This design comes from an exercise in tuning for small area on the open sky130 flow, not from production work.
Where RTL was checked, it was by simulation tests only, not by an equivalence proof against the original.
The series may have gaps, and a smaller design here may also do less where the tests do not look.
Function not checked in runs 12 and 13: the RTL went through the layout flow alone. No driver is modelled on the clock port, so clocking that relies on it looks cheaper here than on a real chip.

run_1/clk_routes.png
Bar = 200 µm.
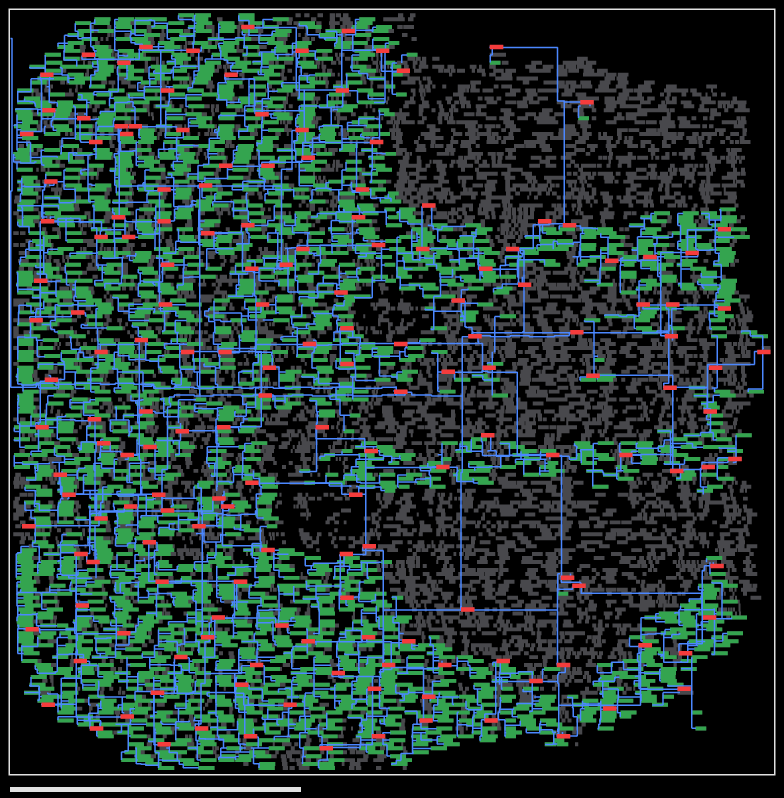
run_1/placement_by_type.png
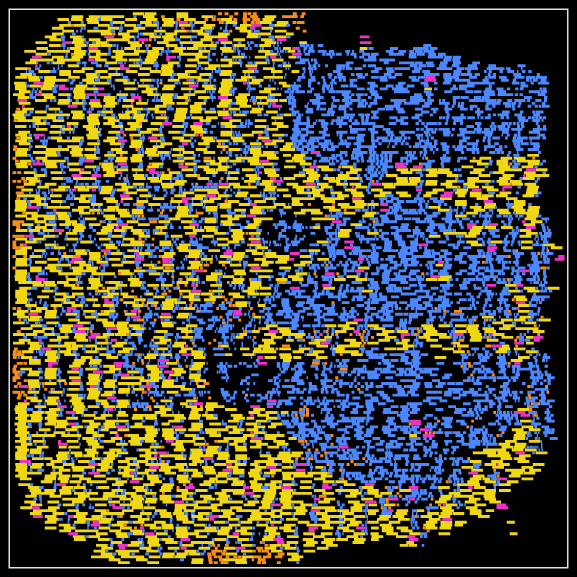
run_1/power_grid.png
Bar = 200 µm. Pins as bars on the die edge. Tap cells in grey.
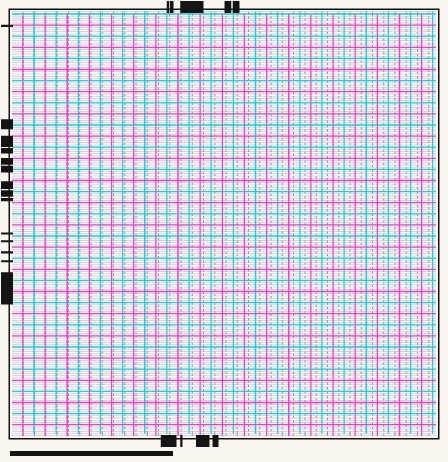
==> flow/config.mk <==
export PLATFORM = sky130hd
export DESIGN_NAME = tpuv1
export DESIGN_NICKNAME = tpuv1
export VERILOG_FILES = /design/flow/design.v
export SDC_FILE = /design/flow/constraint.sdc
export NUM_CORES = 4
export LEC_CHECK = 0
export CAP_MARGIN = 10
export CORE_MARGIN = 2
export CORE_UTILIZATION = 45
export CTS_BUF_LIST = sky130_fd_sc_hd__clkbuf_16
export CTS_CLUSTER_DIAMETER = 60
export CTS_CLUSTER_SIZE = 30
export PLACE_DENSITY = 0.55
export SLEW_MARGIN = 10
export SYNTH_HIERARCHICAL = 1
==> flow/constraint.sdc <==
create_clock -name core_clock -period 10.0 [get_ports {clk}]
set_input_delay 2.0000 -clock core_clock [delete_from_list [all_inputs] [get_ports {clk}]]
set_output_delay 2.0000 -clock core_clock [all_outputs]
set_load 0.01 [all_outputs]
==> flow/design.v <==
module dot8 (input [31:0] one, input [31:0] two, input [31:0] neg, input [63:0] b, input [15:0] c, output [15:0] r);
wire pp1;
wire pp2;
wire pp3;
wire pp4;
wire pp5;
wire pp6;
wire pp7;
wire pp8;
wire pp9;
wire pp10;
wire pp11;
wire pp12;
wire pp13;
wire pp14;
wire pp15;
wire pp16;
wire pp17;
wire pp18;
wire pp19;
wire pp20;
wire pp21;
wire pp22;
wire pp23;
wire pp24;
wire pp25;
wire pp26;
wire pp27;
wire pp28;
wire pp29;
wire pp30;
wire pp31;
wire pp32;
wire pp33;
wire pp34;
wire pp35;
wire pp36;
wire pp37;
wire pp38;
wire pp39;
wire pp40;
wire pp41;
wire pp42;
wire pp43;
wire pp44;
wire pp45;
wire pp46;
wire pp47;
wire pp48;
wire pp49;
wire pp50;
wire pp51;
wire pp52;
wire pp53;
wire pp54;
wire pp55;
wire pp56;
wire pp57;
wire pp58;
wire pp59;
wire pp60;
wire pp61;
wire pp62;
wire pp63;
wire pp64;
wire pp65;
wire pp66;
wire pp67;
wire pp68;
wire pp69;
wire pp70;
wire pp71;
wire pp72;
wire pp73;
wire pp74;
wire pp75;
wire pp76;
wire pp77;
wire pp78;
wire pp79;
wire pp80;
wire pp81;
wire pp82;
wire pp83;
wire pp84;
wire pp85;
wire pp86;
wire pp87;
wire pp88;
wire pp89;
wire pp90;
wire pp91;
wire pp92;
wire pp93;
wire pp94;
wire pp95;
wire pp96;
wire pp97;
wire pp98;
wire pp99;
wire pp100;
wire pp101;
wire pp102;
wire pp103;
wire pp104;
wire pp105;
wire pp106;
wire pp107;
wire pp108;
wire pp109;
wire pp110;
wire pp111;
wire pp112;
wire pp113;
wire pp114;
wire pp115;
wire pp116;
wire pp117;
wire pp118;
wire pp119;
wire pp120;
wire pp121;
wire pp122;
wire pp123;
wire pp124;
wire pp125;
wire pp126;
wire pp127;
wire pp128;
wire pp129;
wire pp130;
wire pp131;
wire pp132;
wire pp133;
wire pp134;
wire pp135;
wire pp136;
wire pp137;
wire pp138;
wire pp139;
wire pp140;
wire pp141;
wire pp142;
wire pp143;
wire pp144;
wire pp145;
wire pp146;
wire pp147;
wire pp148;
wire pp149;
wire pp150;
wire pp151;
wire pp152;
wire pp153;
wire pp154;
wire pp155;
wire pp156;
wire pp157;
wire pp158;
wire pp159;
wire pp160;
wire pp161;
wire pp162;
wire pp163;
wire pp164;
wire pp165;
wire pp166;
wire pp167;
wire pp168;
wire pp169;
wire pp170;
wire pp171;
wire pp172;
wire pp173;
wire pp174;
wire pp175;
wire pp176;
wire pp177;
wire pp178;
wire pp179;
wire pp180;
wire pp181;
wire pp182;
wire pp183;
wire pp184;
wire pp185;
wire pp186;
wire pp187;
wire pp188;
wire pp189;
wire pp190;
wire pp191;
wire pp192;
wire pp193;
wire pp194;
wire pp195;
wire pp196;
wire pp197;
wire pp198;
wire pp199;
wire pp200;
wire pp201;
wire pp202;
wire pp203;
wire pp204;
wire pp205;
wire pp206;
wire pp207;
wire pp208;
wire pp209;
wire pp210;
wire pp211;
wire pp212;
wire pp213;
wire pp214;
wire pp215;
wire pp216;
wire pp217;
wire pp218;
wire pp219;
wire pp220;
wire pp221;
wire pp222;
wire pp223;
wire pp224;
wire pp225;
wire pp226;
wire pp227;
wire pp228;
wire pp229;
wire pp230;
wire pp231;
wire pp232;
wire pp233;
wire pp234;
wire pp235;
wire pp236;
wire pp237;
wire pp238;
wire pp239;
wire pp240;
wire pp241;
wire pp242;
wire pp243;
wire pp244;
wire pp245;
wire pp246;
wire pp247;
wire pp248;
wire pp249;
wire pp250;
wire pp251;
wire pp252;
wire pp253;
wire pp254;
wire pp255;
wire pp256;
wire pp257;
wire pp258;
wire pp259;
wire pp260;
wire pp261;
wire pp262;
wire pp263;
wire pp264;
wire pp265;
wire pp266;
wire pp267;
wire pp268;
wire pp269;
wire pp270;
wire pp271;
wire pp272;
wire pp273;
wire pp274;
wire pp275;
wire pp276;
wire pp277;
wire pp278;
wire pp279;
wire pp280;
wire pp281;
wire pp282;
wire pp283;
wire pp284;
wire pp285;
wire pp286;
wire pp287;
wire pp288;
wire s289;
wire co290;
wire s291;
wire co292;
wire s293;
wire co294;
wire s295;
wire co296;
wire s297;
wire co298;
wire s299;
wire co300;
wire s301;
wire co302;
wire s303;
wire co304;
wire s305;
wire co306;
wire s307;
wire co308;
wire s309;
wire co310;
wire s311;
wire co312;
wire s313;
wire co314;
wire s315;
wire co316;
wire s317;
wire co318;
wire s319;
wire co320;
wire s321;
wire co322;
wire s323;
wire co324;
wire s325;
wire co326;
wire s327;
wire co328;
wire s329;
wire co330;
wire s331;
wire co332;
wire s333;
wire co334;
wire s335;
wire co336;
wire s337;
wire co338;
wire s339;
wire co340;
wire s341;
wire co342;
wire s343;
wire co344;
wire s345;
wire co346;
wire s347;
wire co348;
wire s349;
wire co350;
wire s351;
wire co352;
wire s353;
wire co354;
wire s355;
wire co356;
wire s357;
wire co358;
wire s359;
wire co360;
wire s361;
wire co362;
wire s363;
wire co364;
wire s365;
wire co366;
wire s367;
wire co368;
wire s369;
wire co370;
wire s371;
wire co372;
wire s373;
wire co374;
wire s375;
wire co376;
wire s377;
wire co378;
wire s379;
wire co380;
wire s381;
wire co382;
wire s383;
wire co384;
wire s385;
wire co386;
wire s387;
wire co388;
wire s389;
wire co390;
wire s391;
wire co392;
wire s393;
wire co394;
wire s395;
wire co396;
wire s397;
wire co398;
wire s399;
wire co400;
wire s401;
wire co402;
wire s403;
wire co404;
wire s405;
wire co406;
wire s407;
wire co408;
wire s409;
wire co410;
wire s411;
wire co412;
wire s413;
wire co414;
wire s415;
wire co416;
wire s417;
wire co418;
wire s419;
wire co420;
wire s421;
wire co422;
wire s423;
wire co424;
wire s425;
wire co426;
wire s427;
wire co428;
wire s429;
wire co430;
wire s431;
wire co432;
wire s433;
wire co434;
wire s435;
wire co436;
wire s437;
wire co438;
wire s439;
wire co440;
wire s441;
wire co442;
wire s443;
wire co444;
wire s445;
wire co446;
wire s447;
wire co448;
wire s449;
wire co450;
wire s451;
wire co452;
wire s453;
wire co454;
wire s455;
wire co456;
wire s457;
wire co458;
wire s459;
wire co460;
wire s461;
wire co462;
wire s463;
wire co464;
wire s465;
wire co466;
wire s467;
wire co468;
wire s469;
wire co470;
wire s471;
wire co472;
wire s473;
wire co474;
wire s475;
wire co476;
wire s477;
wire co478;
wire s479;
wire co480;
wire s481;
wire co482;
wire s483;
wire co484;
wire s485;
wire co486;
wire s487;
wire co488;
wire s489;
wire co490;
wire s491;
wire co492;
wire s493;
wire co494;
wire s495;
wire co496;
wire s497;
wire co498;
wire s499;
wire co500;
wire s501;
wire co502;
wire s503;
wire co504;
wire s505;
wire co506;
wire s507;
wire co508;
wire s509;
wire co510;
wire s511;
wire co512;
wire s513;
wire co514;
wire s515;
wire co516;
wire s517;
wire co518;
wire s519;
wire co520;
wire s521;
wire co522;
wire s523;
wire co524;
wire s525;
wire co526;
wire s527;
wire co528;
wire s529;
wire co530;
wire s531;
wire co532;
wire s533;
wire co534;
wire s535;
wire co536;
wire s537;
wire co538;
wire s539;
wire co540;
wire s541;
wire co542;
wire s543;
wire co544;
wire s545;
wire co546;
wire s547;
wire co548;
wire s549;
wire co550;
wire s551;
wire co552;
wire s553;
wire co554;
wire s555;
wire co556;
wire s557;
wire co558;
wire s559;
wire co560;
wire s561;
wire co562;
wire s563;
wire co564;
wire s565;
wire co566;
wire s567;
wire co568;
wire s569;
wire co570;
wire s571;
wire co572;
wire s573;
wire co574;
wire s575;
wire co576;
wire s577;
wire co578;
wire s579;
wire co580;
wire s581;
wire co582;
wire s583;
wire co584;
wire s585;
wire co586;
wire s587;
wire co588;
wire s589;
wire co590;
wire s591;
wire co592;
wire s593;
wire co594;
wire s595;
wire co596;
wire s597;
wire co598;
wire s599;
wire co600;
wire s601;
wire co602;
wire s603;
wire co604;
wire s605;
wire co606;
wire s607;
wire co608;
wire s609;
wire co610;
wire s611;
wire co612;
wire s613;
wire co614;
wire s615;
wire co616;
wire s617;
wire co618;
wire s619;
wire co620;
wire s621;
wire co622;
wire s623;
wire co624;
wire s625;
wire co626;
wire s627;
wire co628;
wire s629;
wire co630;
wire s631;
wire co632;
wire s633;
wire co634;
wire s635;
wire co636;
wire s637;
wire co638;
wire s639;
wire co640;
wire s641;
wire co642;
wire s643;
wire co644;
wire s645;
wire co646;
wire s647;
wire co648;
wire s649;
wire co650;
wire s651;
wire co652;
wire s653;
wire co654;
wire s655;
wire co656;
wire s657;
wire co658;
wire s659;
wire co660;
wire s661;
wire co662;
wire s663;
wire co664;
wire s665;
wire co666;
wire s667;
wire co668;
wire s669;
wire co670;
wire s671;
wire co672;
wire s673;
wire co674;
wire s675;
wire co676;
wire s677;
wire co678;
wire s679;
wire co680;
wire s681;
wire co682;
wire s683;
wire co684;
wire s685;
wire co686;
wire s687;
wire co688;
wire s689;
wire co690;
wire s691;
wire co692;
wire s693;
wire co694;
wire s695;
wire co696;
wire s697;
wire co698;
wire s699;
wire co700;
wire s701;
wire co702;
wire s703;
wire co704;
wire s705;
wire co706;
wire s707;
wire co708;
wire s709;
wire co710;
wire s711;
wire co712;
wire s713;
wire co714;
wire s715;
wire co716;
wire s717;
wire co718;
wire s719;
wire co720;
wire s721;
wire co722;
wire s723;
wire co724;
wire s725;
wire co726;
wire s727;
wire co728;
wire s729;
wire co730;
wire s731;
wire co732;
wire s733;
wire co734;
wire s735;
wire co736;
wire s737;
wire co738;
wire s739;
wire co740;
wire s741;
wire co742;
wire s743;
wire co744;
wire s745;
wire co746;
wire s747;
wire co748;
wire s749;
wire co750;
wire s751;
wire co752;
wire s753;
wire co754;
wire s755;
wire co756;
wire s757;
wire co758;
wire s759;
wire co760;
wire s761;
wire co762;
wire s763;
wire co764;
wire s765;
wire co766;
wire s767;
wire co768;
wire s769;
wire co770;
wire s771;
wire co772;
wire s773;
wire co774;
wire s775;
wire co776;
wire s777;
wire co778;
wire s779;
wire co780;
wire s781;
wire co782;
wire s783;
wire co784;
wire s785;
wire co786;
wire s787;
wire co788;
wire s789;
wire co790;
wire s791;
wire co792;
wire s793;
wire co794;
wire s795;
wire co796;
wire s797;
wire co798;
wire s799;
wire co800;
wire s801;
wire co802;
wire s803;
wire co804;
wire s805;
wire co806;
wire s807;
wire co808;
wire s809;
wire co810;
wire s811;
wire co812;
wire s813;
wire co814;
wire s815;
wire co816;
wire s817;
wire co818;
wire s819;
wire co820;
wire s821;
wire co822;
wire s823;
wire co824;
wire s825;
wire co826;
wire s827;
wire co828;
wire s829;
wire co830;
wire s831;
wire co832;
wire s833;
wire co834;
wire s835;
wire co836;
wire s837;
wire co838;
wire s839;
wire co840;
wire s841;
wire co842;
wire s843;
wire co844;
wire s845;
wire co846;
wire s847;
wire co848;
wire s849;
wire co850;
wire s851;
wire co852;
wire s853;
wire co854;
wire s855;
wire co856;
wire s857;
wire co858;
wire s859;
wire co860;
wire s861;
wire co862;
wire s863;
wire co864;
wire s865;
wire co866;
wire s867;
wire co868;
wire s869;
wire co870;
wire s871;
wire co872;
wire s873;
wire co874;
wire s875;
wire co876;
wire s877;
wire co878;
wire s879;
wire co880;
wire s881;
wire co882;
wire s883;
wire co884;
wire s885;
wire co886;
wire s887;
wire co888;
wire s889;
wire co890;
wire s891;
wire co892;
wire s893;
wire co894;
wire s895;
wire co896;
wire s897;
wire co898;
wire s899;
wire co900;
wire s901;
wire co902;
wire s903;
wire co904;
wire s905;
wire co906;
wire s907;
wire co908;
wire s909;
wire co910;
wire s911;
wire co912;
wire s913;
wire co914;
wire s915;
wire co916;
wire s917;
wire co918;
wire s919;
wire co920;
wire s921;
wire co922;
wire s923;
wire co924;
wire s925;
wire co926;
assign pp1 = ((one[0] & b[0])) ^ neg[0];
assign pp2 = ((one[0] & b[1]) | (two[0] & b[0])) ^ neg[0];
assign pp3 = ((one[0] & b[2]) | (two[0] & b[1])) ^ neg[0];
assign pp4 = ((one[0] & b[3]) | (two[0] & b[2])) ^ neg[0];
assign pp5 = ((one[0] & b[4]) | (two[0] & b[3])) ^ neg[0];
assign pp6 = ((one[0] & b[5]) | (two[0] & b[4])) ^ neg[0];
assign pp7 = ((one[0] & b[6]) | (two[0] & b[5])) ^ neg[0];
assign pp8 = ((one[0] & b[7]) | (two[0] & b[6])) ^ neg[0];
assign pp9 = ~(((one[0] & b[7]) | (two[0] & b[7])) ^ neg[0]);
assign pp10 = ((one[1] & b[0])) ^ neg[1];
assign pp11 = ((one[1] & b[1]) | (two[1] & b[0])) ^ neg[1];
assign pp12 = ((one[1] & b[2]) | (two[1] & b[1])) ^ neg[1];
assign pp13 = ((one[1] & b[3]) | (two[1] & b[2])) ^ neg[1];
assign pp14 = ((one[1] & b[4]) | (two[1] & b[3])) ^ neg[1];
assign pp15 = ((one[1] & b[5]) | (two[1] & b[4])) ^ neg[1];
assign pp16 = ((one[1] & b[6]) | (two[1] & b[5])) ^ neg[1];
assign pp17 = ((one[1] & b[7]) | (two[1] & b[6])) ^ neg[1];
assign pp18 = ~(((one[1] & b[7]) | (two[1] & b[7])) ^ neg[1]);
assign pp19 = ((one[2] & b[0])) ^ neg[2];
assign pp20 = ((one[2] & b[1]) | (two[2] & b[0])) ^ neg[2];
assign pp21 = ((one[2] & b[2]) | (two[2] & b[1])) ^ neg[2];
assign pp22 = ((one[2] & b[3]) | (two[2] & b[2])) ^ neg[2];
assign pp23 = ((one[2] & b[4]) | (two[2] & b[3])) ^ neg[2];
assign pp24 = ((one[2] & b[5]) | (two[2] & b[4])) ^ neg[2];
assign pp25 = ((one[2] & b[6]) | (two[2] & b[5])) ^ neg[2];
assign pp26 = ((one[2] & b[7]) | (two[2] & b[6])) ^ neg[2];
assign pp27 = ~(((one[2] & b[7]) | (two[2] & b[7])) ^ neg[2]);
assign pp28 = ((one[3] & b[0])) ^ neg[3];
assign pp29 = ((one[3] & b[1]) | (two[3] & b[0])) ^ neg[3];
assign pp30 = ((one[3] & b[2]) | (two[3] & b[1])) ^ neg[3];
assign pp31 = ((one[3] & b[3]) | (two[3] & b[2])) ^ neg[3];
assign pp32 = ((one[3] & b[4]) | (two[3] & b[3])) ^ neg[3];
assign pp33 = ((one[3] & b[5]) | (two[3] & b[4])) ^ neg[3];
assign pp34 = ((one[3] & b[6]) | (two[3] & b[5])) ^ neg[3];
assign pp35 = ((one[3] & b[7]) | (two[3] & b[6])) ^ neg[3];
assign pp36 = ~(((one[3] & b[7]) | (two[3] & b[7])) ^ neg[3]);
assign pp37 = ((one[4] & b[8])) ^ neg[4];
assign pp38 = ((one[4] & b[9]) | (two[4] & b[8])) ^ neg[4];
assign pp39 = ((one[4] & b[10]) | (two[4] & b[9])) ^ neg[4];
assign pp40 = ((one[4] & b[11]) | (two[4] & b[10])) ^ neg[4];
assign pp41 = ((one[4] & b[12]) | (two[4] & b[11])) ^ neg[4];
assign pp42 = ((one[4] & b[13]) | (two[4] & b[12])) ^ neg[4];
assign pp43 = ((one[4] & b[14]) | (two[4] & b[13])) ^ neg[4];
assign pp44 = ((one[4] & b[15]) | (two[4] & b[14])) ^ neg[4];
assign pp45 = ~(((one[4] & b[15]) | (two[4] & b[15])) ^ neg[4]);
assign pp46 = ((one[5] & b[8])) ^ neg[5];
assign pp47 = ((one[5] & b[9]) | (two[5] & b[8])) ^ neg[5];
assign pp48 = ((one[5] & b[10]) | (two[5] & b[9])) ^ neg[5];
assign pp49 = ((one[5] & b[11]) | (two[5] & b[10])) ^ neg[5];
assign pp50 = ((one[5] & b[12]) | (two[5] & b[11])) ^ neg[5];
assign pp51 = ((one[5] & b[13]) | (two[5] & b[12])) ^ neg[5];
assign pp52 = ((one[5] & b[14]) | (two[5] & b[13])) ^ neg[5];
assign pp53 = ((one[5] & b[15]) | (two[5] & b[14])) ^ neg[5];
assign pp54 = ~(((one[5] & b[15]) | (two[5] & b[15])) ^ neg[5]);
assign pp55 = ((one[6] & b[8])) ^ neg[6];
assign pp56 = ((one[6] & b[9]) | (two[6] & b[8])) ^ neg[6];
assign pp57 = ((one[6] & b[10]) | (two[6] & b[9])) ^ neg[6];
assign pp58 = ((one[6] & b[11]) | (two[6] & b[10])) ^ neg[6];
assign pp59 = ((one[6] & b[12]) | (two[6] & b[11])) ^ neg[6];
assign pp60 = ((one[6] & b[13]) | (two[6] & b[12])) ^ neg[6];
assign pp61 = ((one[6] & b[14]) | (two[6] & b[13])) ^ neg[6];
assign pp62 = ((one[6] & b[15]) | (two[6] & b[14])) ^ neg[6];
assign pp63 = ~(((one[6] & b[15]) | (two[6] & b[15])) ^ neg[6]);
assign pp64 = ((one[7] & b[8])) ^ neg[7];
assign pp65 = ((one[7] & b[9]) | (two[7] & b[8])) ^ neg[7];
assign pp66 = ((one[7] & b[10]) | (two[7] & b[9])) ^ neg[7];
assign pp67 = ((one[7] & b[11]) | (two[7] & b[10])) ^ neg[7];
assign pp68 = ((one[7] & b[12]) | (two[7] & b[11])) ^ neg[7];
assign pp69 = ((one[7] & b[13]) | (two[7] & b[12])) ^ neg[7];
assign pp70 = ((one[7] & b[14]) | (two[7] & b[13])) ^ neg[7];
assign pp71 = ((one[7] & b[15]) | (two[7] & b[14])) ^ neg[7];
assign pp72 = ~(((one[7] & b[15]) | (two[7] & b[15])) ^ neg[7]);
assign pp73 = ((one[8] & b[16])) ^ neg[8];
assign pp74 = ((one[8] & b[17]) | (two[8] & b[16])) ^ neg[8];
assign pp75 = ((one[8] & b[18]) | (two[8] & b[17])) ^ neg[8];
assign pp76 = ((one[8] & b[19]) | (two[8] & b[18])) ^ neg[8];
assign pp77 = ((one[8] & b[20]) | (two[8] & b[19])) ^ neg[8];
assign pp78 = ((one[8] & b[21]) | (two[8] & b[20])) ^ neg[8];
assign pp79 = ((one[8] & b[22]) | (two[8] & b[21])) ^ neg[8];
assign pp80 = ((one[8] & b[23]) | (two[8] & b[22])) ^ neg[8];
assign pp81 = ~(((one[8] & b[23]) | (two[8] & b[23])) ^ neg[8]);
assign pp82 = ((one[9] & b[16])) ^ neg[9];
assign pp83 = ((one[9] & b[17]) | (two[9] & b[16])) ^ neg[9];
assign pp84 = ((one[9] & b[18]) | (two[9] & b[17])) ^ neg[9];
assign pp85 = ((one[9] & b[19]) | (two[9] & b[18])) ^ neg[9];
assign pp86 = ((one[9] & b[20]) | (two[9] & b[19])) ^ neg[9];
assign pp87 = ((one[9] & b[21]) | (two[9] & b[20])) ^ neg[9];
assign pp88 = ((one[9] & b[22]) | (two[9] & b[21])) ^ neg[9];
assign pp89 = ((one[9] & b[23]) | (two[9] & b[22])) ^ neg[9];
assign pp90 = ~(((one[9] & b[23]) | (two[9] & b[23])) ^ neg[9]);
assign pp91 = ((one[10] & b[16])) ^ neg[10];
assign pp92 = ((one[10] & b[17]) | (two[10] & b[16])) ^ neg[10];
assign pp93 = ((one[10] & b[18]) | (two[10] & b[17])) ^ neg[10];
assign pp94 = ((one[10] & b[19]) | (two[10] & b[18])) ^ neg[10];
assign pp95 = ((one[10] & b[20]) | (two[10] & b[19])) ^ neg[10];
assign pp96 = ((one[10] & b[21]) | (two[10] & b[20])) ^ neg[10];
assign pp97 = ((one[10] & b[22]) | (two[10] & b[21])) ^ neg[10];
assign pp98 = ((one[10] & b[23]) | (two[10] & b[22])) ^ neg[10];
assign pp99 = ~(((one[10] & b[23]) | (two[10] & b[23])) ^ neg[10]);
assign pp100 = ((one[11] & b[16])) ^ neg[11];
assign pp101 = ((one[11] & b[17]) | (two[11] & b[16])) ^ neg[11];
assign pp102 = ((one[11] & b[18]) | (two[11] & b[17])) ^ neg[11];
assign pp103 = ((one[11] & b[19]) | (two[11] & b[18])) ^ neg[11];
assign pp104 = ((one[11] & b[20]) | (two[11] & b[19])) ^ neg[11];
assign pp105 = ((one[11] & b[21]) | (two[11] & b[20])) ^ neg[11];
assign pp106 = ((one[11] & b[22]) | (two[11] & b[21])) ^ neg[11];
assign pp107 = ((one[11] & b[23]) | (two[11] & b[22])) ^ neg[11];
assign pp108 = ~(((one[11] & b[23]) | (two[11] & b[23])) ^ neg[11]);
assign pp109 = ((one[12] & b[24])) ^ neg[12];
assign pp110 = ((one[12] & b[25]) | (two[12] & b[24])) ^ neg[12];
assign pp111 = ((one[12] & b[26]) | (two[12] & b[25])) ^ neg[12];
assign pp112 = ((one[12] & b[27]) | (two[12] & b[26])) ^ neg[12];
assign pp113 = ((one[12] & b[28]) | (two[12] & b[27])) ^ neg[12];
assign pp114 = ((one[12] & b[29]) | (two[12] & b[28])) ^ neg[12];
assign pp115 = ((one[12] & b[30]) | (two[12] & b[29])) ^ neg[12];
assign pp116 = ((one[12] & b[31]) | (two[12] & b[30])) ^ neg[12];
assign pp117 = ~(((one[12] & b[31]) | (two[12] & b[31])) ^ neg[12]);
assign pp118 = ((one[13] & b[24])) ^ neg[13];
assign pp119 = ((one[13] & b[25]) | (two[13] & b[24])) ^ neg[13];
assign pp120 = ((one[13] & b[26]) | (two[13] & b[25])) ^ neg[13];
assign pp121 = ((one[13] & b[27]) | (two[13] & b[26])) ^ neg[13];
assign pp122 = ((one[13] & b[28]) | (two[13] & b[27])) ^ neg[13];
assign pp123 = ((one[13] & b[29]) | (two[13] & b[28])) ^ neg[13];
assign pp124 = ((one[13] & b[30]) | (two[13] & b[29])) ^ neg[13];
assign pp125 = ((one[13] & b[31]) | (two[13] & b[30])) ^ neg[13];
assign pp126 = ~(((one[13] & b[31]) | (two[13] & b[31])) ^ neg[13]);
assign pp127 = ((one[14] & b[24])) ^ neg[14];
assign pp128 = ((one[14] & b[25]) | (two[14] & b[24])) ^ neg[14];
assign pp129 = ((one[14] & b[26]) | (two[14] & b[25])) ^ neg[14];
assign pp130 = ((one[14] & b[27]) | (two[14] & b[26])) ^ neg[14];
assign pp131 = ((one[14] & b[28]) | (two[14] & b[27])) ^ neg[14];
assign pp132 = ((one[14] & b[29]) | (two[14] & b[28])) ^ neg[14];
assign pp133 = ((one[14] & b[30]) | (two[14] & b[29])) ^ neg[14];
assign pp134 = ((one[14] & b[31]) | (two[14] & b[30])) ^ neg[14];
assign pp135 = ~(((one[14] & b[31]) | (two[14] & b[31])) ^ neg[14]);
assign pp136 = ((one[15] & b[24])) ^ neg[15];
assign pp137 = ((one[15] & b[25]) | (two[15] & b[24])) ^ neg[15];
assign pp138 = ((one[15] & b[26]) | (two[15] & b[25])) ^ neg[15];
assign pp139 = ((one[15] & b[27]) | (two[15] & b[26])) ^ neg[15];
assign pp140 = ((one[15] & b[28]) | (two[15] & b[27])) ^ neg[15];
assign pp141 = ((one[15] & b[29]) | (two[15] & b[28])) ^ neg[15];
assign pp142 = ((one[15] & b[30]) | (two[15] & b[29])) ^ neg[15];
assign pp143 = ((one[15] & b[31]) | (two[15] & b[30])) ^ neg[15];
assign pp144 = ~(((one[15] & b[31]) | (two[15] & b[31])) ^ neg[15]);
assign pp145 = ((one[16] & b[32])) ^ neg[16];
assign pp146 = ((one[16] & b[33]) | (two[16] & b[32])) ^ neg[16];
assign pp147 = ((one[16] & b[34]) | (two[16] & b[33])) ^ neg[16];
assign pp148 = ((one[16] & b[35]) | (two[16] & b[34])) ^ neg[16];
assign pp149 = ((one[16] & b[36]) | (two[16] & b[35])) ^ neg[16];
assign pp150 = ((one[16] & b[37]) | (two[16] & b[36])) ^ neg[16];
assign pp151 = ((one[16] & b[38]) | (two[16] & b[37])) ^ neg[16];
assign pp152 = ((one[16] & b[39]) | (two[16] & b[38])) ^ neg[16];
assign pp153 = ~(((one[16] & b[39]) | (two[16] & b[39])) ^ neg[16]);
assign pp154 = ((one[17] & b[32])) ^ neg[17];
assign pp155 = ((one[17] & b[33]) | (two[17] & b[32])) ^ neg[17];
assign pp156 = ((one[17] & b[34]) | (two[17] & b[33])) ^ neg[17];
assign pp157 = ((one[17] & b[35]) | (two[17] & b[34])) ^ neg[17];
assign pp158 = ((one[17] & b[36]) | (two[17] & b[35])) ^ neg[17];
assign pp159 = ((one[17] & b[37]) | (two[17] & b[36])) ^ neg[17];
assign pp160 = ((one[17] & b[38]) | (two[17] & b[37])) ^ neg[17];
assign pp161 = ((one[17] & b[39]) | (two[17] & b[38])) ^ neg[17];
assign pp162 = ~(((one[17] & b[39]) | (two[17] & b[39])) ^ neg[17]);
assign pp163 = ((one[18] & b[32])) ^ neg[18];
assign pp164 = ((one[18] & b[33]) | (two[18] & b[32])) ^ neg[18];
assign pp165 = ((one[18] & b[34]) | (two[18] & b[33])) ^ neg[18];
assign pp166 = ((one[18] & b[35]) | (two[18] & b[34])) ^ neg[18];
assign pp167 = ((one[18] & b[36]) | (two[18] & b[35])) ^ neg[18];
assign pp168 = ((one[18] & b[37]) | (two[18] & b[36])) ^ neg[18];
assign pp169 = ((one[18] & b[38]) | (two[18] & b[37])) ^ neg[18];
assign pp170 = ((one[18] & b[39]) | (two[18] & b[38])) ^ neg[18];
assign pp171 = ~(((one[18] & b[39]) | (two[18] & b[39])) ^ neg[18]);
assign pp172 = ((one[19] & b[32])) ^ neg[19];
assign pp173 = ((one[19] & b[33]) | (two[19] & b[32])) ^ neg[19];
assign pp174 = ((one[19] & b[34]) | (two[19] & b[33])) ^ neg[19];
assign pp175 = ((one[19] & b[35]) | (two[19] & b[34])) ^ neg[19];
assign pp176 = ((one[19] & b[36]) | (two[19] & b[35])) ^ neg[19];
assign pp177 = ((one[19] & b[37]) | (two[19] & b[36])) ^ neg[19];
assign pp178 = ((one[19] & b[38]) | (two[19] & b[37])) ^ neg[19];
assign pp179 = ((one[19] & b[39]) | (two[19] & b[38])) ^ neg[19];
assign pp180 = ~(((one[19] & b[39]) | (two[19] & b[39])) ^ neg[19]);
assign pp181 = ((one[20] & b[40])) ^ neg[20];
assign pp182 = ((one[20] & b[41]) | (two[20] & b[40])) ^ neg[20];
assign pp183 = ((one[20] & b[42]) | (two[20] & b[41])) ^ neg[20];
assign pp184 = ((one[20] & b[43]) | (two[20] & b[42])) ^ neg[20];
assign pp185 = ((one[20] & b[44]) | (two[20] & b[43])) ^ neg[20];
assign pp186 = ((one[20] & b[45]) | (two[20] & b[44])) ^ neg[20];
assign pp187 = ((one[20] & b[46]) | (two[20] & b[45])) ^ neg[20];
assign pp188 = ((one[20] & b[47]) | (two[20] & b[46])) ^ neg[20];
assign pp189 = ~(((one[20] & b[47]) | (two[20] & b[47])) ^ neg[20]);
assign pp190 = ((one[21] & b[40])) ^ neg[21];
assign pp191 = ((one[21] & b[41]) | (two[21] & b[40])) ^ neg[21];
assign pp192 = ((one[21] & b[42]) | (two[21] & b[41])) ^ neg[21];
assign pp193 = ((one[21] & b[43]) | (two[21] & b[42])) ^ neg[21];
assign pp194 = ((one[21] & b[44]) | (two[21] & b[43])) ^ neg[21];
assign pp195 = ((one[21] & b[45]) | (two[21] & b[44])) ^ neg[21];
assign pp196 = ((one[21] & b[46]) | (two[21] & b[45])) ^ neg[21];
assign pp197 = ((one[21] & b[47]) | (two[21] & b[46])) ^ neg[21];
assign pp198 = ~(((one[21] & b[47]) | (two[21] & b[47])) ^ neg[21]);
assign pp199 = ((one[22] & b[40])) ^ neg[22];
assign pp200 = ((one[22] & b[41]) | (two[22] & b[40])) ^ neg[22];
assign pp201 = ((one[22] & b[42]) | (two[22] & b[41])) ^ neg[22];
assign pp202 = ((one[22] & b[43]) | (two[22] & b[42])) ^ neg[22];
assign pp203 = ((one[22] & b[44]) | (two[22] & b[43])) ^ neg[22];
assign pp204 = ((one[22] & b[45]) | (two[22] & b[44])) ^ neg[22];
assign pp205 = ((one[22] & b[46]) | (two[22] & b[45])) ^ neg[22];
assign pp206 = ((one[22] & b[47]) | (two[22] & b[46])) ^ neg[22];
assign pp207 = ~(((one[22] & b[47]) | (two[22] & b[47])) ^ neg[22]);
assign pp208 = ((one[23] & b[40])) ^ neg[23];
assign pp209 = ((one[23] & b[41]) | (two[23] & b[40])) ^ neg[23];
assign pp210 = ((one[23] & b[42]) | (two[23] & b[41])) ^ neg[23];
assign pp211 = ((one[23] & b[43]) | (two[23] & b[42])) ^ neg[23];
assign pp212 = ((one[23] & b[44]) | (two[23] & b[43])) ^ neg[23];
assign pp213 = ((one[23] & b[45]) | (two[23] & b[44])) ^ neg[23];
assign pp214 = ((one[23] & b[46]) | (two[23] & b[45])) ^ neg[23];
assign pp215 = ((one[23] & b[47]) | (two[23] & b[46])) ^ neg[23];
assign pp216 = ~(((one[23] & b[47]) | (two[23] & b[47])) ^ neg[23]);
assign pp217 = ((one[24] & b[48])) ^ neg[24];
assign pp218 = ((one[24] & b[49]) | (two[24] & b[48])) ^ neg[24];
assign pp219 = ((one[24] & b[50]) | (two[24] & b[49])) ^ neg[24];
assign pp220 = ((one[24] & b[51]) | (two[24] & b[50])) ^ neg[24];
assign pp221 = ((one[24] & b[52]) | (two[24] & b[51])) ^ neg[24];
assign pp222 = ((one[24] & b[53]) | (two[24] & b[52])) ^ neg[24];
assign pp223 = ((one[24] & b[54]) | (two[24] & b[53])) ^ neg[24];
assign pp224 = ((one[24] & b[55]) | (two[24] & b[54])) ^ neg[24];
assign pp225 = ~(((one[24] & b[55]) | (two[24] & b[55])) ^ neg[24]);
assign pp226 = ((one[25] & b[48])) ^ neg[25];
assign pp227 = ((one[25] & b[49]) | (two[25] & b[48])) ^ neg[25];
assign pp228 = ((one[25] & b[50]) | (two[25] & b[49])) ^ neg[25];
assign pp229 = ((one[25] & b[51]) | (two[25] & b[50])) ^ neg[25];
assign pp230 = ((one[25] & b[52]) | (two[25] & b[51])) ^ neg[25];
assign pp231 = ((one[25] & b[53]) | (two[25] & b[52])) ^ neg[25];
assign pp232 = ((one[25] & b[54]) | (two[25] & b[53])) ^ neg[25];
assign pp233 = ((one[25] & b[55]) | (two[25] & b[54])) ^ neg[25];
assign pp234 = ~(((one[25] & b[55]) | (two[25] & b[55])) ^ neg[25]);
assign pp235 = ((one[26] & b[48])) ^ neg[26];
assign pp236 = ((one[26] & b[49]) | (two[26] & b[48])) ^ neg[26];
assign pp237 = ((one[26] & b[50]) | (two[26] & b[49])) ^ neg[26];
assign pp238 = ((one[26] & b[51]) | (two[26] & b[50])) ^ neg[26];
assign pp239 = ((one[26] & b[52]) | (two[26] & b[51])) ^ neg[26];
assign pp240 = ((one[26] & b[53]) | (two[26] & b[52])) ^ neg[26];
assign pp241 = ((one[26] & b[54]) | (two[26] & b[53])) ^ neg[26];
assign pp242 = ((one[26] & b[55]) | (two[26] & b[54])) ^ neg[26];
assign pp243 = ~(((one[26] & b[55]) | (two[26] & b[55])) ^ neg[26]);
assign pp244 = ((one[27] & b[48])) ^ neg[27];
assign pp245 = ((one[27] & b[49]) | (two[27] & b[48])) ^ neg[27];
assign pp246 = ((one[27] & b[50]) | (two[27] & b[49])) ^ neg[27];
assign pp247 = ((one[27] & b[51]) | (two[27] & b[50])) ^ neg[27];
assign pp248 = ((one[27] & b[52]) | (two[27] & b[51])) ^ neg[27];
assign pp249 = ((one[27] & b[53]) | (two[27] & b[52])) ^ neg[27];
assign pp250 = ((one[27] & b[54]) | (two[27] & b[53])) ^ neg[27];
assign pp251 = ((one[27] & b[55]) | (two[27] & b[54])) ^ neg[27];
assign pp252 = ~(((one[27] & b[55]) | (two[27] & b[55])) ^ neg[27]);
assign pp253 = ((one[28] & b[56])) ^ neg[28];
assign pp254 = ((one[28] & b[57]) | (two[28] & b[56])) ^ neg[28];
assign pp255 = ((one[28] & b[58]) | (two[28] & b[57])) ^ neg[28];
assign pp256 = ((one[28] & b[59]) | (two[28] & b[58])) ^ neg[28];
assign pp257 = ((one[28] & b[60]) | (two[28] & b[59])) ^ neg[28];
assign pp258 = ((one[28] & b[61]) | (two[28] & b[60])) ^ neg[28];
assign pp259 = ((one[28] & b[62]) | (two[28] & b[61])) ^ neg[28];
assign pp260 = ((one[28] & b[63]) | (two[28] & b[62])) ^ neg[28];
assign pp261 = ~(((one[28] & b[63]) | (two[28] & b[63])) ^ neg[28]);
assign pp262 = ((one[29] & b[56])) ^ neg[29];
assign pp263 = ((one[29] & b[57]) | (two[29] & b[56])) ^ neg[29];
assign pp264 = ((one[29] & b[58]) | (two[29] & b[57])) ^ neg[29];
assign pp265 = ((one[29] & b[59]) | (two[29] & b[58])) ^ neg[29];
assign pp266 = ((one[29] & b[60]) | (two[29] & b[59])) ^ neg[29];
assign pp267 = ((one[29] & b[61]) | (two[29] & b[60])) ^ neg[29];
assign pp268 = ((one[29] & b[62]) | (two[29] & b[61])) ^ neg[29];
assign pp269 = ((one[29] & b[63]) | (two[29] & b[62])) ^ neg[29];
assign pp270 = ~(((one[29] & b[63]) | (two[29] & b[63])) ^ neg[29]);
assign pp271 = ((one[30] & b[56])) ^ neg[30];
assign pp272 = ((one[30] & b[57]) | (two[30] & b[56])) ^ neg[30];
assign pp273 = ((one[30] & b[58]) | (two[30] & b[57])) ^ neg[30];
assign pp274 = ((one[30] & b[59]) | (two[30] & b[58])) ^ neg[30];
assign pp275 = ((one[30] & b[60]) | (two[30] & b[59])) ^ neg[30];
assign pp276 = ((one[30] & b[61]) | (two[30] & b[60])) ^ neg[30];
assign pp277 = ((one[30] & b[62]) | (two[30] & b[61])) ^ neg[30];
assign pp278 = ((one[30] & b[63]) | (two[30] & b[62])) ^ neg[30];
assign pp279 = ~(((one[30] & b[63]) | (two[30] & b[63])) ^ neg[30]);
assign pp280 = ((one[31] & b[56])) ^ neg[31];
assign pp281 = ((one[31] & b[57]) | (two[31] & b[56])) ^ neg[31];
assign pp282 = ((one[31] & b[58]) | (two[31] & b[57])) ^ neg[31];
assign pp283 = ((one[31] & b[59]) | (two[31] & b[58])) ^ neg[31];
assign pp284 = ((one[31] & b[60]) | (two[31] & b[59])) ^ neg[31];
assign pp285 = ((one[31] & b[61]) | (two[31] & b[60])) ^ neg[31];
assign pp286 = ((one[31] & b[62]) | (two[31] & b[61])) ^ neg[31];
assign pp287 = ((one[31] & b[63]) | (two[31] & b[62])) ^ neg[31];
assign pp288 = ~(((one[31] & b[63]) | (two[31] & b[63])) ^ neg[31]);
fa1 us289 (.a(neg[2]), .b(neg[6]), .c(neg[10]), .s(s289), .co(co290));
fa1 us291 (.a(neg[14]), .b(neg[18]), .c(neg[22]), .s(s291), .co(co292));
assign s293 = neg[26] ^ neg[30];
assign co294 = neg[26] & neg[30];
fa1 us295 (.a(neg[3]), .b(neg[7]), .c(neg[11]), .s(s295), .co(co296));
fa1 us297 (.a(neg[15]), .b(neg[19]), .c(neg[23]), .s(s297), .co(co298));
fa1 us299 (.a(neg[27]), .b(neg[31]), .c(pp7), .s(s299), .co(co300));
fa1 us301 (.a(pp14), .b(pp21), .c(pp28), .s(s301), .co(co302));
fa1 us303 (.a(pp43), .b(pp50), .c(pp57), .s(s303), .co(co304));
fa1 us305 (.a(pp64), .b(pp79), .c(pp86), .s(s305), .co(co306));
assign s307 = pp93 ^ pp100;
assign co308 = pp93 & pp100;
fa1 us309 (.a(pp8), .b(pp15), .c(pp22), .s(s309), .co(co310));
fa1 us311 (.a(pp29), .b(pp44), .c(pp51), .s(s311), .co(co312));
fa1 us313 (.a(pp58), .b(pp65), .c(pp80), .s(s313), .co(co314));
fa1 us315 (.a(pp87), .b(pp94), .c(pp101), .s(s315), .co(co316));
fa1 us317 (.a(pp116), .b(pp123), .c(pp130), .s(s317), .co(co318));
fa1 us319 (.a(pp137), .b(pp152), .c(pp159), .s(s319), .co(co320));
fa1 us321 (.a(pp9), .b(pp16), .c(pp23), .s(s321), .co(co322));
fa1 us323 (.a(pp30), .b(pp45), .c(pp52), .s(s323), .co(co324));
fa1 us325 (.a(pp59), .b(pp66), .c(pp81), .s(s325), .co(co326));
fa1 us327 (.a(pp88), .b(pp95), .c(pp102), .s(s327), .co(co328));
fa1 us329 (.a(pp117), .b(pp124), .c(pp131), .s(s329), .co(co330));
assign s331 = pp138 ^ pp153;
assign co332 = pp138 & pp153;
fa1 us333 (.a(pp17), .b(pp24), .c(pp31), .s(s333), .co(co334));
assign s335 = pp53 ^ pp60;
assign co336 = pp53 & pp60;
fa1 us337 (.a(neg[1]), .b(neg[5]), .c(neg[9]), .s(s337), .co(co338));
fa1 us339 (.a(neg[13]), .b(neg[17]), .c(neg[21]), .s(s339), .co(co340));
fa1 us341 (.a(neg[25]), .b(neg[29]), .c(pp3), .s(s341), .co(co342));
assign s343 = pp4 ^ pp11;
assign co344 = pp4 & pp11;
fa1 us345 (.a(pp5), .b(pp12), .c(pp19), .s(s345), .co(co346));
fa1 us347 (.a(pp41), .b(pp48), .c(pp55), .s(s347), .co(co348));
fa1 us349 (.a(pp77), .b(pp84), .c(pp91), .s(s349), .co(co350));
fa1 us351 (.a(pp113), .b(pp120), .c(pp127), .s(s351), .co(co352));
fa1 us353 (.a(pp149), .b(pp156), .c(pp163), .s(s353), .co(co354));
fa1 us355 (.a(pp6), .b(pp13), .c(pp20), .s(s355), .co(co356));
fa1 us357 (.a(pp42), .b(pp49), .c(pp56), .s(s357), .co(co358));
fa1 us359 (.a(pp78), .b(pp85), .c(pp92), .s(s359), .co(co360));
fa1 us361 (.a(pp114), .b(pp121), .c(pp128), .s(s361), .co(co362));
fa1 us363 (.a(pp150), .b(pp157), .c(pp164), .s(s363), .co(co364));
fa1 us365 (.a(pp186), .b(pp193), .c(pp200), .s(s365), .co(co366));
fa1 us367 (.a(pp222), .b(pp229), .c(pp236), .s(s367), .co(co368));
fa1 us369 (.a(pp115), .b(pp122), .c(pp129), .s(s369), .co(co370));
fa1 us371 (.a(pp136), .b(pp151), .c(pp158), .s(s371), .co(co372));
fa1 us373 (.a(pp165), .b(pp172), .c(pp187), .s(s373), .co(co374));
fa1 us375 (.a(pp194), .b(pp201), .c(pp208), .s(s375), .co(co376));
fa1 us377 (.a(pp223), .b(pp230), .c(pp237), .s(s377), .co(co378));
fa1 us379 (.a(pp244), .b(pp259), .c(pp266), .s(s379), .co(co380));
fa1 us381 (.a(pp273), .b(pp280), .c(c[6]), .s(s381), .co(co382));
fa1 us383 (.a(s295), .b(s297), .c(s307), .s(s383), .co(co384));
fa1 us385 (.a(pp166), .b(pp173), .c(pp188), .s(s385), .co(co386));
fa1 us387 (.a(pp195), .b(pp202), .c(pp209), .s(s387), .co(co388));
fa1 us389 (.a(pp224), .b(pp231), .c(pp238), .s(s389), .co(co390));
fa1 us391 (.a(pp245), .b(pp260), .c(pp267), .s(s391), .co(co392));
fa1 us393 (.a(pp274), .b(pp281), .c(c[7]), .s(s393), .co(co394));
fa1 us395 (.a(co296), .b(co298), .c(co308), .s(s395), .co(co396));
fa1 us397 (.a(co300), .b(co302), .c(co304), .s(s397), .co(co398));
fa1 us399 (.a(co306), .b(s309), .c(s311), .s(s399), .co(co400));
assign s401 = s313 ^ s315;
assign co402 = s313 & s315;
fa1 us403 (.a(pp160), .b(pp167), .c(pp174), .s(s403), .co(co404));
fa1 us405 (.a(pp189), .b(pp196), .c(pp203), .s(s405), .co(co406));
fa1 us407 (.a(pp210), .b(pp225), .c(pp232), .s(s407), .co(co408));
fa1 us409 (.a(pp239), .b(pp246), .c(pp261), .s(s409), .co(co410));
fa1 us411 (.a(pp268), .b(pp275), .c(pp282), .s(s411), .co(co412));
fa1 us413 (.a(c[8]), .b(s331), .c(co310), .s(s413), .co(co414));
fa1 us415 (.a(co312), .b(co314), .c(co316), .s(s415), .co(co416));
fa1 us417 (.a(co318), .b(co320), .c(s321), .s(s417), .co(co418));
fa1 us419 (.a(s323), .b(s325), .c(s327), .s(s419), .co(co420));
fa1 us421 (.a(pp67), .b(pp89), .c(pp96), .s(s421), .co(co422));
fa1 us423 (.a(pp103), .b(pp125), .c(pp132), .s(s423), .co(co424));
fa1 us425 (.a(pp139), .b(pp161), .c(pp168), .s(s425), .co(co426));
fa1 us427 (.a(pp175), .b(pp197), .c(pp204), .s(s427), .co(co428));
fa1 us429 (.a(pp211), .b(pp233), .c(pp240), .s(s429), .co(co430));
fa1 us431 (.a(pp247), .b(pp269), .c(pp276), .s(s431), .co(co432));
fa1 us433 (.a(pp283), .b(c[9]), .c(co332), .s(s433), .co(co434));
fa1 us435 (.a(s335), .b(co322), .c(co324), .s(s435), .co(co436));
fa1 us437 (.a(co326), .b(co328), .c(co330), .s(s437), .co(co438));
fa1 us439 (.a(pp18), .b(pp25), .c(pp32), .s(s439), .co(co440));
fa1 us441 (.a(pp54), .b(pp61), .c(pp68), .s(s441), .co(co442));
fa1 us443 (.a(pp90), .b(pp97), .c(pp104), .s(s443), .co(co444));
fa1 us445 (.a(pp126), .b(pp133), .c(pp140), .s(s445), .co(co446));
fa1 us447 (.a(pp162), .b(pp169), .c(pp176), .s(s447), .co(co448));
fa1 us449 (.a(pp198), .b(pp205), .c(pp212), .s(s449), .co(co450));
fa1 us451 (.a(pp234), .b(pp241), .c(pp248), .s(s451), .co(co452));
fa1 us453 (.a(pp270), .b(pp277), .c(pp284), .s(s453), .co(co454));
assign s455 = c[10] ^ co336;
assign co456 = c[10] & co336;
fa1 us457 (.a(1'b1), .b(pp26), .c(pp33), .s(s457), .co(co458));
fa1 us459 (.a(pp62), .b(pp69), .c(pp98), .s(s459), .co(co460));
fa1 us461 (.a(pp105), .b(pp134), .c(pp141), .s(s461), .co(co462));
fa1 us463 (.a(pp170), .b(pp177), .c(pp206), .s(s463), .co(co464));
fa1 us465 (.a(1'b1), .b(pp27), .c(pp34), .s(s465), .co(co466));
assign s467 = pp63 ^ pp70;
assign co468 = pp63 & pp70;
fa1 us469 (.a(neg[0]), .b(neg[4]), .c(neg[8]), .s(s469), .co(co470));
fa1 us471 (.a(neg[12]), .b(neg[16]), .c(neg[20]), .s(s471), .co(co472));
fa1 us473 (.a(pp10), .b(pp39), .c(pp46), .s(s473), .co(co474));
fa1 us475 (.a(pp75), .b(pp82), .c(pp111), .s(s475), .co(co476));
fa1 us477 (.a(pp118), .b(pp147), .c(pp154), .s(s477), .co(co478));
fa1 us479 (.a(pp40), .b(pp47), .c(pp76), .s(s479), .co(co480));
fa1 us481 (.a(pp83), .b(pp112), .c(pp119), .s(s481), .co(co482));
fa1 us483 (.a(pp148), .b(pp155), .c(pp184), .s(s483), .co(co484));
fa1 us485 (.a(pp191), .b(pp220), .c(pp227), .s(s485), .co(co486));
assign s487 = pp256 ^ pp263;
assign co488 = pp256 & pp263;
fa1 us489 (.a(pp185), .b(pp192), .c(pp199), .s(s489), .co(co490));
fa1 us491 (.a(pp221), .b(pp228), .c(pp235), .s(s491), .co(co492));
fa1 us493 (.a(pp257), .b(pp264), .c(pp271), .s(s493), .co(co494));
fa1 us495 (.a(c[4]), .b(s293), .c(s289), .s(s495), .co(co496));
fa1 us497 (.a(s291), .b(co344), .c(s345), .s(s497), .co(co498));
assign s499 = s347 ^ s349;
assign co500 = s347 & s349;
fa1 us501 (.a(pp258), .b(pp265), .c(pp272), .s(s501), .co(co502));
fa1 us503 (.a(c[5]), .b(co294), .c(co290), .s(s503), .co(co504));
fa1 us505 (.a(co292), .b(co346), .c(co348), .s(s505), .co(co506));
fa1 us507 (.a(co350), .b(co352), .c(co354), .s(s507), .co(co508));
fa1 us509 (.a(s355), .b(s357), .c(s359), .s(s509), .co(co510));
fa1 us511 (.a(s361), .b(s363), .c(s365), .s(s511), .co(co512));
fa1 us513 (.a(co356), .b(co358), .c(co360), .s(s513), .co(co514));
fa1 us515 (.a(co362), .b(co364), .c(co366), .s(s515), .co(co516));
fa1 us517 (.a(co368), .b(s369), .c(s371), .s(s517), .co(co518));
fa1 us519 (.a(s373), .b(s375), .c(s377), .s(s519), .co(co520));
fa1 us521 (.a(s379), .b(s381), .c(s299), .s(s521), .co(co522));
fa1 us523 (.a(s301), .b(s303), .c(s305), .s(s523), .co(co524));
fa1 us525 (.a(co370), .b(co372), .c(co374), .s(s525), .co(co526));
fa1 us527 (.a(co376), .b(co378), .c(co380), .s(s527), .co(co528));
fa1 us529 (.a(co382), .b(s385), .c(s387), .s(s529), .co(co530));
fa1 us531 (.a(s389), .b(s391), .c(s393), .s(s531), .co(co532));
fa1 us533 (.a(s317), .b(s319), .c(co384), .s(s533), .co(co534));
fa1 us535 (.a(s395), .b(s401), .c(s397), .s(s535), .co(co536));
fa1 us537 (.a(co386), .b(co388), .c(co390), .s(s537), .co(co538));
fa1 us539 (.a(co392), .b(co394), .c(s403), .s(s539), .co(co540));
fa1 us541 (.a(s405), .b(s407), .c(s409), .s(s541), .co(co542));
fa1 us543 (.a(s411), .b(s329), .c(co396), .s(s543), .co(co544));
fa1 us545 (.a(co402), .b(co398), .c(co400), .s(s545), .co(co546));
fa1 us547 (.a(s413), .b(s415), .c(s417), .s(s547), .co(co548));
fa1 us549 (.a(co404), .b(co406), .c(co408), .s(s549), .co(co550));
fa1 us551 (.a(co410), .b(co412), .c(s421), .s(s551), .co(co552));
fa1 us553 (.a(s423), .b(s425), .c(s427), .s(s553), .co(co554));
fa1 us555 (.a(s429), .b(s431), .c(s333), .s(s555), .co(co556));
fa1 us557 (.a(s433), .b(co414), .c(co416), .s(s557), .co(co558));
fa1 us559 (.a(co418), .b(co420), .c(s435), .s(s559), .co(co560));
fa1 us561 (.a(co422), .b(co424), .c(co426), .s(s561), .co(co562));
fa1 us563 (.a(co428), .b(co430), .c(co432), .s(s563), .co(co564));
fa1 us565 (.a(s439), .b(s441), .c(s443), .s(s565), .co(co566));
fa1 us567 (.a(s445), .b(s447), .c(s449), .s(s567), .co(co568));
fa1 us569 (.a(s451), .b(s453), .c(co334), .s(s569), .co(co570));
fa1 us571 (.a(s455), .b(co434), .c(co436), .s(s571), .co(co572));
fa1 us573 (.a(pp213), .b(pp242), .c(pp249), .s(s573), .co(co574));
fa1 us575 (.a(pp278), .b(pp285), .c(c[11]), .s(s575), .co(co576));
fa1 us577 (.a(co440), .b(co442), .c(co444), .s(s577), .co(co578));
fa1 us579 (.a(co446), .b(co448), .c(co450), .s(s579), .co(co580));
fa1 us581 (.a(co452), .b(co454), .c(s457), .s(s581), .co(co582));
fa1 us583 (.a(s459), .b(s461), .c(s463), .s(s583), .co(co584));
fa1 us585 (.a(pp99), .b(pp106), .c(pp135), .s(s585), .co(co586));
fa1 us587 (.a(pp142), .b(pp171), .c(pp178), .s(s587), .co(co588));
fa1 us589 (.a(pp207), .b(pp214), .c(pp243), .s(s589), .co(co590));
fa1 us591 (.a(pp250), .b(pp279), .c(pp286), .s(s591), .co(co592));
fa1 us593 (.a(c[12]), .b(s467), .c(co458), .s(s593), .co(co594));
fa1 us595 (.a(co460), .b(co462), .c(co464), .s(s595), .co(co596));
fa1 us597 (.a(pp35), .b(pp71), .c(pp107), .s(s597), .co(co598));
fa1 us599 (.a(pp143), .b(pp179), .c(pp215), .s(s599), .co(co600));
fa1 us601 (.a(neg[24]), .b(neg[28]), .c(pp1), .s(s601), .co(co602));
fa1 us603 (.a(pp37), .b(pp73), .c(pp109), .s(s603), .co(co604));
fa1 us605 (.a(pp2), .b(pp38), .c(pp74), .s(s605), .co(co606));
fa1 us607 (.a(pp110), .b(pp146), .c(pp182), .s(s607), .co(co608));
fa1 us609 (.a(pp183), .b(pp190), .c(pp219), .s(s609), .co(co610));
fa1 us611 (.a(pp226), .b(pp255), .c(pp262), .s(s611), .co(co612));
fa1 us613 (.a(c[2]), .b(s337), .c(s339), .s(s613), .co(co614));
fa1 us615 (.a(c[3]), .b(co338), .c(co340), .s(s615), .co(co616));
fa1 us617 (.a(s487), .b(s343), .c(co474), .s(s617), .co(co618));
fa1 us619 (.a(co476), .b(co478), .c(s479), .s(s619), .co(co620));
assign s621 = s481 ^ s483;
assign co622 = s481 & s483;
fa1 us623 (.a(co488), .b(co480), .c(co482), .s(s623), .co(co624));
fa1 us625 (.a(co484), .b(co486), .c(s489), .s(s625), .co(co626));
fa1 us627 (.a(s491), .b(s493), .c(s351), .s(s627), .co(co628));
fa1 us629 (.a(s353), .b(s495), .c(s499), .s(s629), .co(co630));
fa1 us631 (.a(co490), .b(co492), .c(co494), .s(s631), .co(co632));
fa1 us633 (.a(s501), .b(s367), .c(co496), .s(s633), .co(co634));
fa1 us635 (.a(s503), .b(co500), .c(co498), .s(s635), .co(co636));
fa1 us637 (.a(s505), .b(s507), .c(s509), .s(s637), .co(co638));
fa1 us639 (.a(co502), .b(co504), .c(s383), .s(s639), .co(co640));
fa1 us641 (.a(co506), .b(co508), .c(co510), .s(s641), .co(co642));
fa1 us643 (.a(co512), .b(s513), .c(s515), .s(s643), .co(co644));
fa1 us645 (.a(s517), .b(s519), .c(s521), .s(s645), .co(co646));
fa1 us647 (.a(co514), .b(co516), .c(co518), .s(s647), .co(co648));
fa1 us649 (.a(co520), .b(co522), .c(co524), .s(s649), .co(co650));
fa1 us651 (.a(s525), .b(s527), .c(s529), .s(s651), .co(co652));
fa1 us653 (.a(s531), .b(s399), .c(s533), .s(s653), .co(co654));
fa1 us655 (.a(co526), .b(co528), .c(co530), .s(s655), .co(co656));
fa1 us657 (.a(co532), .b(s537), .c(s539), .s(s657), .co(co658));
fa1 us659 (.a(s541), .b(s419), .c(co534), .s(s659), .co(co660));
fa1 us661 (.a(s543), .b(co536), .c(s545), .s(s661), .co(co662));
fa1 us663 (.a(co538), .b(co540), .c(co542), .s(s663), .co(co664));
fa1 us665 (.a(s549), .b(s551), .c(s553), .s(s665), .co(co666));
fa1 us667 (.a(s555), .b(s437), .c(co544), .s(s667), .co(co668));
fa1 us669 (.a(co546), .b(co548), .c(s557), .s(s669), .co(co670));
fa1 us671 (.a(co550), .b(co552), .c(co554), .s(s671), .co(co672));
fa1 us673 (.a(co556), .b(s561), .c(s563), .s(s673), .co(co674));
fa1 us675 (.a(s565), .b(s567), .c(s569), .s(s675), .co(co676));
fa1 us677 (.a(co438), .b(co558), .c(co560), .s(s677), .co(co678));
fa1 us679 (.a(s573), .b(s575), .c(co456), .s(s679), .co(co680));
fa1 us681 (.a(co562), .b(co564), .c(co566), .s(s681), .co(co682));
fa1 us683 (.a(co568), .b(co570), .c(s577), .s(s683), .co(co684));
fa1 us685 (.a(s579), .b(s581), .c(s583), .s(s685), .co(co686));
fa1 us687 (.a(co574), .b(co576), .c(s585), .s(s687), .co(co688));
fa1 us689 (.a(s587), .b(s589), .c(s591), .s(s689), .co(co690));
fa1 us691 (.a(s465), .b(co578), .c(co580), .s(s691), .co(co692));
fa1 us693 (.a(co582), .b(co584), .c(s593), .s(s693), .co(co694));
fa1 us695 (.a(pp251), .b(pp287), .c(c[13]), .s(s695), .co(co696));
fa1 us697 (.a(co468), .b(co586), .c(co588), .s(s697), .co(co698));
fa1 us699 (.a(co590), .b(co592), .c(s597), .s(s699), .co(co700));
fa1 us701 (.a(s599), .b(co466), .c(co594), .s(s701), .co(co702));
fa1 us703 (.a(1'b1), .b(pp36), .c(pp72), .s(s703), .co(co704));
fa1 us705 (.a(pp108), .b(pp144), .c(pp180), .s(s705), .co(co706));
fa1 us707 (.a(pp216), .b(pp252), .c(pp288), .s(s707), .co(co708));
assign s709 = c[14] ^ co598;
assign co710 = c[14] & co598;
fa1 us711 (.a(pp145), .b(pp181), .c(pp217), .s(s711), .co(co712));
assign s713 = pp253 ^ c[0];
assign co714 = pp253 & c[0];
fa1 us715 (.a(pp218), .b(pp254), .c(c[1]), .s(s715), .co(co716));
fa1 us717 (.a(co470), .b(co472), .c(co602), .s(s717), .co(co718));
assign s719 = co604 ^ s605;
assign co720 = co604 & s605;
fa1 us721 (.a(co606), .b(co608), .c(s609), .s(s721), .co(co722));
fa1 us723 (.a(s611), .b(s473), .c(s475), .s(s723), .co(co724));
fa1 us725 (.a(s477), .b(s341), .c(s613), .s(s725), .co(co726));
fa1 us727 (.a(co610), .b(co612), .c(s485), .s(s727), .co(co728));
fa1 us729 (.a(co342), .b(co614), .c(s615), .s(s729), .co(co730));
fa1 us731 (.a(s621), .b(s617), .c(s619), .s(s731), .co(co732));
fa1 us733 (.a(co616), .b(co622), .c(co618), .s(s733), .co(co734));
fa1 us735 (.a(co620), .b(s623), .c(s625), .s(s735), .co(co736));
fa1 us737 (.a(s627), .b(s497), .c(s629), .s(s737), .co(co738));
fa1 us739 (.a(co624), .b(co626), .c(co628), .s(s739), .co(co740));
fa1 us741 (.a(s631), .b(s511), .c(s633), .s(s741), .co(co742));
fa1 us743 (.a(co630), .b(s635), .c(s637), .s(s743), .co(co744));
fa1 us745 (.a(co632), .b(s523), .c(co634), .s(s745), .co(co746));
fa1 us747 (.a(s639), .b(co636), .c(co638), .s(s747), .co(co748));
fa1 us749 (.a(s641), .b(s643), .c(s645), .s(s749), .co(co750));
fa1 us751 (.a(co640), .b(co642), .c(co644), .s(s751), .co(co752));
fa1 us753 (.a(co646), .b(s647), .c(s649), .s(s753), .co(co754));
fa1 us755 (.a(s651), .b(s535), .c(s653), .s(s755), .co(co756));
fa1 us757 (.a(co648), .b(co650), .c(co652), .s(s757), .co(co758));
fa1 us759 (.a(s655), .b(s657), .c(s547), .s(s759), .co(co760));
fa1 us761 (.a(co654), .b(s659), .c(s661), .s(s761), .co(co762));
fa1 us763 (.a(co656), .b(co658), .c(s663), .s(s763), .co(co764));
fa1 us765 (.a(s665), .b(s559), .c(co660), .s(s765), .co(co766));
fa1 us767 (.a(s667), .b(co662), .c(s669), .s(s767), .co(co768));
fa1 us769 (.a(co664), .b(co666), .c(s671), .s(s769), .co(co770));
fa1 us771 (.a(s673), .b(s675), .c(s571), .s(s771), .co(co772));
fa1 us773 (.a(co668), .b(co670), .c(s677), .s(s773), .co(co774));
fa1 us775 (.a(s679), .b(co672), .c(co674), .s(s775), .co(co776));
fa1 us777 (.a(co676), .b(s681), .c(s683), .s(s777), .co(co778));
fa1 us779 (.a(s685), .b(co572), .c(co678), .s(s779), .co(co780));
fa1 us781 (.a(s687), .b(s689), .c(s595), .s(s781), .co(co782));
fa1 us783 (.a(co680), .b(co682), .c(co684), .s(s783), .co(co784));
fa1 us785 (.a(co686), .b(s691), .c(s693), .s(s785), .co(co786));
fa1 us787 (.a(s695), .b(co688), .c(co690), .s(s787), .co(co788));
fa1 us789 (.a(s697), .b(s699), .c(co596), .s(s789), .co(co790));
fa1 us791 (.a(co692), .b(co694), .c(s701), .s(s791), .co(co792));
fa1 us793 (.a(co696), .b(s703), .c(s705), .s(s793), .co(co794));
fa1 us795 (.a(s707), .b(co600), .c(s709), .s(s795), .co(co796));
fa1 us797 (.a(co698), .b(co700), .c(co702), .s(s797), .co(co798));
fa1 us799 (.a(c[15]), .b(co704), .c(co706), .s(s799), .co(co800));
fa1 us801 (.a(s469), .b(s471), .c(s713), .s(s801), .co(co802));
fa1 us803 (.a(co714), .b(co712), .c(s715), .s(s803), .co(co804));
assign s805 = s607 ^ s719;
assign co806 = s607 & s719;
fa1 us807 (.a(co716), .b(co720), .c(co718), .s(s807), .co(co808));
fa1 us809 (.a(s721), .b(s723), .c(s725), .s(s809), .co(co810));
fa1 us811 (.a(co722), .b(co724), .c(s727), .s(s811), .co(co812));
fa1 us813 (.a(co726), .b(s729), .c(s731), .s(s813), .co(co814));
fa1 us815 (.a(co728), .b(co730), .c(co732), .s(s815), .co(co816));
fa1 us817 (.a(s733), .b(s735), .c(s737), .s(s817), .co(co818));
fa1 us819 (.a(co734), .b(co736), .c(s739), .s(s819), .co(co820));
fa1 us821 (.a(s741), .b(co738), .c(s743), .s(s821), .co(co822));
fa1 us823 (.a(co740), .b(co742), .c(s745), .s(s823), .co(co824));
fa1 us825 (.a(co744), .b(s747), .c(s749), .s(s825), .co(co826));
fa1 us827 (.a(co746), .b(co748), .c(co750), .s(s827), .co(co828));
fa1 us829 (.a(s751), .b(s753), .c(s755), .s(s829), .co(co830));
fa1 us831 (.a(co752), .b(co754), .c(s757), .s(s831), .co(co832));
fa1 us833 (.a(s759), .b(co756), .c(s761), .s(s833), .co(co834));
fa1 us835 (.a(co758), .b(co760), .c(s763), .s(s835), .co(co836));
fa1 us837 (.a(s765), .b(co762), .c(s767), .s(s837), .co(co838));
fa1 us839 (.a(co764), .b(s769), .c(s771), .s(s839), .co(co840));
fa1 us841 (.a(co766), .b(co768), .c(s773), .s(s841), .co(co842));
fa1 us843 (.a(co770), .b(co772), .c(s775), .s(s843), .co(co844));
fa1 us845 (.a(s777), .b(co774), .c(s779), .s(s845), .co(co846));
fa1 us847 (.a(s781), .b(co776), .c(co778), .s(s847), .co(co848));
fa1 us849 (.a(s783), .b(s785), .c(co780), .s(s849), .co(co850));
fa1 us851 (.a(co782), .b(s787), .c(s789), .s(s851), .co(co852));
fa1 us853 (.a(co784), .b(co786), .c(s791), .s(s853), .co(co854));
fa1 us855 (.a(s793), .b(s795), .c(co788), .s(s855), .co(co856));
fa1 us857 (.a(co790), .b(co792), .c(s797), .s(s857), .co(co858));
fa1 us859 (.a(co708), .b(co710), .c(co794), .s(s859), .co(co860));
fa1 us861 (.a(s799), .b(co796), .c(co798), .s(s861), .co(co862));
assign s863 = s711 ^ s601;
assign co864 = s711 & s601;
fa1 us865 (.a(co802), .b(s803), .c(s717), .s(s865), .co(co866));
fa1 us867 (.a(co804), .b(co806), .c(s807), .s(s867), .co(co868));
fa1 us869 (.a(co808), .b(s811), .c(co810), .s(s869), .co(co870));
fa1 us871 (.a(co812), .b(co814), .c(s815), .s(s871), .co(co872));
fa1 us873 (.a(co816), .b(s819), .c(co818), .s(s873), .co(co874));
fa1 us875 (.a(co820), .b(s823), .c(co822), .s(s875), .co(co876));
fa1 us877 (.a(co824), .b(co826), .c(s827), .s(s877), .co(co878));
fa1 us879 (.a(co828), .b(s831), .c(co830), .s(s879), .co(co880));
fa1 us881 (.a(co832), .b(s835), .c(co834), .s(s881), .co(co882));
fa1 us883 (.a(co836), .b(s839), .c(co838), .s(s883), .co(co884));
fa1 us885 (.a(co840), .b(s843), .c(co842), .s(s885), .co(co886));
fa1 us887 (.a(co844), .b(s847), .c(co846), .s(s887), .co(co888));
fa1 us889 (.a(s851), .b(co848), .c(s853), .s(s889), .co(co890));
fa1 us891 (.a(co852), .b(s855), .c(co854), .s(s891), .co(co892));
fa1 us893 (.a(s859), .b(co856), .c(co858), .s(s893), .co(co894));
assign s895 = s603 ^ s863;
assign co896 = s603 & s863;
fa1 us897 (.a(co864), .b(s805), .c(s865), .s(s897), .co(co898));
fa1 us899 (.a(co866), .b(s809), .c(s867), .s(s899), .co(co900));
fa1 us901 (.a(co868), .b(s813), .c(s869), .s(s901), .co(co902));
fa1 us903 (.a(co870), .b(s817), .c(s871), .s(s903), .co(co904));
fa1 us905 (.a(co872), .b(s821), .c(s873), .s(s905), .co(co906));
fa1 us907 (.a(s825), .b(co874), .c(s875), .s(s907), .co(co908));
fa1 us909 (.a(s829), .b(co876), .c(s877), .s(s909), .co(co910));
fa1 us911 (.a(co878), .b(s833), .c(s879), .s(s911), .co(co912));
fa1 us913 (.a(s837), .b(co880), .c(s881), .s(s913), .co(co914));
fa1 us915 (.a(s841), .b(co882), .c(s883), .s(s915), .co(co916));
fa1 us917 (.a(s845), .b(co884), .c(s885), .s(s917), .co(co918));
fa1 us919 (.a(s849), .b(co886), .c(s887), .s(s919), .co(co920));
fa1 us921 (.a(s889), .b(co850), .c(co888), .s(s921), .co(co922));
fa1 us923 (.a(s857), .b(co890), .c(s891), .s(s923), .co(co924));
fa1 us925 (.a(s861), .b(co892), .c(s893), .s(s925), .co(co926));
assign r = {co924, co922, co920, co918, co916, co914, co912, co910, co908, co906, co904, co902, co900, co898, co896, s895} + {s925, s923, s921, s919, s917, s915, s913, s911, s909, s907, s905, s903, s901, s899, s897, s801};
endmodule
module boothenc (input [63:0] a, output [31:0] one, output [31:0] two, output [31:0] neg);
genvar p, r;
generate for (p = 0; p < 8; p = p + 1) begin : g_p
  for (r = 0; r < 4; r = r + 1) begin : g_r
    wire x2 = a[8*p+2*r+1], x1 = a[8*p+2*r];
    wire x0 = (r == 0) ? 1'b0 : a[8*p+2*r-1];
    assign one[4*p+r] = x1 ^ x0;
    assign two[4*p+r] = (x2 & ~x1 & ~x0) | (~x2 & x1 & x0);
    assign neg[4*p+r] = x2;
  end
end endgenerate
endmodule
module fa1 (input a, input b, input c, output s, output co);
assign s = a ^ b ^ c;
assign co = (a & b) | (a & c) | (b & c);
endmodule
module tpuv1
  (
    input clk, rst_n, r_w,  
    input [63:0] dataIn,
    output [63:0] dataOut,
    input [15:0] addr
  );
wire wrA   = r_w & (addr[15:6] == 10'h004);             
wire wrB   = r_w & (addr[15:6] == 10'h008);             
wire wrCl  = r_w & (addr[15:7] == 9'h006) & ~addr[3];  
wire wrCh  = r_w & (addr[15:7] == 9'h006) &  addr[3];  
wire start = r_w & (addr == 16'h0400);
reg        busy;
reg  [2:0] row;
reg  [2:0] st;
wire last = busy & (row == 3'd7) & st[2];
wire [2:0] nrow = busy ? row + {2'd0, st[2]} : 3'd0;
wire [2:0] nst  = busy ? {st[1:0], st[2]} : 3'b001;
always @(posedge clk) begin
  if (!rst_n) begin
    busy <= 1'b0;
    row  <= 3'd0;
    st   <= 3'b001;
  end else if (busy) begin
    st <= {st[1:0], st[2]};
    if (st[2]) begin
      row <= row + 3'd1;
      if (row == 3'd7) busy <= 1'b0;
    end
  end else if (start) begin
    busy <= 1'b1;
    row  <= 3'd0;
    st   <= 3'b001;
  end
end
wire [63:0] din = (rst_n & ~busy) ? dataIn : 64'd0;
reg [63:0] A [0:7];
integer ia;
always @(posedge clk)
  for (ia = 0; ia < 8; ia = ia + 1)
    if (!rst_n || last || (wrA && addr[5:3] == ia[2:0]))
      A[ia] <= din;
reg [63:0] B [0:7];
reg [7:0]  bval;
integer ib;
always @(posedge clk)
  if (wrB) begin
    for (ib = 0; ib < 7; ib = ib + 1)
      B[ib] <= B[ib+1];
    B[7] <= dataIn;
  end
always @(posedge clk)
  if (!rst_n || last) bval <= 8'd0;
  else if (wrB)       bval <= {1'b1, bval[7:1]};
reg [63:0] Cin_lo;
always @(posedge clk)
  if (!rst_n || wrCl) Cin_lo <= din;
reg  [127:0] C [0:7];
wire [2:0]   crow = busy ? nrow : addr[6:4];
wire [127:0] Crd  = C[crow];
assign dataOut = addr[3] ? Crd[127:64] : Crd[63:0];
reg  [63:0] Arow;
reg  [15:0] Cel [0:2];
reg  [15:0] Cnx [0:2];
integer u, m, q;
always @* begin
  for (u = 0; u < 3; u = u + 1) begin
    Cnx[u] = 16'd0;
    for (q = 0; q < 3; q = q + 1)
      if (3*q+u < 8)
        Cnx[u] = Cnx[u] | ({16{nst[q]}} & Crd[16*(3*q+u) +: 16]);
  end
end
always @(posedge clk) begin
  Arow <= A[nrow];
  for (u = 0; u < 3; u = u + 1)
    Cel[u] <= Cnx[u];
end
reg  [63:0] Bcol [0:2];
always @* begin
  for (u = 0; u < 3; u = u + 1) begin
    Bcol[u] = 64'd0;
    for (q = 0; q < 3; q = q + 1)
      if (3*q+u < 8)
        for (m = 0; m < 8; m = m + 1)
          Bcol[u][8*m +: 8] = Bcol[u][8*m +: 8] |
                              ({8{st[q] & bval[m]}} & B[m][8*(3*q+u) +: 8]);
  end
end
wire [31:0] one, two, neg;
boothenc u_enc (.a(Arow), .one(one), .two(two), .neg(neg));
wire [15:0] res [0:2];
genvar gu;
generate
  for (gu = 0; gu < 3; gu = gu + 1) begin : g_dot
    dot8 u_dot (.one(one), .two(two), .neg(neg), .b(Bcol[gu]), .c(Cel[gu]), .r(res[gu]));
  end
endgenerate
wire [127:0] wdata = {din, rst_n ? Cin_lo : 64'd0};
wire         csel  = busy & rst_n;
reg  [127:0] cbus;
integer ic, jc;
always @*
  for (jc = 0; jc < 8; jc = jc + 1)
    cbus[16*jc +: 16] = csel ? res[jc % 3] : wdata[16*jc +: 16];
always @(posedge clk)
  for (ic = 0; ic < 8; ic = ic + 1)
    for (jc = 0; jc < 8; jc = jc + 1)
      if (!rst_n || (wrCh && addr[6:4] == ic[2:0]) ||
          (busy && row == ic[2:0] && st[jc / 3]))
        C[ic][16*jc +: 16] <= cbus[16*jc +: 16];
endmodule
==> flow/run.sh <==
#!/bin/bash
# synth_recipe.tcl (not shown) runs the flow's synth.tcl, then flattens the netlist and writes it again
# the make line also repeats each setting of config.mk as NAME=value (left out here)
make -C /OpenROAD-flow-scripts/flow DESIGN_CONFIG=/design/flow/config.mk WORK_HOME=/design/flow/orfs CLKGATE_MAP_FILE= SYNTH_SCRIPT=/design/flow/synth_recipe.tcl finish
==> results.yml, run 1 <==
cts:
  clk_latency_ps: 930
  cts_sinks: 2239
  cts_buffers: 170
  htree_levels: 4
  postCtsSetupBuffers: 0
  holdBufCountCts: 0
  root_buffer: "clkbuf_16"
  cts_resized: 0
  clk_pin_slew_ps: 90
  cts_tree: "built"
  cts_buffer_depth: 4
job:
  drv_cap: 0
route:
  wirelength_mm: 495
  viasPerCell: 6.56
  num_vias: 81500
  drt-pass1-iter-count: 8
  antenna_left: 0
  drc: 0
critical_path:
  cp_cell_sequence: "and2_1, buf_4, a22oi_1, nand2_1, a22oi_1, xnor2_1, fa_1, fa_1, fa_1, fa_1, fa_1, fa_1, fa_1, fa_1, ha_1, a21oi_1, mux2i_1, o311ai_0, a311oi_1, nand2_1, a21oi_1"
  cp.buffers_inverters: 1
  slowest_delay_ps: 890
  end_kind: "flip-flop"
  critPathArrivalTime_ps: 10020
  reg2reg_to: "C[5][124]"
  cp_top_family: "adder cells"
  cp.required_ps: 10610
  crit_type: "flip-flop to flip-flop"
  path_max_fanout: 17
  rrSetupSlack_ps: 590
  r2r.worst_path.cells: 21
  cp_common_cell: "fa_1"
  rr_startpoint: "st[0]"
  cp.depth: 21
  startpoint_type: "flip-flop"
yosys:
  synth_common_cells: "2112 x edfxtp_1, 973 x a22oi_1, 909 x fa_1"
  synth_top_area_share_pct: 52.0
  synth_warnings: 19
  syn_area_per_cell_um2: 13.7
  synth_flop_cell: "edfxtp_1"
  post-synth-top-count-cell: "edfxtp_1"
  synth_area_um2: 122000
  synth_cell_types: 106
  async_flop_share_pct: 0
  synthTopCellsByArea: "edfxtp_1 52%, fa_1 15%, a22oi_1 6.0%, xnor2_1 5.7%, nand2_1 2.5%"
  yosysSeqAreaShare_pct: 54.1
  syn-instance-count: 8895
min_path:
  min_path_cells: 0
  min_from: "B[1][6]"
  hp-class: "flip-flop to flip-flop"
  whs_endpoint: "B[0][6]"
timing:
  final-max-slew-violation-count: 0
  setup_viol_count_final: 0
  skew_ps: 117
  hold_viol: 0
  fin_crit_sh_pct: 94.1
  min_period_ps: 9410
  tns_ps: 0
  rsz0062_at_grt: "false"
  clock.fmax_ghz: 0.106
  slew_headroom_pct: 14.2
  timing_worst_slew_pin_value_ps: 1270
finish:
  fillCellCount: 23300
  layout.nets: 9786
  utilization_pct: 49.6
  synthToLayoutAreaGrowth_pct: 9.89
global_routing:
  antenna_found_initial: 49
  overflow: 0
  grt_pass1_vias: 78900
  grt_max_degree: 171
  grt_usage_pct: 35.5
  grt_pass1_wl_mm: 676
floorplanning:
  dieArea_um2: 275000
  die_y_um: 524
  die_w_um: 524
  start_util_pct: 45.1
  core_um2: 270000
  pin_count: 147
  rows: 191
placed_design:
  portBuffers: 146
  place.gp.congestion: 0.996
run_status:
  status: "finished clean"
## Picture notes: clk_routes.png
legend:
  green:
    item: flip-flops
    count: 2239
  blue:
    item: clock wires
    length: 26.0 mm
  red:
    item: clock drivers
    count: 170
flops lie: spread over the die
routed clock nets: 171

## Picture notes: placement_by_type.png
legend:
  magenta:
    class: clock drivers and dummy loads
    cells: 311
    share_of_their_area: 4.8%
  blue:
    class: combinational and other logic
    cells: 5796
    share_of_their_area: 41%
  orange:
    class: other buffers and delay cells
    cells: 483
    share_of_their_area: 3.2%
  yellow:
    class: flops
    cells: 2239
    share_of_their_area: 51%

## Picture notes: power_grid.png
legend:
  cyan:
    net: VDD
  magenta:
    net: VSS
met4 straps: 38
met1 rails: 192
tap cells: 3570
met5 straps: 38
signal pins: 147

## run 1: state kept, by name, summed over array words and instances (netlist names)
name	cells
Cin_lo	64
Cel	48
bval	8
Arow	64
B	512
C	1024
st	3
row	3
busy	1
A	512
## run 1: worst reg2reg max path, cell delays in order, from the launching register on
cell and delay [ps]:
dfxtp_1 890, and2_1 770, buf_4 320, a22oi_1 120, nand2_1 250, a22oi_1 160, xnor2_1 190, fa_1 560
fa_1 470, fa_1 460, fa_1 540, fa_1 450, fa_1 420, fa_1 520, fa_1 480, ha_1 530
a21oi_1 360, mux2i_1 220, o311ai_0 150, a311oi_1 470, nand2_1 310, a21oi_1 490
## run 1: final cells by class
class | count | area (µm²) | area share [%]
Clock buffer | 173 | 4330 | 3.23
Sequential cell | 2239 | 66000 | 49.3
Inverter | 29 | 116 | 0.0869
Tap cell | 3570 | 4470 | 3.33
Multi-Input combinational cell | 5767 | 52900 | 39.5
Timing Repair Buffer | 483 | 4120 | 3.08
Clock inverter | 138 | 1880 | 1.40
Antenna cell | 36 | 90.1 | 0.0673
## run 1: metal layers
metal,vias up,wire length [µm],GRT usage [%]
met5,-,201,0
met4,32,31100,18.7
met3,1007,54100,8.96
met2,5361,220000,53.6
met1,42400,190000,47.5
li1,32700,-,-
## run 1: worst max path at each step
| stage | start | to | slack (ps) |
|---|---|---|---|
| floorplan | addr[12] | bval[0] | 230 |
| global route | st[0] | C[5][124] | 400 |
| global placement | st[0] | C[2][124] | 1020 |
| CTS | st[0] | C[5][124] | 870 |
| detailed placement | st[0] | C[1][124] | 900 |
| finish | st[0] | C[5][124] | 590 |
## run 1: through the flow
step	setup WS, ps	cell area [µm²]	hold slack [ps]	std cells
2_1_floorplan	225	122000	426	8901
3_3_place_gp	1020	128000	430	12100
3_5_place_dp	902	128000	440	12100
4_1_cts	866	134000	457	12400
5_1_grt	402	134000	462	12400
6_report	587	134000	457	12400
## run 1: per-module statistics from Yosys (local to each module, per instance)
module,flops+latches,cells inside
boothenc,0,144
dot8,0,843
tpuv1,2239,5316
fa1,0,1
## run 1: cell usage in the layout, fill, tap and decap left out, types with 98 or more instances in the layout
cell type	count
a21oi_1	325
ha_1	104
o21ai_0	213
nor2_1	98
a22oi_1	973
clkbuf_16	173
clkdlybuf4s50_1	142
xnor2_1	789
xor2_1	114
mux2i_1	160
fa_1	909
nand2_1	821
o22ai_1	102
edfxtp_1	2112
buf_4	325
## run 1: kinds of logic after synthesis
kind of cell               Yosys count  synth area share, %
buffers and inverters              895                 3.19
and+or+nand+nor                   1348                 5.02
DFF                               2239                 54.1
xor gates and xnor gates           929                 6.70
adders and majority gates         1013                 16.0
AOI/OAI and AO/OA                 2272                 13.3
other                                3              0.00924
muxes                              196                 1.66
run_1/wires.png
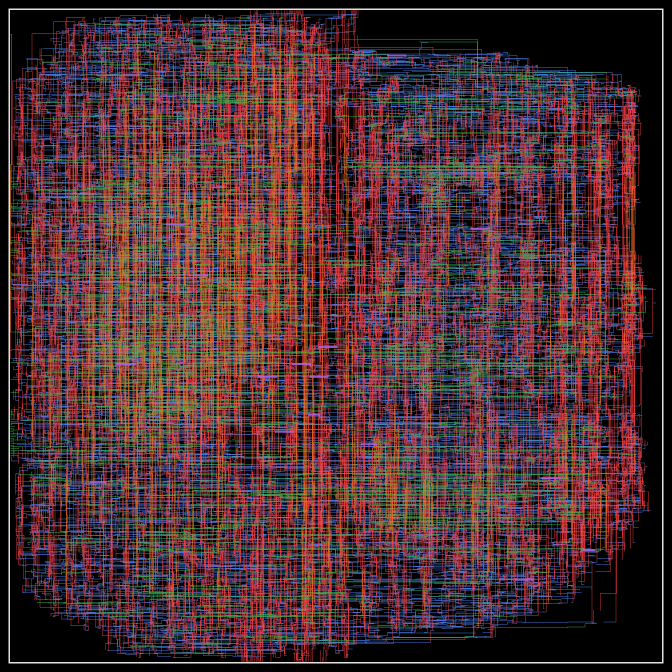

==> run 2: changes to the inputs <==
--- a/flow/config.mk
+++ b/flow/config.mk
@@ -10,5 +10,5 @@
 export CORE_UTILIZATION = 45
-export CTS_BUF_LIST = sky130_fd_sc_hd__clkbuf_16
-export CTS_CLUSTER_DIAMETER = 60
-export CTS_CLUSTER_SIZE = 30
+export CTS_BUF_LIST = sky130_fd_sc_hd__clkbuf_8
+export CTS_CLUSTER_DIAMETER = 45
+export CTS_CLUSTER_SIZE = 16
 export PLACE_DENSITY = 0.55
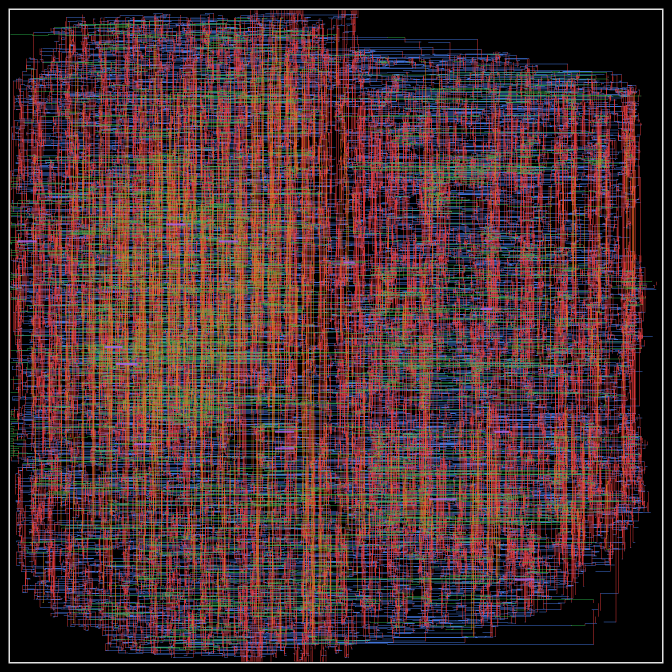
run_2/wires.png
legend:
  orange:
    layer: metal 4
    wire_length: 32.9 mm
  blue:
    layer: metal 1
    wire_length: 190 mm
  red:
    layer: metal 2
    wire_length: 219 mm
  purple:
    layer: metal 5
    wire_length: 168 µm
  green:
    layer: metal 3
    wire_length: 55.5 mm

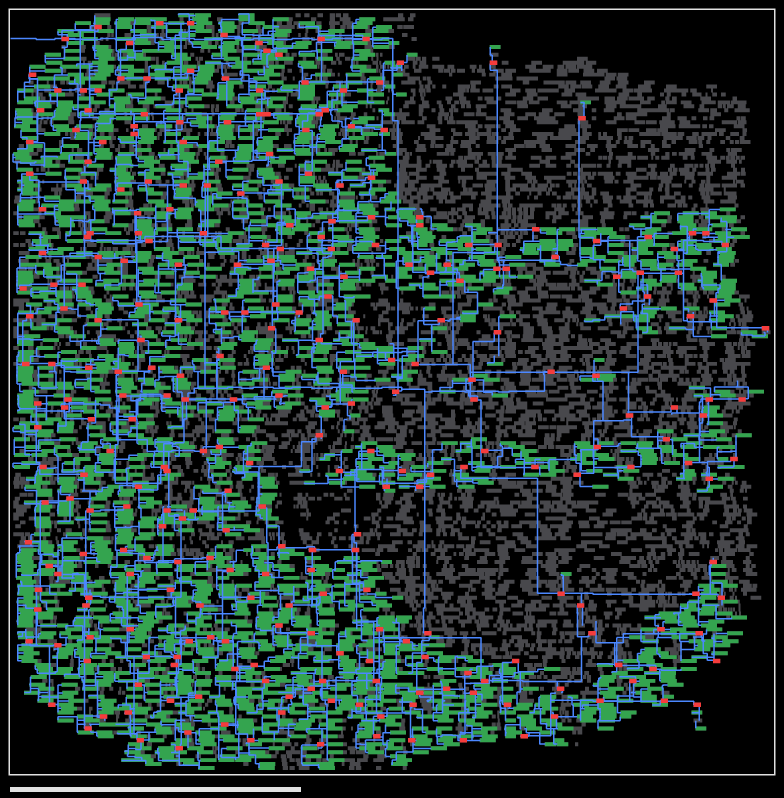
run_2/clk_routes.png
Bar = 200 µm.
legend:
  green:
    item: flip-flops
    count: 2239
  red:
    item: clock drivers
    count: 297
  blue:
    item: clock wires
    length: 28.3 mm
flops lie: spread over the die

==> run 2 against run 1 <==
  * Largest cell class unchanged
  * Critical path depth did not move
  * First-iteration DRC count is 2.3% lower
  * Still clean
  * Wire length rose by 0.50%
==> results.yml, run 2 <==
run_status:
  status: "finished clean"
placed_design:
  portBuffers: 146
  place.gp.congestion: 0.996
  placed_cells: 12100
  dpl.hpwl_mm: 362
global_routing:
  grt_pass1_wl_mm: 680
  grt_usage_pct: 35.8
  grt_pass1_vias: 80500
  grt_max_degree: 171
  antenna_found_initial: 46
  overflow: 0
finish:
  fillCellCount: 23300
  mostFrequentLayoutCell: "edfxtp_1"
  layout-drive-gt1-share_pct: 12.0
  synthToLayoutAreaGrowth_pct: 10.4
  largest_registers: "C: 1024 flops, A: 512 flops, B: 512 flops"
  layout.nets: 9913
  largest_reg_flops: 1024
  instances_no_fill: 12700
  final_cell_mix: "2112 x edfxtp_1, 973 x a22oi_1, 909 x fa_1"
  regMostFlops: "C"
yosys:
  synth_top_area_share_pct: 52.0
  syn-instance-count: 8895
  synth_area_um2: 122000
  yosysSeqAreaShare_pct: 54.1
  synth_edf_count: 2112
  synth_cell_types: 106
  post-synth-top-count-cell: "edfxtp_1"
  synth_flop_cell: "edfxtp_1"
  synthTopCellsByArea: "edfxtp_1 52%, fa_1 15%, a22oi_1 6.0%, xnor2_1 5.7%, nand2_1 2.5%"
  yosysTopAreaCell: "edfxtp_1"
  syn_area_per_cell_um2: 13.7
  synth_warnings: 19
  synth_common_cells: "2112 x edfxtp_1, 973 x a22oi_1, 909 x fa_1"
  ys_ff_latch: 2239
  async_flop_share_pct: 0
floorplanning:
  core_um2: 270000
  dieArea_um2: 275000
  die_w_um: 524
  start_util_pct: 45.1
  rows: 191
  die_y_um: 524
  pin_count: 147
cts:
  root_buffer: "clkbuf_8"
  holdBufCountCts: 0
  cts_resized: 0
  cts_tree: "built"
  cts_sinks: 2239
  htree_levels: 5
  clk_latency_ps: 1080
  clk_pin_slew_ps: 100
  cts_buffer_depth: 4
  cts_buffers: 297
  postCtsSetupBuffers: 0
route:
  viasPerCell: 6.51
  drc: 0
  num_vias: 82500
  drt-pass1-iter-count: 7
  wirelength_mm: 498
  wire_per_inst_um: 39.3
  drt_iter0_drc: 12200
  antenna_left: 0
critical_path:
  r2r.worst_path.cells: 21
  path_max_fanout: 17
  critPathArrivalTime_ps: 10190
  cp.required_ps: 10800
  startpoint_type: "flip-flop"
  crit_type: "flip-flop to flip-flop"
  end_kind: "flip-flop"
timing:
  clock.fmax_ghz: 0.106
  fin_crit_sh_pct: 93.9
  setup_viol_count_final: 0
  rsz0062_at_grt: "false"
  slew_headroom_pct: 9.85
  tns_ps: 0
  hold_viol: 0
  min_period_ps: 9390
  final-max-slew-violation-count: 0
  timing_worst_slew_pin_value_ps: 1320
  skew_ps: 135
job:
  drv_cap: 0
min_path:
  min_path_cells: 0
  hp-class: "flip-flop to flip-flop"
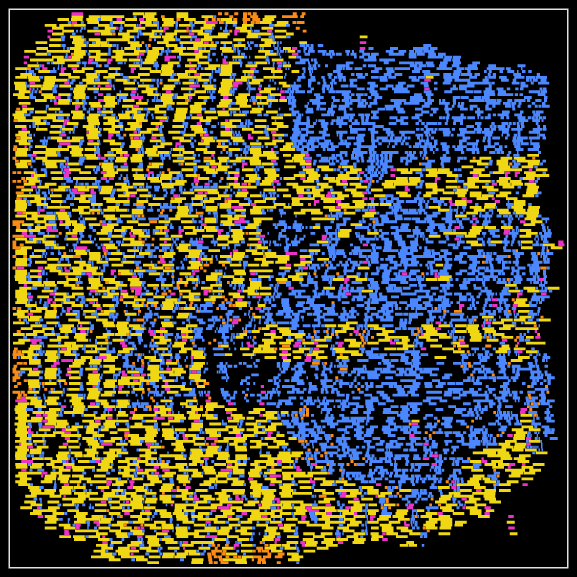
run_2/placement_by_type.png
legend:
  yellow:
    class: flops
    cells: 2239
    share_of_their_area: 51%
  magenta:
    class: clock drivers and dummy loads
    cells: 548
    share_of_their_area: 5.3%
  orange:
    class: other buffers and delay cells
    cells: 483
    share_of_their_area: 3.2%
  blue:
    class: combinational and other logic
    cells: 5796
    share_of_their_area: 41%

==> run 2: cell counts after synthesis <==
No cell type changed its count.
==> run 2: cells by family after synthesis <==
family          after synthesis  synth area share (%)
compound gates             2272                  13.3
xor+xnor                    929                  6.70
fa+ha+maj                  1013                  16.0
buf+inv                     895                  3.19
flops                      2239                  54.1
mux                         196                  1.66
other cells                   3               0.00924
simple gates               1348                  5.02
==> run 2: per-layer routing <==
metal / vias up / part of all wire [%] / global-route usage, % / wire (µm)
li1: 33000 / - / - / -
met1: 42700 / 38 / 47.4 / 190000
met2: 5527 / 44 / 53.4 / 219000
met3: 1161 / 11 / 9.71 / 55500
met4: 26 / 6.6 / 19.8 / 32900
met5: - / 0.034 / 0 / 168
==> run 2: cell type report <==
| class | count | area, µm² | share of cell area, % |
|---|---|---|---|
| flip-flops and latches | 2239 | 66000 | 49.1 |
| multi-input cells | 5767 | 52900 | 39.3 |
| well taps | 3570 | 4470 | 3.32 |
| clock buffers | 311 | 4280 | 3.18 |
| repair buffers | 483 | 4120 | 3.06 |
| clock inverters | 237 | 2570 | 1.91 |
| inverters | 29 | 116 | 0.0865 |
| diodes | 25 | 62.6 | 0.0465 |
==> run 2: worst max-delay path: stages, from the launching register on <==
cell	delay [ps]
dfxtp_1	930
and2_1	750
buf_4	320
a22oi_1	110
nand2_1	250
a22oi_1	160
xnor2_1	190
fa_1	560
fa_1	470
fa_1	450
fa_1	540
fa_1	450
fa_1	410
fa_1	510
fa_1	480
ha_1	550
a21oi_1	360
mux2i_1	220
o311ai_0	150
a311oi_1	460
nand2_1	300
a21oi_1	500
==> run 2: per-module statistics from Yosys (local to each module, per instance) <==
| module | flip-flops and latches | area [µm²] | times used | cells inside |
|---|---|---|---|---|
| dot8 | 0 | 6080 | 3 | 843 |
| tpuv1 | 2239 | 84500 | 1 | 5316 |
| boothenc | 0 | 1010 | 1 | 144 |
| fa1 | 0 | 20.0 | 906 | 1 |
==> run 2: worst paths after layout <==
check / startpoint / endpoint / slack, ps
setup / recovery: st[0] / C[6][124] / 610
hold / removal: B[6][16] / B[5][16] / 380
setup reg to reg: st[0] / C[6][124] / 610
hold reg to reg: B[6][16] / B[5][16] / 380
==> run 2: stage by stage <==
| step | utilization, % | hold slack, ps | worst slack (ps) | area [µm²] |
|---|---|---|---|---|
| final | 49.8 | 381 | 606 | 135000 |
| after global routing | 49.8 | 403 | 443 | 135000 |
| after CTS | 49.8 | 383 | 912 | 134000 |
| after detailed placement | 47.3 | 440 | 902 | 128000 |
| after global placement | 47.3 | 430 | 1020 | 128000 |
| after floorplan | - | 426 | 225 | 122000 |
run_2/layout.png
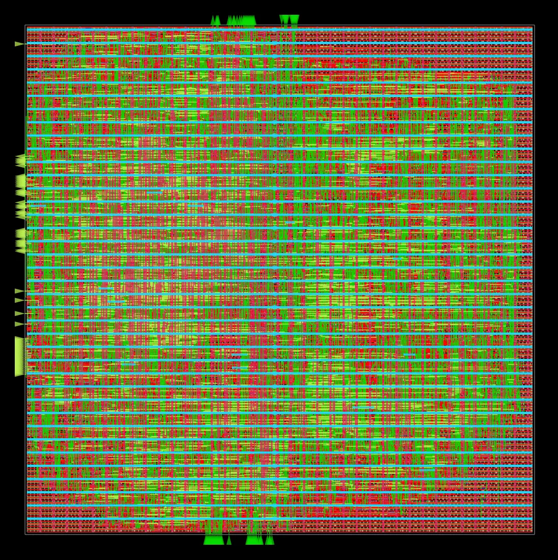

==> run 3: changes to the inputs <==
==> flow/flow/run.sh (new file) <==
#!/bin/bash
# The standard layout (standard.sh, the ORFS flow with flow/config.mk's
# settings), with two changes passed to ORFS through its own variables:
#  - clock tree synthesis without dummy loads (clkbuf_16, clusters of 30);
#  - the port buffers are buf_1 cells.
set -euo pipefail
export CTS_ARGS="-sink_clustering_enable -repair_clock_nets -sink_clustering_size 30 -sink_clustering_max_diameter 60 -buf_list sky130_fd_sc_hd__clkbuf_16 -dont_use_dummy_load"
export BUFFER_PORTS_ARGS="-buffer_cell sky130_fd_sc_hd__buf_1"
bash standard.sh > standard.log 2>&1
==> flow/standard.sh (new file) <==
#!/bin/bash
# synth_recipe.tcl (not shown) runs the flow's synth.tcl, then flattens the netlist and writes it again
# the make line also repeats each setting of config.mk as NAME=value (left out here)
make -C /OpenROAD-flow-scripts/flow DESIGN_CONFIG=/design/flow/config.mk WORK_HOME=/design/flow/orfs CLKGATE_MAP_FILE= SYNTH_SCRIPT=/design/flow/synth_recipe.tcl "${@:-finish}"
--- a/flow/config.mk
+++ b/flow/config.mk
@@ -10,5 +10,5 @@
 export CORE_UTILIZATION = 45
-export CTS_BUF_LIST = sky130_fd_sc_hd__clkbuf_8
-export CTS_CLUSTER_DIAMETER = 45
-export CTS_CLUSTER_SIZE = 16
+export CTS_BUF_LIST = sky130_fd_sc_hd__clkbuf_16
+export CTS_CLUSTER_DIAMETER = 60
+export CTS_CLUSTER_SIZE = 30
 export PLACE_DENSITY = 0.55
removed: flow/run.sh
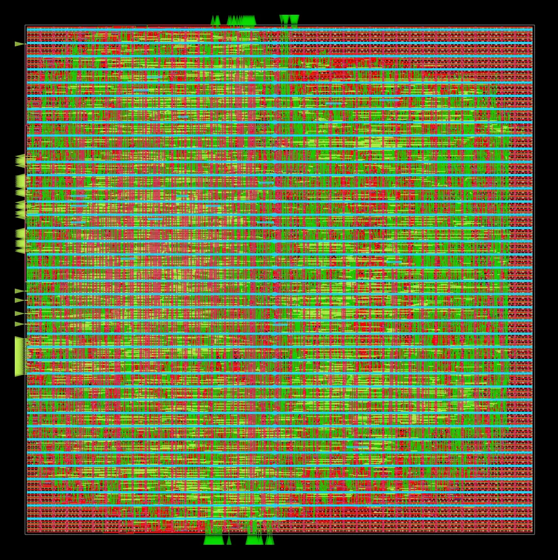
run_3/layout.png
final WL: 492 mm
Die Y: 524 µm

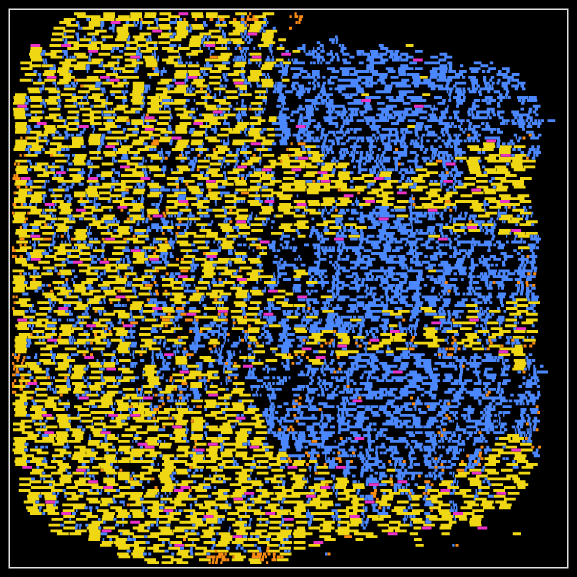
run_3/placement_by_type.png
legend:
  blue:
    class: combinational and other logic
    cells: 5796
    share_of_their_area: 42%
  magenta:
    class: clock drivers
    cells: 158
    share_of_their_area: 3.1%
  orange:
    class: other buffers and delay cells
    cells: 477
    share_of_their_area: 2.5%
  yellow:
    class: flops
    cells: 2239
    share_of_their_area: 52%

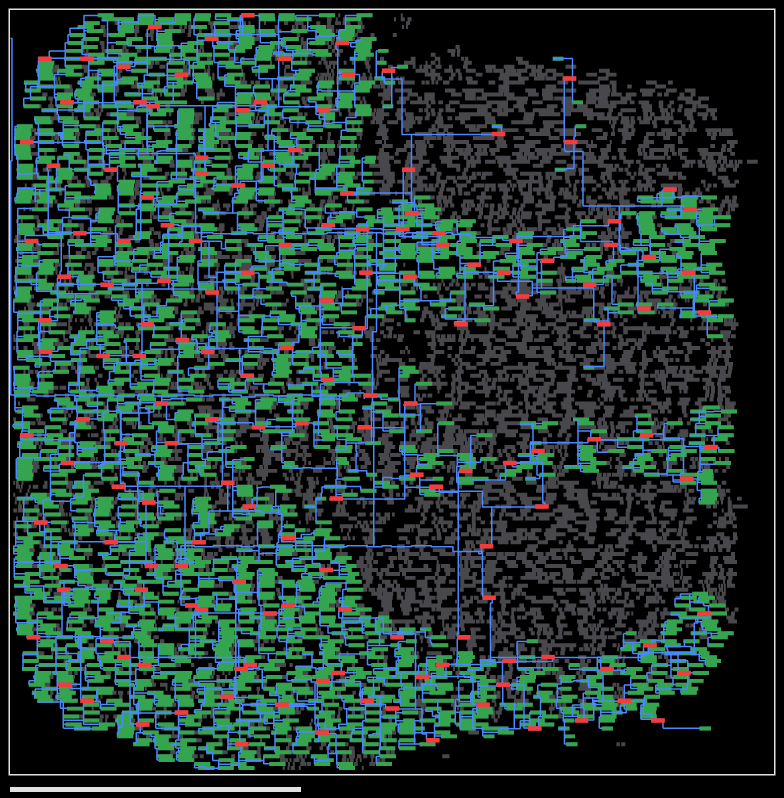
run_3/clk_routes.png
Bar = 200 µm.
legend:
  blue:
    item: clock wires
    length: 25.1 mm
  red:
    item: clock drivers
    count: 158
  green:
    item: flip-flops
    count: 2239
routed clock nets: 159

==> run 3 against run 2 <==
  * First-iteration DRC count increased by 1.8%
  * Via count is 1.0% lower
  * Sequential share of layout area rose by 1.4 points
  * Highest routed layer unchanged
  * Synthesized cell count unchanged
  * Synthesized area did not move
  * Largest cell class unchanged
==> results.yml, run 3 <==
yosys:
  synth_cell_types: 106
  syn-instance-count: 8895
  yosysTopAreaCell: "edfxtp_1"
  ys_ff_latch: 2239
  synth_flop_cell: "edfxtp_1"
  async_flop_share_pct: 0
  synth_common_cells: "2112 x edfxtp_1, 973 x a22oi_1, 909 x fa_1"
  synth_warnings: 19
  synth_edf_count: 2112
  synth_area_um2: 122000
  post-synth-top-count-cell: "edfxtp_1"
  syn_area_per_cell_um2: 13.7
  synthTopCellsByArea: "edfxtp_1 52%, fa_1 15%, a22oi_1 6.0%, xnor2_1 5.7%, nand2_1 2.5%"
  yosysSeqAreaShare_pct: 54.1
  synth_top_area_share_pct: 52.0
cts:
  cts_buffer_depth: 4
  cts_resized: 0
  clk_pin_slew_ps: 70
  postCtsSetupBuffers: 0
  clk_latency_ps: 930
  cts_sinks: 2239
  cts_buffers: 158
  holdBufCountCts: 0
  htree_levels: 4
  cts_tree: "built"
  root_buffer: "clkbuf_16"
timing:
  worst_slack_ps: 547
  timing_worst_slew_pin_value_ps: 1300
  fin_crit_sh_pct: 94.5
  final-max-slew-violation-count: 0
  rsz0062_at_grt: "false"
  slew_headroom_pct: 12.9
  min_period_ps: 9450
  hold_viol: 0
  skew_ps: 161
  setup_viol_count_final: 0
  tns_ps: 0
  clock.fmax_ghz: 0.106
critical_path:
  cp_top_family: "adder cells"
  crit_type: "flip-flop to flip-flop"
  cp_common_cell: "fa_1"
  end_kind: "flip-flop"
  startpoint_type: "flip-flop"
  cp_slowest_cell: "dfxtp_1"
  slowest_delay_ps: 870
  cp_cell_sequence: "and2_1, buf_4, a22oi_1, nand2_1, a22oi_1, xnor2_1, fa_1, fa_1, fa_1, fa_1, fa_1, fa_1, fa_1, fa_1, ha_1, and3_1, a221oi_2, o21ai_1, a211oi_2, xnor2_1, nand2_1, a21oi_1"
  path_max_fanout: 14
  cp.buffers_inverters: 1
  cp.required_ps: 10580
  critPathArrivalTime_ps: 10040
route:
  viasPerCell: 6.65
  num_vias: 81600
  antenna_left: 0
  wire_per_inst_um: 40.0
  drc: 0
  drt-pass1-iter-count: 10
  drt_iter0_drc: 12500
floorplanning:
  pin_count: 147
  rows: 191
  dieArea_um2: 275000
  die_w_um: 524
  core_um2: 270000
  start_util_pct: 45.1
placed_design:
  portBuffers: 146
  placed_cells: 12100
  dp_slack_ps: 944
  place.gp.congestion: 0.974
  dpl.hpwl_mm: 354
global_routing:
  grt_usage_pct: 35.3
  antenna_found_initial: 63
  grt_pass1_wl_mm: 670
  overflow: 0
  grt_max_degree: 181
  grt_pass1_vias: 78500
finish:
  layout.nets: 9768
  instances_no_fill: 12300
  layout-drive-gt1-share_pct: 8.45
  largest_registers: "C: 1024 flops, A: 512 flops, B: 512 flops"
  mostFrequentLayoutCell: "edfxtp_1"
  final_cell_mix: "2112 x edfxtp_1, 973 x a22oi_1, 909 x fa_1"
  synthToLayoutAreaGrowth_pct: 7.34
  largest_reg_flops: 1024
  regMostFlops: "C"
  fillCellCount: 23500
run_status:
  status: "finished clean"
job:
  drv_cap: 0
min_path:
  hp-class: "flip-flop to flip-flop"
-- run 3: worst paths after layout --
path | start | endpoint | slack, ps | depth (start not counted)
hold / removal | B[3][7] | B[2][7] | 410 | 0
setup / recovery | st[0] | C[3][126] | 550 | 22
setup reg to reg | st[0] | C[3][126] | 550 | 22
hold reg to reg | B[3][7] | B[2][7] | 410 | 0
-- run 3: cells by family (layout without fill, tap and decap cells) --
group	after synthesis	count (layout)	share of synthesized area, %
fa+ha+maj	1013	1013	16.0
flops	2239	2239	54.1
buf+inv	895	664	3.19
other cells	3	51	0.00924
xor+xnor	929	929	6.70
mux	196	196	1.66
compound gates	2272	2272	13.3
simple gates	1348	1348	5.02
-- run 3: per-stage QoR --
stage / hold slack, ps / area [µm²] / utilization [%]
after floorplan: 426 / 122000 / -
after global placement: 434 / 127000 / 46.9
after detailed placement: 435 / 127000 / 46.9
after CTS: 395 / 131000 / 48.4
after global routing: 406 / 131000 / 48.4
final: 407 / 131000 / 48.5
-- run 3: routing by layer --
layer  global-route usage, %  part of all wire [%]  up-vias
met1                    47.3                    38    42300
met2                    52.6                    44     5733
met3                    8.93                    11     1054
li1                        -                     -    32500
met4                    19.2                   6.5       34
met5                       0                 0.048        -
-- run 3: layout make-up --
type,instances,area [µm²],share of cell area (%)
diodes,42,105,0.0803
clock buffers,158,3950,3.02
inverters,29,116,0.0889
multi-input cells,5767,53000,40.5
flip-flops and latches,2239,66000,50.4
well taps,3570,4470,3.41
repair buffers,477,3210,2.46
-- run 3: per-module statistics from Yosys, one instance, submodules excluded --
module	flops+latches	cells inside	times used	area, µm²
dot8	0	843	3	6080
tpuv1	2239	5316	1	84500
boothenc	0	144	1	1010
fa1	0	1	906	20.0
-- run 3: worst reg2reg max path: cells and delay by family (launching register included) --
| kind | cells | cell delay [ps] |
|---|---|---|
| buffers and inverters | 1 | 290 |
| AND/OR/NAND/NOR | 4 | 1530 |
| adder cells (fa/ha/maj) | 9 | 4630 |
| XOR/XNOR | 2 | 780 |
| AO/OA/AOI/OAI | 6 | 1100 |
| flip-flops | 1 | 870 |
run_3/wires.png
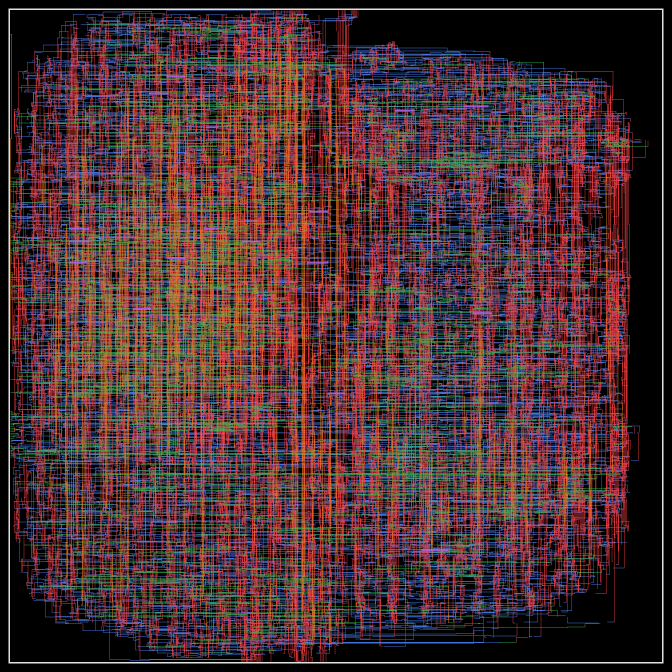

==> run 4: changes to the inputs <==
--- a/flow/config.mk
+++ b/flow/config.mk
@@ -7,5 +7,5 @@
 export LEC_CHECK = 0
-export CAP_MARGIN = 10
+export CAP_MARGIN = 0
 export CORE_MARGIN = 2
-export CORE_UTILIZATION = 45
+export CORE_UTILIZATION = 50
 export CTS_BUF_LIST = sky130_fd_sc_hd__clkbuf_16
@@ -13,4 +13,4 @@
 export CTS_CLUSTER_SIZE = 30
-export PLACE_DENSITY = 0.55
-export SLEW_MARGIN = 10
+export PLACE_DENSITY = 0.6
+export SLEW_MARGIN = 0
 export SYNTH_HIERARCHICAL = 1
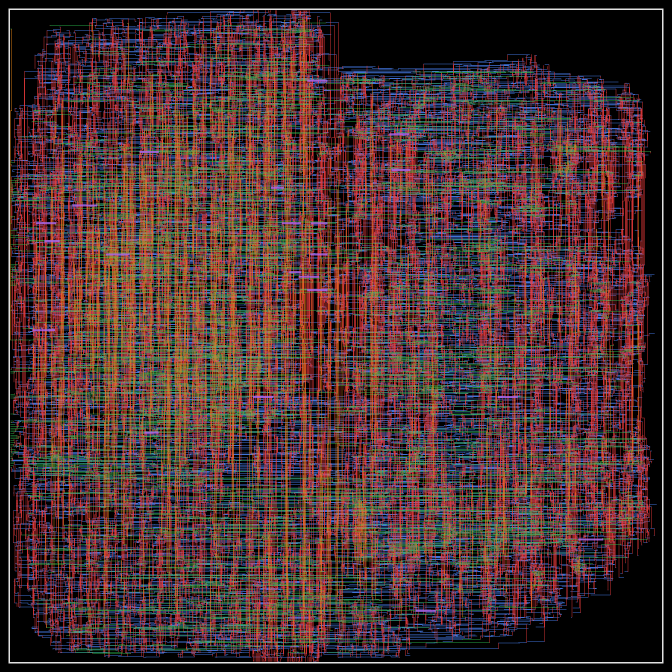
run_4/wires.png
legend:
  green:
    layer: metal 3
    wire_length: 64.5 mm
  red:
    layer: metal 2
    wire_length: 206 mm
  blue:
    layer: metal 1
    wire_length: 174 mm
  purple:
    layer: metal 5
    wire_length: 273 µm
  orange:
    layer: metal 4
    wire_length: 32.3 mm

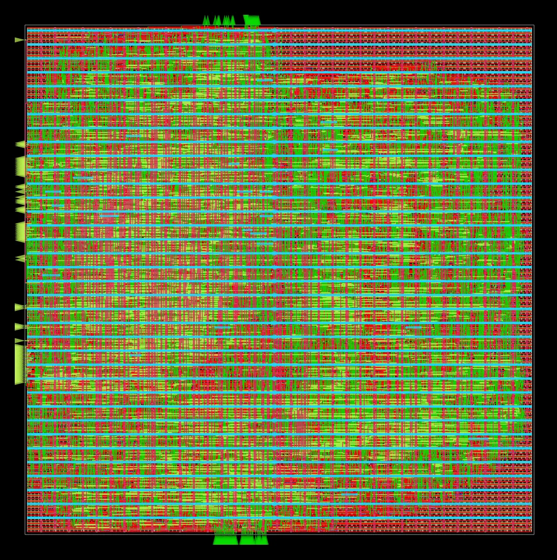
run_4/layout.png
fin util: 53.7%
Die Y: 498 µm

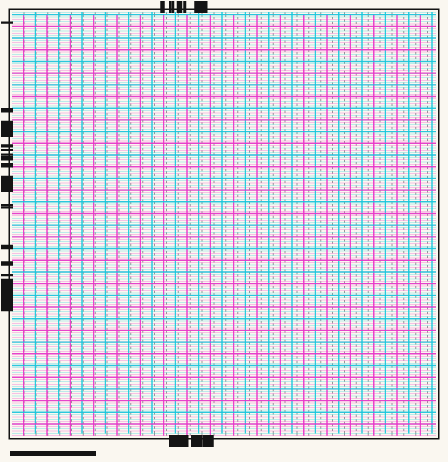
run_4/power_grid.png
Bar = 100 µm. Pins as bars on the die edge. Tap cells in grey.
legend:
  cyan:
    net: VDD
  magenta:
    net: VSS
signal pins: 147
rows: 181
tap cells: 3202
met1 rails: 182

==> run 4 against run 3 <==
  * Still clean
  * Cell count down 3.0%
  * Final area down 0.42%
  * Register-to-register slack better by 70 ps
  * Critical endpoint is now C[7][109]
==> results.yml, run 4 <==
finish:
  final_cell_mix: "2112 x edfxtp_1, 973 x a22oi_1, 909 x fa_1"
  layout-drive-gt1-share_pct: 8.46
  fin_area_um2: 130000
  synthToLayoutAreaGrowth_pct: 6.89
  regMostFlops: "C"
  seq_area_um2: 66000
  fillCellCount: 19900
  largest_reg_flops: 1024
  largest_registers: "C: 1024 flops, A: 512 flops, B: 512 flops"
  layout.nets: 9773
  mostFrequentLayoutCell: "edfxtp_1"
  multiInputGateArea_um2: 53000
yosys:
  post-synth-top-count-cell: "edfxtp_1"
  yosysSeqAreaShare_pct: 54.1
  yosysTopAreaCell: "edfxtp_1"
  syn_area_per_cell_um2: 13.7
  synth_common_cells: "2112 x edfxtp_1, 973 x a22oi_1, 909 x fa_1"
  ys_ff_latch: 2239
  async_flop_share_pct: 0
  synth_edf_count: 2112
  synth_top_area_share_pct: 52.0
  synth_cell_types: 106
  syn-instance-count: 8895
  synth_flop_cell: "edfxtp_1"
  synth_area_um2: 122000
  synth_warnings: 19
  synthTopCellsByArea: "edfxtp_1 52%, fa_1 15%, a22oi_1 6.0%, xnor2_1 5.7%, nand2_1 2.5%"
timing:
  skew_ps: 125
  final-max-slew-violation-count: 0
  fin_crit_sh_pct: 93.8
  min_period_ps: 9380
  rsz0062_at_grt: "false"
  timing_worst_slew_pin_value_ps: 1440
  slew_headroom_pct: 4.14
  hold_viol: 0
  setup_viol_count_final: 0
  clock.fmax_ghz: 0.107
  tns_ps: 0
cts:
  cts_tree: "built"
  htree_levels: 4
  clk_pin_slew_ps: 80
  clk_latency_ps: 900
  cts_buffer_depth: 3
  holdBufCountCts: 0
  cts_buffers: 151
  cts_sinks: 2239
  postCtsSetupBuffers: 0
  cts_resized: 0
  root_buffer: "clkbuf_16"
min_path:
  min_path_cells: 0
  min_from: "B[5][39]"
  hp-class: "flip-flop to flip-flop"
floorplanning:
  rows: 181
  start_util_pct: 50.2
  pin_count: 147
  dieArea_um2: 248000
  core_um2: 243000
  die_w_um: 498
global_routing:
  grt_pass1_wl_mm: 654
  grt_pass1_vias: 78900
  grt_max_degree: 167
  overflow: 0
  grt_usage_pct: 38.2
  antenna_found_initial: 62
route:
  drt_iter0_drc: 12400
  num_vias: 81600
  viasPerCell: 6.85
  drc: 0
  antenna_left: 0
  wirelength_mm: 477
  wire_per_inst_um: 40.0
  drt-pass1-iter-count: 13
critical_path:
  crit_type: "flip-flop to flip-flop"
  crit_start: "st[1]"
  rr_startpoint: "st[1]"
  end_kind: "flip-flop"
  critPathArrivalTime_ps: 9930
  cp.required_ps: 10550
  startpoint_type: "flip-flop"
  r2r.worst_path.cells: 22
  path_max_fanout: 18
run_status:
  status: "finished clean"
placed_design:
  dpl.hpwl_mm: 346
  placed_cell_area_um2: 126000
  place.gp.congestion: 1.01
  portBuffers: 146
job:
  drv_cap: 0
[run 4: through the flow]
step / setup slack [ps] / hold slack (ps) / cells
floorplan: 225 / 426 / 8901
global placement: 985 / 430 / 11700
detailed placement: 835 / 437 / 11700
CTS: 788 / 406 / 11900
global route: 322 / 419 / 11900
finish: 620 / 406 / 11900
[run 4: final cells by class]
class	count	share of cell area, %
Tap cell	3202	3.07
Timing Repair Buffer	489	2.51
Inverter	29	0.0893
Clock buffer	151	2.90
Antenna cell	38	0.0730
Sequential cell	2239	50.7
Multi-Input combinational cell	5767	40.7
[run 4: critical path: stages, from the launching register on]
cell     delay (ps)
dfxtp_1         860
and2_1          850
buf_4           260
nand2_1          50
nand2_1         230
a22oi_1         150
xnor2_1         180
fa_1            460
fa_1            530
fa_1            440
fa_1            550
fa_1            450
fa_1            440
fa_1            510
fa_1            510
ha_1            580
nand2_1         120
o31ai_1         290
a31oi_1         130
a31oi_2         210
xor2_1          460
nand2_1         290
a21oi_1         530
[run 4: routing by layer]
layer | vias to the layer above | share of wire (%) | wire [µm] | track usage (%)
li1 | 32500 | - | - | -
met1 | 41900 | 36 | 174000 | 50.1
met2 | 6059 | 43 | 206000 | 55.7
met3 | 1112 | 14 | 64500 | 12.9
met4 | 42 | 6.8 | 32300 | 21.7
met5 | - | 0.057 | 273 | 0
[run 4: Yosys stat by module (local to each module, per instance)]
module	copies in the design	flip-flops and latches	cells	cell area [µm²]
tpuv1	1	2239	5316	84500
boothenc	1	0	144	1010
fa1	906	0	1	20.0
dot8	3	0	843	6080
[run 4: logic make-up (layout without fill, tap and decap cells)]
family	count (synthesis)	after routing	synth area share [%]
AOI/OAI and AO/OA	2272	2272	13.3
DFF	2239	2239	54.1
adders and majority gates	1013	1013	16.0
xor gates and xnor gates	929	929	6.70
muxes	196	196	1.66
other	3	47	0.00924
and+or+nand+nor	1348	1348	5.02
buffers and inverters	895	669	3.19
[run 4: path summary, 6_finish.rpt]
check	slack (ps)	to
min reg2reg	410	B[4][39]
min	410	B[4][39]
max reg2reg	620	C[7][109]
max	620	C[7][109]
run_4/placement_by_type.png
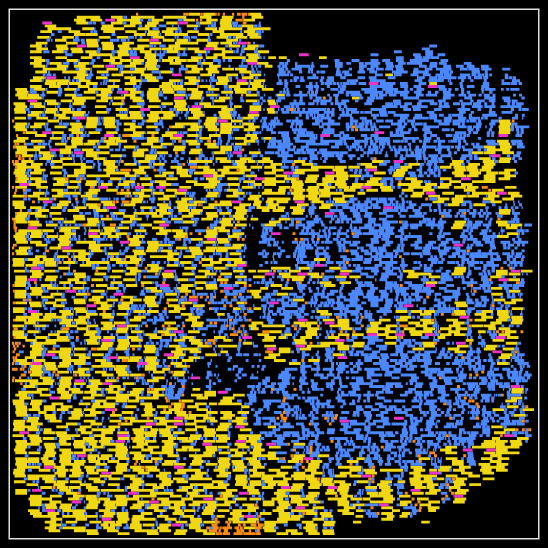

==> run 5: changes to the inputs <==
==> flow/flow/run.sh (replaced) <==
#!/bin/bash
# The standard layout (standard.sh, the ORFS flow with flow/config.mk's
# settings), with two changes passed to ORFS through its own variables:
#  - clock tree synthesis without dummy loads (clkbuf_16, clusters of up to 30 within 100 um);
#  - the port buffers are buf_1 cells.
set -euo pipefail
export CTS_ARGS="-sink_clustering_enable -repair_clock_nets -sink_clustering_size 30 -sink_clustering_max_diameter 100 -buf_list sky130_fd_sc_hd__clkbuf_16 -dont_use_dummy_load"
export BUFFER_PORTS_ARGS="-buffer_cell sky130_fd_sc_hd__buf_1"
bash standard.sh > standard.log 2>&1
--- a/flow/config.mk
+++ b/flow/config.mk
@@ -9,5 +9,5 @@
 export CORE_MARGIN = 2
-export CORE_UTILIZATION = 50
+export CORE_UTILIZATION = 45
 export CTS_BUF_LIST = sky130_fd_sc_hd__clkbuf_16
-export CTS_CLUSTER_DIAMETER = 60
+export CTS_CLUSTER_DIAMETER = 100
 export CTS_CLUSTER_SIZE = 30
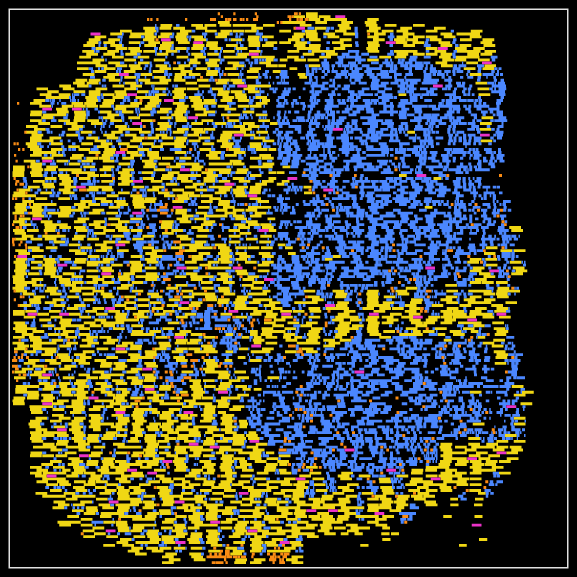
run_5/placement_by_type.png
legend:
  magenta:
    class: clock drivers
    cells: 95
    share_of_their_area: 1.9%
  orange:
    class: other buffers and delay cells
    cells: 479
    share_of_their_area: 2.6%
  blue:
    class: combinational and other logic
    cells: 5796
    share_of_their_area: 43%
  yellow:
    class: flops
    cells: 2239
    share_of_their_area: 53%

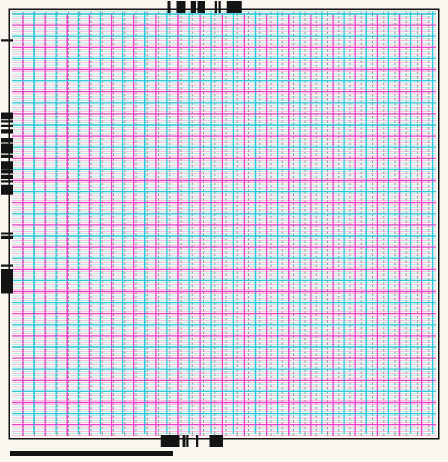
run_5/power_grid.png
Bar = 200 µm. Pins as bars on the die edge. Tap cells in grey.
legend:
  cyan:
    net: VDD
  magenta:
    net: VSS
signal pins: 147
rows: 191
met1 rails: 192

==> run 5 against run 4 <==
  * Still clean
  * Clock skew up 29 ps
  * Utilization down 5.8 points
  * Hold slack got worse by 16 ps
  * Critical path type unchanged
  * Largest cell class unchanged
  * Highest routed layer unchanged
==> results.yml, run 5 <==
cts:
  root_buffer: "clkbuf_16"
  holdBufCountCts: 0
  cts_resized: 0
  clk_latency_ps: 840
  cts_buffers: 95
  htree_levels: 3
  clk_pin_slew_ps: 110
  postCtsSetupBuffers: 0
  cts_tree: "built"
  cts_sinks: 2239
  cts_buffer_depth: 3
timing:
  hold_viol: 0
  clock.fmax_ghz: 0.107
  skew_ps: 154
  whs_ps: 390
  timing_worst_slew_pin_value_ps: 1370
  final-max-slew-violation-count: 0
  min_period_ps: 9380
  fin_crit_sh_pct: 93.8
  worst_slack_ps: 620
  setup_viol_count_final: 0
  slew_headroom_pct: 8.00
  tns_ps: 0
  rsz0062_at_grt: "false"
critical_path:
  cp_slowest_cell: "dfxtp_1"
  crit_type: "flip-flop to flip-flop"
  slowest_delay_ps: 850
  cp_common_cell: "fa_1"
  startpoint_type: "flip-flop"
  cp_cell_sequence: "and2_1, a22oi_1, nand2_1, o21ai_0, xor2_1, fa_1, fa_1, fa_1, fa_1, fa_1, fa_1, fa_1, fa_1, ha_1, nand2_1, o31ai_1, a31oi_1, a31oi_2, xor2_1, nand2_1, a21oi_1"
  end_kind: "flip-flop"
  critPathArrivalTime_ps: 9900
  path_max_fanout: 17
  cp.required_ps: 10520
global_routing:
  grt_max_degree: 185
  overflow: 0
  antenna_found_initial: 49
  grt_pass1_wl_mm: 654
  grt_pass1_vias: 78800
  grt_usage_pct: 34.1
route:
  drc: 0
  wirelength_mm: 475
  antenna_left: 0
  drt-pass1-iter-count: 6
  wire_per_inst_um: 38.9
  viasPerCell: 6.66
  drt_iter0_drc: 12500
  num_vias: 81400
placed_design:
  placed_cells: 12100
  portBuffers: 146
  dpl.hpwl_mm: 344
  place.gp.congestion: 1.04
  placed_cell_area_um2: 127000
  dp_slack_ps: 896
yosys:
  async_flop_share_pct: 0
  synth_common_cells: "2112 x edfxtp_1, 973 x a22oi_1, 909 x fa_1"
  synth_area_um2: 122000
  synth_flop_cell: "edfxtp_1"
  syn-instance-count: 8895
  yosysSeqAreaShare_pct: 54.1
  post-synth-top-count-cell: "edfxtp_1"
  syn_area_per_cell_um2: 13.7
  synth_edf_count: 2112
  synth_top_area_share_pct: 52.0
  yosysTopAreaCell: "edfxtp_1"
  synthTopCellsByArea: "edfxtp_1 52%, fa_1 15%, a22oi_1 6.0%, xnor2_1 5.7%, nand2_1 2.5%"
  ys_ff_latch: 2239
  synth_warnings: 19
  synth_cell_types: 106
finish:
  fillCellCount: 23500
  mostFrequentLayoutCell: "edfxtp_1"
  final_cell_mix: "2112 x edfxtp_1, 973 x a22oi_1, 909 x fa_1"
  layout-drive-gt1-share_pct: 7.82
  regMostFlops: "C"
  utilization_pct: 47.8
  instances_no_fill: 12200
  largest_registers: "C: 1024 flops, A: 512 flops, B: 512 flops"
  layout.nets: 9707
  largest_reg_flops: 1024
  synthToLayoutAreaGrowth_pct: 6.00
job:
  drv_cap: 0
run_status:
  status: "finished clean"
floorplanning:
  die_w_um: 524
  core_um2: 270000
  start_util_pct: 45.1
  rows: 191
  pin_count: 147
min_path:
  hp-class: "flip-flop to flip-flop"
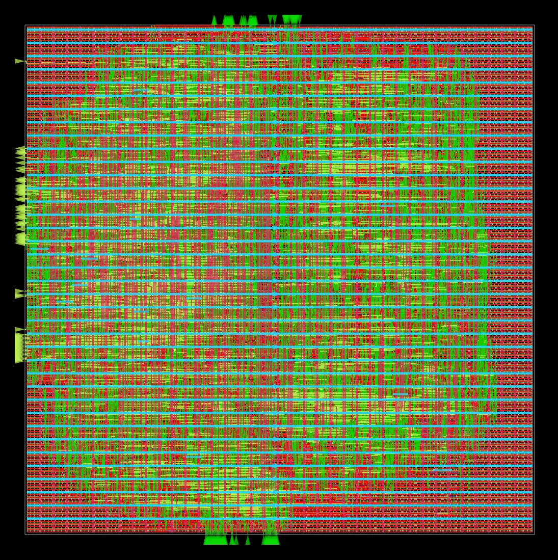
run_5/layout.png
die footprint: 275000 µm²
post-layout instance area: 129000 µm²
Die Y: 524 µm

[run 5: kinds of logic (layout without fill, tap and decap cells)]
kind of cell,after synthesis,in the layout,synth area share (%)
muxes,196,196,1.66
AOI/OAI and AO/OA,2272,2272,13.3
other,3,49,0.00924
DFF,2239,2239,54.1
and+or+nand+nor,1348,1348,5.02
adders and majority gates,1013,1013,16.0
buffers and inverters,895,603,3.19
xor gates and xnor gates,929,929,6.70
[run 5: Yosys stat by module (local to each module, per instance)]
module,times used,cells inside,cell area [µm²]
boothenc,1,144,1010
dot8,3,843,6080
fa1,906,1,20.0
tpuv1,1,5316,84500
[run 5: area by class of cell]
cell class | instances | area (µm²) | area share [%]
antenna | 40 | 100 | 0.0775
clock buffer | 95 | 2380 | 1.84
inverter | 29 | 118 | 0.0910
multi-input combinational | 5767 | 52900 | 41.0
sequential | 2239 | 66000 | 51.1
tap | 3570 | 4470 | 3.46
timing repair buffer | 479 | 3220 | 2.49
[run 5: final timing paths]
kind / endpoint / depth (start not counted) / startpoint / slack, ps
max: C[5][61] / 21 / st[0] / 620
min: B[1][42] / 0 / B[2][42] / 390
max reg2reg: C[5][61] / 21 / st[0] / 620
min reg2reg: B[1][42] / 0 / B[2][42] / 390
[run 5: per-layer routing]
metal  wire (µm)  track usage, %
met1      172000            43.4
met2      211000            51.7
met4       36700            21.8
met5         177               0
met3       56200            9.36
[run 5: worst max-delay path, delay by kind of cell (launching register included)]
| kind | cells | cell delay (ps) |
|---|---|---|
| AND/OR/NAND/NOR | 4 | 1450 |
| adder cells (fa/ha/maj) | 9 | 4550 |
| flip-flops | 1 | 850 |
| XOR/XNOR | 2 | 830 |
| AO/OA/AOI/OAI | 6 | 1440 |
run_5/clk_routes.png
Bar = 200 µm.
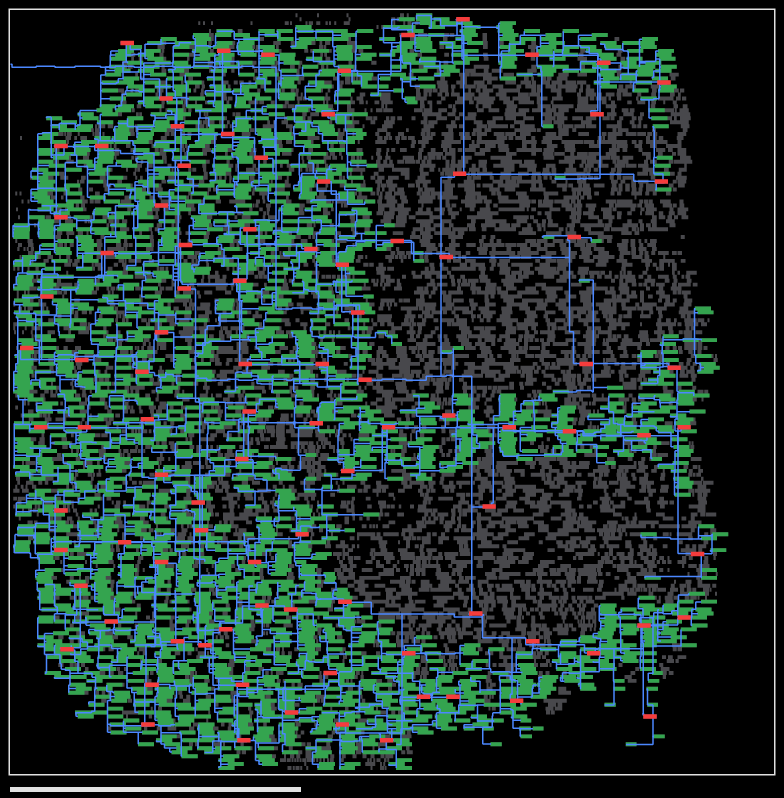

==> run 6: changes to the inputs <==
--- a/flow/config.mk
+++ b/flow/config.mk
@@ -9,3 +9,3 @@
 export CORE_MARGIN = 2
-export CORE_UTILIZATION = 45
+export CORE_UTILIZATION = 55
 export CTS_BUF_LIST = sky130_fd_sc_hd__clkbuf_16
@@ -13,3 +13,3 @@
 export CTS_CLUSTER_SIZE = 30
-export PLACE_DENSITY = 0.6
+export PLACE_DENSITY = 0.7
 export SLEW_MARGIN = 0
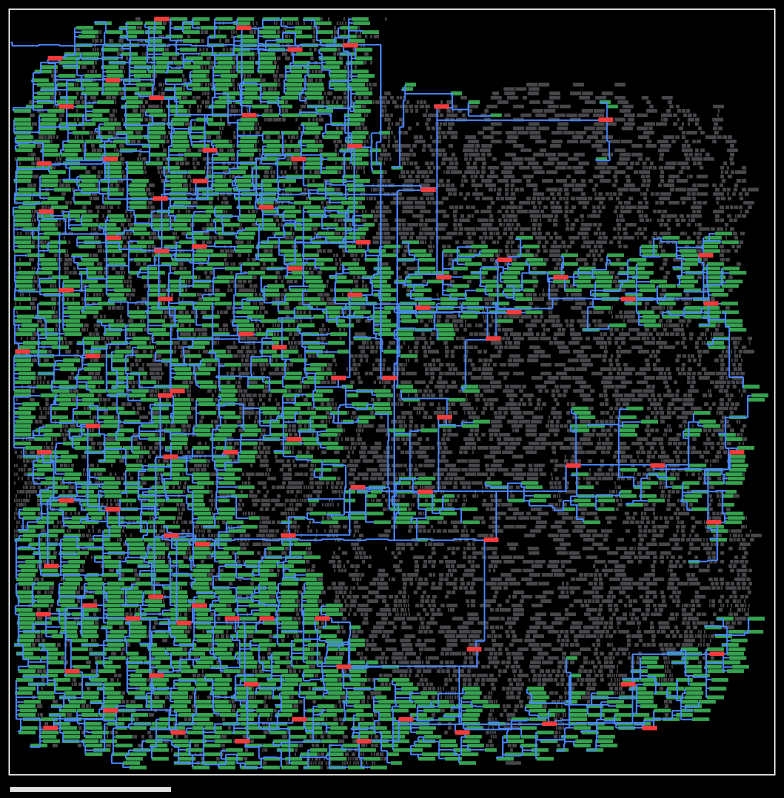
run_6/clk_routes.png
Bar = 100 µm.
legend:
  green:
    item: flip-flops
    count: 2239
  red:
    item: clock drivers
    count: 91
  blue:
    item: clock wires
    length: 22.0 mm
routed clock nets: 92
flops lie: spread over the die

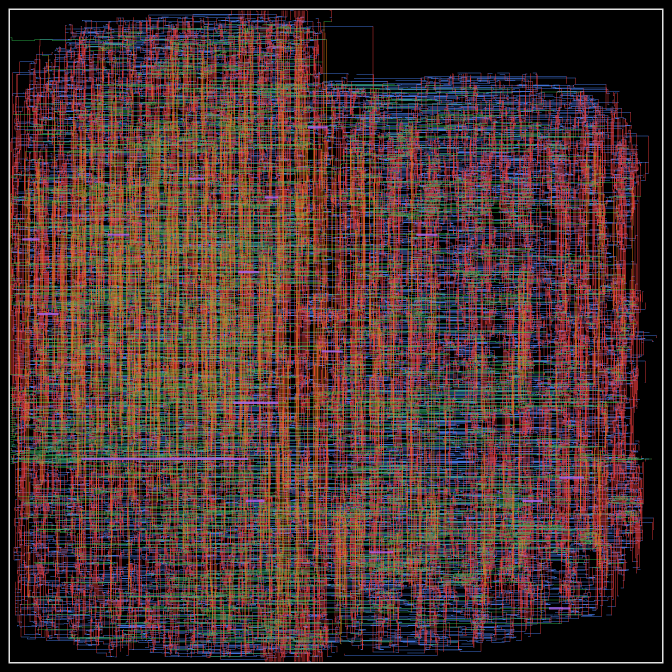
run_6/wires.png
legend:
  purple:
    layer: metal 5
    wire_length: 332 µm
  green:
    layer: metal 3
    wire_length: 69.4 mm
  orange:
    layer: metal 4
    wire_length: 36.0 mm
  blue:
    layer: metal 1
    wire_length: 160 mm
  red:
    layer: metal 2
    wire_length: 196 mm

==> run 6 against run 5 <==
  * The layout now fails its checks (capacitance limit, slew limit)
  * Critical path type unchanged
  * Critical endpoint is now C[5][29]
  * Hold slack improved by 48 ps
  * Utilization increased by 10 points
  * Clock-buffer cell count decreased by 4
  * Global-route usage increased by 7.0 points
  * Synthesized cell count unchanged
  * First-iteration DRC count increased by 16%
  * Wire length decreased by 2.9%
  * Largest cell class unchanged
  * Clock skew decreased by 3.2 ps
  * Final area decreased by 0.70%
==> results.yml, run 6 <==
run_status:
  status: "finished with violations"
  violatedChecks: "capacitance limit, slew limit"
placed_design:
  portBuffers: 146
  dpl.hpwl_mm: 332
  placed_cell_area_um2: 126000
route:
  drc: 0
  viasPerCell: 7.10
  wirelength_mm: 462
  drt-pass1-iter-count: 9
  drt_iter0_drc: 14500
yosys:
  yosysTopAreaCell: "edfxtp_1"
  synth_warnings: 19
  yosysSeqAreaShare_pct: 54.1
  syn_area_per_cell_um2: 13.7
  synth_common_cells: "2112 x edfxtp_1, 973 x a22oi_1, 909 x fa_1"
  post-synth-top-count-cell: "edfxtp_1"
  synth_top_area_share_pct: 52.0
  synth_cell_types: 106
  synth_edf_count: 2112
  synth_area_um2: 122000
  async_flop_share_pct: 0
  synthTopCellsByArea: "edfxtp_1 52%, fa_1 15%, a22oi_1 6.0%, xnor2_1 5.7%, nand2_1 2.5%"
  syn-instance-count: 8895
global_routing:
  overflow: 0
  grt_util_met1_pct: 53.1
  grt.busiest_layer: "met2"
  grt_use_met3_pct: 15.3
  grt_max_degree: 179
  antenna_found_initial: 42
  grt_pass1_wl_mm: 638
  grt_usage_pct: 41.1
  grt_pass1_vias: 79100
  grt_use_met2_pct: 59.0
cts:
  htree_levels: 3
  cts_resized: 0
  cts_buffer_depth: 3
  root_buffer: "clkbuf_16"
  cts_buffers: 91
  clk_latency_ps: 830
timing:
  skew_ps: 151
  rsz0062_at_grt: "false"
  slew_headroom_pct: -12.6
  clock.fmax_ghz: 0.105
  final-max-slew-violation-count: 5
  min_period_ps: 9540
  whs_ps: 438
  setup_viol_count_final: 0
  timing_worst_slew_pin_value_ps: 1690
  tns_ps: 0
min_path:
  min_from: "B[3][41]"
  hp-class: "flip-flop to flip-flop"
floorplanning:
  core_um2: 220000
  dieArea_um2: 225000
  pin_count: 147
  die_y_um: 475
  die_w_um: 475
critical_path:
  startpoint_type: "flip-flop"
  r2r.worst_path.cells: 22
  reg2reg_to: "C[5][29]"
  rr_startpoint: "st[1]"
  end_kind: "flip-flop"
  path_max_fanout: 17
  rrSetupSlack_ps: 460
finish:
  largest_registers: "C: 1024 flops, A: 512 flops, B: 512 flops"
  synthToLayoutAreaGrowth_pct: 5.26
  final_cell_mix: "2112 x edfxtp_1, 973 x a22oi_1, 909 x fa_1"
  largest_reg_flops: 1024
  layout.nets: 9699
  mostFrequentLayoutCell: "edfxtp_1"
  regMostFlops: "C"
job:
  drv_cap: 2
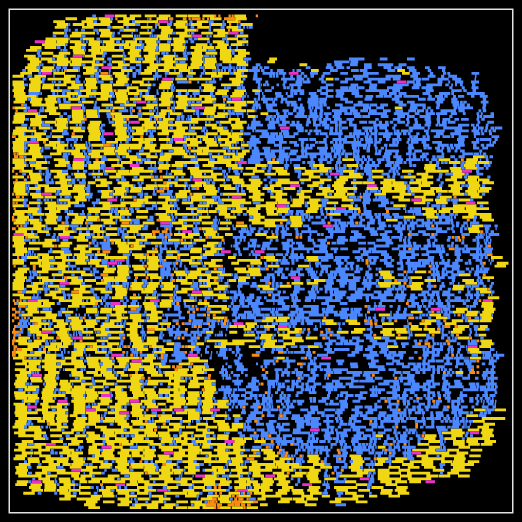
run_6/placement_by_type.png
legend:
  yellow:
    class: flops
    cells: 2239
    share_of_their_area: 53%
  orange:
    class: other buffers and delay cells
    cells: 475
    share_of_their_area: 2.6%
  magenta:
    class: clock drivers
    cells: 91
    share_of_their_area: 1.8%
  blue:
    class: combinational and other logic
    cells: 5796
    share_of_their_area: 43%

-- run 6: changes by cell type in the layout (fill, tap and decap cells not counted), moves of 2 or more --
cell,change
xor2_4,+3
nor2b_1,+5
nor2b_2,-5
o21ai_2,-6
xor2_2,-3
nand2_2,+2
clkbuf_16,-4
o21ai_1,+5
buf_4,-4
a21oi_1,-3
diode_2,-4
a21oi_2,+3
-- run 6: critical path, stage by stage (launching register included) --
cell     delay [ps]
dfxtp_1         920
and2_1          820
buf_4           310
nand2_1          70
nand2_1         300
o21ai_0         190
xor2_1          200
fa_1            590
fa_1            580
fa_1            470
fa_1            550
fa_1            430
fa_1            530
fa_1            500
ha_1            580
nand2_1         130
o31ai_1         280
a31oi_1         140
a31oi_2         210
xor2_1          280
buf_4           200
nand2_1         140
a21oi_1         800
-- run 6: final cells by class --
class,instances,area (µm²)
clock buffers,91,2280
flip-flops and latches,2239,66000
diodes,36,90.1
fillers,17300,91600
inverters,29,118
repair buffers,475,3180
well taps,2958,3700
multi-input cells,5767,52900
-- run 6: kinds of logic (layout without fill, tap and decap cells) --
family                     count (synthesis)  after routing  synth area share (%)
muxes                                    196            196                  1.66
DFF                                     2239           2239                  54.1
buffers and inverters                    895            595                  3.19
xor gates and xnor gates                 929            929                  6.70
and+or+nand+nor                         1348           1348                  5.02
AOI/OAI and AO/OA                       2272           2272                  13.3
other                                      3             45               0.00924
adders and majority gates               1013           1013                  16.0
-- run 6: Yosys stat by module, one instance, submodules excluded --
module	flops+latches	copies in the design	cell area, µm²
dot8	0	3	6080
fa1	0	906	20.0
tpuv1	2239	1	84500
boothenc	0	1	1010
-- run 6: stage by stage --
| step | utilization [%] | setup WS, ps | instances |
|---|---|---|---|
| after floorplan | - | 225 | 8901 |
| after global placement | 57.2 | 931 | 11500 |
| after detailed placement | 57.2 | 872 | 11500 |
| after CTS | 58.3 | 814 | 11600 |
| after global routing | 58.3 | 290 | 11600 |
| final | 58.3 | 456 | 11600 |
-- run 6: worst max path at each step --
stage,from,end,slack [ps],cells past startpoint
5_1_grt,st[1],C[3][109],290,22
4_1_cts,st[0],C[5][29],810,22
2_1_floorplan,addr[12],bval[0],230,7
3_3_place_gp,st[0],C[2][60],930,20
3_5_place_dp,st[0],C[1][60],870,20
6_report,st[1],C[5][29],460,22
-- run 6: per-layer routing --
layer	wire, µm	up-vias
met5	332	-
met4	36000	33
met3	69400	1385
met2	196000	6977
met1	160000	41600
li1	-	32300
run_6/layout.png
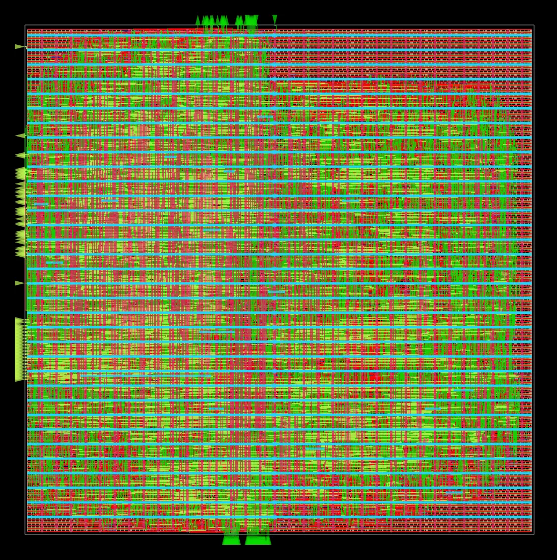

==> run 7: changes to the inputs <==
--- a/flow/design.v
+++ b/flow/design.v
@@ -1627,21 +1627,21 @@
 reg  [127:0] C [0:7];
-wire [2:0]   crow = busy ? nrow : addr[6:4];
-wire [127:0] Crd  = C[crow];
-assign dataOut = addr[3] ? Crd[127:64] : Crd[63:0];
-reg  [63:0] Arow;
-reg  [15:0] Cel [0:2];
-reg  [15:0] Cnx [0:2];
-integer u, m, q;
+wire [3:0]  chalf = busy ? {nrow, ~nst[0]} : addr[6:3];
+reg  [63:0] Crd;
+integer k;
 always @* begin
-  for (u = 0; u < 3; u = u + 1) begin
-    Cnx[u] = 16'd0;
-    for (q = 0; q < 3; q = q + 1)
-      if (3*q+u < 8)
-        Cnx[u] = Cnx[u] | ({16{nst[q]}} & Crd[16*(3*q+u) +: 16]);
-  end
+  Crd = 64'd0;
+  for (k = 0; k < 16; k = k + 1)
+    Crd = Crd | ({64{chalf == k[3:0]}} & C[k / 2][64 * (k % 2) +: 64]);
 end
+assign dataOut = Crd;
+reg  [63:0] Arow;
+reg  [15:0] Cel [0:2];
+reg  [15:0] X3;
+integer u, m;
 always @(posedge clk) begin
-  Arow <= A[nrow];
-  for (u = 0; u < 3; u = u + 1)
-    Cel[u] <= Cnx[u];
+  Arow   <= A[nrow];
+  Cel[0] <= nst[2] ? X3 : Crd[15:0];
+  Cel[1] <= nst[2] ? Crd[63:48] : Crd[31:16];
+  Cel[2] <= Crd[47:32];
+  if (nst[0]) X3 <= Crd[63:48];
 end
@@ -1649,9 +1649,11 @@
 always @* begin
-  for (u = 0; u < 3; u = u + 1) begin
-    Bcol[u] = 64'd0;
-    for (q = 0; q < 3; q = q + 1)
-      if (3*q+u < 8)
-        for (m = 0; m < 8; m = m + 1)
-          Bcol[u][8*m +: 8] = Bcol[u][8*m +: 8] |
-                              ({8{st[q] & bval[m]}} & B[m][8*(3*q+u) +: 8]);
+  for (m = 0; m < 8; m = m + 1) begin
+    Bcol[0][8*m +: 8] = {8{bval[m]}} & (({8{st[0]}} & B[m][8*0 +: 8]) |
+                                        ({8{st[1]}} & B[m][8*4 +: 8]) |
+                                        ({8{st[2]}} & B[m][8*3 +: 8]));
+    Bcol[1][8*m +: 8] = {8{bval[m]}} & (({8{st[0]}} & B[m][8*1 +: 8]) |
+                                        ({8{st[1]}} & B[m][8*5 +: 8]) |
+                                        ({8{st[2]}} & B[m][8*7 +: 8]));
+    Bcol[2][8*m +: 8] = {8{bval[m]}} & (({8{st[0]}} & B[m][8*2 +: 8]) |
+                                        ({8{st[1]}} & B[m][8*6 +: 8]));
   end
@@ -1667,2 +1669,8 @@
 endgenerate
+function automatic integer ucol(input integer j);
+  ucol = (j == 3) ? 0 : (j == 7) ? 1 : j % 4;
+endfunction
+function automatic integer scol(input integer j);
+  scol = (j == 3 || j == 7) ? 2 : j / 4;
+endfunction
 wire [127:0] wdata = {din, rst_n ? Cin_lo : 64'd0};
@@ -1673,3 +1681,3 @@
   for (jc = 0; jc < 8; jc = jc + 1)
-    cbus[16*jc +: 16] = csel ? res[jc % 3] : wdata[16*jc +: 16];
+    cbus[16*jc +: 16] = csel ? res[ucol(jc)] : wdata[16*jc +: 16];
 always @(posedge clk)
@@ -1678,3 +1686,3 @@
       if (!rst_n || (wrCh && addr[6:4] == ic[2:0]) ||
-          (busy && row == ic[2:0] && st[jc / 3]))
+          (busy && row == ic[2:0] && st[scol(jc)]))
         C[ic][16*jc +: 16] <= cbus[16*jc +: 16];
--- a/flow/config.mk
+++ b/flow/config.mk
@@ -9,3 +9,3 @@
 export CORE_MARGIN = 2
-export CORE_UTILIZATION = 55
+export CORE_UTILIZATION = 45
 export CTS_BUF_LIST = sky130_fd_sc_hd__clkbuf_16
@@ -13,3 +13,3 @@
 export CTS_CLUSTER_SIZE = 30
-export PLACE_DENSITY = 0.7
+export PLACE_DENSITY = 0.6
 export SLEW_MARGIN = 0
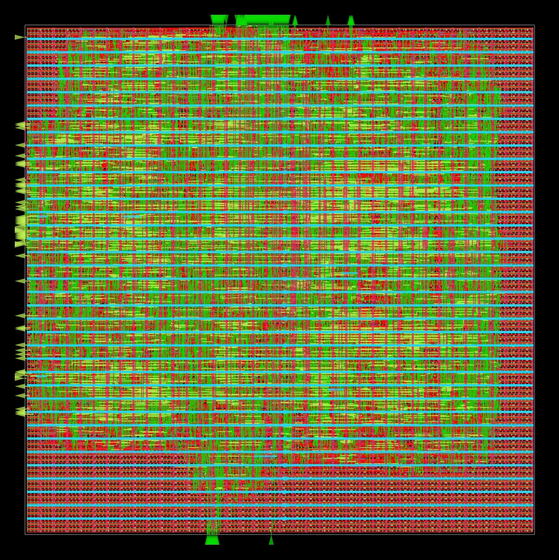
run_7/layout.png
FP Rows: 189
post-layout instance area: 128000 µm²
final cell count without fillers: 11800
Die Wd: 520 µm
I/O Pins: 147

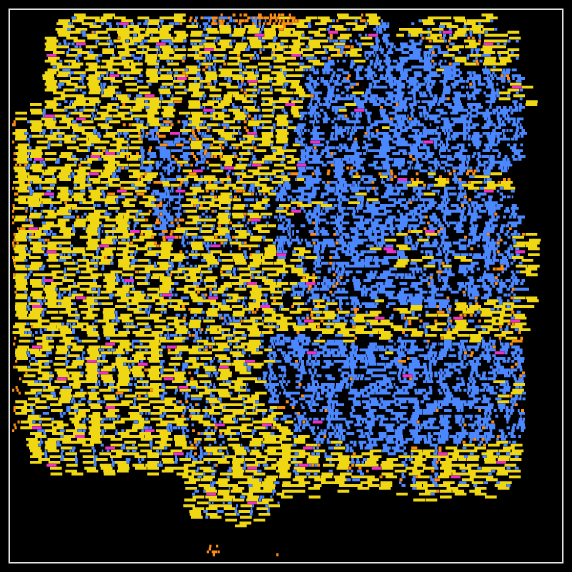
run_7/placement_by_type.png
legend:
  orange:
    class: other buffers and delay cells
    cells: 561
    share_of_their_area: 3.1%
  magenta:
    class: clock drivers
    cells: 97
    share_of_their_area: 2.0%
  blue:
    class: combinational and other logic
    cells: 5287
    share_of_their_area: 41%
  yellow:
    class: flops
    cells: 2255
    share_of_their_area: 54%

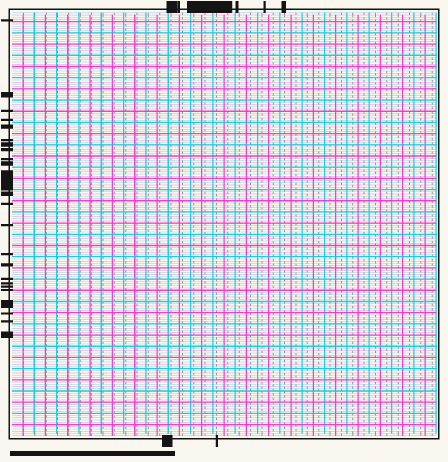
run_7/power_grid.png
Bar = 200 µm. Pins as bars on the die edge. Tap cells in grey.
legend:
  cyan:
    net: VDD
  magenta:
    net: VSS
met4 straps: 38
met5 straps: 37

==> run 7 against run 6 <==
  * The run now finishes clean
  * Sequential share of layout area is 0.37 points higher
  * Hold slack worse by 49 ps
  * Fmax is 0.54% higher
  * Synthesized cell count is 6.1% lower
  * Via count is 7.3% lower
  * Wire length is 8.8% lower
  * Critical path depth is 1 lower
  * Sequential cell count is 16 higher
  * Non-clock buffer count is 86 higher
==> results.yml, run 7 <==
yosys:
  post-synth-top-count-cell: "edfxtp_1"
  synth-xor-area-share_pct: 6.79
  yosysTopAreaCell: "edfxtp_1"
  async_flop_share_pct: 0
  synth_cell_types: 70
  synthTopCellsByArea: "edfxtp_1 53%, fa_1 15%, a22oi_1 8.0%, xnor2_1 5.8%, clkbuf_1 2.2%"
  synth_flop_cell: "edfxtp_1"
  synth_area_um2: 120000
  synth_common_cells: "2128 x edfxtp_1, 1272 x a22oi_1, 909 x fa_1"
  synth_edf_count: 2128
  ys_ff_latch: 2255
  yosysSeqAreaShare_pct: 55.4
  synthMuxAreaShare_pct: 0.469
  synth_top_family_by_area: "adder cells"
  syn-instance-count: 8350
  syn_area_per_cell_um2: 14.4
  synth_fa_ha_area_share_pct: 16.3
  yosys.area_share.simple_pct: 4.94
  synth_top_area_share_pct: 53.3
  synth_compound_area_share_pct: 13.3
  synth_warnings: 17
floorplanning:
  dieArea_um2: 271000
  core_um2: 265000
  start_util_pct: 45.2
timing:
  min_period_ps: 9490
  rsz0062_at_grt: "false"
  slew_headroom_pct: 6.39
  clock.fmax_ghz: 0.105
  final-max-slew-violation-count: 0
  worst_slack_ps: 507
  timing_worst_slew_pin_value_ps: 1390
  setup_viol_count_final: 0
  skew_ps: 153
  hold_viol: 0
  fin_crit_sh_pct: 94.9
cts:
  postCtsSetupBuffers: 0
  root_buffer: "clkbuf_16"
  holdBufCountCts: 0
  cts_tree: "built"
  htree_levels: 3
  clk_pin_slew_ps: 120
  cts_sinks: 2255
  clk_latency_ps: 850
  cts_buffer_depth: 3
  cts_buffers: 97
  cts_resized: 0
finish:
  synthToLayoutAreaGrowth_pct: 7.04
  final_cell_mix: "2128 x edfxtp_1, 1272 x a22oi_1, 909 x fa_1"
  layout-drive-gt1-share_pct: 8.83
  regMostFlops: "C"
  layout.nets: 9298
  largest_registers: "C: 1024 flops, A: 512 flops, B: 512 flops"
  largest_reg_flops: 1024
  mostFrequentLayoutCell: "edfxtp_1"
route:
  drc: 0
  wirelength_mm: 421
  wire_per_inst_um: 35.8
  num_vias: 76200
  drt_iter0_drc: 12400
  drt-pass1-iter-count: 8
  viasPerCell: 6.48
  antenna_left: 0
global_routing:
  overflow: 0
  grt_pass1_vias: 73900
  antenna_found_initial: 35
  grt_pass1_wl_mm: 586
  grt_usage_pct: 30.7
  grt_max_degree: 167
critical_path:
  cp_common_cell: "fa_1"
  cp.required_ps: 10430
  end_kind: "flip-flop"
  critPathArrivalTime_ps: 9920
  slowest_delay_ps: 950
  cp_slowest_cell: "a21boi_0"
  cp_cell_sequence: "buf_4, a222oi_1, nor2b_1, a22oi_1, xnor2_1, fa_1, fa_1, fa_1, fa_1, fa_1, fa_1, fa_1, fa_1, ha_1, a21oi_1, mux2i_1, o311ai_0, a311oi_1, buf_4, nand2_1, a21boi_0"
  path_max_fanout: 44
  startpoint_type: "flip-flop"
  crit_type: "flip-flop to flip-flop"
job:
  drv_cap: 0
placed_design:
  placed_cell_area_um2: 126000
  placed_cells: 11600
  place.gp.congestion: 1.02
  dp_slack_ps: 668
  portBuffers: 146
  dpl.hpwl_mm: 299
run_status:
  status: "finished clean"
min_path:
  hp-class: "flip-flop to flip-flop"
[run 7: changes by cell type after synthesis, moves of 123 or more]
cell	delta
a21boi_0	+128
a22oi_1	+299
nand2_1	-395
mux2i_1	-142
nor2b_1	+199
nand2b_1	+123
a222oi_1	+137
[run 7: final cells by class]
class                           instances  area [µm²]
Antenna cell                           29        72.6
Fill cell                           22700      137000
Tap cell                             3533        4420
Clock buffer                           97        2430
Multi-Input combinational cell       5281       51000
Sequential cell                      2255       66500
Timing Repair Buffer                  561        3870
Inverter                                6        26.3
[run 7: worst paths after layout]
path	slack (ps)	startpoint	depth (start not counted)	end
max	510	st[2]	21	C[7][28]
min	390	B[5][35]	0	B[4][35]
max reg2reg	510	st[2]	21	C[7][28]
min reg2reg	390	B[5][35]	0	B[4][35]
[run 7: modules after synthesis, one instance, submodules excluded]
module | cells | times used | area (µm²) | flip-flops and latches
dot8 | 846 | 3 | 6050 | 0
fa1 | 1 | 906 | 20.0 | 0
tpuv1 | 4762 | 1 | 82600 | 2255
boothenc | 144 | 1 | 1010 | 0
[run 7: cells by family after synthesis]
family	after synthesis
buffers and inverters	820
xor gates and xnor gates	929
muxes	52
and+or+nand+nor	1122
adders and majority gates	1013
AOI/OAI and AO/OA	2156
other	3
DFF	2255
[run 7: worst max-delay path, delay by kind of cell (launching register included)]
family,cells,cell delay (ps)
fa+ha+maj,9,4380
mux,1,210
simple gates,2,610
compound gates,6,2170
xor+xnor,1,210
buf+inv,2,760
flops,1,810
[run 7: through the flow]
step	hold slack, ps	utilization [%]	TNS [ps]
6_report	389	48.4	0
5_1_grt	400	48.4	0
4_1_cts	386	48.4	0
3_5_place_dp	434	47.5	0
3_3_place_gp	432	47.5	0
2_1_floorplan	424	-	-304590
[run 7: layer usage]
| layer | GRT usage [%] | share of wire (%) | vias to the layer above |
|---|---|---|---|
| met5 | 0 | 0.019 | - |
| met4 | 10.1 | 3.9 | 12 |
| met3 | 7.90 | 12 | 732 |
| met2 | 46.8 | 45 | 4975 |
| met1 | 42.9 | 39 | 39700 |
| li1 | - | - | 30900 |
run_7/clk_routes.png
Bar = 200 µm.
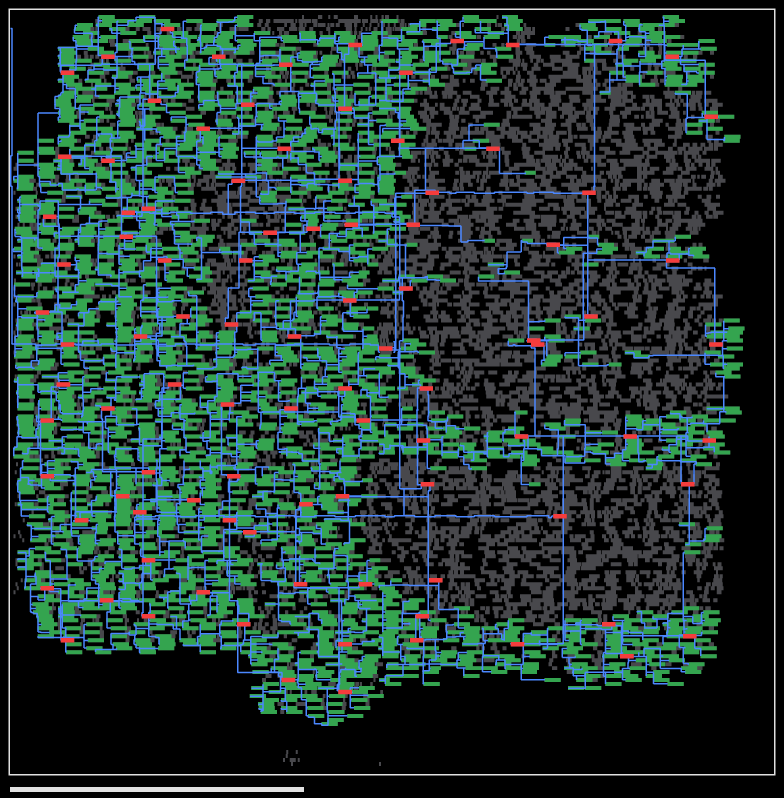

==> run 8: changes to the inputs <==
--- a/flow/config.mk
+++ b/flow/config.mk
@@ -7,3 +7,3 @@
 export LEC_CHECK = 0
-export CAP_MARGIN = 0
+export CAP_MARGIN = 10
 export CORE_MARGIN = 2
@@ -14,3 +14,3 @@
 export PLACE_DENSITY = 0.6
-export SLEW_MARGIN = 0
+export SLEW_MARGIN = 10
 export SYNTH_HIERARCHICAL = 1
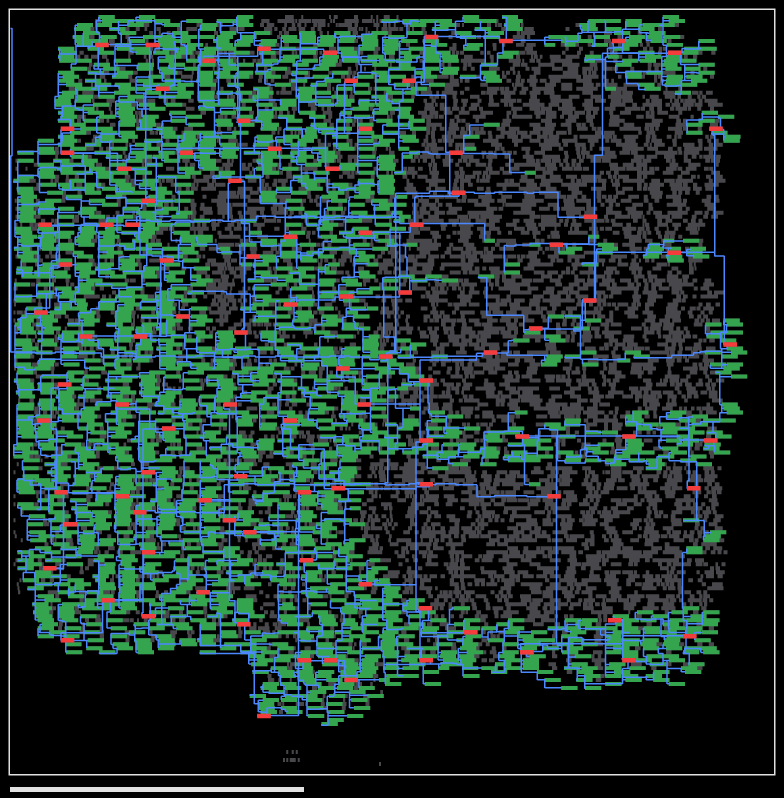
run_8/clk_routes.png
Bar = 200 µm.
legend:
  blue:
    item: clock wires
    length: 23.3 mm
  red:
    item: clock drivers
    count: 97
  green:
    item: flip-flops
    count: 2255
flops lie: spread over the die

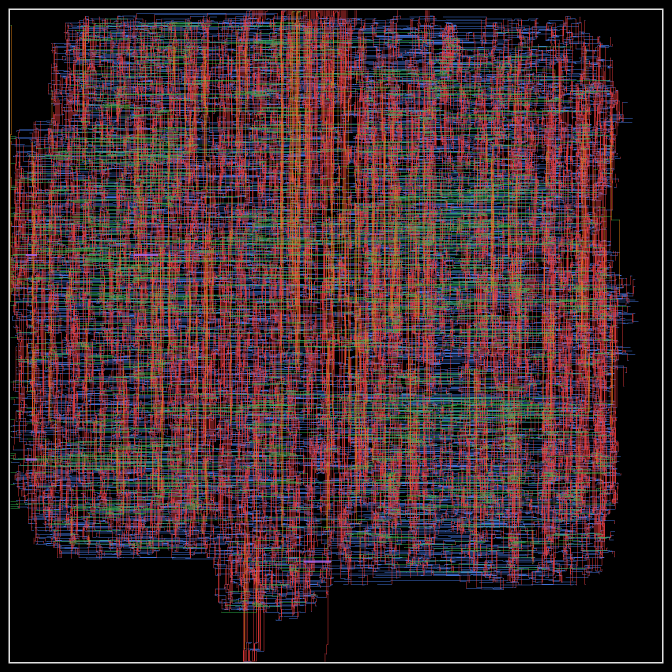
run_8/wires.png
legend:
  blue:
    layer: metal 1
    wire_length: 165 mm
  red:
    layer: metal 2
    wire_length: 190 mm
  green:
    layer: metal 3
    wire_length: 50.5 mm
  orange:
    layer: metal 4
    wire_length: 16100 µm
  purple:
    layer: metal 5
    wire_length: 52.4 µm

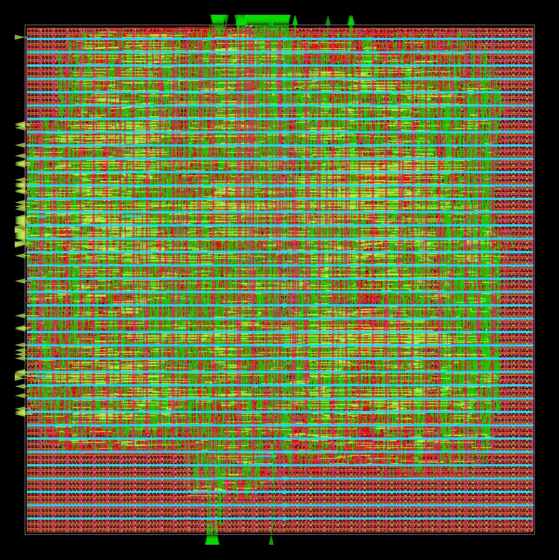
run_8/layout.png
Die Y: 520 µm
final WL: 421 mm
die footprint: 271000 µm²
final cell count without fillers: 11800
post-layout instance area: 128000 µm²

==> run 8 against run 7 <==
  * Sequential cell count is the same
  * Die area is the same
  * Largest cell class unchanged
  * Sequential share of layout area is essentially flat
  * Via count is essentially flat
  * Global-route usage is essentially flat
  * Register-to-register slack is essentially flat
==> results.yml, run 8 <==
run_status:
  status: "finished clean"
cts:
  holdBufCountCts: 0
  cts_buffers: 97
  cts_buffer_depth: 3
  htree_levels: 3
  cts_resized: 0
  clk_latency_ps: 840
  cts_sinks: 2255
  cts_tree: "built"
  root_buffer: "clkbuf_16"
  clk_pin_slew_ps: 110
  postCtsSetupBuffers: 0
finish:
  layout.nets: 9296
  synthToLayoutAreaGrowth_pct: 7.05
  largest_reg_flops: 1024
  layout-drive-gt1-share_pct: 8.82
  regMostFlops: "C"
  final_cell_mix: "2128 x edfxtp_1, 1272 x a22oi_1, 909 x fa_1"
  largest_registers: "C: 1024 flops, A: 512 flops, B: 512 flops"
  mostFrequentLayoutCell: "edfxtp_1"
yosys:
  synth_flop_cell: "edfxtp_1"
  post-synth-top-count-cell: "edfxtp_1"
  syn-instance-count: 8350
  async_flop_share_pct: 0
  yosysTopAreaCell: "edfxtp_1"
  ys_ff_latch: 2255
  synth_top_area_share_pct: 53.3
  synth_edf_count: 2128
  synth_area_um2: 120000
  synth_warnings: 17
  synthTopCellsByArea: "edfxtp_1 53%, fa_1 15%, a22oi_1 8.0%, xnor2_1 5.8%, clkbuf_1 2.2%"
  syn_area_per_cell_um2: 14.4
  yosysSeqAreaShare_pct: 55.4
  synth_common_cells: "2128 x edfxtp_1, 1272 x a22oi_1, 909 x fa_1"
  synth_cell_types: 70
timing:
  setup_viol_count_final: 0
  rsz0062_at_grt: "false"
  tns_ps: 0
  skew_ps: 127
  whs_ps: 422
  slew_headroom_pct: 12.3
  final-max-slew-violation-count: 0
  hold_viol: 0
  min_period_ps: 9480
  clock.fmax_ghz: 0.105
  timing_worst_slew_pin_value_ps: 1300
  fin_crit_sh_pct: 94.8
route:
  num_vias: 76200
  viasPerCell: 6.48
  antenna_left: 0
  drt-pass1-iter-count: 10
  drc: 0
  wire_per_inst_um: 35.8
  drt_iter0_drc: 12900
critical_path:
  cp_slowest_cell: "a21boi_0"
  cp_top_family: "adder cells"
  cp.required_ps: 10430
  end_kind: "flip-flop"
  cp.buffers_inverters: 3
  cp_common_cell: "fa_1"
  startpoint_type: "flip-flop"
  cp_cell_sequence: "buf_4, nand3b_1, o21ai_2, buf_4, a22oi_1, xnor2_1, fa_1, fa_1, fa_1, fa_1, fa_1, fa_1, fa_1, fa_1, ha_1, a21oi_1, mux2i_1, o311ai_0, a311oi_1, buf_4, nand2_1, a21boi_0"
  rrSetupSlack_ps: 520
  crit_type: "flip-flop to flip-flop"
  critPathArrivalTime_ps: 9910
  path_max_fanout: 19
  slowest_delay_ps: 950
placed_design:
  placed_cells: 11600
  portBuffers: 146
  place.gp.congestion: 1.02
  dpl.hpwl_mm: 299
  placed_cell_area_um2: 126000
floorplanning:
  die_w_um: 520
  rows: 189
  pin_count: 147
  core_um2: 265000
  start_util_pct: 45.2
global_routing:
  grt_max_degree: 167
  grt_pass1_wl_mm: 586
  overflow: 0
  grt_pass1_vias: 74000
  antenna_found_initial: 30
  grt_usage_pct: 30.7
job:
  drv_cap: 0
min_path:
  hp-class: "flip-flop to flip-flop"
[run 8: cell counts after synthesis]
Identical to the previous run, type by type.
[run 8: stage by stage]
| step | utilization, % | setup WS, ps |
|---|---|---|
| finish | 48.4 | 520 |
| global route | 48.4 | 289 |
| CTS | 48.4 | 639 |
| detailed placement | 47.5 | 665 |
| global placement | 47.5 | 878 |
| floorplan | - | -595 |
[run 8: modules after synthesis, one instance, submodules excluded]
module / times used / cell area [µm²]
boothenc: 1 / 1010
dot8: 3 / 6050
fa1: 906 / 20.0
tpuv1: 1 / 82600
[run 8: final timing paths]
| path | startpoint | end | cells past startpoint |
|---|---|---|---|
| max | Arow[19] | C[3][28] | 22 |
| min reg2reg | B[1][61] | B[0][61] | 0 |
| max reg2reg | Arow[19] | C[3][28] | 22 |
| min | B[1][61] | B[0][61] | 0 |
[run 8: cells by family after synthesis]
kind of cell | count (synthesis) | share of synthesized area, %
flops | 2255 | 55.4
compound gates | 2156 | 13.3
simple gates | 1122 | 4.95
fa+ha+maj | 1013 | 16.3
xor+xnor | 929 | 6.79
buf+inv | 820 | 2.81
mux | 52 | 0.469
other cells | 3 | 0.00939
[run 8: cell type report]
cell class,count,area [µm²]
flip-flops and latches,2255,66500
clock buffers,97,2430
well taps,3533,4420
diodes,34,85.1
repair buffers,559,3850
multi-input cells,5281,51000
fillers,22700,137000
inverters,6,26.3
[run 8: routing by layer]
layer	global-route usage (%)	wire, µm	up-vias
met5	0	52	-
li1	-	-	30800
met3	8.02	50500	708
met4	9.60	16100	8
met2	47.0	190000	5009
met1	42.9	165000	39600
run_8/placement_by_type.png
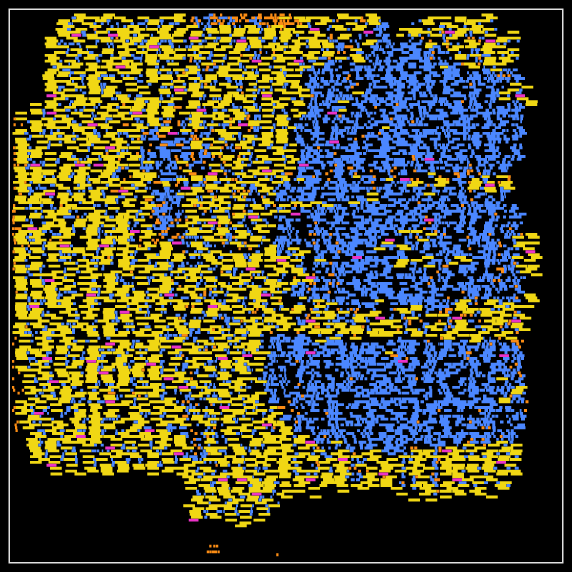

==> run 9: changes to the inputs <==
--- a/flow/config.mk
+++ b/flow/config.mk
@@ -13,2 +13,3 @@
 export CTS_CLUSTER_SIZE = 30
+export GPL_ROUTABILITY_DRIVEN = 0
 export PLACE_DENSITY = 0.6
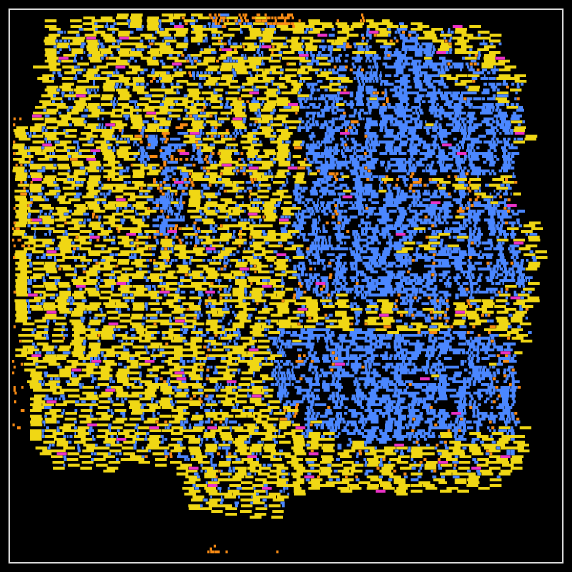
run_9/placement_by_type.png
legend:
  blue:
    class: combinational and other logic
    cells: 5287
    share_of_their_area: 41%
  orange:
    class: other buffers and delay cells
    cells: 550
    share_of_their_area: 3.1%
  yellow:
    class: flops
    cells: 2255
    share_of_their_area: 54%
  magenta:
    class: clock drivers
    cells: 98
    share_of_their_area: 2.0%

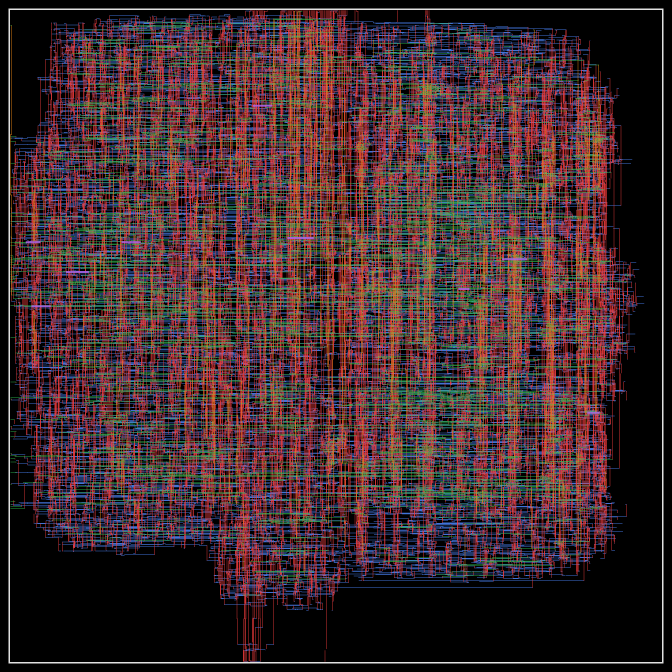
run_9/wires.png
legend:
  blue:
    layer: metal 1
    wire_length: 162 mm
  orange:
    layer: metal 4
    wire_length: 17300 µm
  purple:
    layer: metal 5
    wire_length: 121 µm
  green:
    layer: metal 3
    wire_length: 54.8 mm
  red:
    layer: metal 2
    wire_length: 187 mm

==> run 9 against run 8 <==
  * Synthesized cell count unchanged
  * Sequential cell count unchanged
  * Critical path depth unchanged
  * Sequential share of layout area about the same
  * Synthesized area unchanged
  * Utilization about the same
  * Clock-buffer cell count increased by 1
  * Fmax increased by 1.2%
  * Cell count decreased by 0.14%
  * Critical endpoint is now C[3][127]
  * Highest routed layer unchanged
==> results.yml, run 9 <==
run_status:
  status: "finished clean"
critical_path:
  slowest_delay_ps: 770
  crit_type: "flip-flop to flip-flop"
  cp_top_family: "adder cells"
  critPathArrivalTime_ps: 9860
  cp_slowest_cell: "dfxtp_4"
  path_max_fanout: 38
  startpoint_type: "flip-flop"
  cp_common_cell: "fa_1"
  cp.buffers_inverters: 3
  cp.required_ps: 10490
timing:
  skew_ps: 143
  fin_crit_sh_pct: 93.7
  setup_viol_count_final: 0
  worst_slack_ps: 635
  hold_viol: 0
  min_period_ps: 9370
  rsz0062_at_grt: "false"
yosys:
  synthTopCellsByArea: "edfxtp_1 53%, fa_1 15%, a22oi_1 8.0%, xnor2_1 5.8%, clkbuf_1 2.2%"
  synth_warnings: 17
  yosysTopAreaCell: "edfxtp_1"
  synth_area_um2: 120000
  async_flop_share_pct: 0
  post-synth-top-count-cell: "edfxtp_1"
  synth_cell_types: 70
  ys_ff_latch: 2255
  synth_top_area_share_pct: 53.3
  synth_edf_count: 2128
  synth_flop_cell: "edfxtp_1"
  synth_common_cells: "2128 x edfxtp_1, 1272 x a22oi_1, 909 x fa_1"
  syn-instance-count: 8350
floorplanning:
  die_y_um: 520
  start_util_pct: 45.2
  core_um2: 265000
  dieArea_um2: 271000
  die_w_um: 520
  rows: 189
global_routing:
  overflow: 0
  grt_max_degree: 184
  grt_usage_pct: 30.7
  grt_pass1_wl_mm: 588
  grt_pass1_vias: 74800
finish:
  fin_area_um2: 128000
  final_cell_mix: "2128 x edfxtp_1, 1272 x a22oi_1, 909 x fa_1"
  multiInputGateArea_um2: 51000
  fillCellCount: 22600
  largest_reg_flops: 1024
cts:
  cts_tree: "built"
  htree_levels: 3
  cts_sinks: 2255
  root_buffer: "clkbuf_16"
  clk_pin_slew_ps: 110
  holdBufCountCts: 0
  clk_latency_ps: 840
  cts_resized: 0
  cts_buffer_depth: 3
placed_design:
  placed_cell_area_um2: 126000
  dp_slack_ps: 870
  dpl.hpwl_mm: 300
route:
  wire_per_inst_um: 35.9
  drt-pass1-iter-count: 10
  drt_iter0_drc: 12900
  wirelength_mm: 421
  drc: 0
job:
  drv_cap: 0
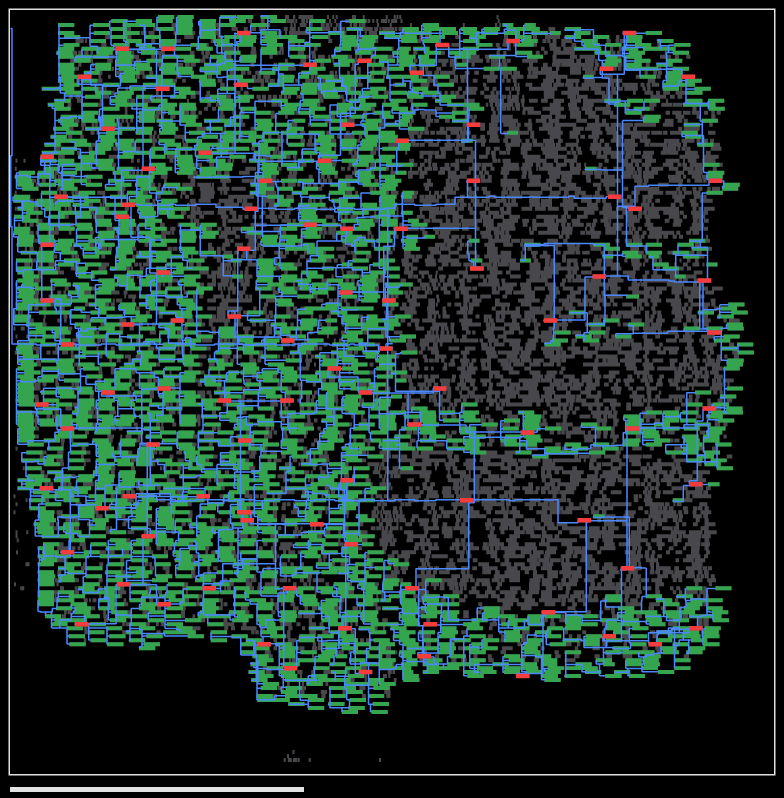
run_9/clk_routes.png
Bar = 200 µm.
legend:
  green:
    item: flip-flops
    count: 2255
  red:
    item: clock drivers
    count: 98
  blue:
    item: clock wires
    length: 23.6 mm
flops lie: spread over the die
routed clock nets: 99

==> run 9: cell types whose count changed in the layout (fill, tap and decap cells not counted), sizes merged <==
cell | previous run | this run
buf | 558 | 548
diode | 34 | 25
clkbuf | 98 | 100
==> run 9: per-layer routing <==
layer	vias to the layer above	part of all wire [%]	track usage, %
met3	749	13	9.49
li1	30800	-	-
met1	39800	38	42.3
met5	-	0.029	0
met4	18	4.1	10.7
met2	5273	44	46.2
==> run 9: kinds of logic (layout without fill, tap and decap cells) <==
logic type               Yosys count  in the layout  share of synthesized area, %
AO/OA/AOI/OAI                   2156           2156                          13.3
XOR/XNOR                         929            929                          6.79
adder cells (fa/ha/maj)         1013           1013                          16.3
buffers and inverters            820            654                          2.81
flip-flops                      2255           2255                          55.4
multiplexers                      52             52                         0.469
other                              3             34                       0.00939
AND/OR/NAND/NOR                 1122           1122                          4.95
==> run 9: metrics by stage <==
stage               hold WS [ps]  util (%)  setup TNS, ps  cells
global route                 396      48.4              0  11700
global placement             429      47.4              0  11600
finish                       394      48.4              0  11700
floorplan                    424         -        -304590   8356
CTS                          389      48.4              0  11700
detailed placement           434      47.4              0  11600
==> run 9: layout make-up <==
type | count | area share (%)
Sequential cell | 2255 | 51.8
Timing Repair Buffer | 550 | 2.95
Inverter | 6 | 0.0205
Antenna cell | 25 | 0.0488
Multi-Input combinational cell | 5281 | 39.8
Clock buffer | 98 | 1.91
Tap cell | 3533 | 3.45
==> run 9: path summary, 6_finish.rpt <==
check                 from         to  slack, ps  cells past startpoint
setup / recovery     st[1]  C[3][127]        630                     22
hold / removal    B[1][39]   B[0][39]        390                      0
setup reg to reg     st[1]  C[3][127]        630                     22
hold reg to reg   B[1][39]   B[0][39]        390                      0
==> run 9: modules after synthesis, one instance, submodules excluded <==
module,cell area (µm²),flip-flops and latches,cells
boothenc,1010,0,144
dot8,6050,0,846
fa1,20.0,0,1
tpuv1,82600,2255,4762
==> run 9: worst reg2reg max path: stages, from the launching register on <==
cell	delay (ps)
dfxtp_4	770
buf_4	540
buf_4	300
a222oi_1	110
nor2b_1	640
a22oi_1	180
xnor2_1	340
fa_1	480
fa_1	630
fa_1	680
fa_1	460
fa_1	400
fa_1	420
fa_1	470
ha_1	470
a21oi_1	260
o21ai_0	170
a21oi_1	180
o211ai_1	140
xnor2_1	510
buf_4	200
nand2_1	80
a21boi_0	670
run_9/layout.png
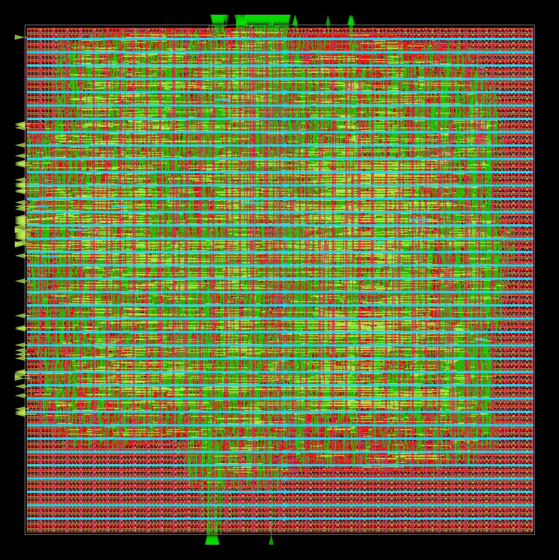

==> run 10: changes to the inputs <==
--- a/flow/config.mk
+++ b/flow/config.mk
@@ -9,3 +9,3 @@
 export CORE_MARGIN = 2
-export CORE_UTILIZATION = 45
+export CORE_UTILIZATION = 50
 export CTS_BUF_LIST = sky130_fd_sc_hd__clkbuf_16
@@ -13,4 +13,3 @@
 export CTS_CLUSTER_SIZE = 30
-export GPL_ROUTABILITY_DRIVEN = 0
-export PLACE_DENSITY = 0.6
+export PLACE_DENSITY = 0.65
 export SLEW_MARGIN = 10
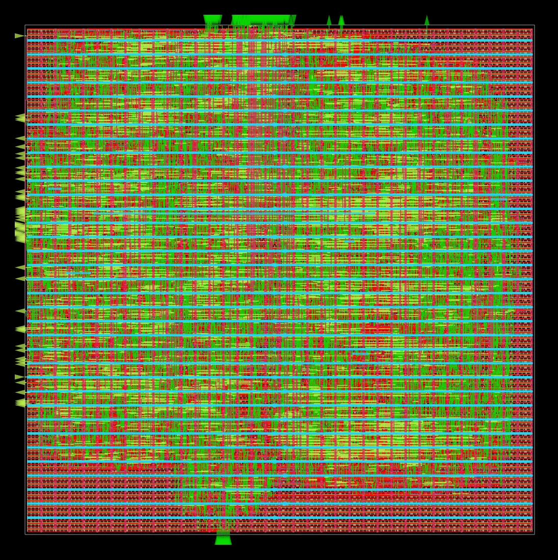
run_10/layout.png
final WL: 408 mm
die footprint: 244000 µm²
FP Rows: 179
post-layout instance area: 128000 µm²

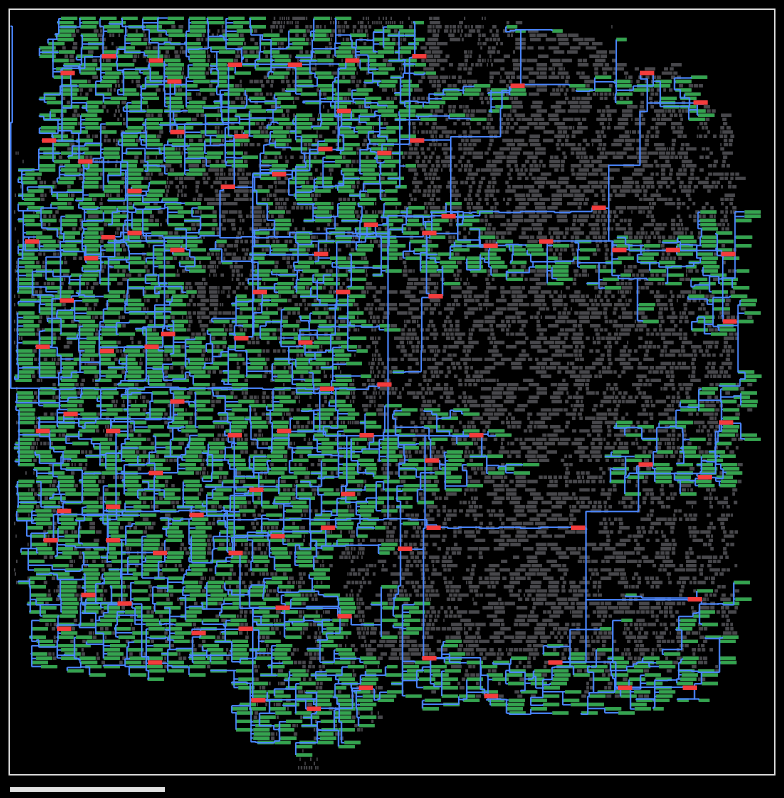
run_10/clk_routes.png
Bar = 100 µm.
legend:
  red:
    item: clock drivers
    count: 94
  green:
    item: flip-flops
    count: 2255
  blue:
    item: clock wires
    length: 22.2 mm
flops lie: spread over the die

==> run 10 against run 9 <==
  * Worst setup slack improved by 20 ps
  * Cell count decreased by 3.4%
  * Critical endpoint is now C[3][14]
  * Hold slack got worse by 4.0 ps
  * Wire length decreased by 3.1%
  * Synthesized area unchanged
==> results.yml, run 10 <==
cts:
  cts_resized: 0
  postCtsSetupBuffers: 0
  root_buffer: "clkbuf_16"
  cts_buffer_depth: 3
  cts_buffers: 94
  holdBufCountCts: 0
  clk_latency_ps: 820
  clk_pin_slew_ps: 110
  cts_tree: "built"
  htree_levels: 3
  cts_sinks: 2255
finish:
  multiInputGateArea_um2: 51000
  layout.nets: 9253
  largest_reg_flops: 1024
  layout-drive-gt1-share_pct: 8.34
  mostFrequentLayoutCell: "edfxtp_1"
  seq_area_um2: 66500
  fillCellCount: 19200
  largest_registers: "C: 1024 flops, A: 512 flops, B: 512 flops"
  regMostFlops: "C"
  synthToLayoutAreaGrowth_pct: 6.37
  final_cell_mix: "2128 x edfxtp_1, 1272 x a22oi_1, 909 x fa_1"
yosys:
  synth_warnings: 17
  synthTopCellsByArea: "edfxtp_1 53%, fa_1 15%, a22oi_1 8.0%, xnor2_1 5.8%, clkbuf_1 2.2%"
  synth_flop_cell: "edfxtp_1"
  yosysSeqAreaShare_pct: 55.4
  synth_area_um2: 120000
  post-synth-top-count-cell: "edfxtp_1"
  synth_top_area_share_pct: 53.3
  syn-instance-count: 8350
  async_flop_share_pct: 0
  ys_ff_latch: 2255
  synth_common_cells: "2128 x edfxtp_1, 1272 x a22oi_1, 909 x fa_1"
  syn_area_per_cell_um2: 14.4
  synth_edf_count: 2128
  yosysTopAreaCell: "edfxtp_1"
critical_path:
  slowest_delay_ps: 1060
  cp_common_cell: "fa_1"
  startpoint_type: "flip-flop"
  end_kind: "flip-flop"
  cp_cell_sequence: "buf_4, a222oi_1, nor2b_1, a22oi_1, xnor2_1, fa_1, fa_1, fa_1, fa_1, fa_1, fa_1, fa_1, fa_1, ha_1, and3_1, a221oi_2, o21ai_1, a211oi_2, xnor2_1, nand2_1, a21boi_0"
  cp_slowest_cell: "a21boi_0"
  cp.required_ps: 10420
  rrSetupSlack_ps: 650
  r2r.worst_path.cells: 21
  cp_top_family: "adder cells"
  cp.buffers_inverters: 1
  path_max_fanout: 32
  reg2reg_to: "C[3][14]"
  rr_startpoint: "st[1]"
  crit_type: "flip-flop to flip-flop"
min_path:
  whs_endpoint: "B[1][45]"
  hp-class: "flip-flop to flip-flop"
  min_path_cells: 0
  min_from: "B[2][45]"
floorplanning:
  die_w_um: 494
  core_um2: 238000
  pin_count: 147
  start_util_pct: 50.4
  die_y_um: 494
placed_design:
  dpl.hpwl_mm: 292
  place.gp.congestion: 1.00
  placed_cell_area_um2: 125000
  portBuffers: 146
timing:
  hold_viol: 0
  slew_headroom_pct: 11.5
  rsz0062_at_grt: "false"
  timing_worst_slew_pin_value_ps: 1320
  fin_crit_sh_pct: 93.5
  final-max-slew-violation-count: 0
  clock.fmax_ghz: 0.107
  min_period_ps: 9350
  skew_ps: 156
global_routing:
  grt_use_met3_pct: 10.4
  grt_pass1_vias: 74200
  overflow: 0
  grt_util_met1_pct: 46.9
  grt_usage_pct: 33.2
  grt_use_met2_pct: 49.2
  grt_pass1_wl_mm: 573
  grt.busiest_layer: "met2"
  grt_max_degree: 173
  antenna_found_initial: 42
route:
  drt-pass1-iter-count: 8
  drt_iter0_drc: 11900
  viasPerCell: 6.70
  drc: 0
  num_vias: 76100
  wire_per_inst_um: 36.0
  antenna_left: 0
run_status:
  status: "finished clean"
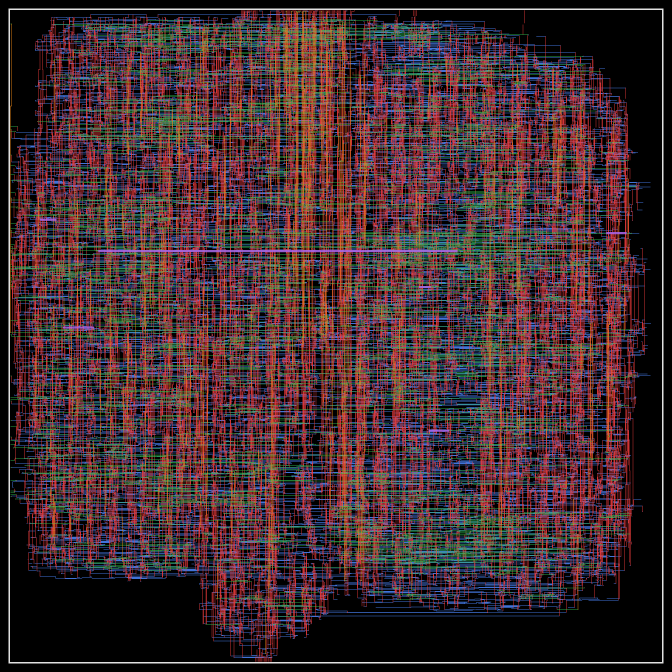
run_10/wires.png
legend:
  blue:
    layer: metal 1
    wire_length: 158 mm
  red:
    layer: metal 2
    wire_length: 181 mm
  purple:
    layer: metal 5
    wire_length: 339 µm
  green:
    layer: metal 3
    wire_length: 54.0 mm
  orange:
    layer: metal 4
    wire_length: 15700 µm

[run 10: how the worst max path moves through the flow]
| stage | from | endpoint | slack, ps | cells past startpoint |
|---|---|---|---|---|
| after floorplan | r_w | B[0][0] | -590 | 5 |
| after global placement | st[0] | C[6][108] | 710 | 21 |
| after detailed placement | st[0] | C[0][108] | 540 | 21 |
| after CTS | st[0] | C[3][108] | 620 | 21 |
| after global routing | st[1] | C[0][78] | 300 | 21 |
| final | st[1] | C[3][14] | 650 | 21 |
[run 10: final cells by class]
class / instances / area share, %
inverters: 6 / 0.0206
clock buffers: 94 / 1.84
repair buffers: 519 / 2.82
flip-flops and latches: 2255 / 52.1
diodes: 32 / 0.0628
well taps: 3167 / 3.11
multi-input cells: 5281 / 40.0
[run 10: through the flow]
| step | utilization (%) | worst slack, ps | hold WS [ps] | TNS (ps) |
|---|---|---|---|---|
| after floorplan | - | -595 | 424 | -304590 |
| after global placement | 52.5 | 708 | 432 | 0 |
| after detailed placement | 52.5 | 544 | 433 | 0 |
| after CTS | 53.5 | 616 | 394 | 0 |
| after global routing | 53.5 | 298 | 400 | 0 |
| final | 53.6 | 655 | 390 | 0 |
[run 10: worst reg2reg max path, delay by kind of cell (launching register included)]
family                     cells  cell delay, ps
adders and majority gates      9            4350
AOI/OAI and AO/OA              6            2030
and+or+nand+nor                3            1070
DFF                            1             730
buffers and inverters          1             410
xor gates and xnor gates       2             390
[run 10: modules after synthesis (local to each module, per instance)]
| module | flops+latches | area (µm²) |
|---|---|---|
| boothenc | 0 | 1010 |
| dot8 | 0 | 6050 |
| fa1 | 0 | 20.0 |
| tpuv1 | 2255 | 82600 |
[run 10: cell families after synthesis]
family	share of synthesized area, %
adder cells (fa/ha/maj)	16.3
AO/OA/AOI/OAI	13.3
buffers and inverters	2.81
AND/OR/NAND/NOR	4.95
XOR/XNOR	6.79
multiplexers	0.469
other	0.00939
flip-flops	55.4
[run 10: layer usage]
metal	wire length [µm]	part of all wire [%]
met1	158000	39
met2	181000	44
met3	54000	13
met4	15700	3.8
met5	338	0.083
run_10/power_grid.png
Bar = 100 µm. Pins as bars on the die edge. Tap cells in grey.
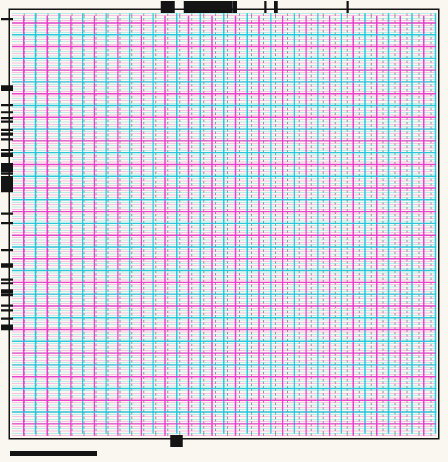

==> run 11: changes to the inputs <==
--- a/flow/config.mk
+++ b/flow/config.mk
@@ -9,3 +9,3 @@
 export CORE_MARGIN = 2
-export CORE_UTILIZATION = 50
+export CORE_UTILIZATION = 55
 export CTS_BUF_LIST = sky130_fd_sc_hd__clkbuf_16
@@ -13,3 +13,3 @@
 export CTS_CLUSTER_SIZE = 30
-export PLACE_DENSITY = 0.65
+export PLACE_DENSITY = 0.7
 export SLEW_MARGIN = 10
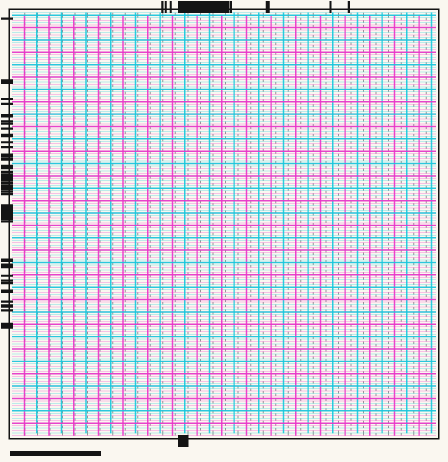
run_11/power_grid.png
Bar = 100 µm. Pins as bars on the die edge. Tap cells in grey.
legend:
  cyan:
    net: VDD
  magenta:
    net: VSS
met1 rails: 172
rows: 171
signal pins: 147
met5 straps: 34

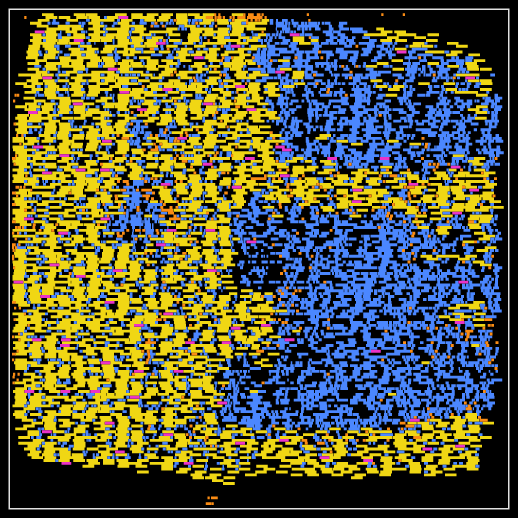
run_11/placement_by_type.png
legend:
  orange:
    class: other buffers and delay cells
    cells: 580
    share_of_their_area: 3.2%
  yellow:
    class: flops
    cells: 2255
    share_of_their_area: 54%
  blue:
    class: combinational and other logic
    cells: 5287
    share_of_their_area: 41%
  magenta:
    class: clock drivers
    cells: 90
    share_of_their_area: 1.8%

==> run 11 against run 10 <==
  * Non-clock buffer count rose by 61
  * Utilization rose by 5.2 points
  * Die area fell by 9.0%
==> results.yml, run 11 <==
critical_path:
  cp.buffers_inverters: 3
  reg2reg_to: "C[0][105]"
  rr_startpoint: "st[0]"
  rrSetupSlack_ps: 820
  cp.required_ps: 10430
  critPathArrivalTime_ps: 9600
  slowest_delay_ps: 940
  crit_type: "flip-flop to flip-flop"
  cp_cell_sequence: "buf_12, buf_12, buf_4, a22oi_1, nor2b_1, a22oi_1, xnor2_1, fa_1, fa_1, fa_1, fa_1, fa_1, fa_1, fa_1, ha_1, nand3_1, nor3_1, a211oi_1, nor3_1, xor2_1, nand2_1, a21boi_0"
  r2r.worst_path.cells: 22
  path_max_fanout: 39
  cp_common_cell: "fa_1"
  cp.depth: 22
  cp_top_family: "adder cells"
yosys:
  synth_flop_cell: "edfxtp_1"
  syn_area_per_cell_um2: 14.4
  yosysTopAreaCell: "edfxtp_1"
  synth_edf_count: 2128
  yosysSeqAreaShare_pct: 55.4
  synth_cell_types: 70
  syn-instance-count: 8350
  synth_top_area_share_pct: 53.3
  post-synth-top-count-cell: "edfxtp_1"
  synthTopCellsByArea: "edfxtp_1 53%, fa_1 15%, a22oi_1 8.0%, xnor2_1 5.8%, clkbuf_1 2.2%"
placed_design:
  portBuffers: 146
  place.gp.congestion: 0.998
route:
  wire_per_inst_um: 36.8
  num_vias: 76500
  wirelength_mm: 408
  drt-pass1-iter-count: 14
  antenna_left: 0
  viasPerCell: 6.90
min_path:
  min_path_cells: 0
  hp-class: "flip-flop to flip-flop"
  min_from: "B[5][13]"
  whs_endpoint: "B[4][13]"
cts:
  cts_buffers: 90
  cts_tree: "built"
  clk_pin_slew_ps: 110
  cts_resized: 0
  root_buffer: "clkbuf_16"
  htree_levels: 3
  cts_sinks: 2255
  clk_latency_ps: 830
  holdBufCountCts: 0
  postCtsSetupBuffers: 0
finish:
  largest_registers: "C: 1024 flops, A: 512 flops, B: 512 flops"
  layout-drive-gt1-share_pct: 8.90
  layout.nets: 9310
  largest_reg_flops: 1024
  mostFrequentLayoutCell: "edfxtp_1"
  regMostFlops: "C"
  synthToLayoutAreaGrowth_pct: 6.28
timing:
  hold_viol: 0
  timing_worst_slew_pin_value_ps: 1260
  min_period_ps: 9180
  final-max-slew-violation-count: 0
  slew_headroom_pct: 15.5
  clock.fmax_ghz: 0.109
  skew_ps: 147
  setup_viol_count_final: 0
floorplanning:
  dieArea_um2: 222000
  pin_count: 147
  start_util_pct: 55.3
  core_um2: 217000
  die_w_um: 471
global_routing:
  grt_max_degree: 183
  antenna_found_initial: 35
  grt_pass1_wl_mm: 573
  overflow: 0
  grt_pass1_vias: 74500
run_status:
  status: "finished clean"
job:
  drv_cap: 0
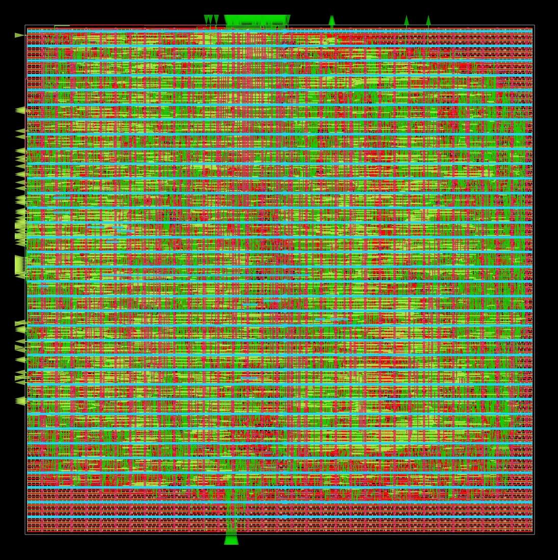
run_11/layout.png
post-layout instance area: 127000 µm²
FP Rows: 171

## run 11: layer usage
metal | GRT usage (%) | vias to the layer above | part of all wire, %
li1 | - | 30900 | -
met1 | 50.6 | 39100 | 37
met2 | 53.4 | 5675 | 44
met3 | 12.0 | 869 | 14
met4 | 15.1 | 26 | 5.0
met5 | 0.606 | - | 0.082
## run 11: logic make-up after synthesis
logic type	count (synthesis)	synth area share, %
flip-flops	2255	55.4
AO/OA/AOI/OAI	2156	13.3
AND/OR/NAND/NOR	1122	4.95
adder cells (fa/ha/maj)	1013	16.3
XOR/XNOR	929	6.79
buffers and inverters	820	2.81
multiplexers	52	0.469
other	3	0.00939
## run 11: worst max-delay path by stage
stage                      from   endpoint  slack (ps)
after CTS                 st[0]  C[3][105]        1050
after detailed placement  st[0]  C[5][105]        1070
after floorplan             r_w    B[0][0]        -590
final                     st[0]  C[0][105]         820
after global routing      st[0]  C[0][105]         400
after global placement    st[0]  C[4][105]        1140
## run 11: final cells by class
class,count,area (µm²)
sequential,2255,66500
antenna,24,60.1
timing repair buffer,580,4010
clock buffer,90,2250
multi-input combinational,5281,51000
fill,16700,89500
tap,2854,3570
inverter,6,26.3
## run 11: per-stage QoR
step	instances	setup WS, ps	setup TNS (ps)	hold slack, ps	cell area, µm²
final	11100	824	0	418	127000
after floorplan	8356	-595	-304590	424	120000
after detailed placement	11000	1070	0	433	125000
after global routing	11100	403	0	431	127000
after global placement	11000	1140	0	432	125000
after CTS	11100	1050	0	417	127000
## run 11: modules after synthesis, one instance, submodules excluded
module | flops+latches | cells inside | copies in the design
boothenc | 0 | 144 | 1
dot8 | 0 | 846 | 3
fa1 | 0 | 1 | 906
tpuv1 | 2255 | 4762 | 1
## run 11: worst register-to-register path, delay by kind of cell, from the launching register on
| kind | cells | cell delay [ps] |
|---|---|---|
| compound gates | 4 | 1390 |
| fa+ha+maj | 8 | 3870 |
| flops | 1 | 670 |
| simple gates | 5 | 1420 |
| xor+xnor | 2 | 670 |
| buf+inv | 3 | 850 |
run_11/clk_routes.png
Bar = 100 µm.
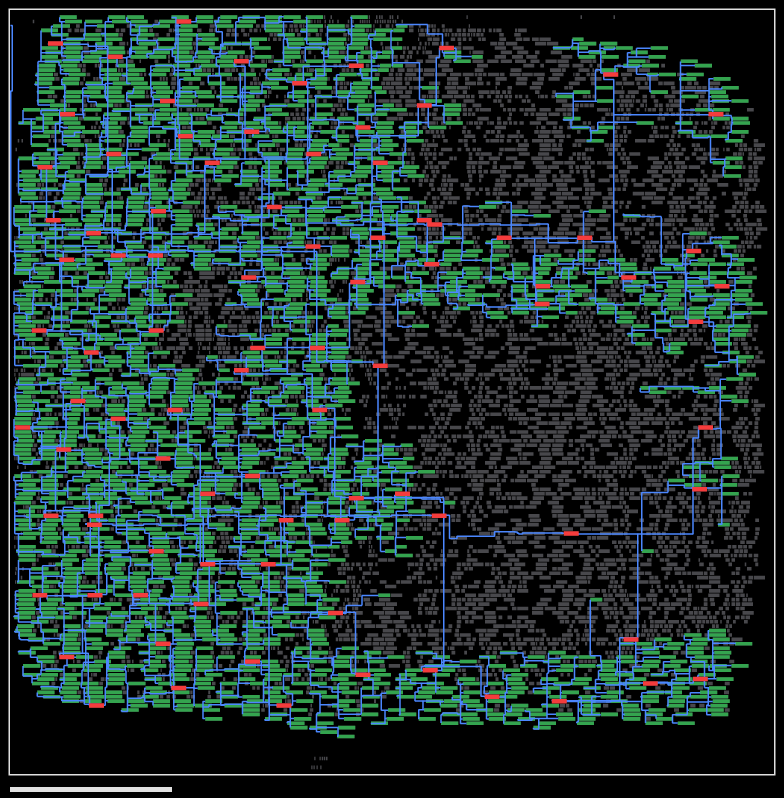

--- run 12 (changed files replaced; the others as in run 11) ---
removed: flow/flow/run.sh
removed: flow/standard.sh
==> flow/design.v <==
module tpuv1
  (
    input clk, rst_n, r_w,  
    input [63:0] dataIn,
    output [63:0] dataOut,
    input [15:0] addr
  );
wire wrA   = r_w & (addr[15:6] == 10'h004);             
wire wrB   = r_w & (addr[15:6] == 10'h008);             
wire wrCl  = r_w & (addr[15:7] == 9'h006) & ~addr[3];  
wire wrCh  = r_w & (addr[15:7] == 9'h006) &  addr[3];  
wire start = r_w & (addr == 16'h0400);
reg        busy;
reg  [2:0] row;
reg  [1:0] step;
wire last = busy & (row == 3'd7) & (step == 2'd2);
always @(posedge clk) begin
  if (!rst_n) begin
    busy <= 1'b0;
    row  <= 3'd0;
    step <= 2'd0;
  end else if (busy) begin
    if (step == 2'd2) begin
      step <= 2'd0;
      row  <= row + 3'd1;
      if (row == 3'd7) busy <= 1'b0;
    end else
      step <= step + 2'd1;
  end else if (start) begin
    busy <= 1'b1;
    row  <= 3'd0;
    step <= 2'd0;
  end
end
wire [63:0] din = (rst_n & ~busy) ? dataIn : 64'd0;
reg [63:0] A [0:7];
integer ia;
always @(posedge clk)
  for (ia = 0; ia < 8; ia = ia + 1)
    if (!rst_n || last || (wrA && addr[5:3] == ia[2:0]))
      A[ia] <= din;
reg [63:0] B [0:7];
reg [7:0]  bval;
integer ib;
always @(posedge clk)
  if (wrB) begin
    for (ib = 0; ib < 7; ib = ib + 1)
      B[ib] <= B[ib+1];
    B[7] <= dataIn;
  end
always @(posedge clk)
  if (!rst_n || last) bval <= 8'd0;
  else if (wrB)       bval <= {1'b1, bval[7:1]};
reg [63:0] Cin_lo;
always @(posedge clk)
  if (!rst_n || wrCl) Cin_lo <= din;
reg  [127:0] C [0:7];
wire [2:0]   crow = busy ? row : addr[6:4];
wire [127:0] Crd  = C[crow];
assign dataOut = addr[3] ? Crd[127:64] : Crd[63:0];
wire [63:0] Arow = A[row];
reg  [63:0] Bcol [0:2];
reg  [15:0] Cel  [0:2];
integer u, m;
always @* begin
  for (u = 0; u < 3; u = u + 1) begin
    for (m = 0; m < 8; m = m + 1)
      Bcol[u][8*m +: 8] = bval[m] ? B[m][8*(3*step+u) +: 8] : 8'd0;
    Cel[u] = Crd[16*(3*step+u) +: 16];
  end
end
reg [15:0] res [0:2];
reg signed [15:0] pa, pb;
integer k;
always @* begin
  for (u = 0; u < 3; u = u + 1) begin
    res[u] = Cel[u];
    for (k = 0; k < 8; k = k + 1) begin
      pa = {{8{Arow[8*k+7]}}, Arow[8*k +: 8]};
      pb = {{8{Bcol[u][8*k+7]}}, Bcol[u][8*k +: 8]};
      res[u] = res[u] + pa * pb;
    end
  end
end
wire [127:0] wdata = rst_n ? {din, Cin_lo} : 128'd0;
integer ic, jc;
always @(posedge clk)
  for (ic = 0; ic < 8; ic = ic + 1)
    for (jc = 0; jc < 8; jc = jc + 1)
      if (!rst_n || (wrCh && addr[6:4] == ic[2:0]))
        C[ic][16*jc +: 16] <= wdata[16*jc +: 16];
      else if (busy && row == ic[2:0] && step == jc / 3)
        C[ic][16*jc +: 16] <= res[jc % 3];
endmodule
==> flow/run.sh <==
#!/bin/bash
# synth_recipe.tcl (not shown) runs the flow's synth.tcl, then flattens the netlist and writes it again
# the make line also repeats each setting of config.mk as NAME=value (left out here)
make -C /OpenROAD-flow-scripts/flow DESIGN_CONFIG=/design/flow/config.mk WORK_HOME=/design/flow/orfs CLKGATE_MAP_FILE= SYNTH_SCRIPT=/design/flow/synth_recipe.tcl finish
==> flow/config.mk <==
export PLATFORM = sky130hd
export DESIGN_NAME = tpuv1
export DESIGN_NICKNAME = tpuv1
export VERILOG_FILES = /design/flow/design.v
export SDC_FILE = /design/flow/constraint.sdc
export NUM_CORES = 4
export LEC_CHECK = 0
export CAP_MARGIN = 20
export CORE_MARGIN = 2
export CORE_UTILIZATION = 35
export PLACE_DENSITY = 0.45
export SLEW_MARGIN = 30
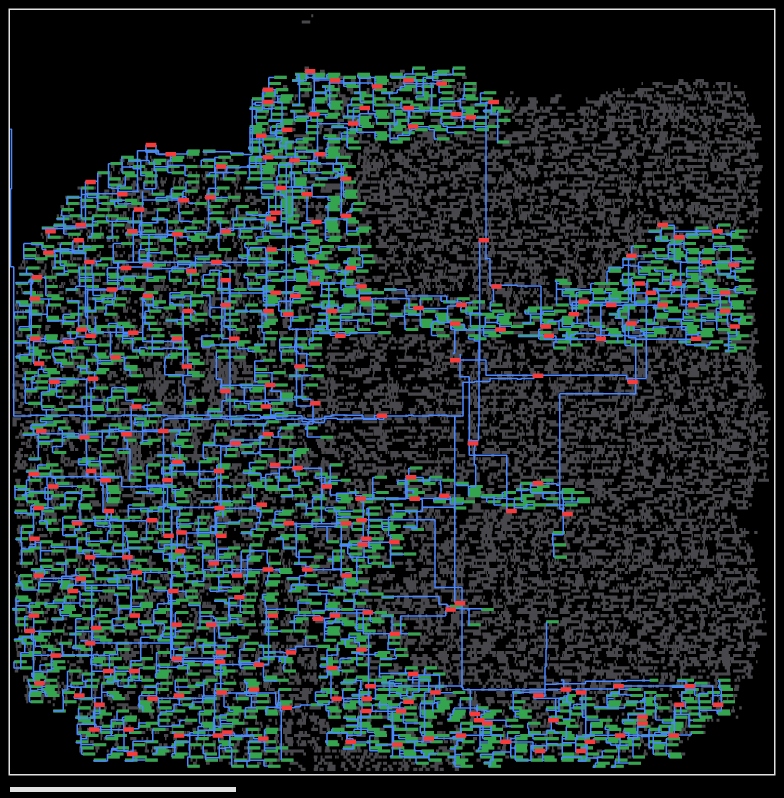
run_12/clk_routes.png
Bar = 200 µm.
legend:
  red:
    item: clock drivers
    count: 240
  green:
    item: flip-flops
    count: 2126
  blue:
    item: clock wires
    length: 31.7 mm
flops lie: spread over the die

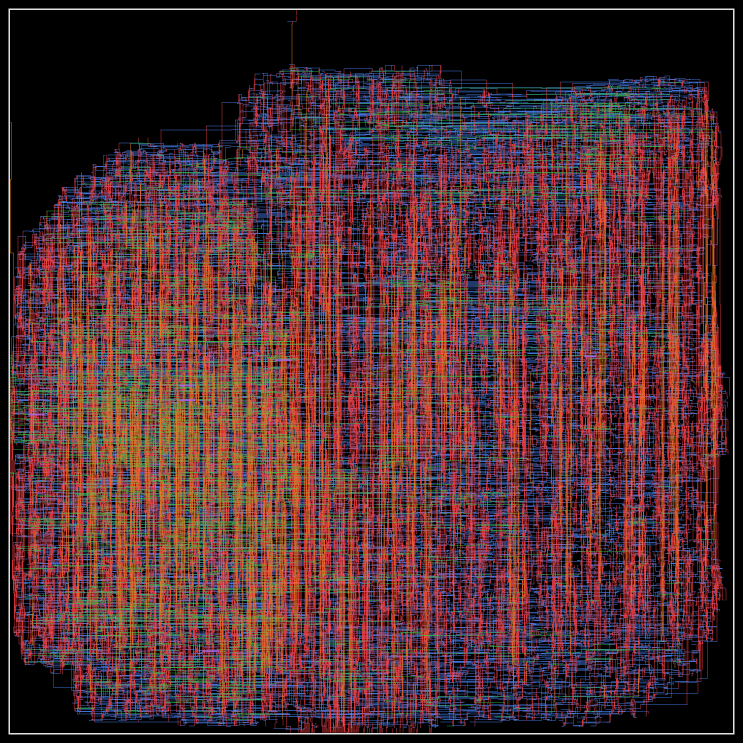
run_12/wires.png
legend:
  blue:
    layer: metal 1
    wire_length: 289 mm
  orange:
    layer: metal 4
    wire_length: 58.6 mm
  green:
    layer: metal 3
    wire_length: 60.0 mm
  red:
    layer: metal 2
    wire_length: 333 mm
  purple:
    layer: metal 5
    wire_length: 76.4 µm

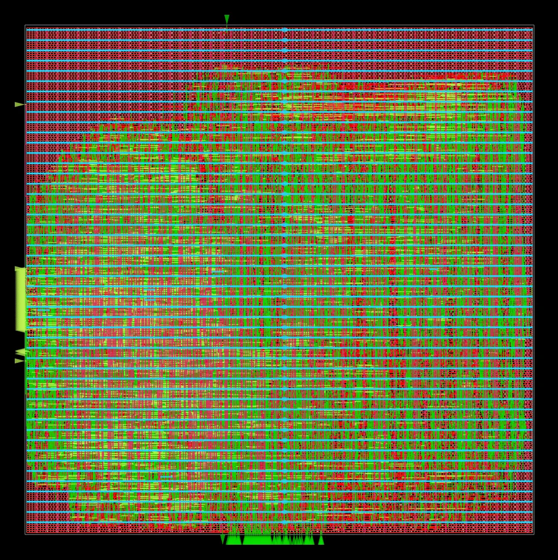
run_12/layout.png
die footprint: 456000 µm²
FP Rows: 246
post-layout instance area: 194000 µm²

==> run 12 against run 11 <==
  * Now fails the layout checks on setup timing
  * Sequential cell count decreased by 129
  * Via count grew 60%
  * Die area up 110%
  * Final area rose by 52%
  * Worst setup slack got worse by 1200 ps
  * Cell count increased by 100%
  * Clock-buffer cell count up 206
  * Synthesized area is 32% higher
==> results.yml, run 12 <==
global_routing:
  grt_usage_pct: 32.2
  antenna_found_initial: 49
  grt_pass1_wl_mm: 1010
  grt_use_met2_pct: 50.3
  grt_max_degree: 198
  grt_use_met3_pct: 5.16
  grt_util_met1_pct: 41.7
  grt_pass1_vias: 121000
  grt.busiest_layer: "met2"
  overflow: 0
run_status:
  violatedChecks: "setup timing"
  status: "finished with violations"
placed_design:
  dp_slack_ps: -2330
  place.gp.congestion: 0.997
  placed_cells: 21700
  portBuffers: 146
  dpl.hpwl_mm: 567
yosys:
  synth_area_um2: 158000
  synth_cell_types: 84
  synthTopCellsByArea: "edfxtp_1 40%, fa_1 24%, nand2_1 5.3%, inv_1 4.8%, ha_1 4.7%"
  post-synth-top-count-cell: "nand2_1"
  synth_warnings: 7
  synth_edf_count: 2112
  syn-instance-count: 14700
  synth_flop_cell: "edfxtp_1"
  yosysSeqAreaShare_pct: 40.3
  yosysTopAreaCell: "edfxtp_1"
  syn_area_per_cell_um2: 10.8
  synth_top_area_share_pct: 40.2
  synth_common_cells: "2221 x nand2_1, 2112 x edfxtp_1, 2023 x inv_1"
  async_flop_share_pct: 0
  ys_ff_latch: 2126
finish:
  seq_area_um2: 63700
  layout-drive-gt1-share_pct: 19.9
  final_cell_mix: "2191 x nand2_1, 2112 x edfxtp_1, 1953 x inv_1"
  largest_reg_flops: 1024
  layout.nets: 18700
  instances_no_fill: 22300
  multiInputGateArea_um2: 86200
  regMostFlops: "C"
  fillCellCount: 42800
  synthToLayoutAreaGrowth_pct: 23.0
  largest_registers: "C: 1024 flops, A: 512 flops, B: 512 flops"
  mostFrequentLayoutCell: "nand2_1"
cts:
  htree_levels: 4
  cts_sinks: 2126
  cts_buffers: 240
  root_buffer: "clkbuf_16"
  cts_buffer_depth: 4
  clk_pin_slew_ps: 80
  holdBufCountCts: 0
  clk_latency_ps: 1050
  cts_tree: "built"
min_path:
  hp-class: "flip-flop to flip-flop"
  min_from: "B[6][28]"
  min_path_cells: 0
  whs_endpoint: "B[5][28]"
timing:
  whs_ps: 418
  skew_ps: 153
  fin_crit_sh_pct: 103
  slew_headroom_pct: 21.2
  final-max-slew-violation-count: 0
  setup_viol_count_final: 358
  clock.fmax_ghz: 0.0966
  rsz0062_at_grt: "true"
  timing_worst_slew_pin_value_ps: 1180
  min_period_ps: 10350
  worst_slack_ps: -349
  hold_viol: 0
critical_path:
  rrSetupSlack_ps: -350
  cp_common_cell: "fa_1"
  crit_type: "flip-flop to flip-flop"
  startpoint_type: "flip-flop"
  path_max_fanout: 8
  slowest_delay_ps: 680
  end_kind: "flip-flop"
  cp_slowest_cell: "fa_2"
  critPathArrivalTime_ps: 11030
  rr_startpoint: "row[0]"
  reg2reg_to: "C[7][45]"
  cp.required_ps: 10680
  r2r.worst_path.cells: 38
route:
  wirelength_mm: 741
  drc: 0
  drt-pass1-iter-count: 8
  wire_per_inst_um: 33.2
  num_vias: 122000
  viasPerCell: 5.47
  drt_iter0_drc: 14900
  antenna_left: 0
job:
  drv_cap: 0
floorplanning:
  die_y_um: 676
  start_util_pct: 35.2
  core_um2: 449000
  die_w_um: 676
  pin_count: 147
[run 12: cell families (layout without fill, tap and decap cells)]
family / count (synthesis) / in the layout / synth area share, %
simple gates: 4381 / 4381 / 11.4
compound gates: 2148 / 2148 / 8.29
mux: 365 / 365 / 2.93
flops: 2126 / 2126 / 40.3
buf+inv: 2938 / 4631 / 7.15
fa+ha+maj: 2464 / 2464 / 28.4
xor+xnor: 241 / 241 / 1.42
other cells: 0 / 27 / 0
[run 12: area by class of cell]
class                   count  share of cell area [%]
clock inverters           142                   0.672
flip-flops and latches   2126                    32.8
diodes                     27                  0.0348
repair buffers           2164                    11.1
multi-input cells        9599                    44.4
well taps                5952                    3.84
clock buffers             296                    3.24
inverters                2029                    3.94
[run 12: layer usage]
metal / vias up / wire length [µm]
met1: 62800 / 289000
li1: 51400 / -
met4: 12 / 58600
met3: 1539 / 60000
met5: - / 76
met2: 6310 / 333000
[run 12: what timing repair did]
| action | CTS | global route |
|---|---|---|
| resized for setup | 349 | 348 |
| setup buffers | 143 | 55 |
| cloned | 11 | 6 |
| setup endpoints to repair | 680 | 612 |
| pin swaps | 154 | 170 |
| hold endpoints to repair | 0 | 0 |
[run 12: through the flow]
step / util, % / instance area [µm²] / TNS (ps)
2_1_floorplan: - / 159000 / -2930
3_3_place_gp: 40.4 / 181000 / -1369590
3_5_place_dp: 40.4 / 182000 / -1262030
4_1_cts: 42.8 / 192000 / -50460
5_1_grt: 43.2 / 194000 / -162530
6_report: 43.2 / 194000 / -46790
[run 12: worst max-delay path, delay by kind of cell, from the launching register on]
family,cells,cell delay (ps)
buf+inv,13,1510
flops,1,370
fa+ha+maj,13,6030
simple gates,4,400
compound gates,7,1500
xor+xnor,1,150
[run 12: how the worst max path moves through the flow]
stage	startpoint	to	slack [ps]
final	row[0]	C[7][45]	-350
after global routing	row[1]	C[2][15]	-580
after CTS	row[1]	C[2][15]	-350
after detailed placement	addr[6]	C[1][63]	-2330
after global placement	addr[5]	C[4][63]	-2580
after floorplan	addr[5]	C[0][124]	-140
run_12/power_grid.png
Bar = 200 µm. Pins as bars on the die edge. Tap cells in grey.
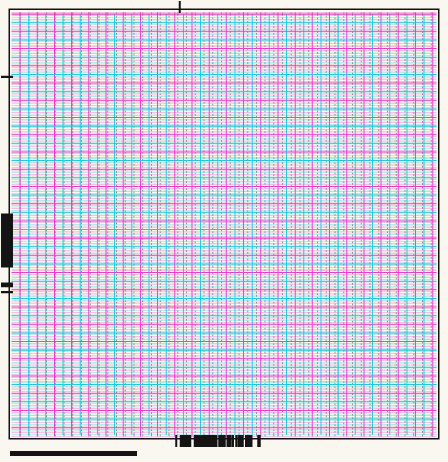

--- run 13: outline of the changes from run 12 ---
flow/design.v: 94 -> 2681 lines; modules unchanged: 0
  dot8: new, 2565 lines
  fa1: new, 4 lines
  tpuv1: edited, 94 -> 112 lines
==> module tpuv1 as of run 13 <==
module tpuv1
  (
    input clk, rst_n, r_w,  
    input [63:0] dataIn,
    output [63:0] dataOut,
    input [15:0] addr
  );
wire wrA   = r_w & (addr[15:6] == 10'h004);             
wire wrB   = r_w & (addr[15:6] == 10'h008);             
wire wrCl  = r_w & (addr[15:7] == 9'h006) & ~addr[3];  
wire wrCh  = r_w & (addr[15:7] == 9'h006) &  addr[3];  
wire start = r_w & (addr == 16'h0400);
reg        busy;
reg  [2:0] row;
reg  [1:0] step;
wire last = busy & (row == 3'd7) & (step == 2'd2);
wire [2:0] nrow  = busy ? row + {2'd0, step == 2'd2} : 3'd0;
wire [1:0] nstep = (busy && step != 2'd2) ? step + 2'd1 : 2'd0;
always @(posedge clk) begin
  if (!rst_n) begin
    busy <= 1'b0;
    row  <= 3'd0;
    step <= 2'd0;
  end else if (busy) begin
    if (step == 2'd2) begin
      step <= 2'd0;
      row  <= row + 3'd1;
      if (row == 3'd7) busy <= 1'b0;
    end else
      step <= step + 2'd1;
  end else if (start) begin
    busy <= 1'b1;
    row  <= 3'd0;
    step <= 2'd0;
  end
end
wire [63:0] din = (rst_n & ~busy) ? dataIn : 64'd0;
reg [63:0] A [0:7];
integer ia;
always @(posedge clk)
  for (ia = 0; ia < 8; ia = ia + 1)
    if (!rst_n || last || (wrA && addr[5:3] == ia[2:0]))
      A[ia] <= din;
reg [63:0] B [0:7];
reg [7:0]  bval;
integer ib;
always @(posedge clk)
  if (wrB) begin
    for (ib = 0; ib < 7; ib = ib + 1)
      B[ib] <= B[ib+1];
    B[7] <= dataIn;
  end
always @(posedge clk)
  if (!rst_n || last) bval <= 8'd0;
  else if (wrB)       bval <= {1'b1, bval[7:1]};
reg [63:0] Cin_lo;
always @(posedge clk)
  if (!rst_n || wrCl) Cin_lo <= din;
reg  [127:0] C [0:7];
wire [2:0]   crow = busy ? nrow : addr[6:4];
wire [127:0] Crd  = C[crow];
assign dataOut = addr[3] ? Crd[127:64] : Crd[63:0];
reg  [63:0] Arow;
reg  [15:0] Cel [0:2];
wire [2:0]  nst = {nstep == 2'd2, nstep == 2'd1, nstep == 2'd0};
reg  [15:0] Cnx [0:2];
integer u, m, q;
always @* begin
  for (u = 0; u < 3; u = u + 1) begin
    Cnx[u] = 16'd0;
    for (q = 0; q < 3; q = q + 1)
      if (3*q+u < 8)
        Cnx[u] = Cnx[u] | ({16{nst[q]}} & Crd[16*(3*q+u) +: 16]);
  end
end
always @(posedge clk) begin
  Arow <= A[nrow];
  for (u = 0; u < 3; u = u + 1)
    Cel[u] <= Cnx[u];
end
wire [2:0]  st = {step == 2'd2, step == 2'd1, step == 2'd0};
reg  [63:0] Bcol [0:2];
always @* begin
  for (u = 0; u < 3; u = u + 1) begin
    Bcol[u] = 64'd0;
    for (q = 0; q < 3; q = q + 1)
      if (3*q+u < 8)
        for (m = 0; m < 8; m = m + 1)
          Bcol[u][8*m +: 8] = Bcol[u][8*m +: 8] |
                              ({8{st[q] & bval[m]}} & B[m][8*(3*q+u) +: 8]);
  end
end
wire [15:0] res [0:2];
genvar gu;
generate
  for (gu = 0; gu < 3; gu = gu + 1) begin : g_dot
    dot8 u_dot (.a(Arow), .b(Bcol[gu]), .c(Cel[gu]), .r(res[gu]));
  end
endgenerate
wire [127:0] wdata = {din, Cin_lo};
reg  [127:0] cbus;
integer ic, jc;
always @*
  for (jc = 0; jc < 8; jc = jc + 1)
    cbus[16*jc +: 16] = !rst_n ? 16'd0 : busy ? res[jc % 3] : wdata[16*jc +: 16];
always @(posedge clk)
  for (ic = 0; ic < 8; ic = ic + 1)
    for (jc = 0; jc < 8; jc = jc + 1)
      if (!rst_n || (wrCh && addr[6:4] == ic[2:0]) ||
          (busy && row == ic[2:0] && step == jc / 3))
        C[ic][16*jc +: 16] <= cbus[16*jc +: 16];
endmodule
==> module fa1 as of run 13 <==
module fa1 (input a, input b, input c, output s, output co);
assign s = a ^ b ^ c;
assign co = (a & b) | (a & c) | (b & c);
endmodule
--- a/flow/config.mk
+++ b/flow/config.mk
@@ -11,2 +11,3 @@
 export PLACE_DENSITY = 0.45
 export SLEW_MARGIN = 30
+export SYNTH_HIERARCHICAL = 1
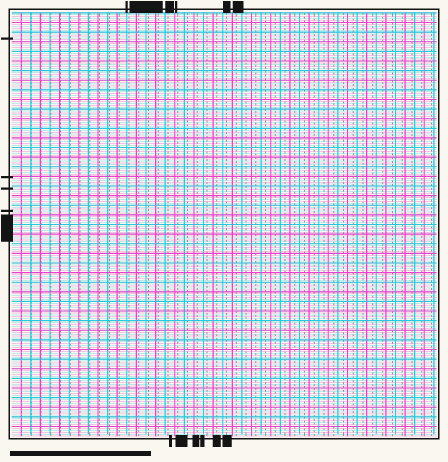
run_13/power_grid.png
Bar = 200 µm. Pins as bars on the die edge. Tap cells in grey.
legend:
  cyan:
    net: VDD
  magenta:
    net: VSS
tap cells: 4773
met4 straps: 44
met1 rails: 221

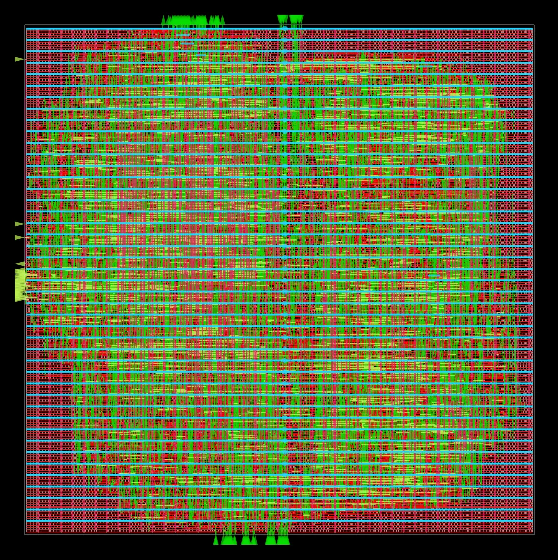
run_13/layout.png
die footprint: 366000 µm²
final WL: 571 mm
post-layout instance area: 145000 µm²
Die Y: 605 µm

==> run 13 against run 12 <==
  * Now clean on timing, DRC and antenna
  * Cell count is 34% lower
  * Global-route usage down 1.1 points
  * Critical path depth fell by 14
  * Die area fell by 20%
  * Synthesized area is 20% lower
  * Utilization shrank 2.8 points
  * Non-clock buffer count decreased by 1557
  * Sequential cell count up 112
  * Via count fell by 29%
  * Critical path type unchanged
  * Critical endpoint is now C[3][76]
  * Largest cell class is now flip-flops and latches
==> results.yml, run 13 <==
run_status:
  status: "finished clean"
yosys:
  async_flop_share_pct: 0
  synth_common_cells: "2112 x edfxtp_1, 2009 x nand2_1, 1473 x fa_1"
  yosysSeqAreaShare_pct: 52.1
  synth_area_um2: 127000
  yosysTopAreaCell: "edfxtp_1"
  synth_edf_count: 2112
  synth_cell_types: 86
  post-synth-top-count-cell: "edfxtp_1"
  synth_flop_cell: "edfxtp_1"
  ys_ff_latch: 2238
  synth_warnings: 19
  synthTopCellsByArea: "edfxtp_1 50%, fa_1 23%, nand2_1 6.0%, a21oi_1 2.2%, dfxtp_1 2.0%"
  syn_area_per_cell_um2: 13.5
  syn-instance-count: 9404
route:
  viasPerCell: 5.86
  met2_wirelength_mm: 249
  wl_met1_mm: 232
  drc: 0
  antenna_left: 0
  drt_iter0_drc: 11400
  num_vias: 86300
  top_layer_used: "met5"
  wire_per_inst_um: 38.7
  wl_met3_mm: 54.7
  drt-pass1-iter-count: 8
timing:
  final-max-slew-violation-count: 0
  rsz0062_at_grt: "true"
  clock.fmax_ghz: 0.102
  slew_headroom_pct: 25.2
  skew_ps: 102
  timing_worst_slew_pin_value_ps: 1120
  hold_viol: 0
  setup_viol_count_final: 0
  whs_ps: 434
  fin_crit_sh_pct: 97.8
  min_period_ps: 9780
floorplanning:
  pin_count: 147
  start_util_pct: 35.2
  rows: 220
  die_w_um: 605
  core_um2: 359000
finish:
  layout.nets: 11400
  largest_registers: "C: 1024 flops, A: 512 flops, B: 512 flops"
  instances_no_fill: 14700
  largest_reg_flops: 1024
  utilization_pct: 40.4
  layout-drive-gt1-share_pct: 10.8
  mostFrequentLayoutCell: "edfxtp_1"
  regMostFlops: "C"
  synthToLayoutAreaGrowth_pct: 14.8
  fillCellCount: 33500
  final_cell_mix: "2112 x edfxtp_1, 2002 x nand2_1, 1473 x fa_1"
global_routing:
  overflow: 0
  grt_pass1_wl_mm: 772
  grt_pass1_vias: 86500
  antenna_found_initial: 57
  grt_max_degree: 167
  grt_usage_pct: 31.1
min_path:
  min_from: "B[4][53]"
  hp-class: "flip-flop to flip-flop"
cts:
  htree_levels: 5
  cts_buffers: 268
  clk_pin_slew_ps: 60
  cts_buffer_depth: 4
  cts_tree: "built"
  clk_latency_ps: 960
  root_buffer: "clkbuf_16"
  cts_sinks: 2238
critical_path:
  rrSetupSlack_ps: 220
  end_kind: "flip-flop"
  critPathArrivalTime_ps: 10390
  path_max_fanout: 15
  crit_type: "flip-flop to flip-flop"
  cp.required_ps: 10610
  startpoint_type: "flip-flop"
  crit_start: "step[0]"
  rr_startpoint: "step[0]"
placed_design:
  dpl.hpwl_mm: 416
  placed_cell_area_um2: 136000
  portBuffers: 146
  place.gp.congestion: 0.963
  placed_cells: 14200
job:
  drv_cap: 0
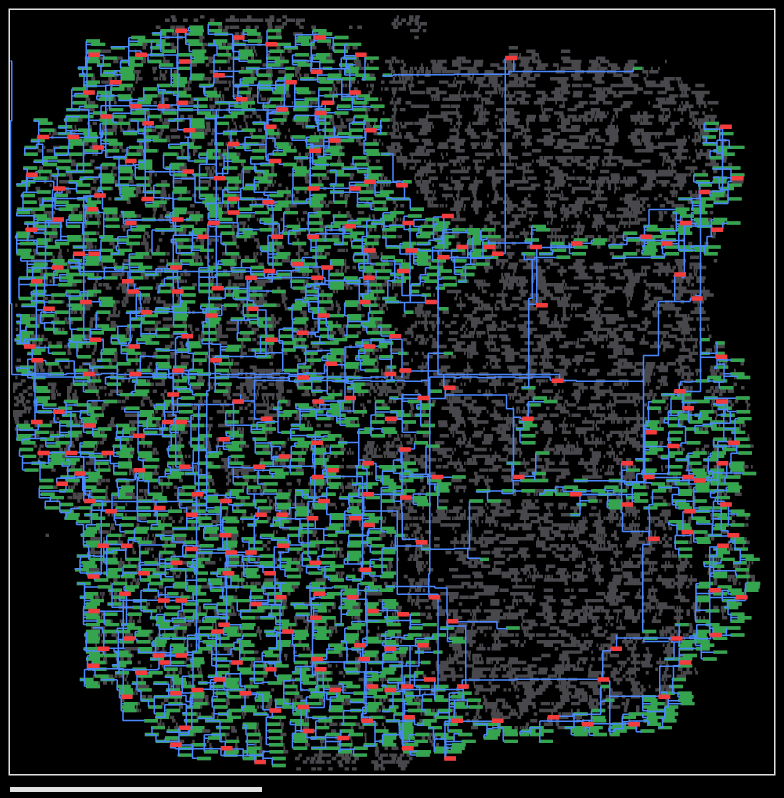
run_13/clk_routes.png
Bar = 200 µm.
legend:
  red:
    item: clock drivers
    count: 268
  green:
    item: flip-flops
    count: 2238
  blue:
    item: clock wires
    length: 31.7 mm
flops lie: spread over the die
routed clock nets: 269

==> run 13: changes by cell type after synthesis, sizes merged, moves of 233 or more <==
cell    delta
inv     -1796
nor2    -1251
o21ai    -505
ha       -479
fa       -400
clkbuf   -248
nand3    -248
and2     +233
==> run 13: final cells by class <==
class	instances	area (µm²)	share of cell area, %
inverter	231	877	0.604
antenna	31	77.6	0.0534
clock inverter	144	1730	1.19
clock buffer	344	7260	5.00
multi-input combinational	6373	58000	39.9
tap	4773	5970	4.11
sequential	2238	66000	45.4
timing repair buffer	607	5320	3.66
==> run 13: timing repair <==
action                                  in CTS  in global routing
setup buffers                                0                  0
gates resized for setup                      0                 11
endpoints found under the setup margin       0                144
hold buffers                                 0                  0
==> run 13: logic make-up after synthesis <==
| group | after synthesis | synth area share [%] |
|---|---|---|
| multiplexers | 259 | 2.19 |
| flip-flops | 2238 | 52.1 |
| AO/OA/AOI/OAI | 1661 | 8.73 |
| buffers and inverters | 793 | 2.50 |
| AND/OR/NAND/NOR | 2822 | 9.70 |
| XOR/XNOR | 43 | 0.330 |
| other | 3 | 0.00890 |
| adder cells (fa/ha/maj) | 1585 | 24.4 |
==> run 13: worst max-delay path, stage by stage, from the launching register on <==
cell	delay [ps]
dfxtp_1	400
inv_1	260
ha_1	630
and2_1	240
buf_4	250
a22oi_1	100
nand2_1	400
nand2_1	170
fa_1	630
fa_1	540
fa_1	470
fa_1	520
fa_1	440
fa_1	580
fa_1	440
fa_1	510
fa_1	430
ha_1	310
a21o_1	230
a31o_2	220
a21oi_1	200
o21ai_0	120
nor3_1	250
nand2_1	260
a21oi_1	840
==> run 13: worst paths after layout <==
kind              end  cells past startpoint
min reg2reg  B[3][53]                      0
max reg2reg  C[3][76]                     24
max          C[3][76]                     24
min          B[3][53]                      0
==> run 13: layer usage <==
metal / global-route usage (%) / vias up
met5: 0 / -
met4: 15.9 / 10
met3: 7.33 / 1001
met2: 46.2 / 5025
met1: 42.6 / 46200
li1: - / 34100
==> run 13: modules after synthesis, one instance, submodules excluded <==
module,copies in the design,cells inside,flops+latches,area (µm²)
tpuv1,1,5696,2238,86100
fa1,1470,1,0,20.0
dot8,3,746,0,3650
==> run 13: metrics by stage <==
step	TNS, ps	worst slack (ps)
final	0	220
after global routing	-390	-37.6
after CTS	0	46.3
after detailed placement	0	87.1
after global placement	0	245
after floorplan	0	406

==> screenshots <==
Placement by cell class.
shot_01.png
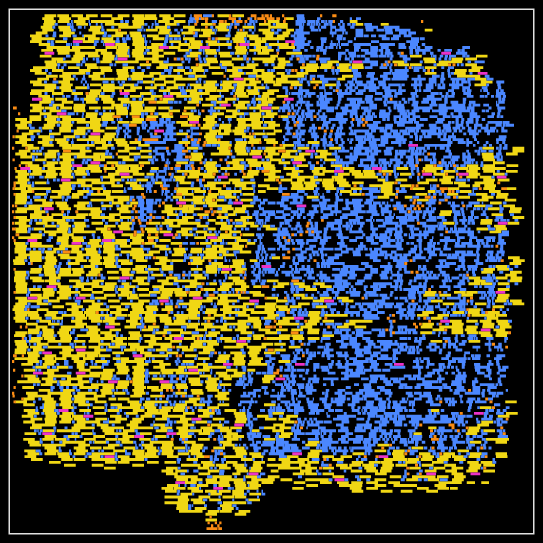
shot_02.png
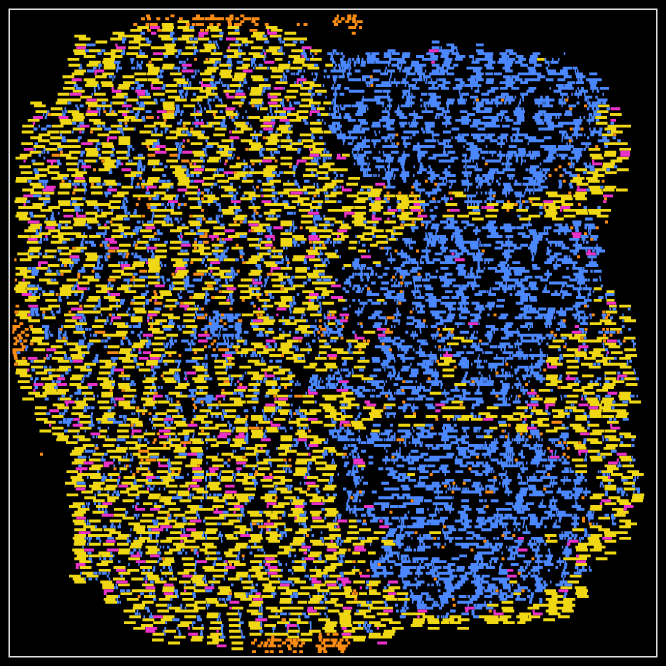
shot_03.png
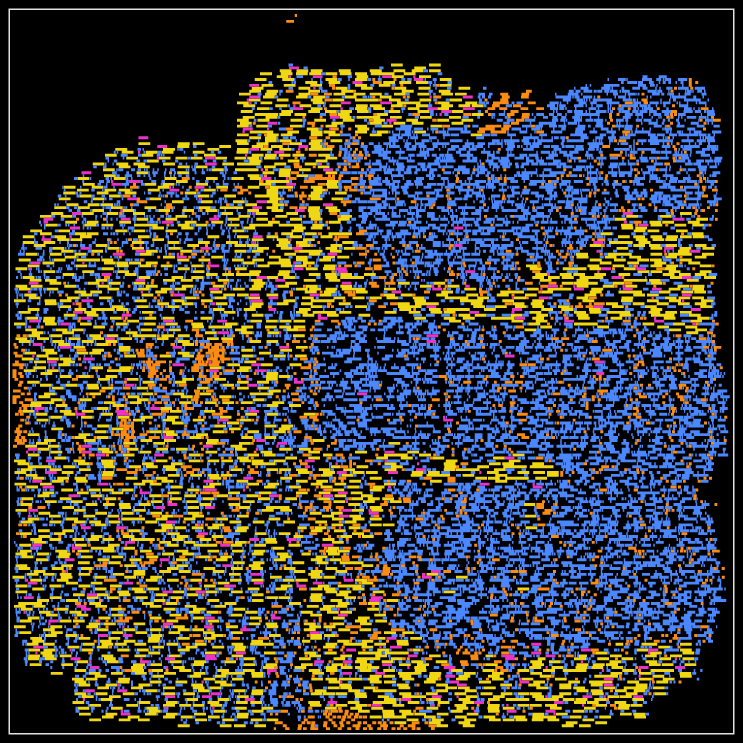
For run 10, see shot_01.png.
For run 13, see shot_02.png.
For run 12, see shot_03.png.

Key to shot_03.png:
legend:
  yellow:
    class: flops
    cells: 2126
    share_of_their_area: 34%
  magenta:
    class: clock drivers and dummy loads
    cells: 438
    share_of_their_area: 4.1%
  blue:
    class: combinational and other logic
    cells: 11628
    share_of_their_area: 50%
  orange:
    class: other buffers and delay cells
    cells: 2164
    share_of_their_area: 12%


==> screenshots <==
Routed metal, one colour a layer.
picture 1
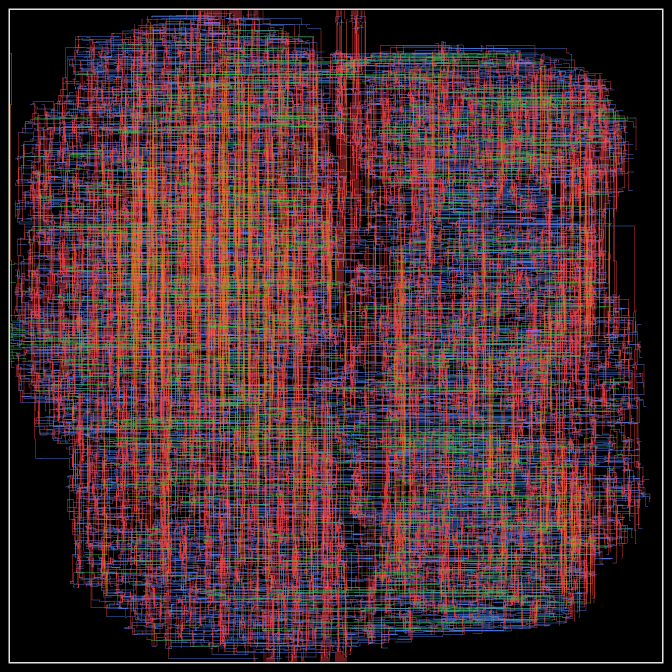
picture 2
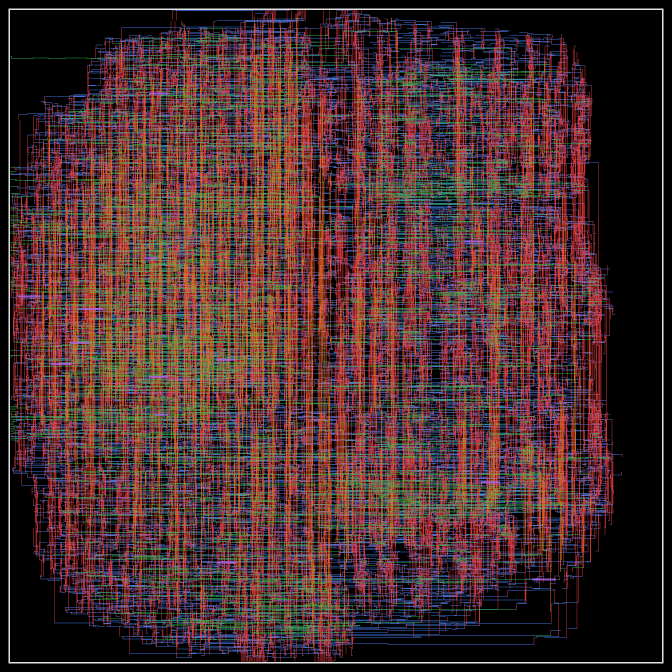
picture 3
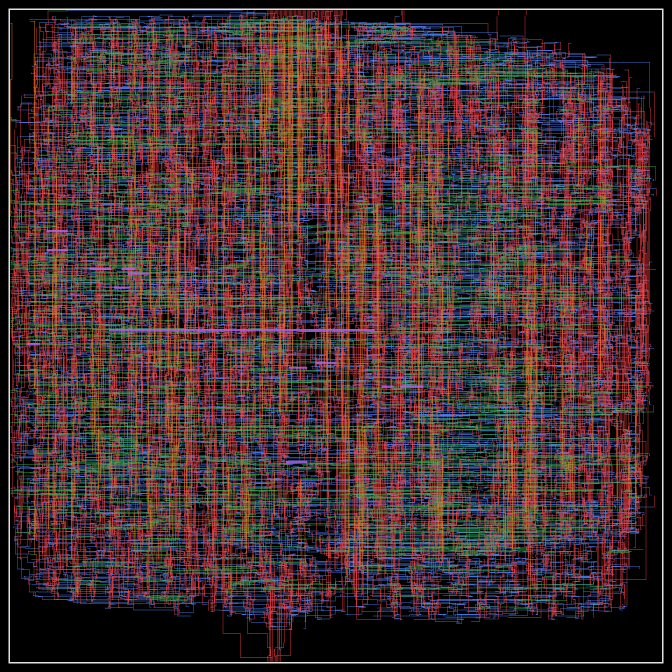
For run 11, see picture 3.
For run 13, see picture 1.
For run 5, see picture 2.

Key to picture 1:
legend:
  red:
    layer: metal 2
    wire_length: 249 mm
  blue:
    layer: metal 1
    wire_length: 232 mm
  purple:
    layer: metal 5
    wire_length: 64.4 µm
  green:
    layer: metal 3
    wire_length: 54.7 mm
  orange:
    layer: metal 4
    wire_length: 34.6 mm

[port drivers added, routing unchanged]
The results above use ideal ports. As a check the final layouts listed here were re-extracted and re-timed, cells and wires unchanged.
Step 1, drivers: a clkbuf_16 drives clk and a buf_2 each remaining input, both assumed.
Step 2 moves the port delays by t, midway between the first and last clock arrival at a register: inputs arrive t later, outputs are due t later. That takes back most of the time a late clock gives input paths.
Slacks: ideal / step 1 / step 2; pairs: ideal / step 1.
run	shift t [ns]	slack for setup (ns)	hold slack, ns	worst setup path at the end	cell pins on the clock port's net
run 1	0.983	0.587 / 0.587 / 0.587	0.457 / 0.457 / 0.457	register to register	1
run 2	1.127	0.606 / 0.606 / 0.606	0.381 / 0.381 / 0.381	register to register	1
run 3	0.950	0.547 / 0.547 / 0.547	0.407 / 0.407 / 0.407	register to register	1
run 4	0.925	0.620 / 0.620 / 0.620	0.406 / 0.406 / 0.406	register to register	1
run 5	0.869	0.620 / 0.620 / 0.620	0.390 / 0.390 / 0.390	register to register	1
run 6	0.859	0.456 / 0.456 / 0.456	0.438 / 0.438 / 0.438	register to register	1
run 7	0.874	0.507 / 0.507 / 0.507	0.389 / 0.389 / 0.389	register to register	1
run 8	0.868	0.520 / 0.520 / 0.520	0.422 / 0.422 / 0.422	register to register	1
run 9	0.867	0.635 / 0.635 / 0.635	0.394 / 0.394 / 0.394	register to register	1
run 10	0.845	0.655 / 0.655 / 0.655	0.390 / 0.390 / 0.390	register to register	1
run 11	0.851	0.824 / 0.824 / 0.824	0.418 / 0.418 / 0.418	register to register	1
run 12	1.091	-0.349 / -0.349 / -1.293	0.418 / 0.418 / 0.418	input to register	1
run 13	1.015	0.220 / 0.220 / 0.220	0.434 / 0.434 / 0.434	register to register	1
For run 12, which loses most, drivers alone change the setup slack by 0.000 ns; drivers and shift together by -0.944 ns.
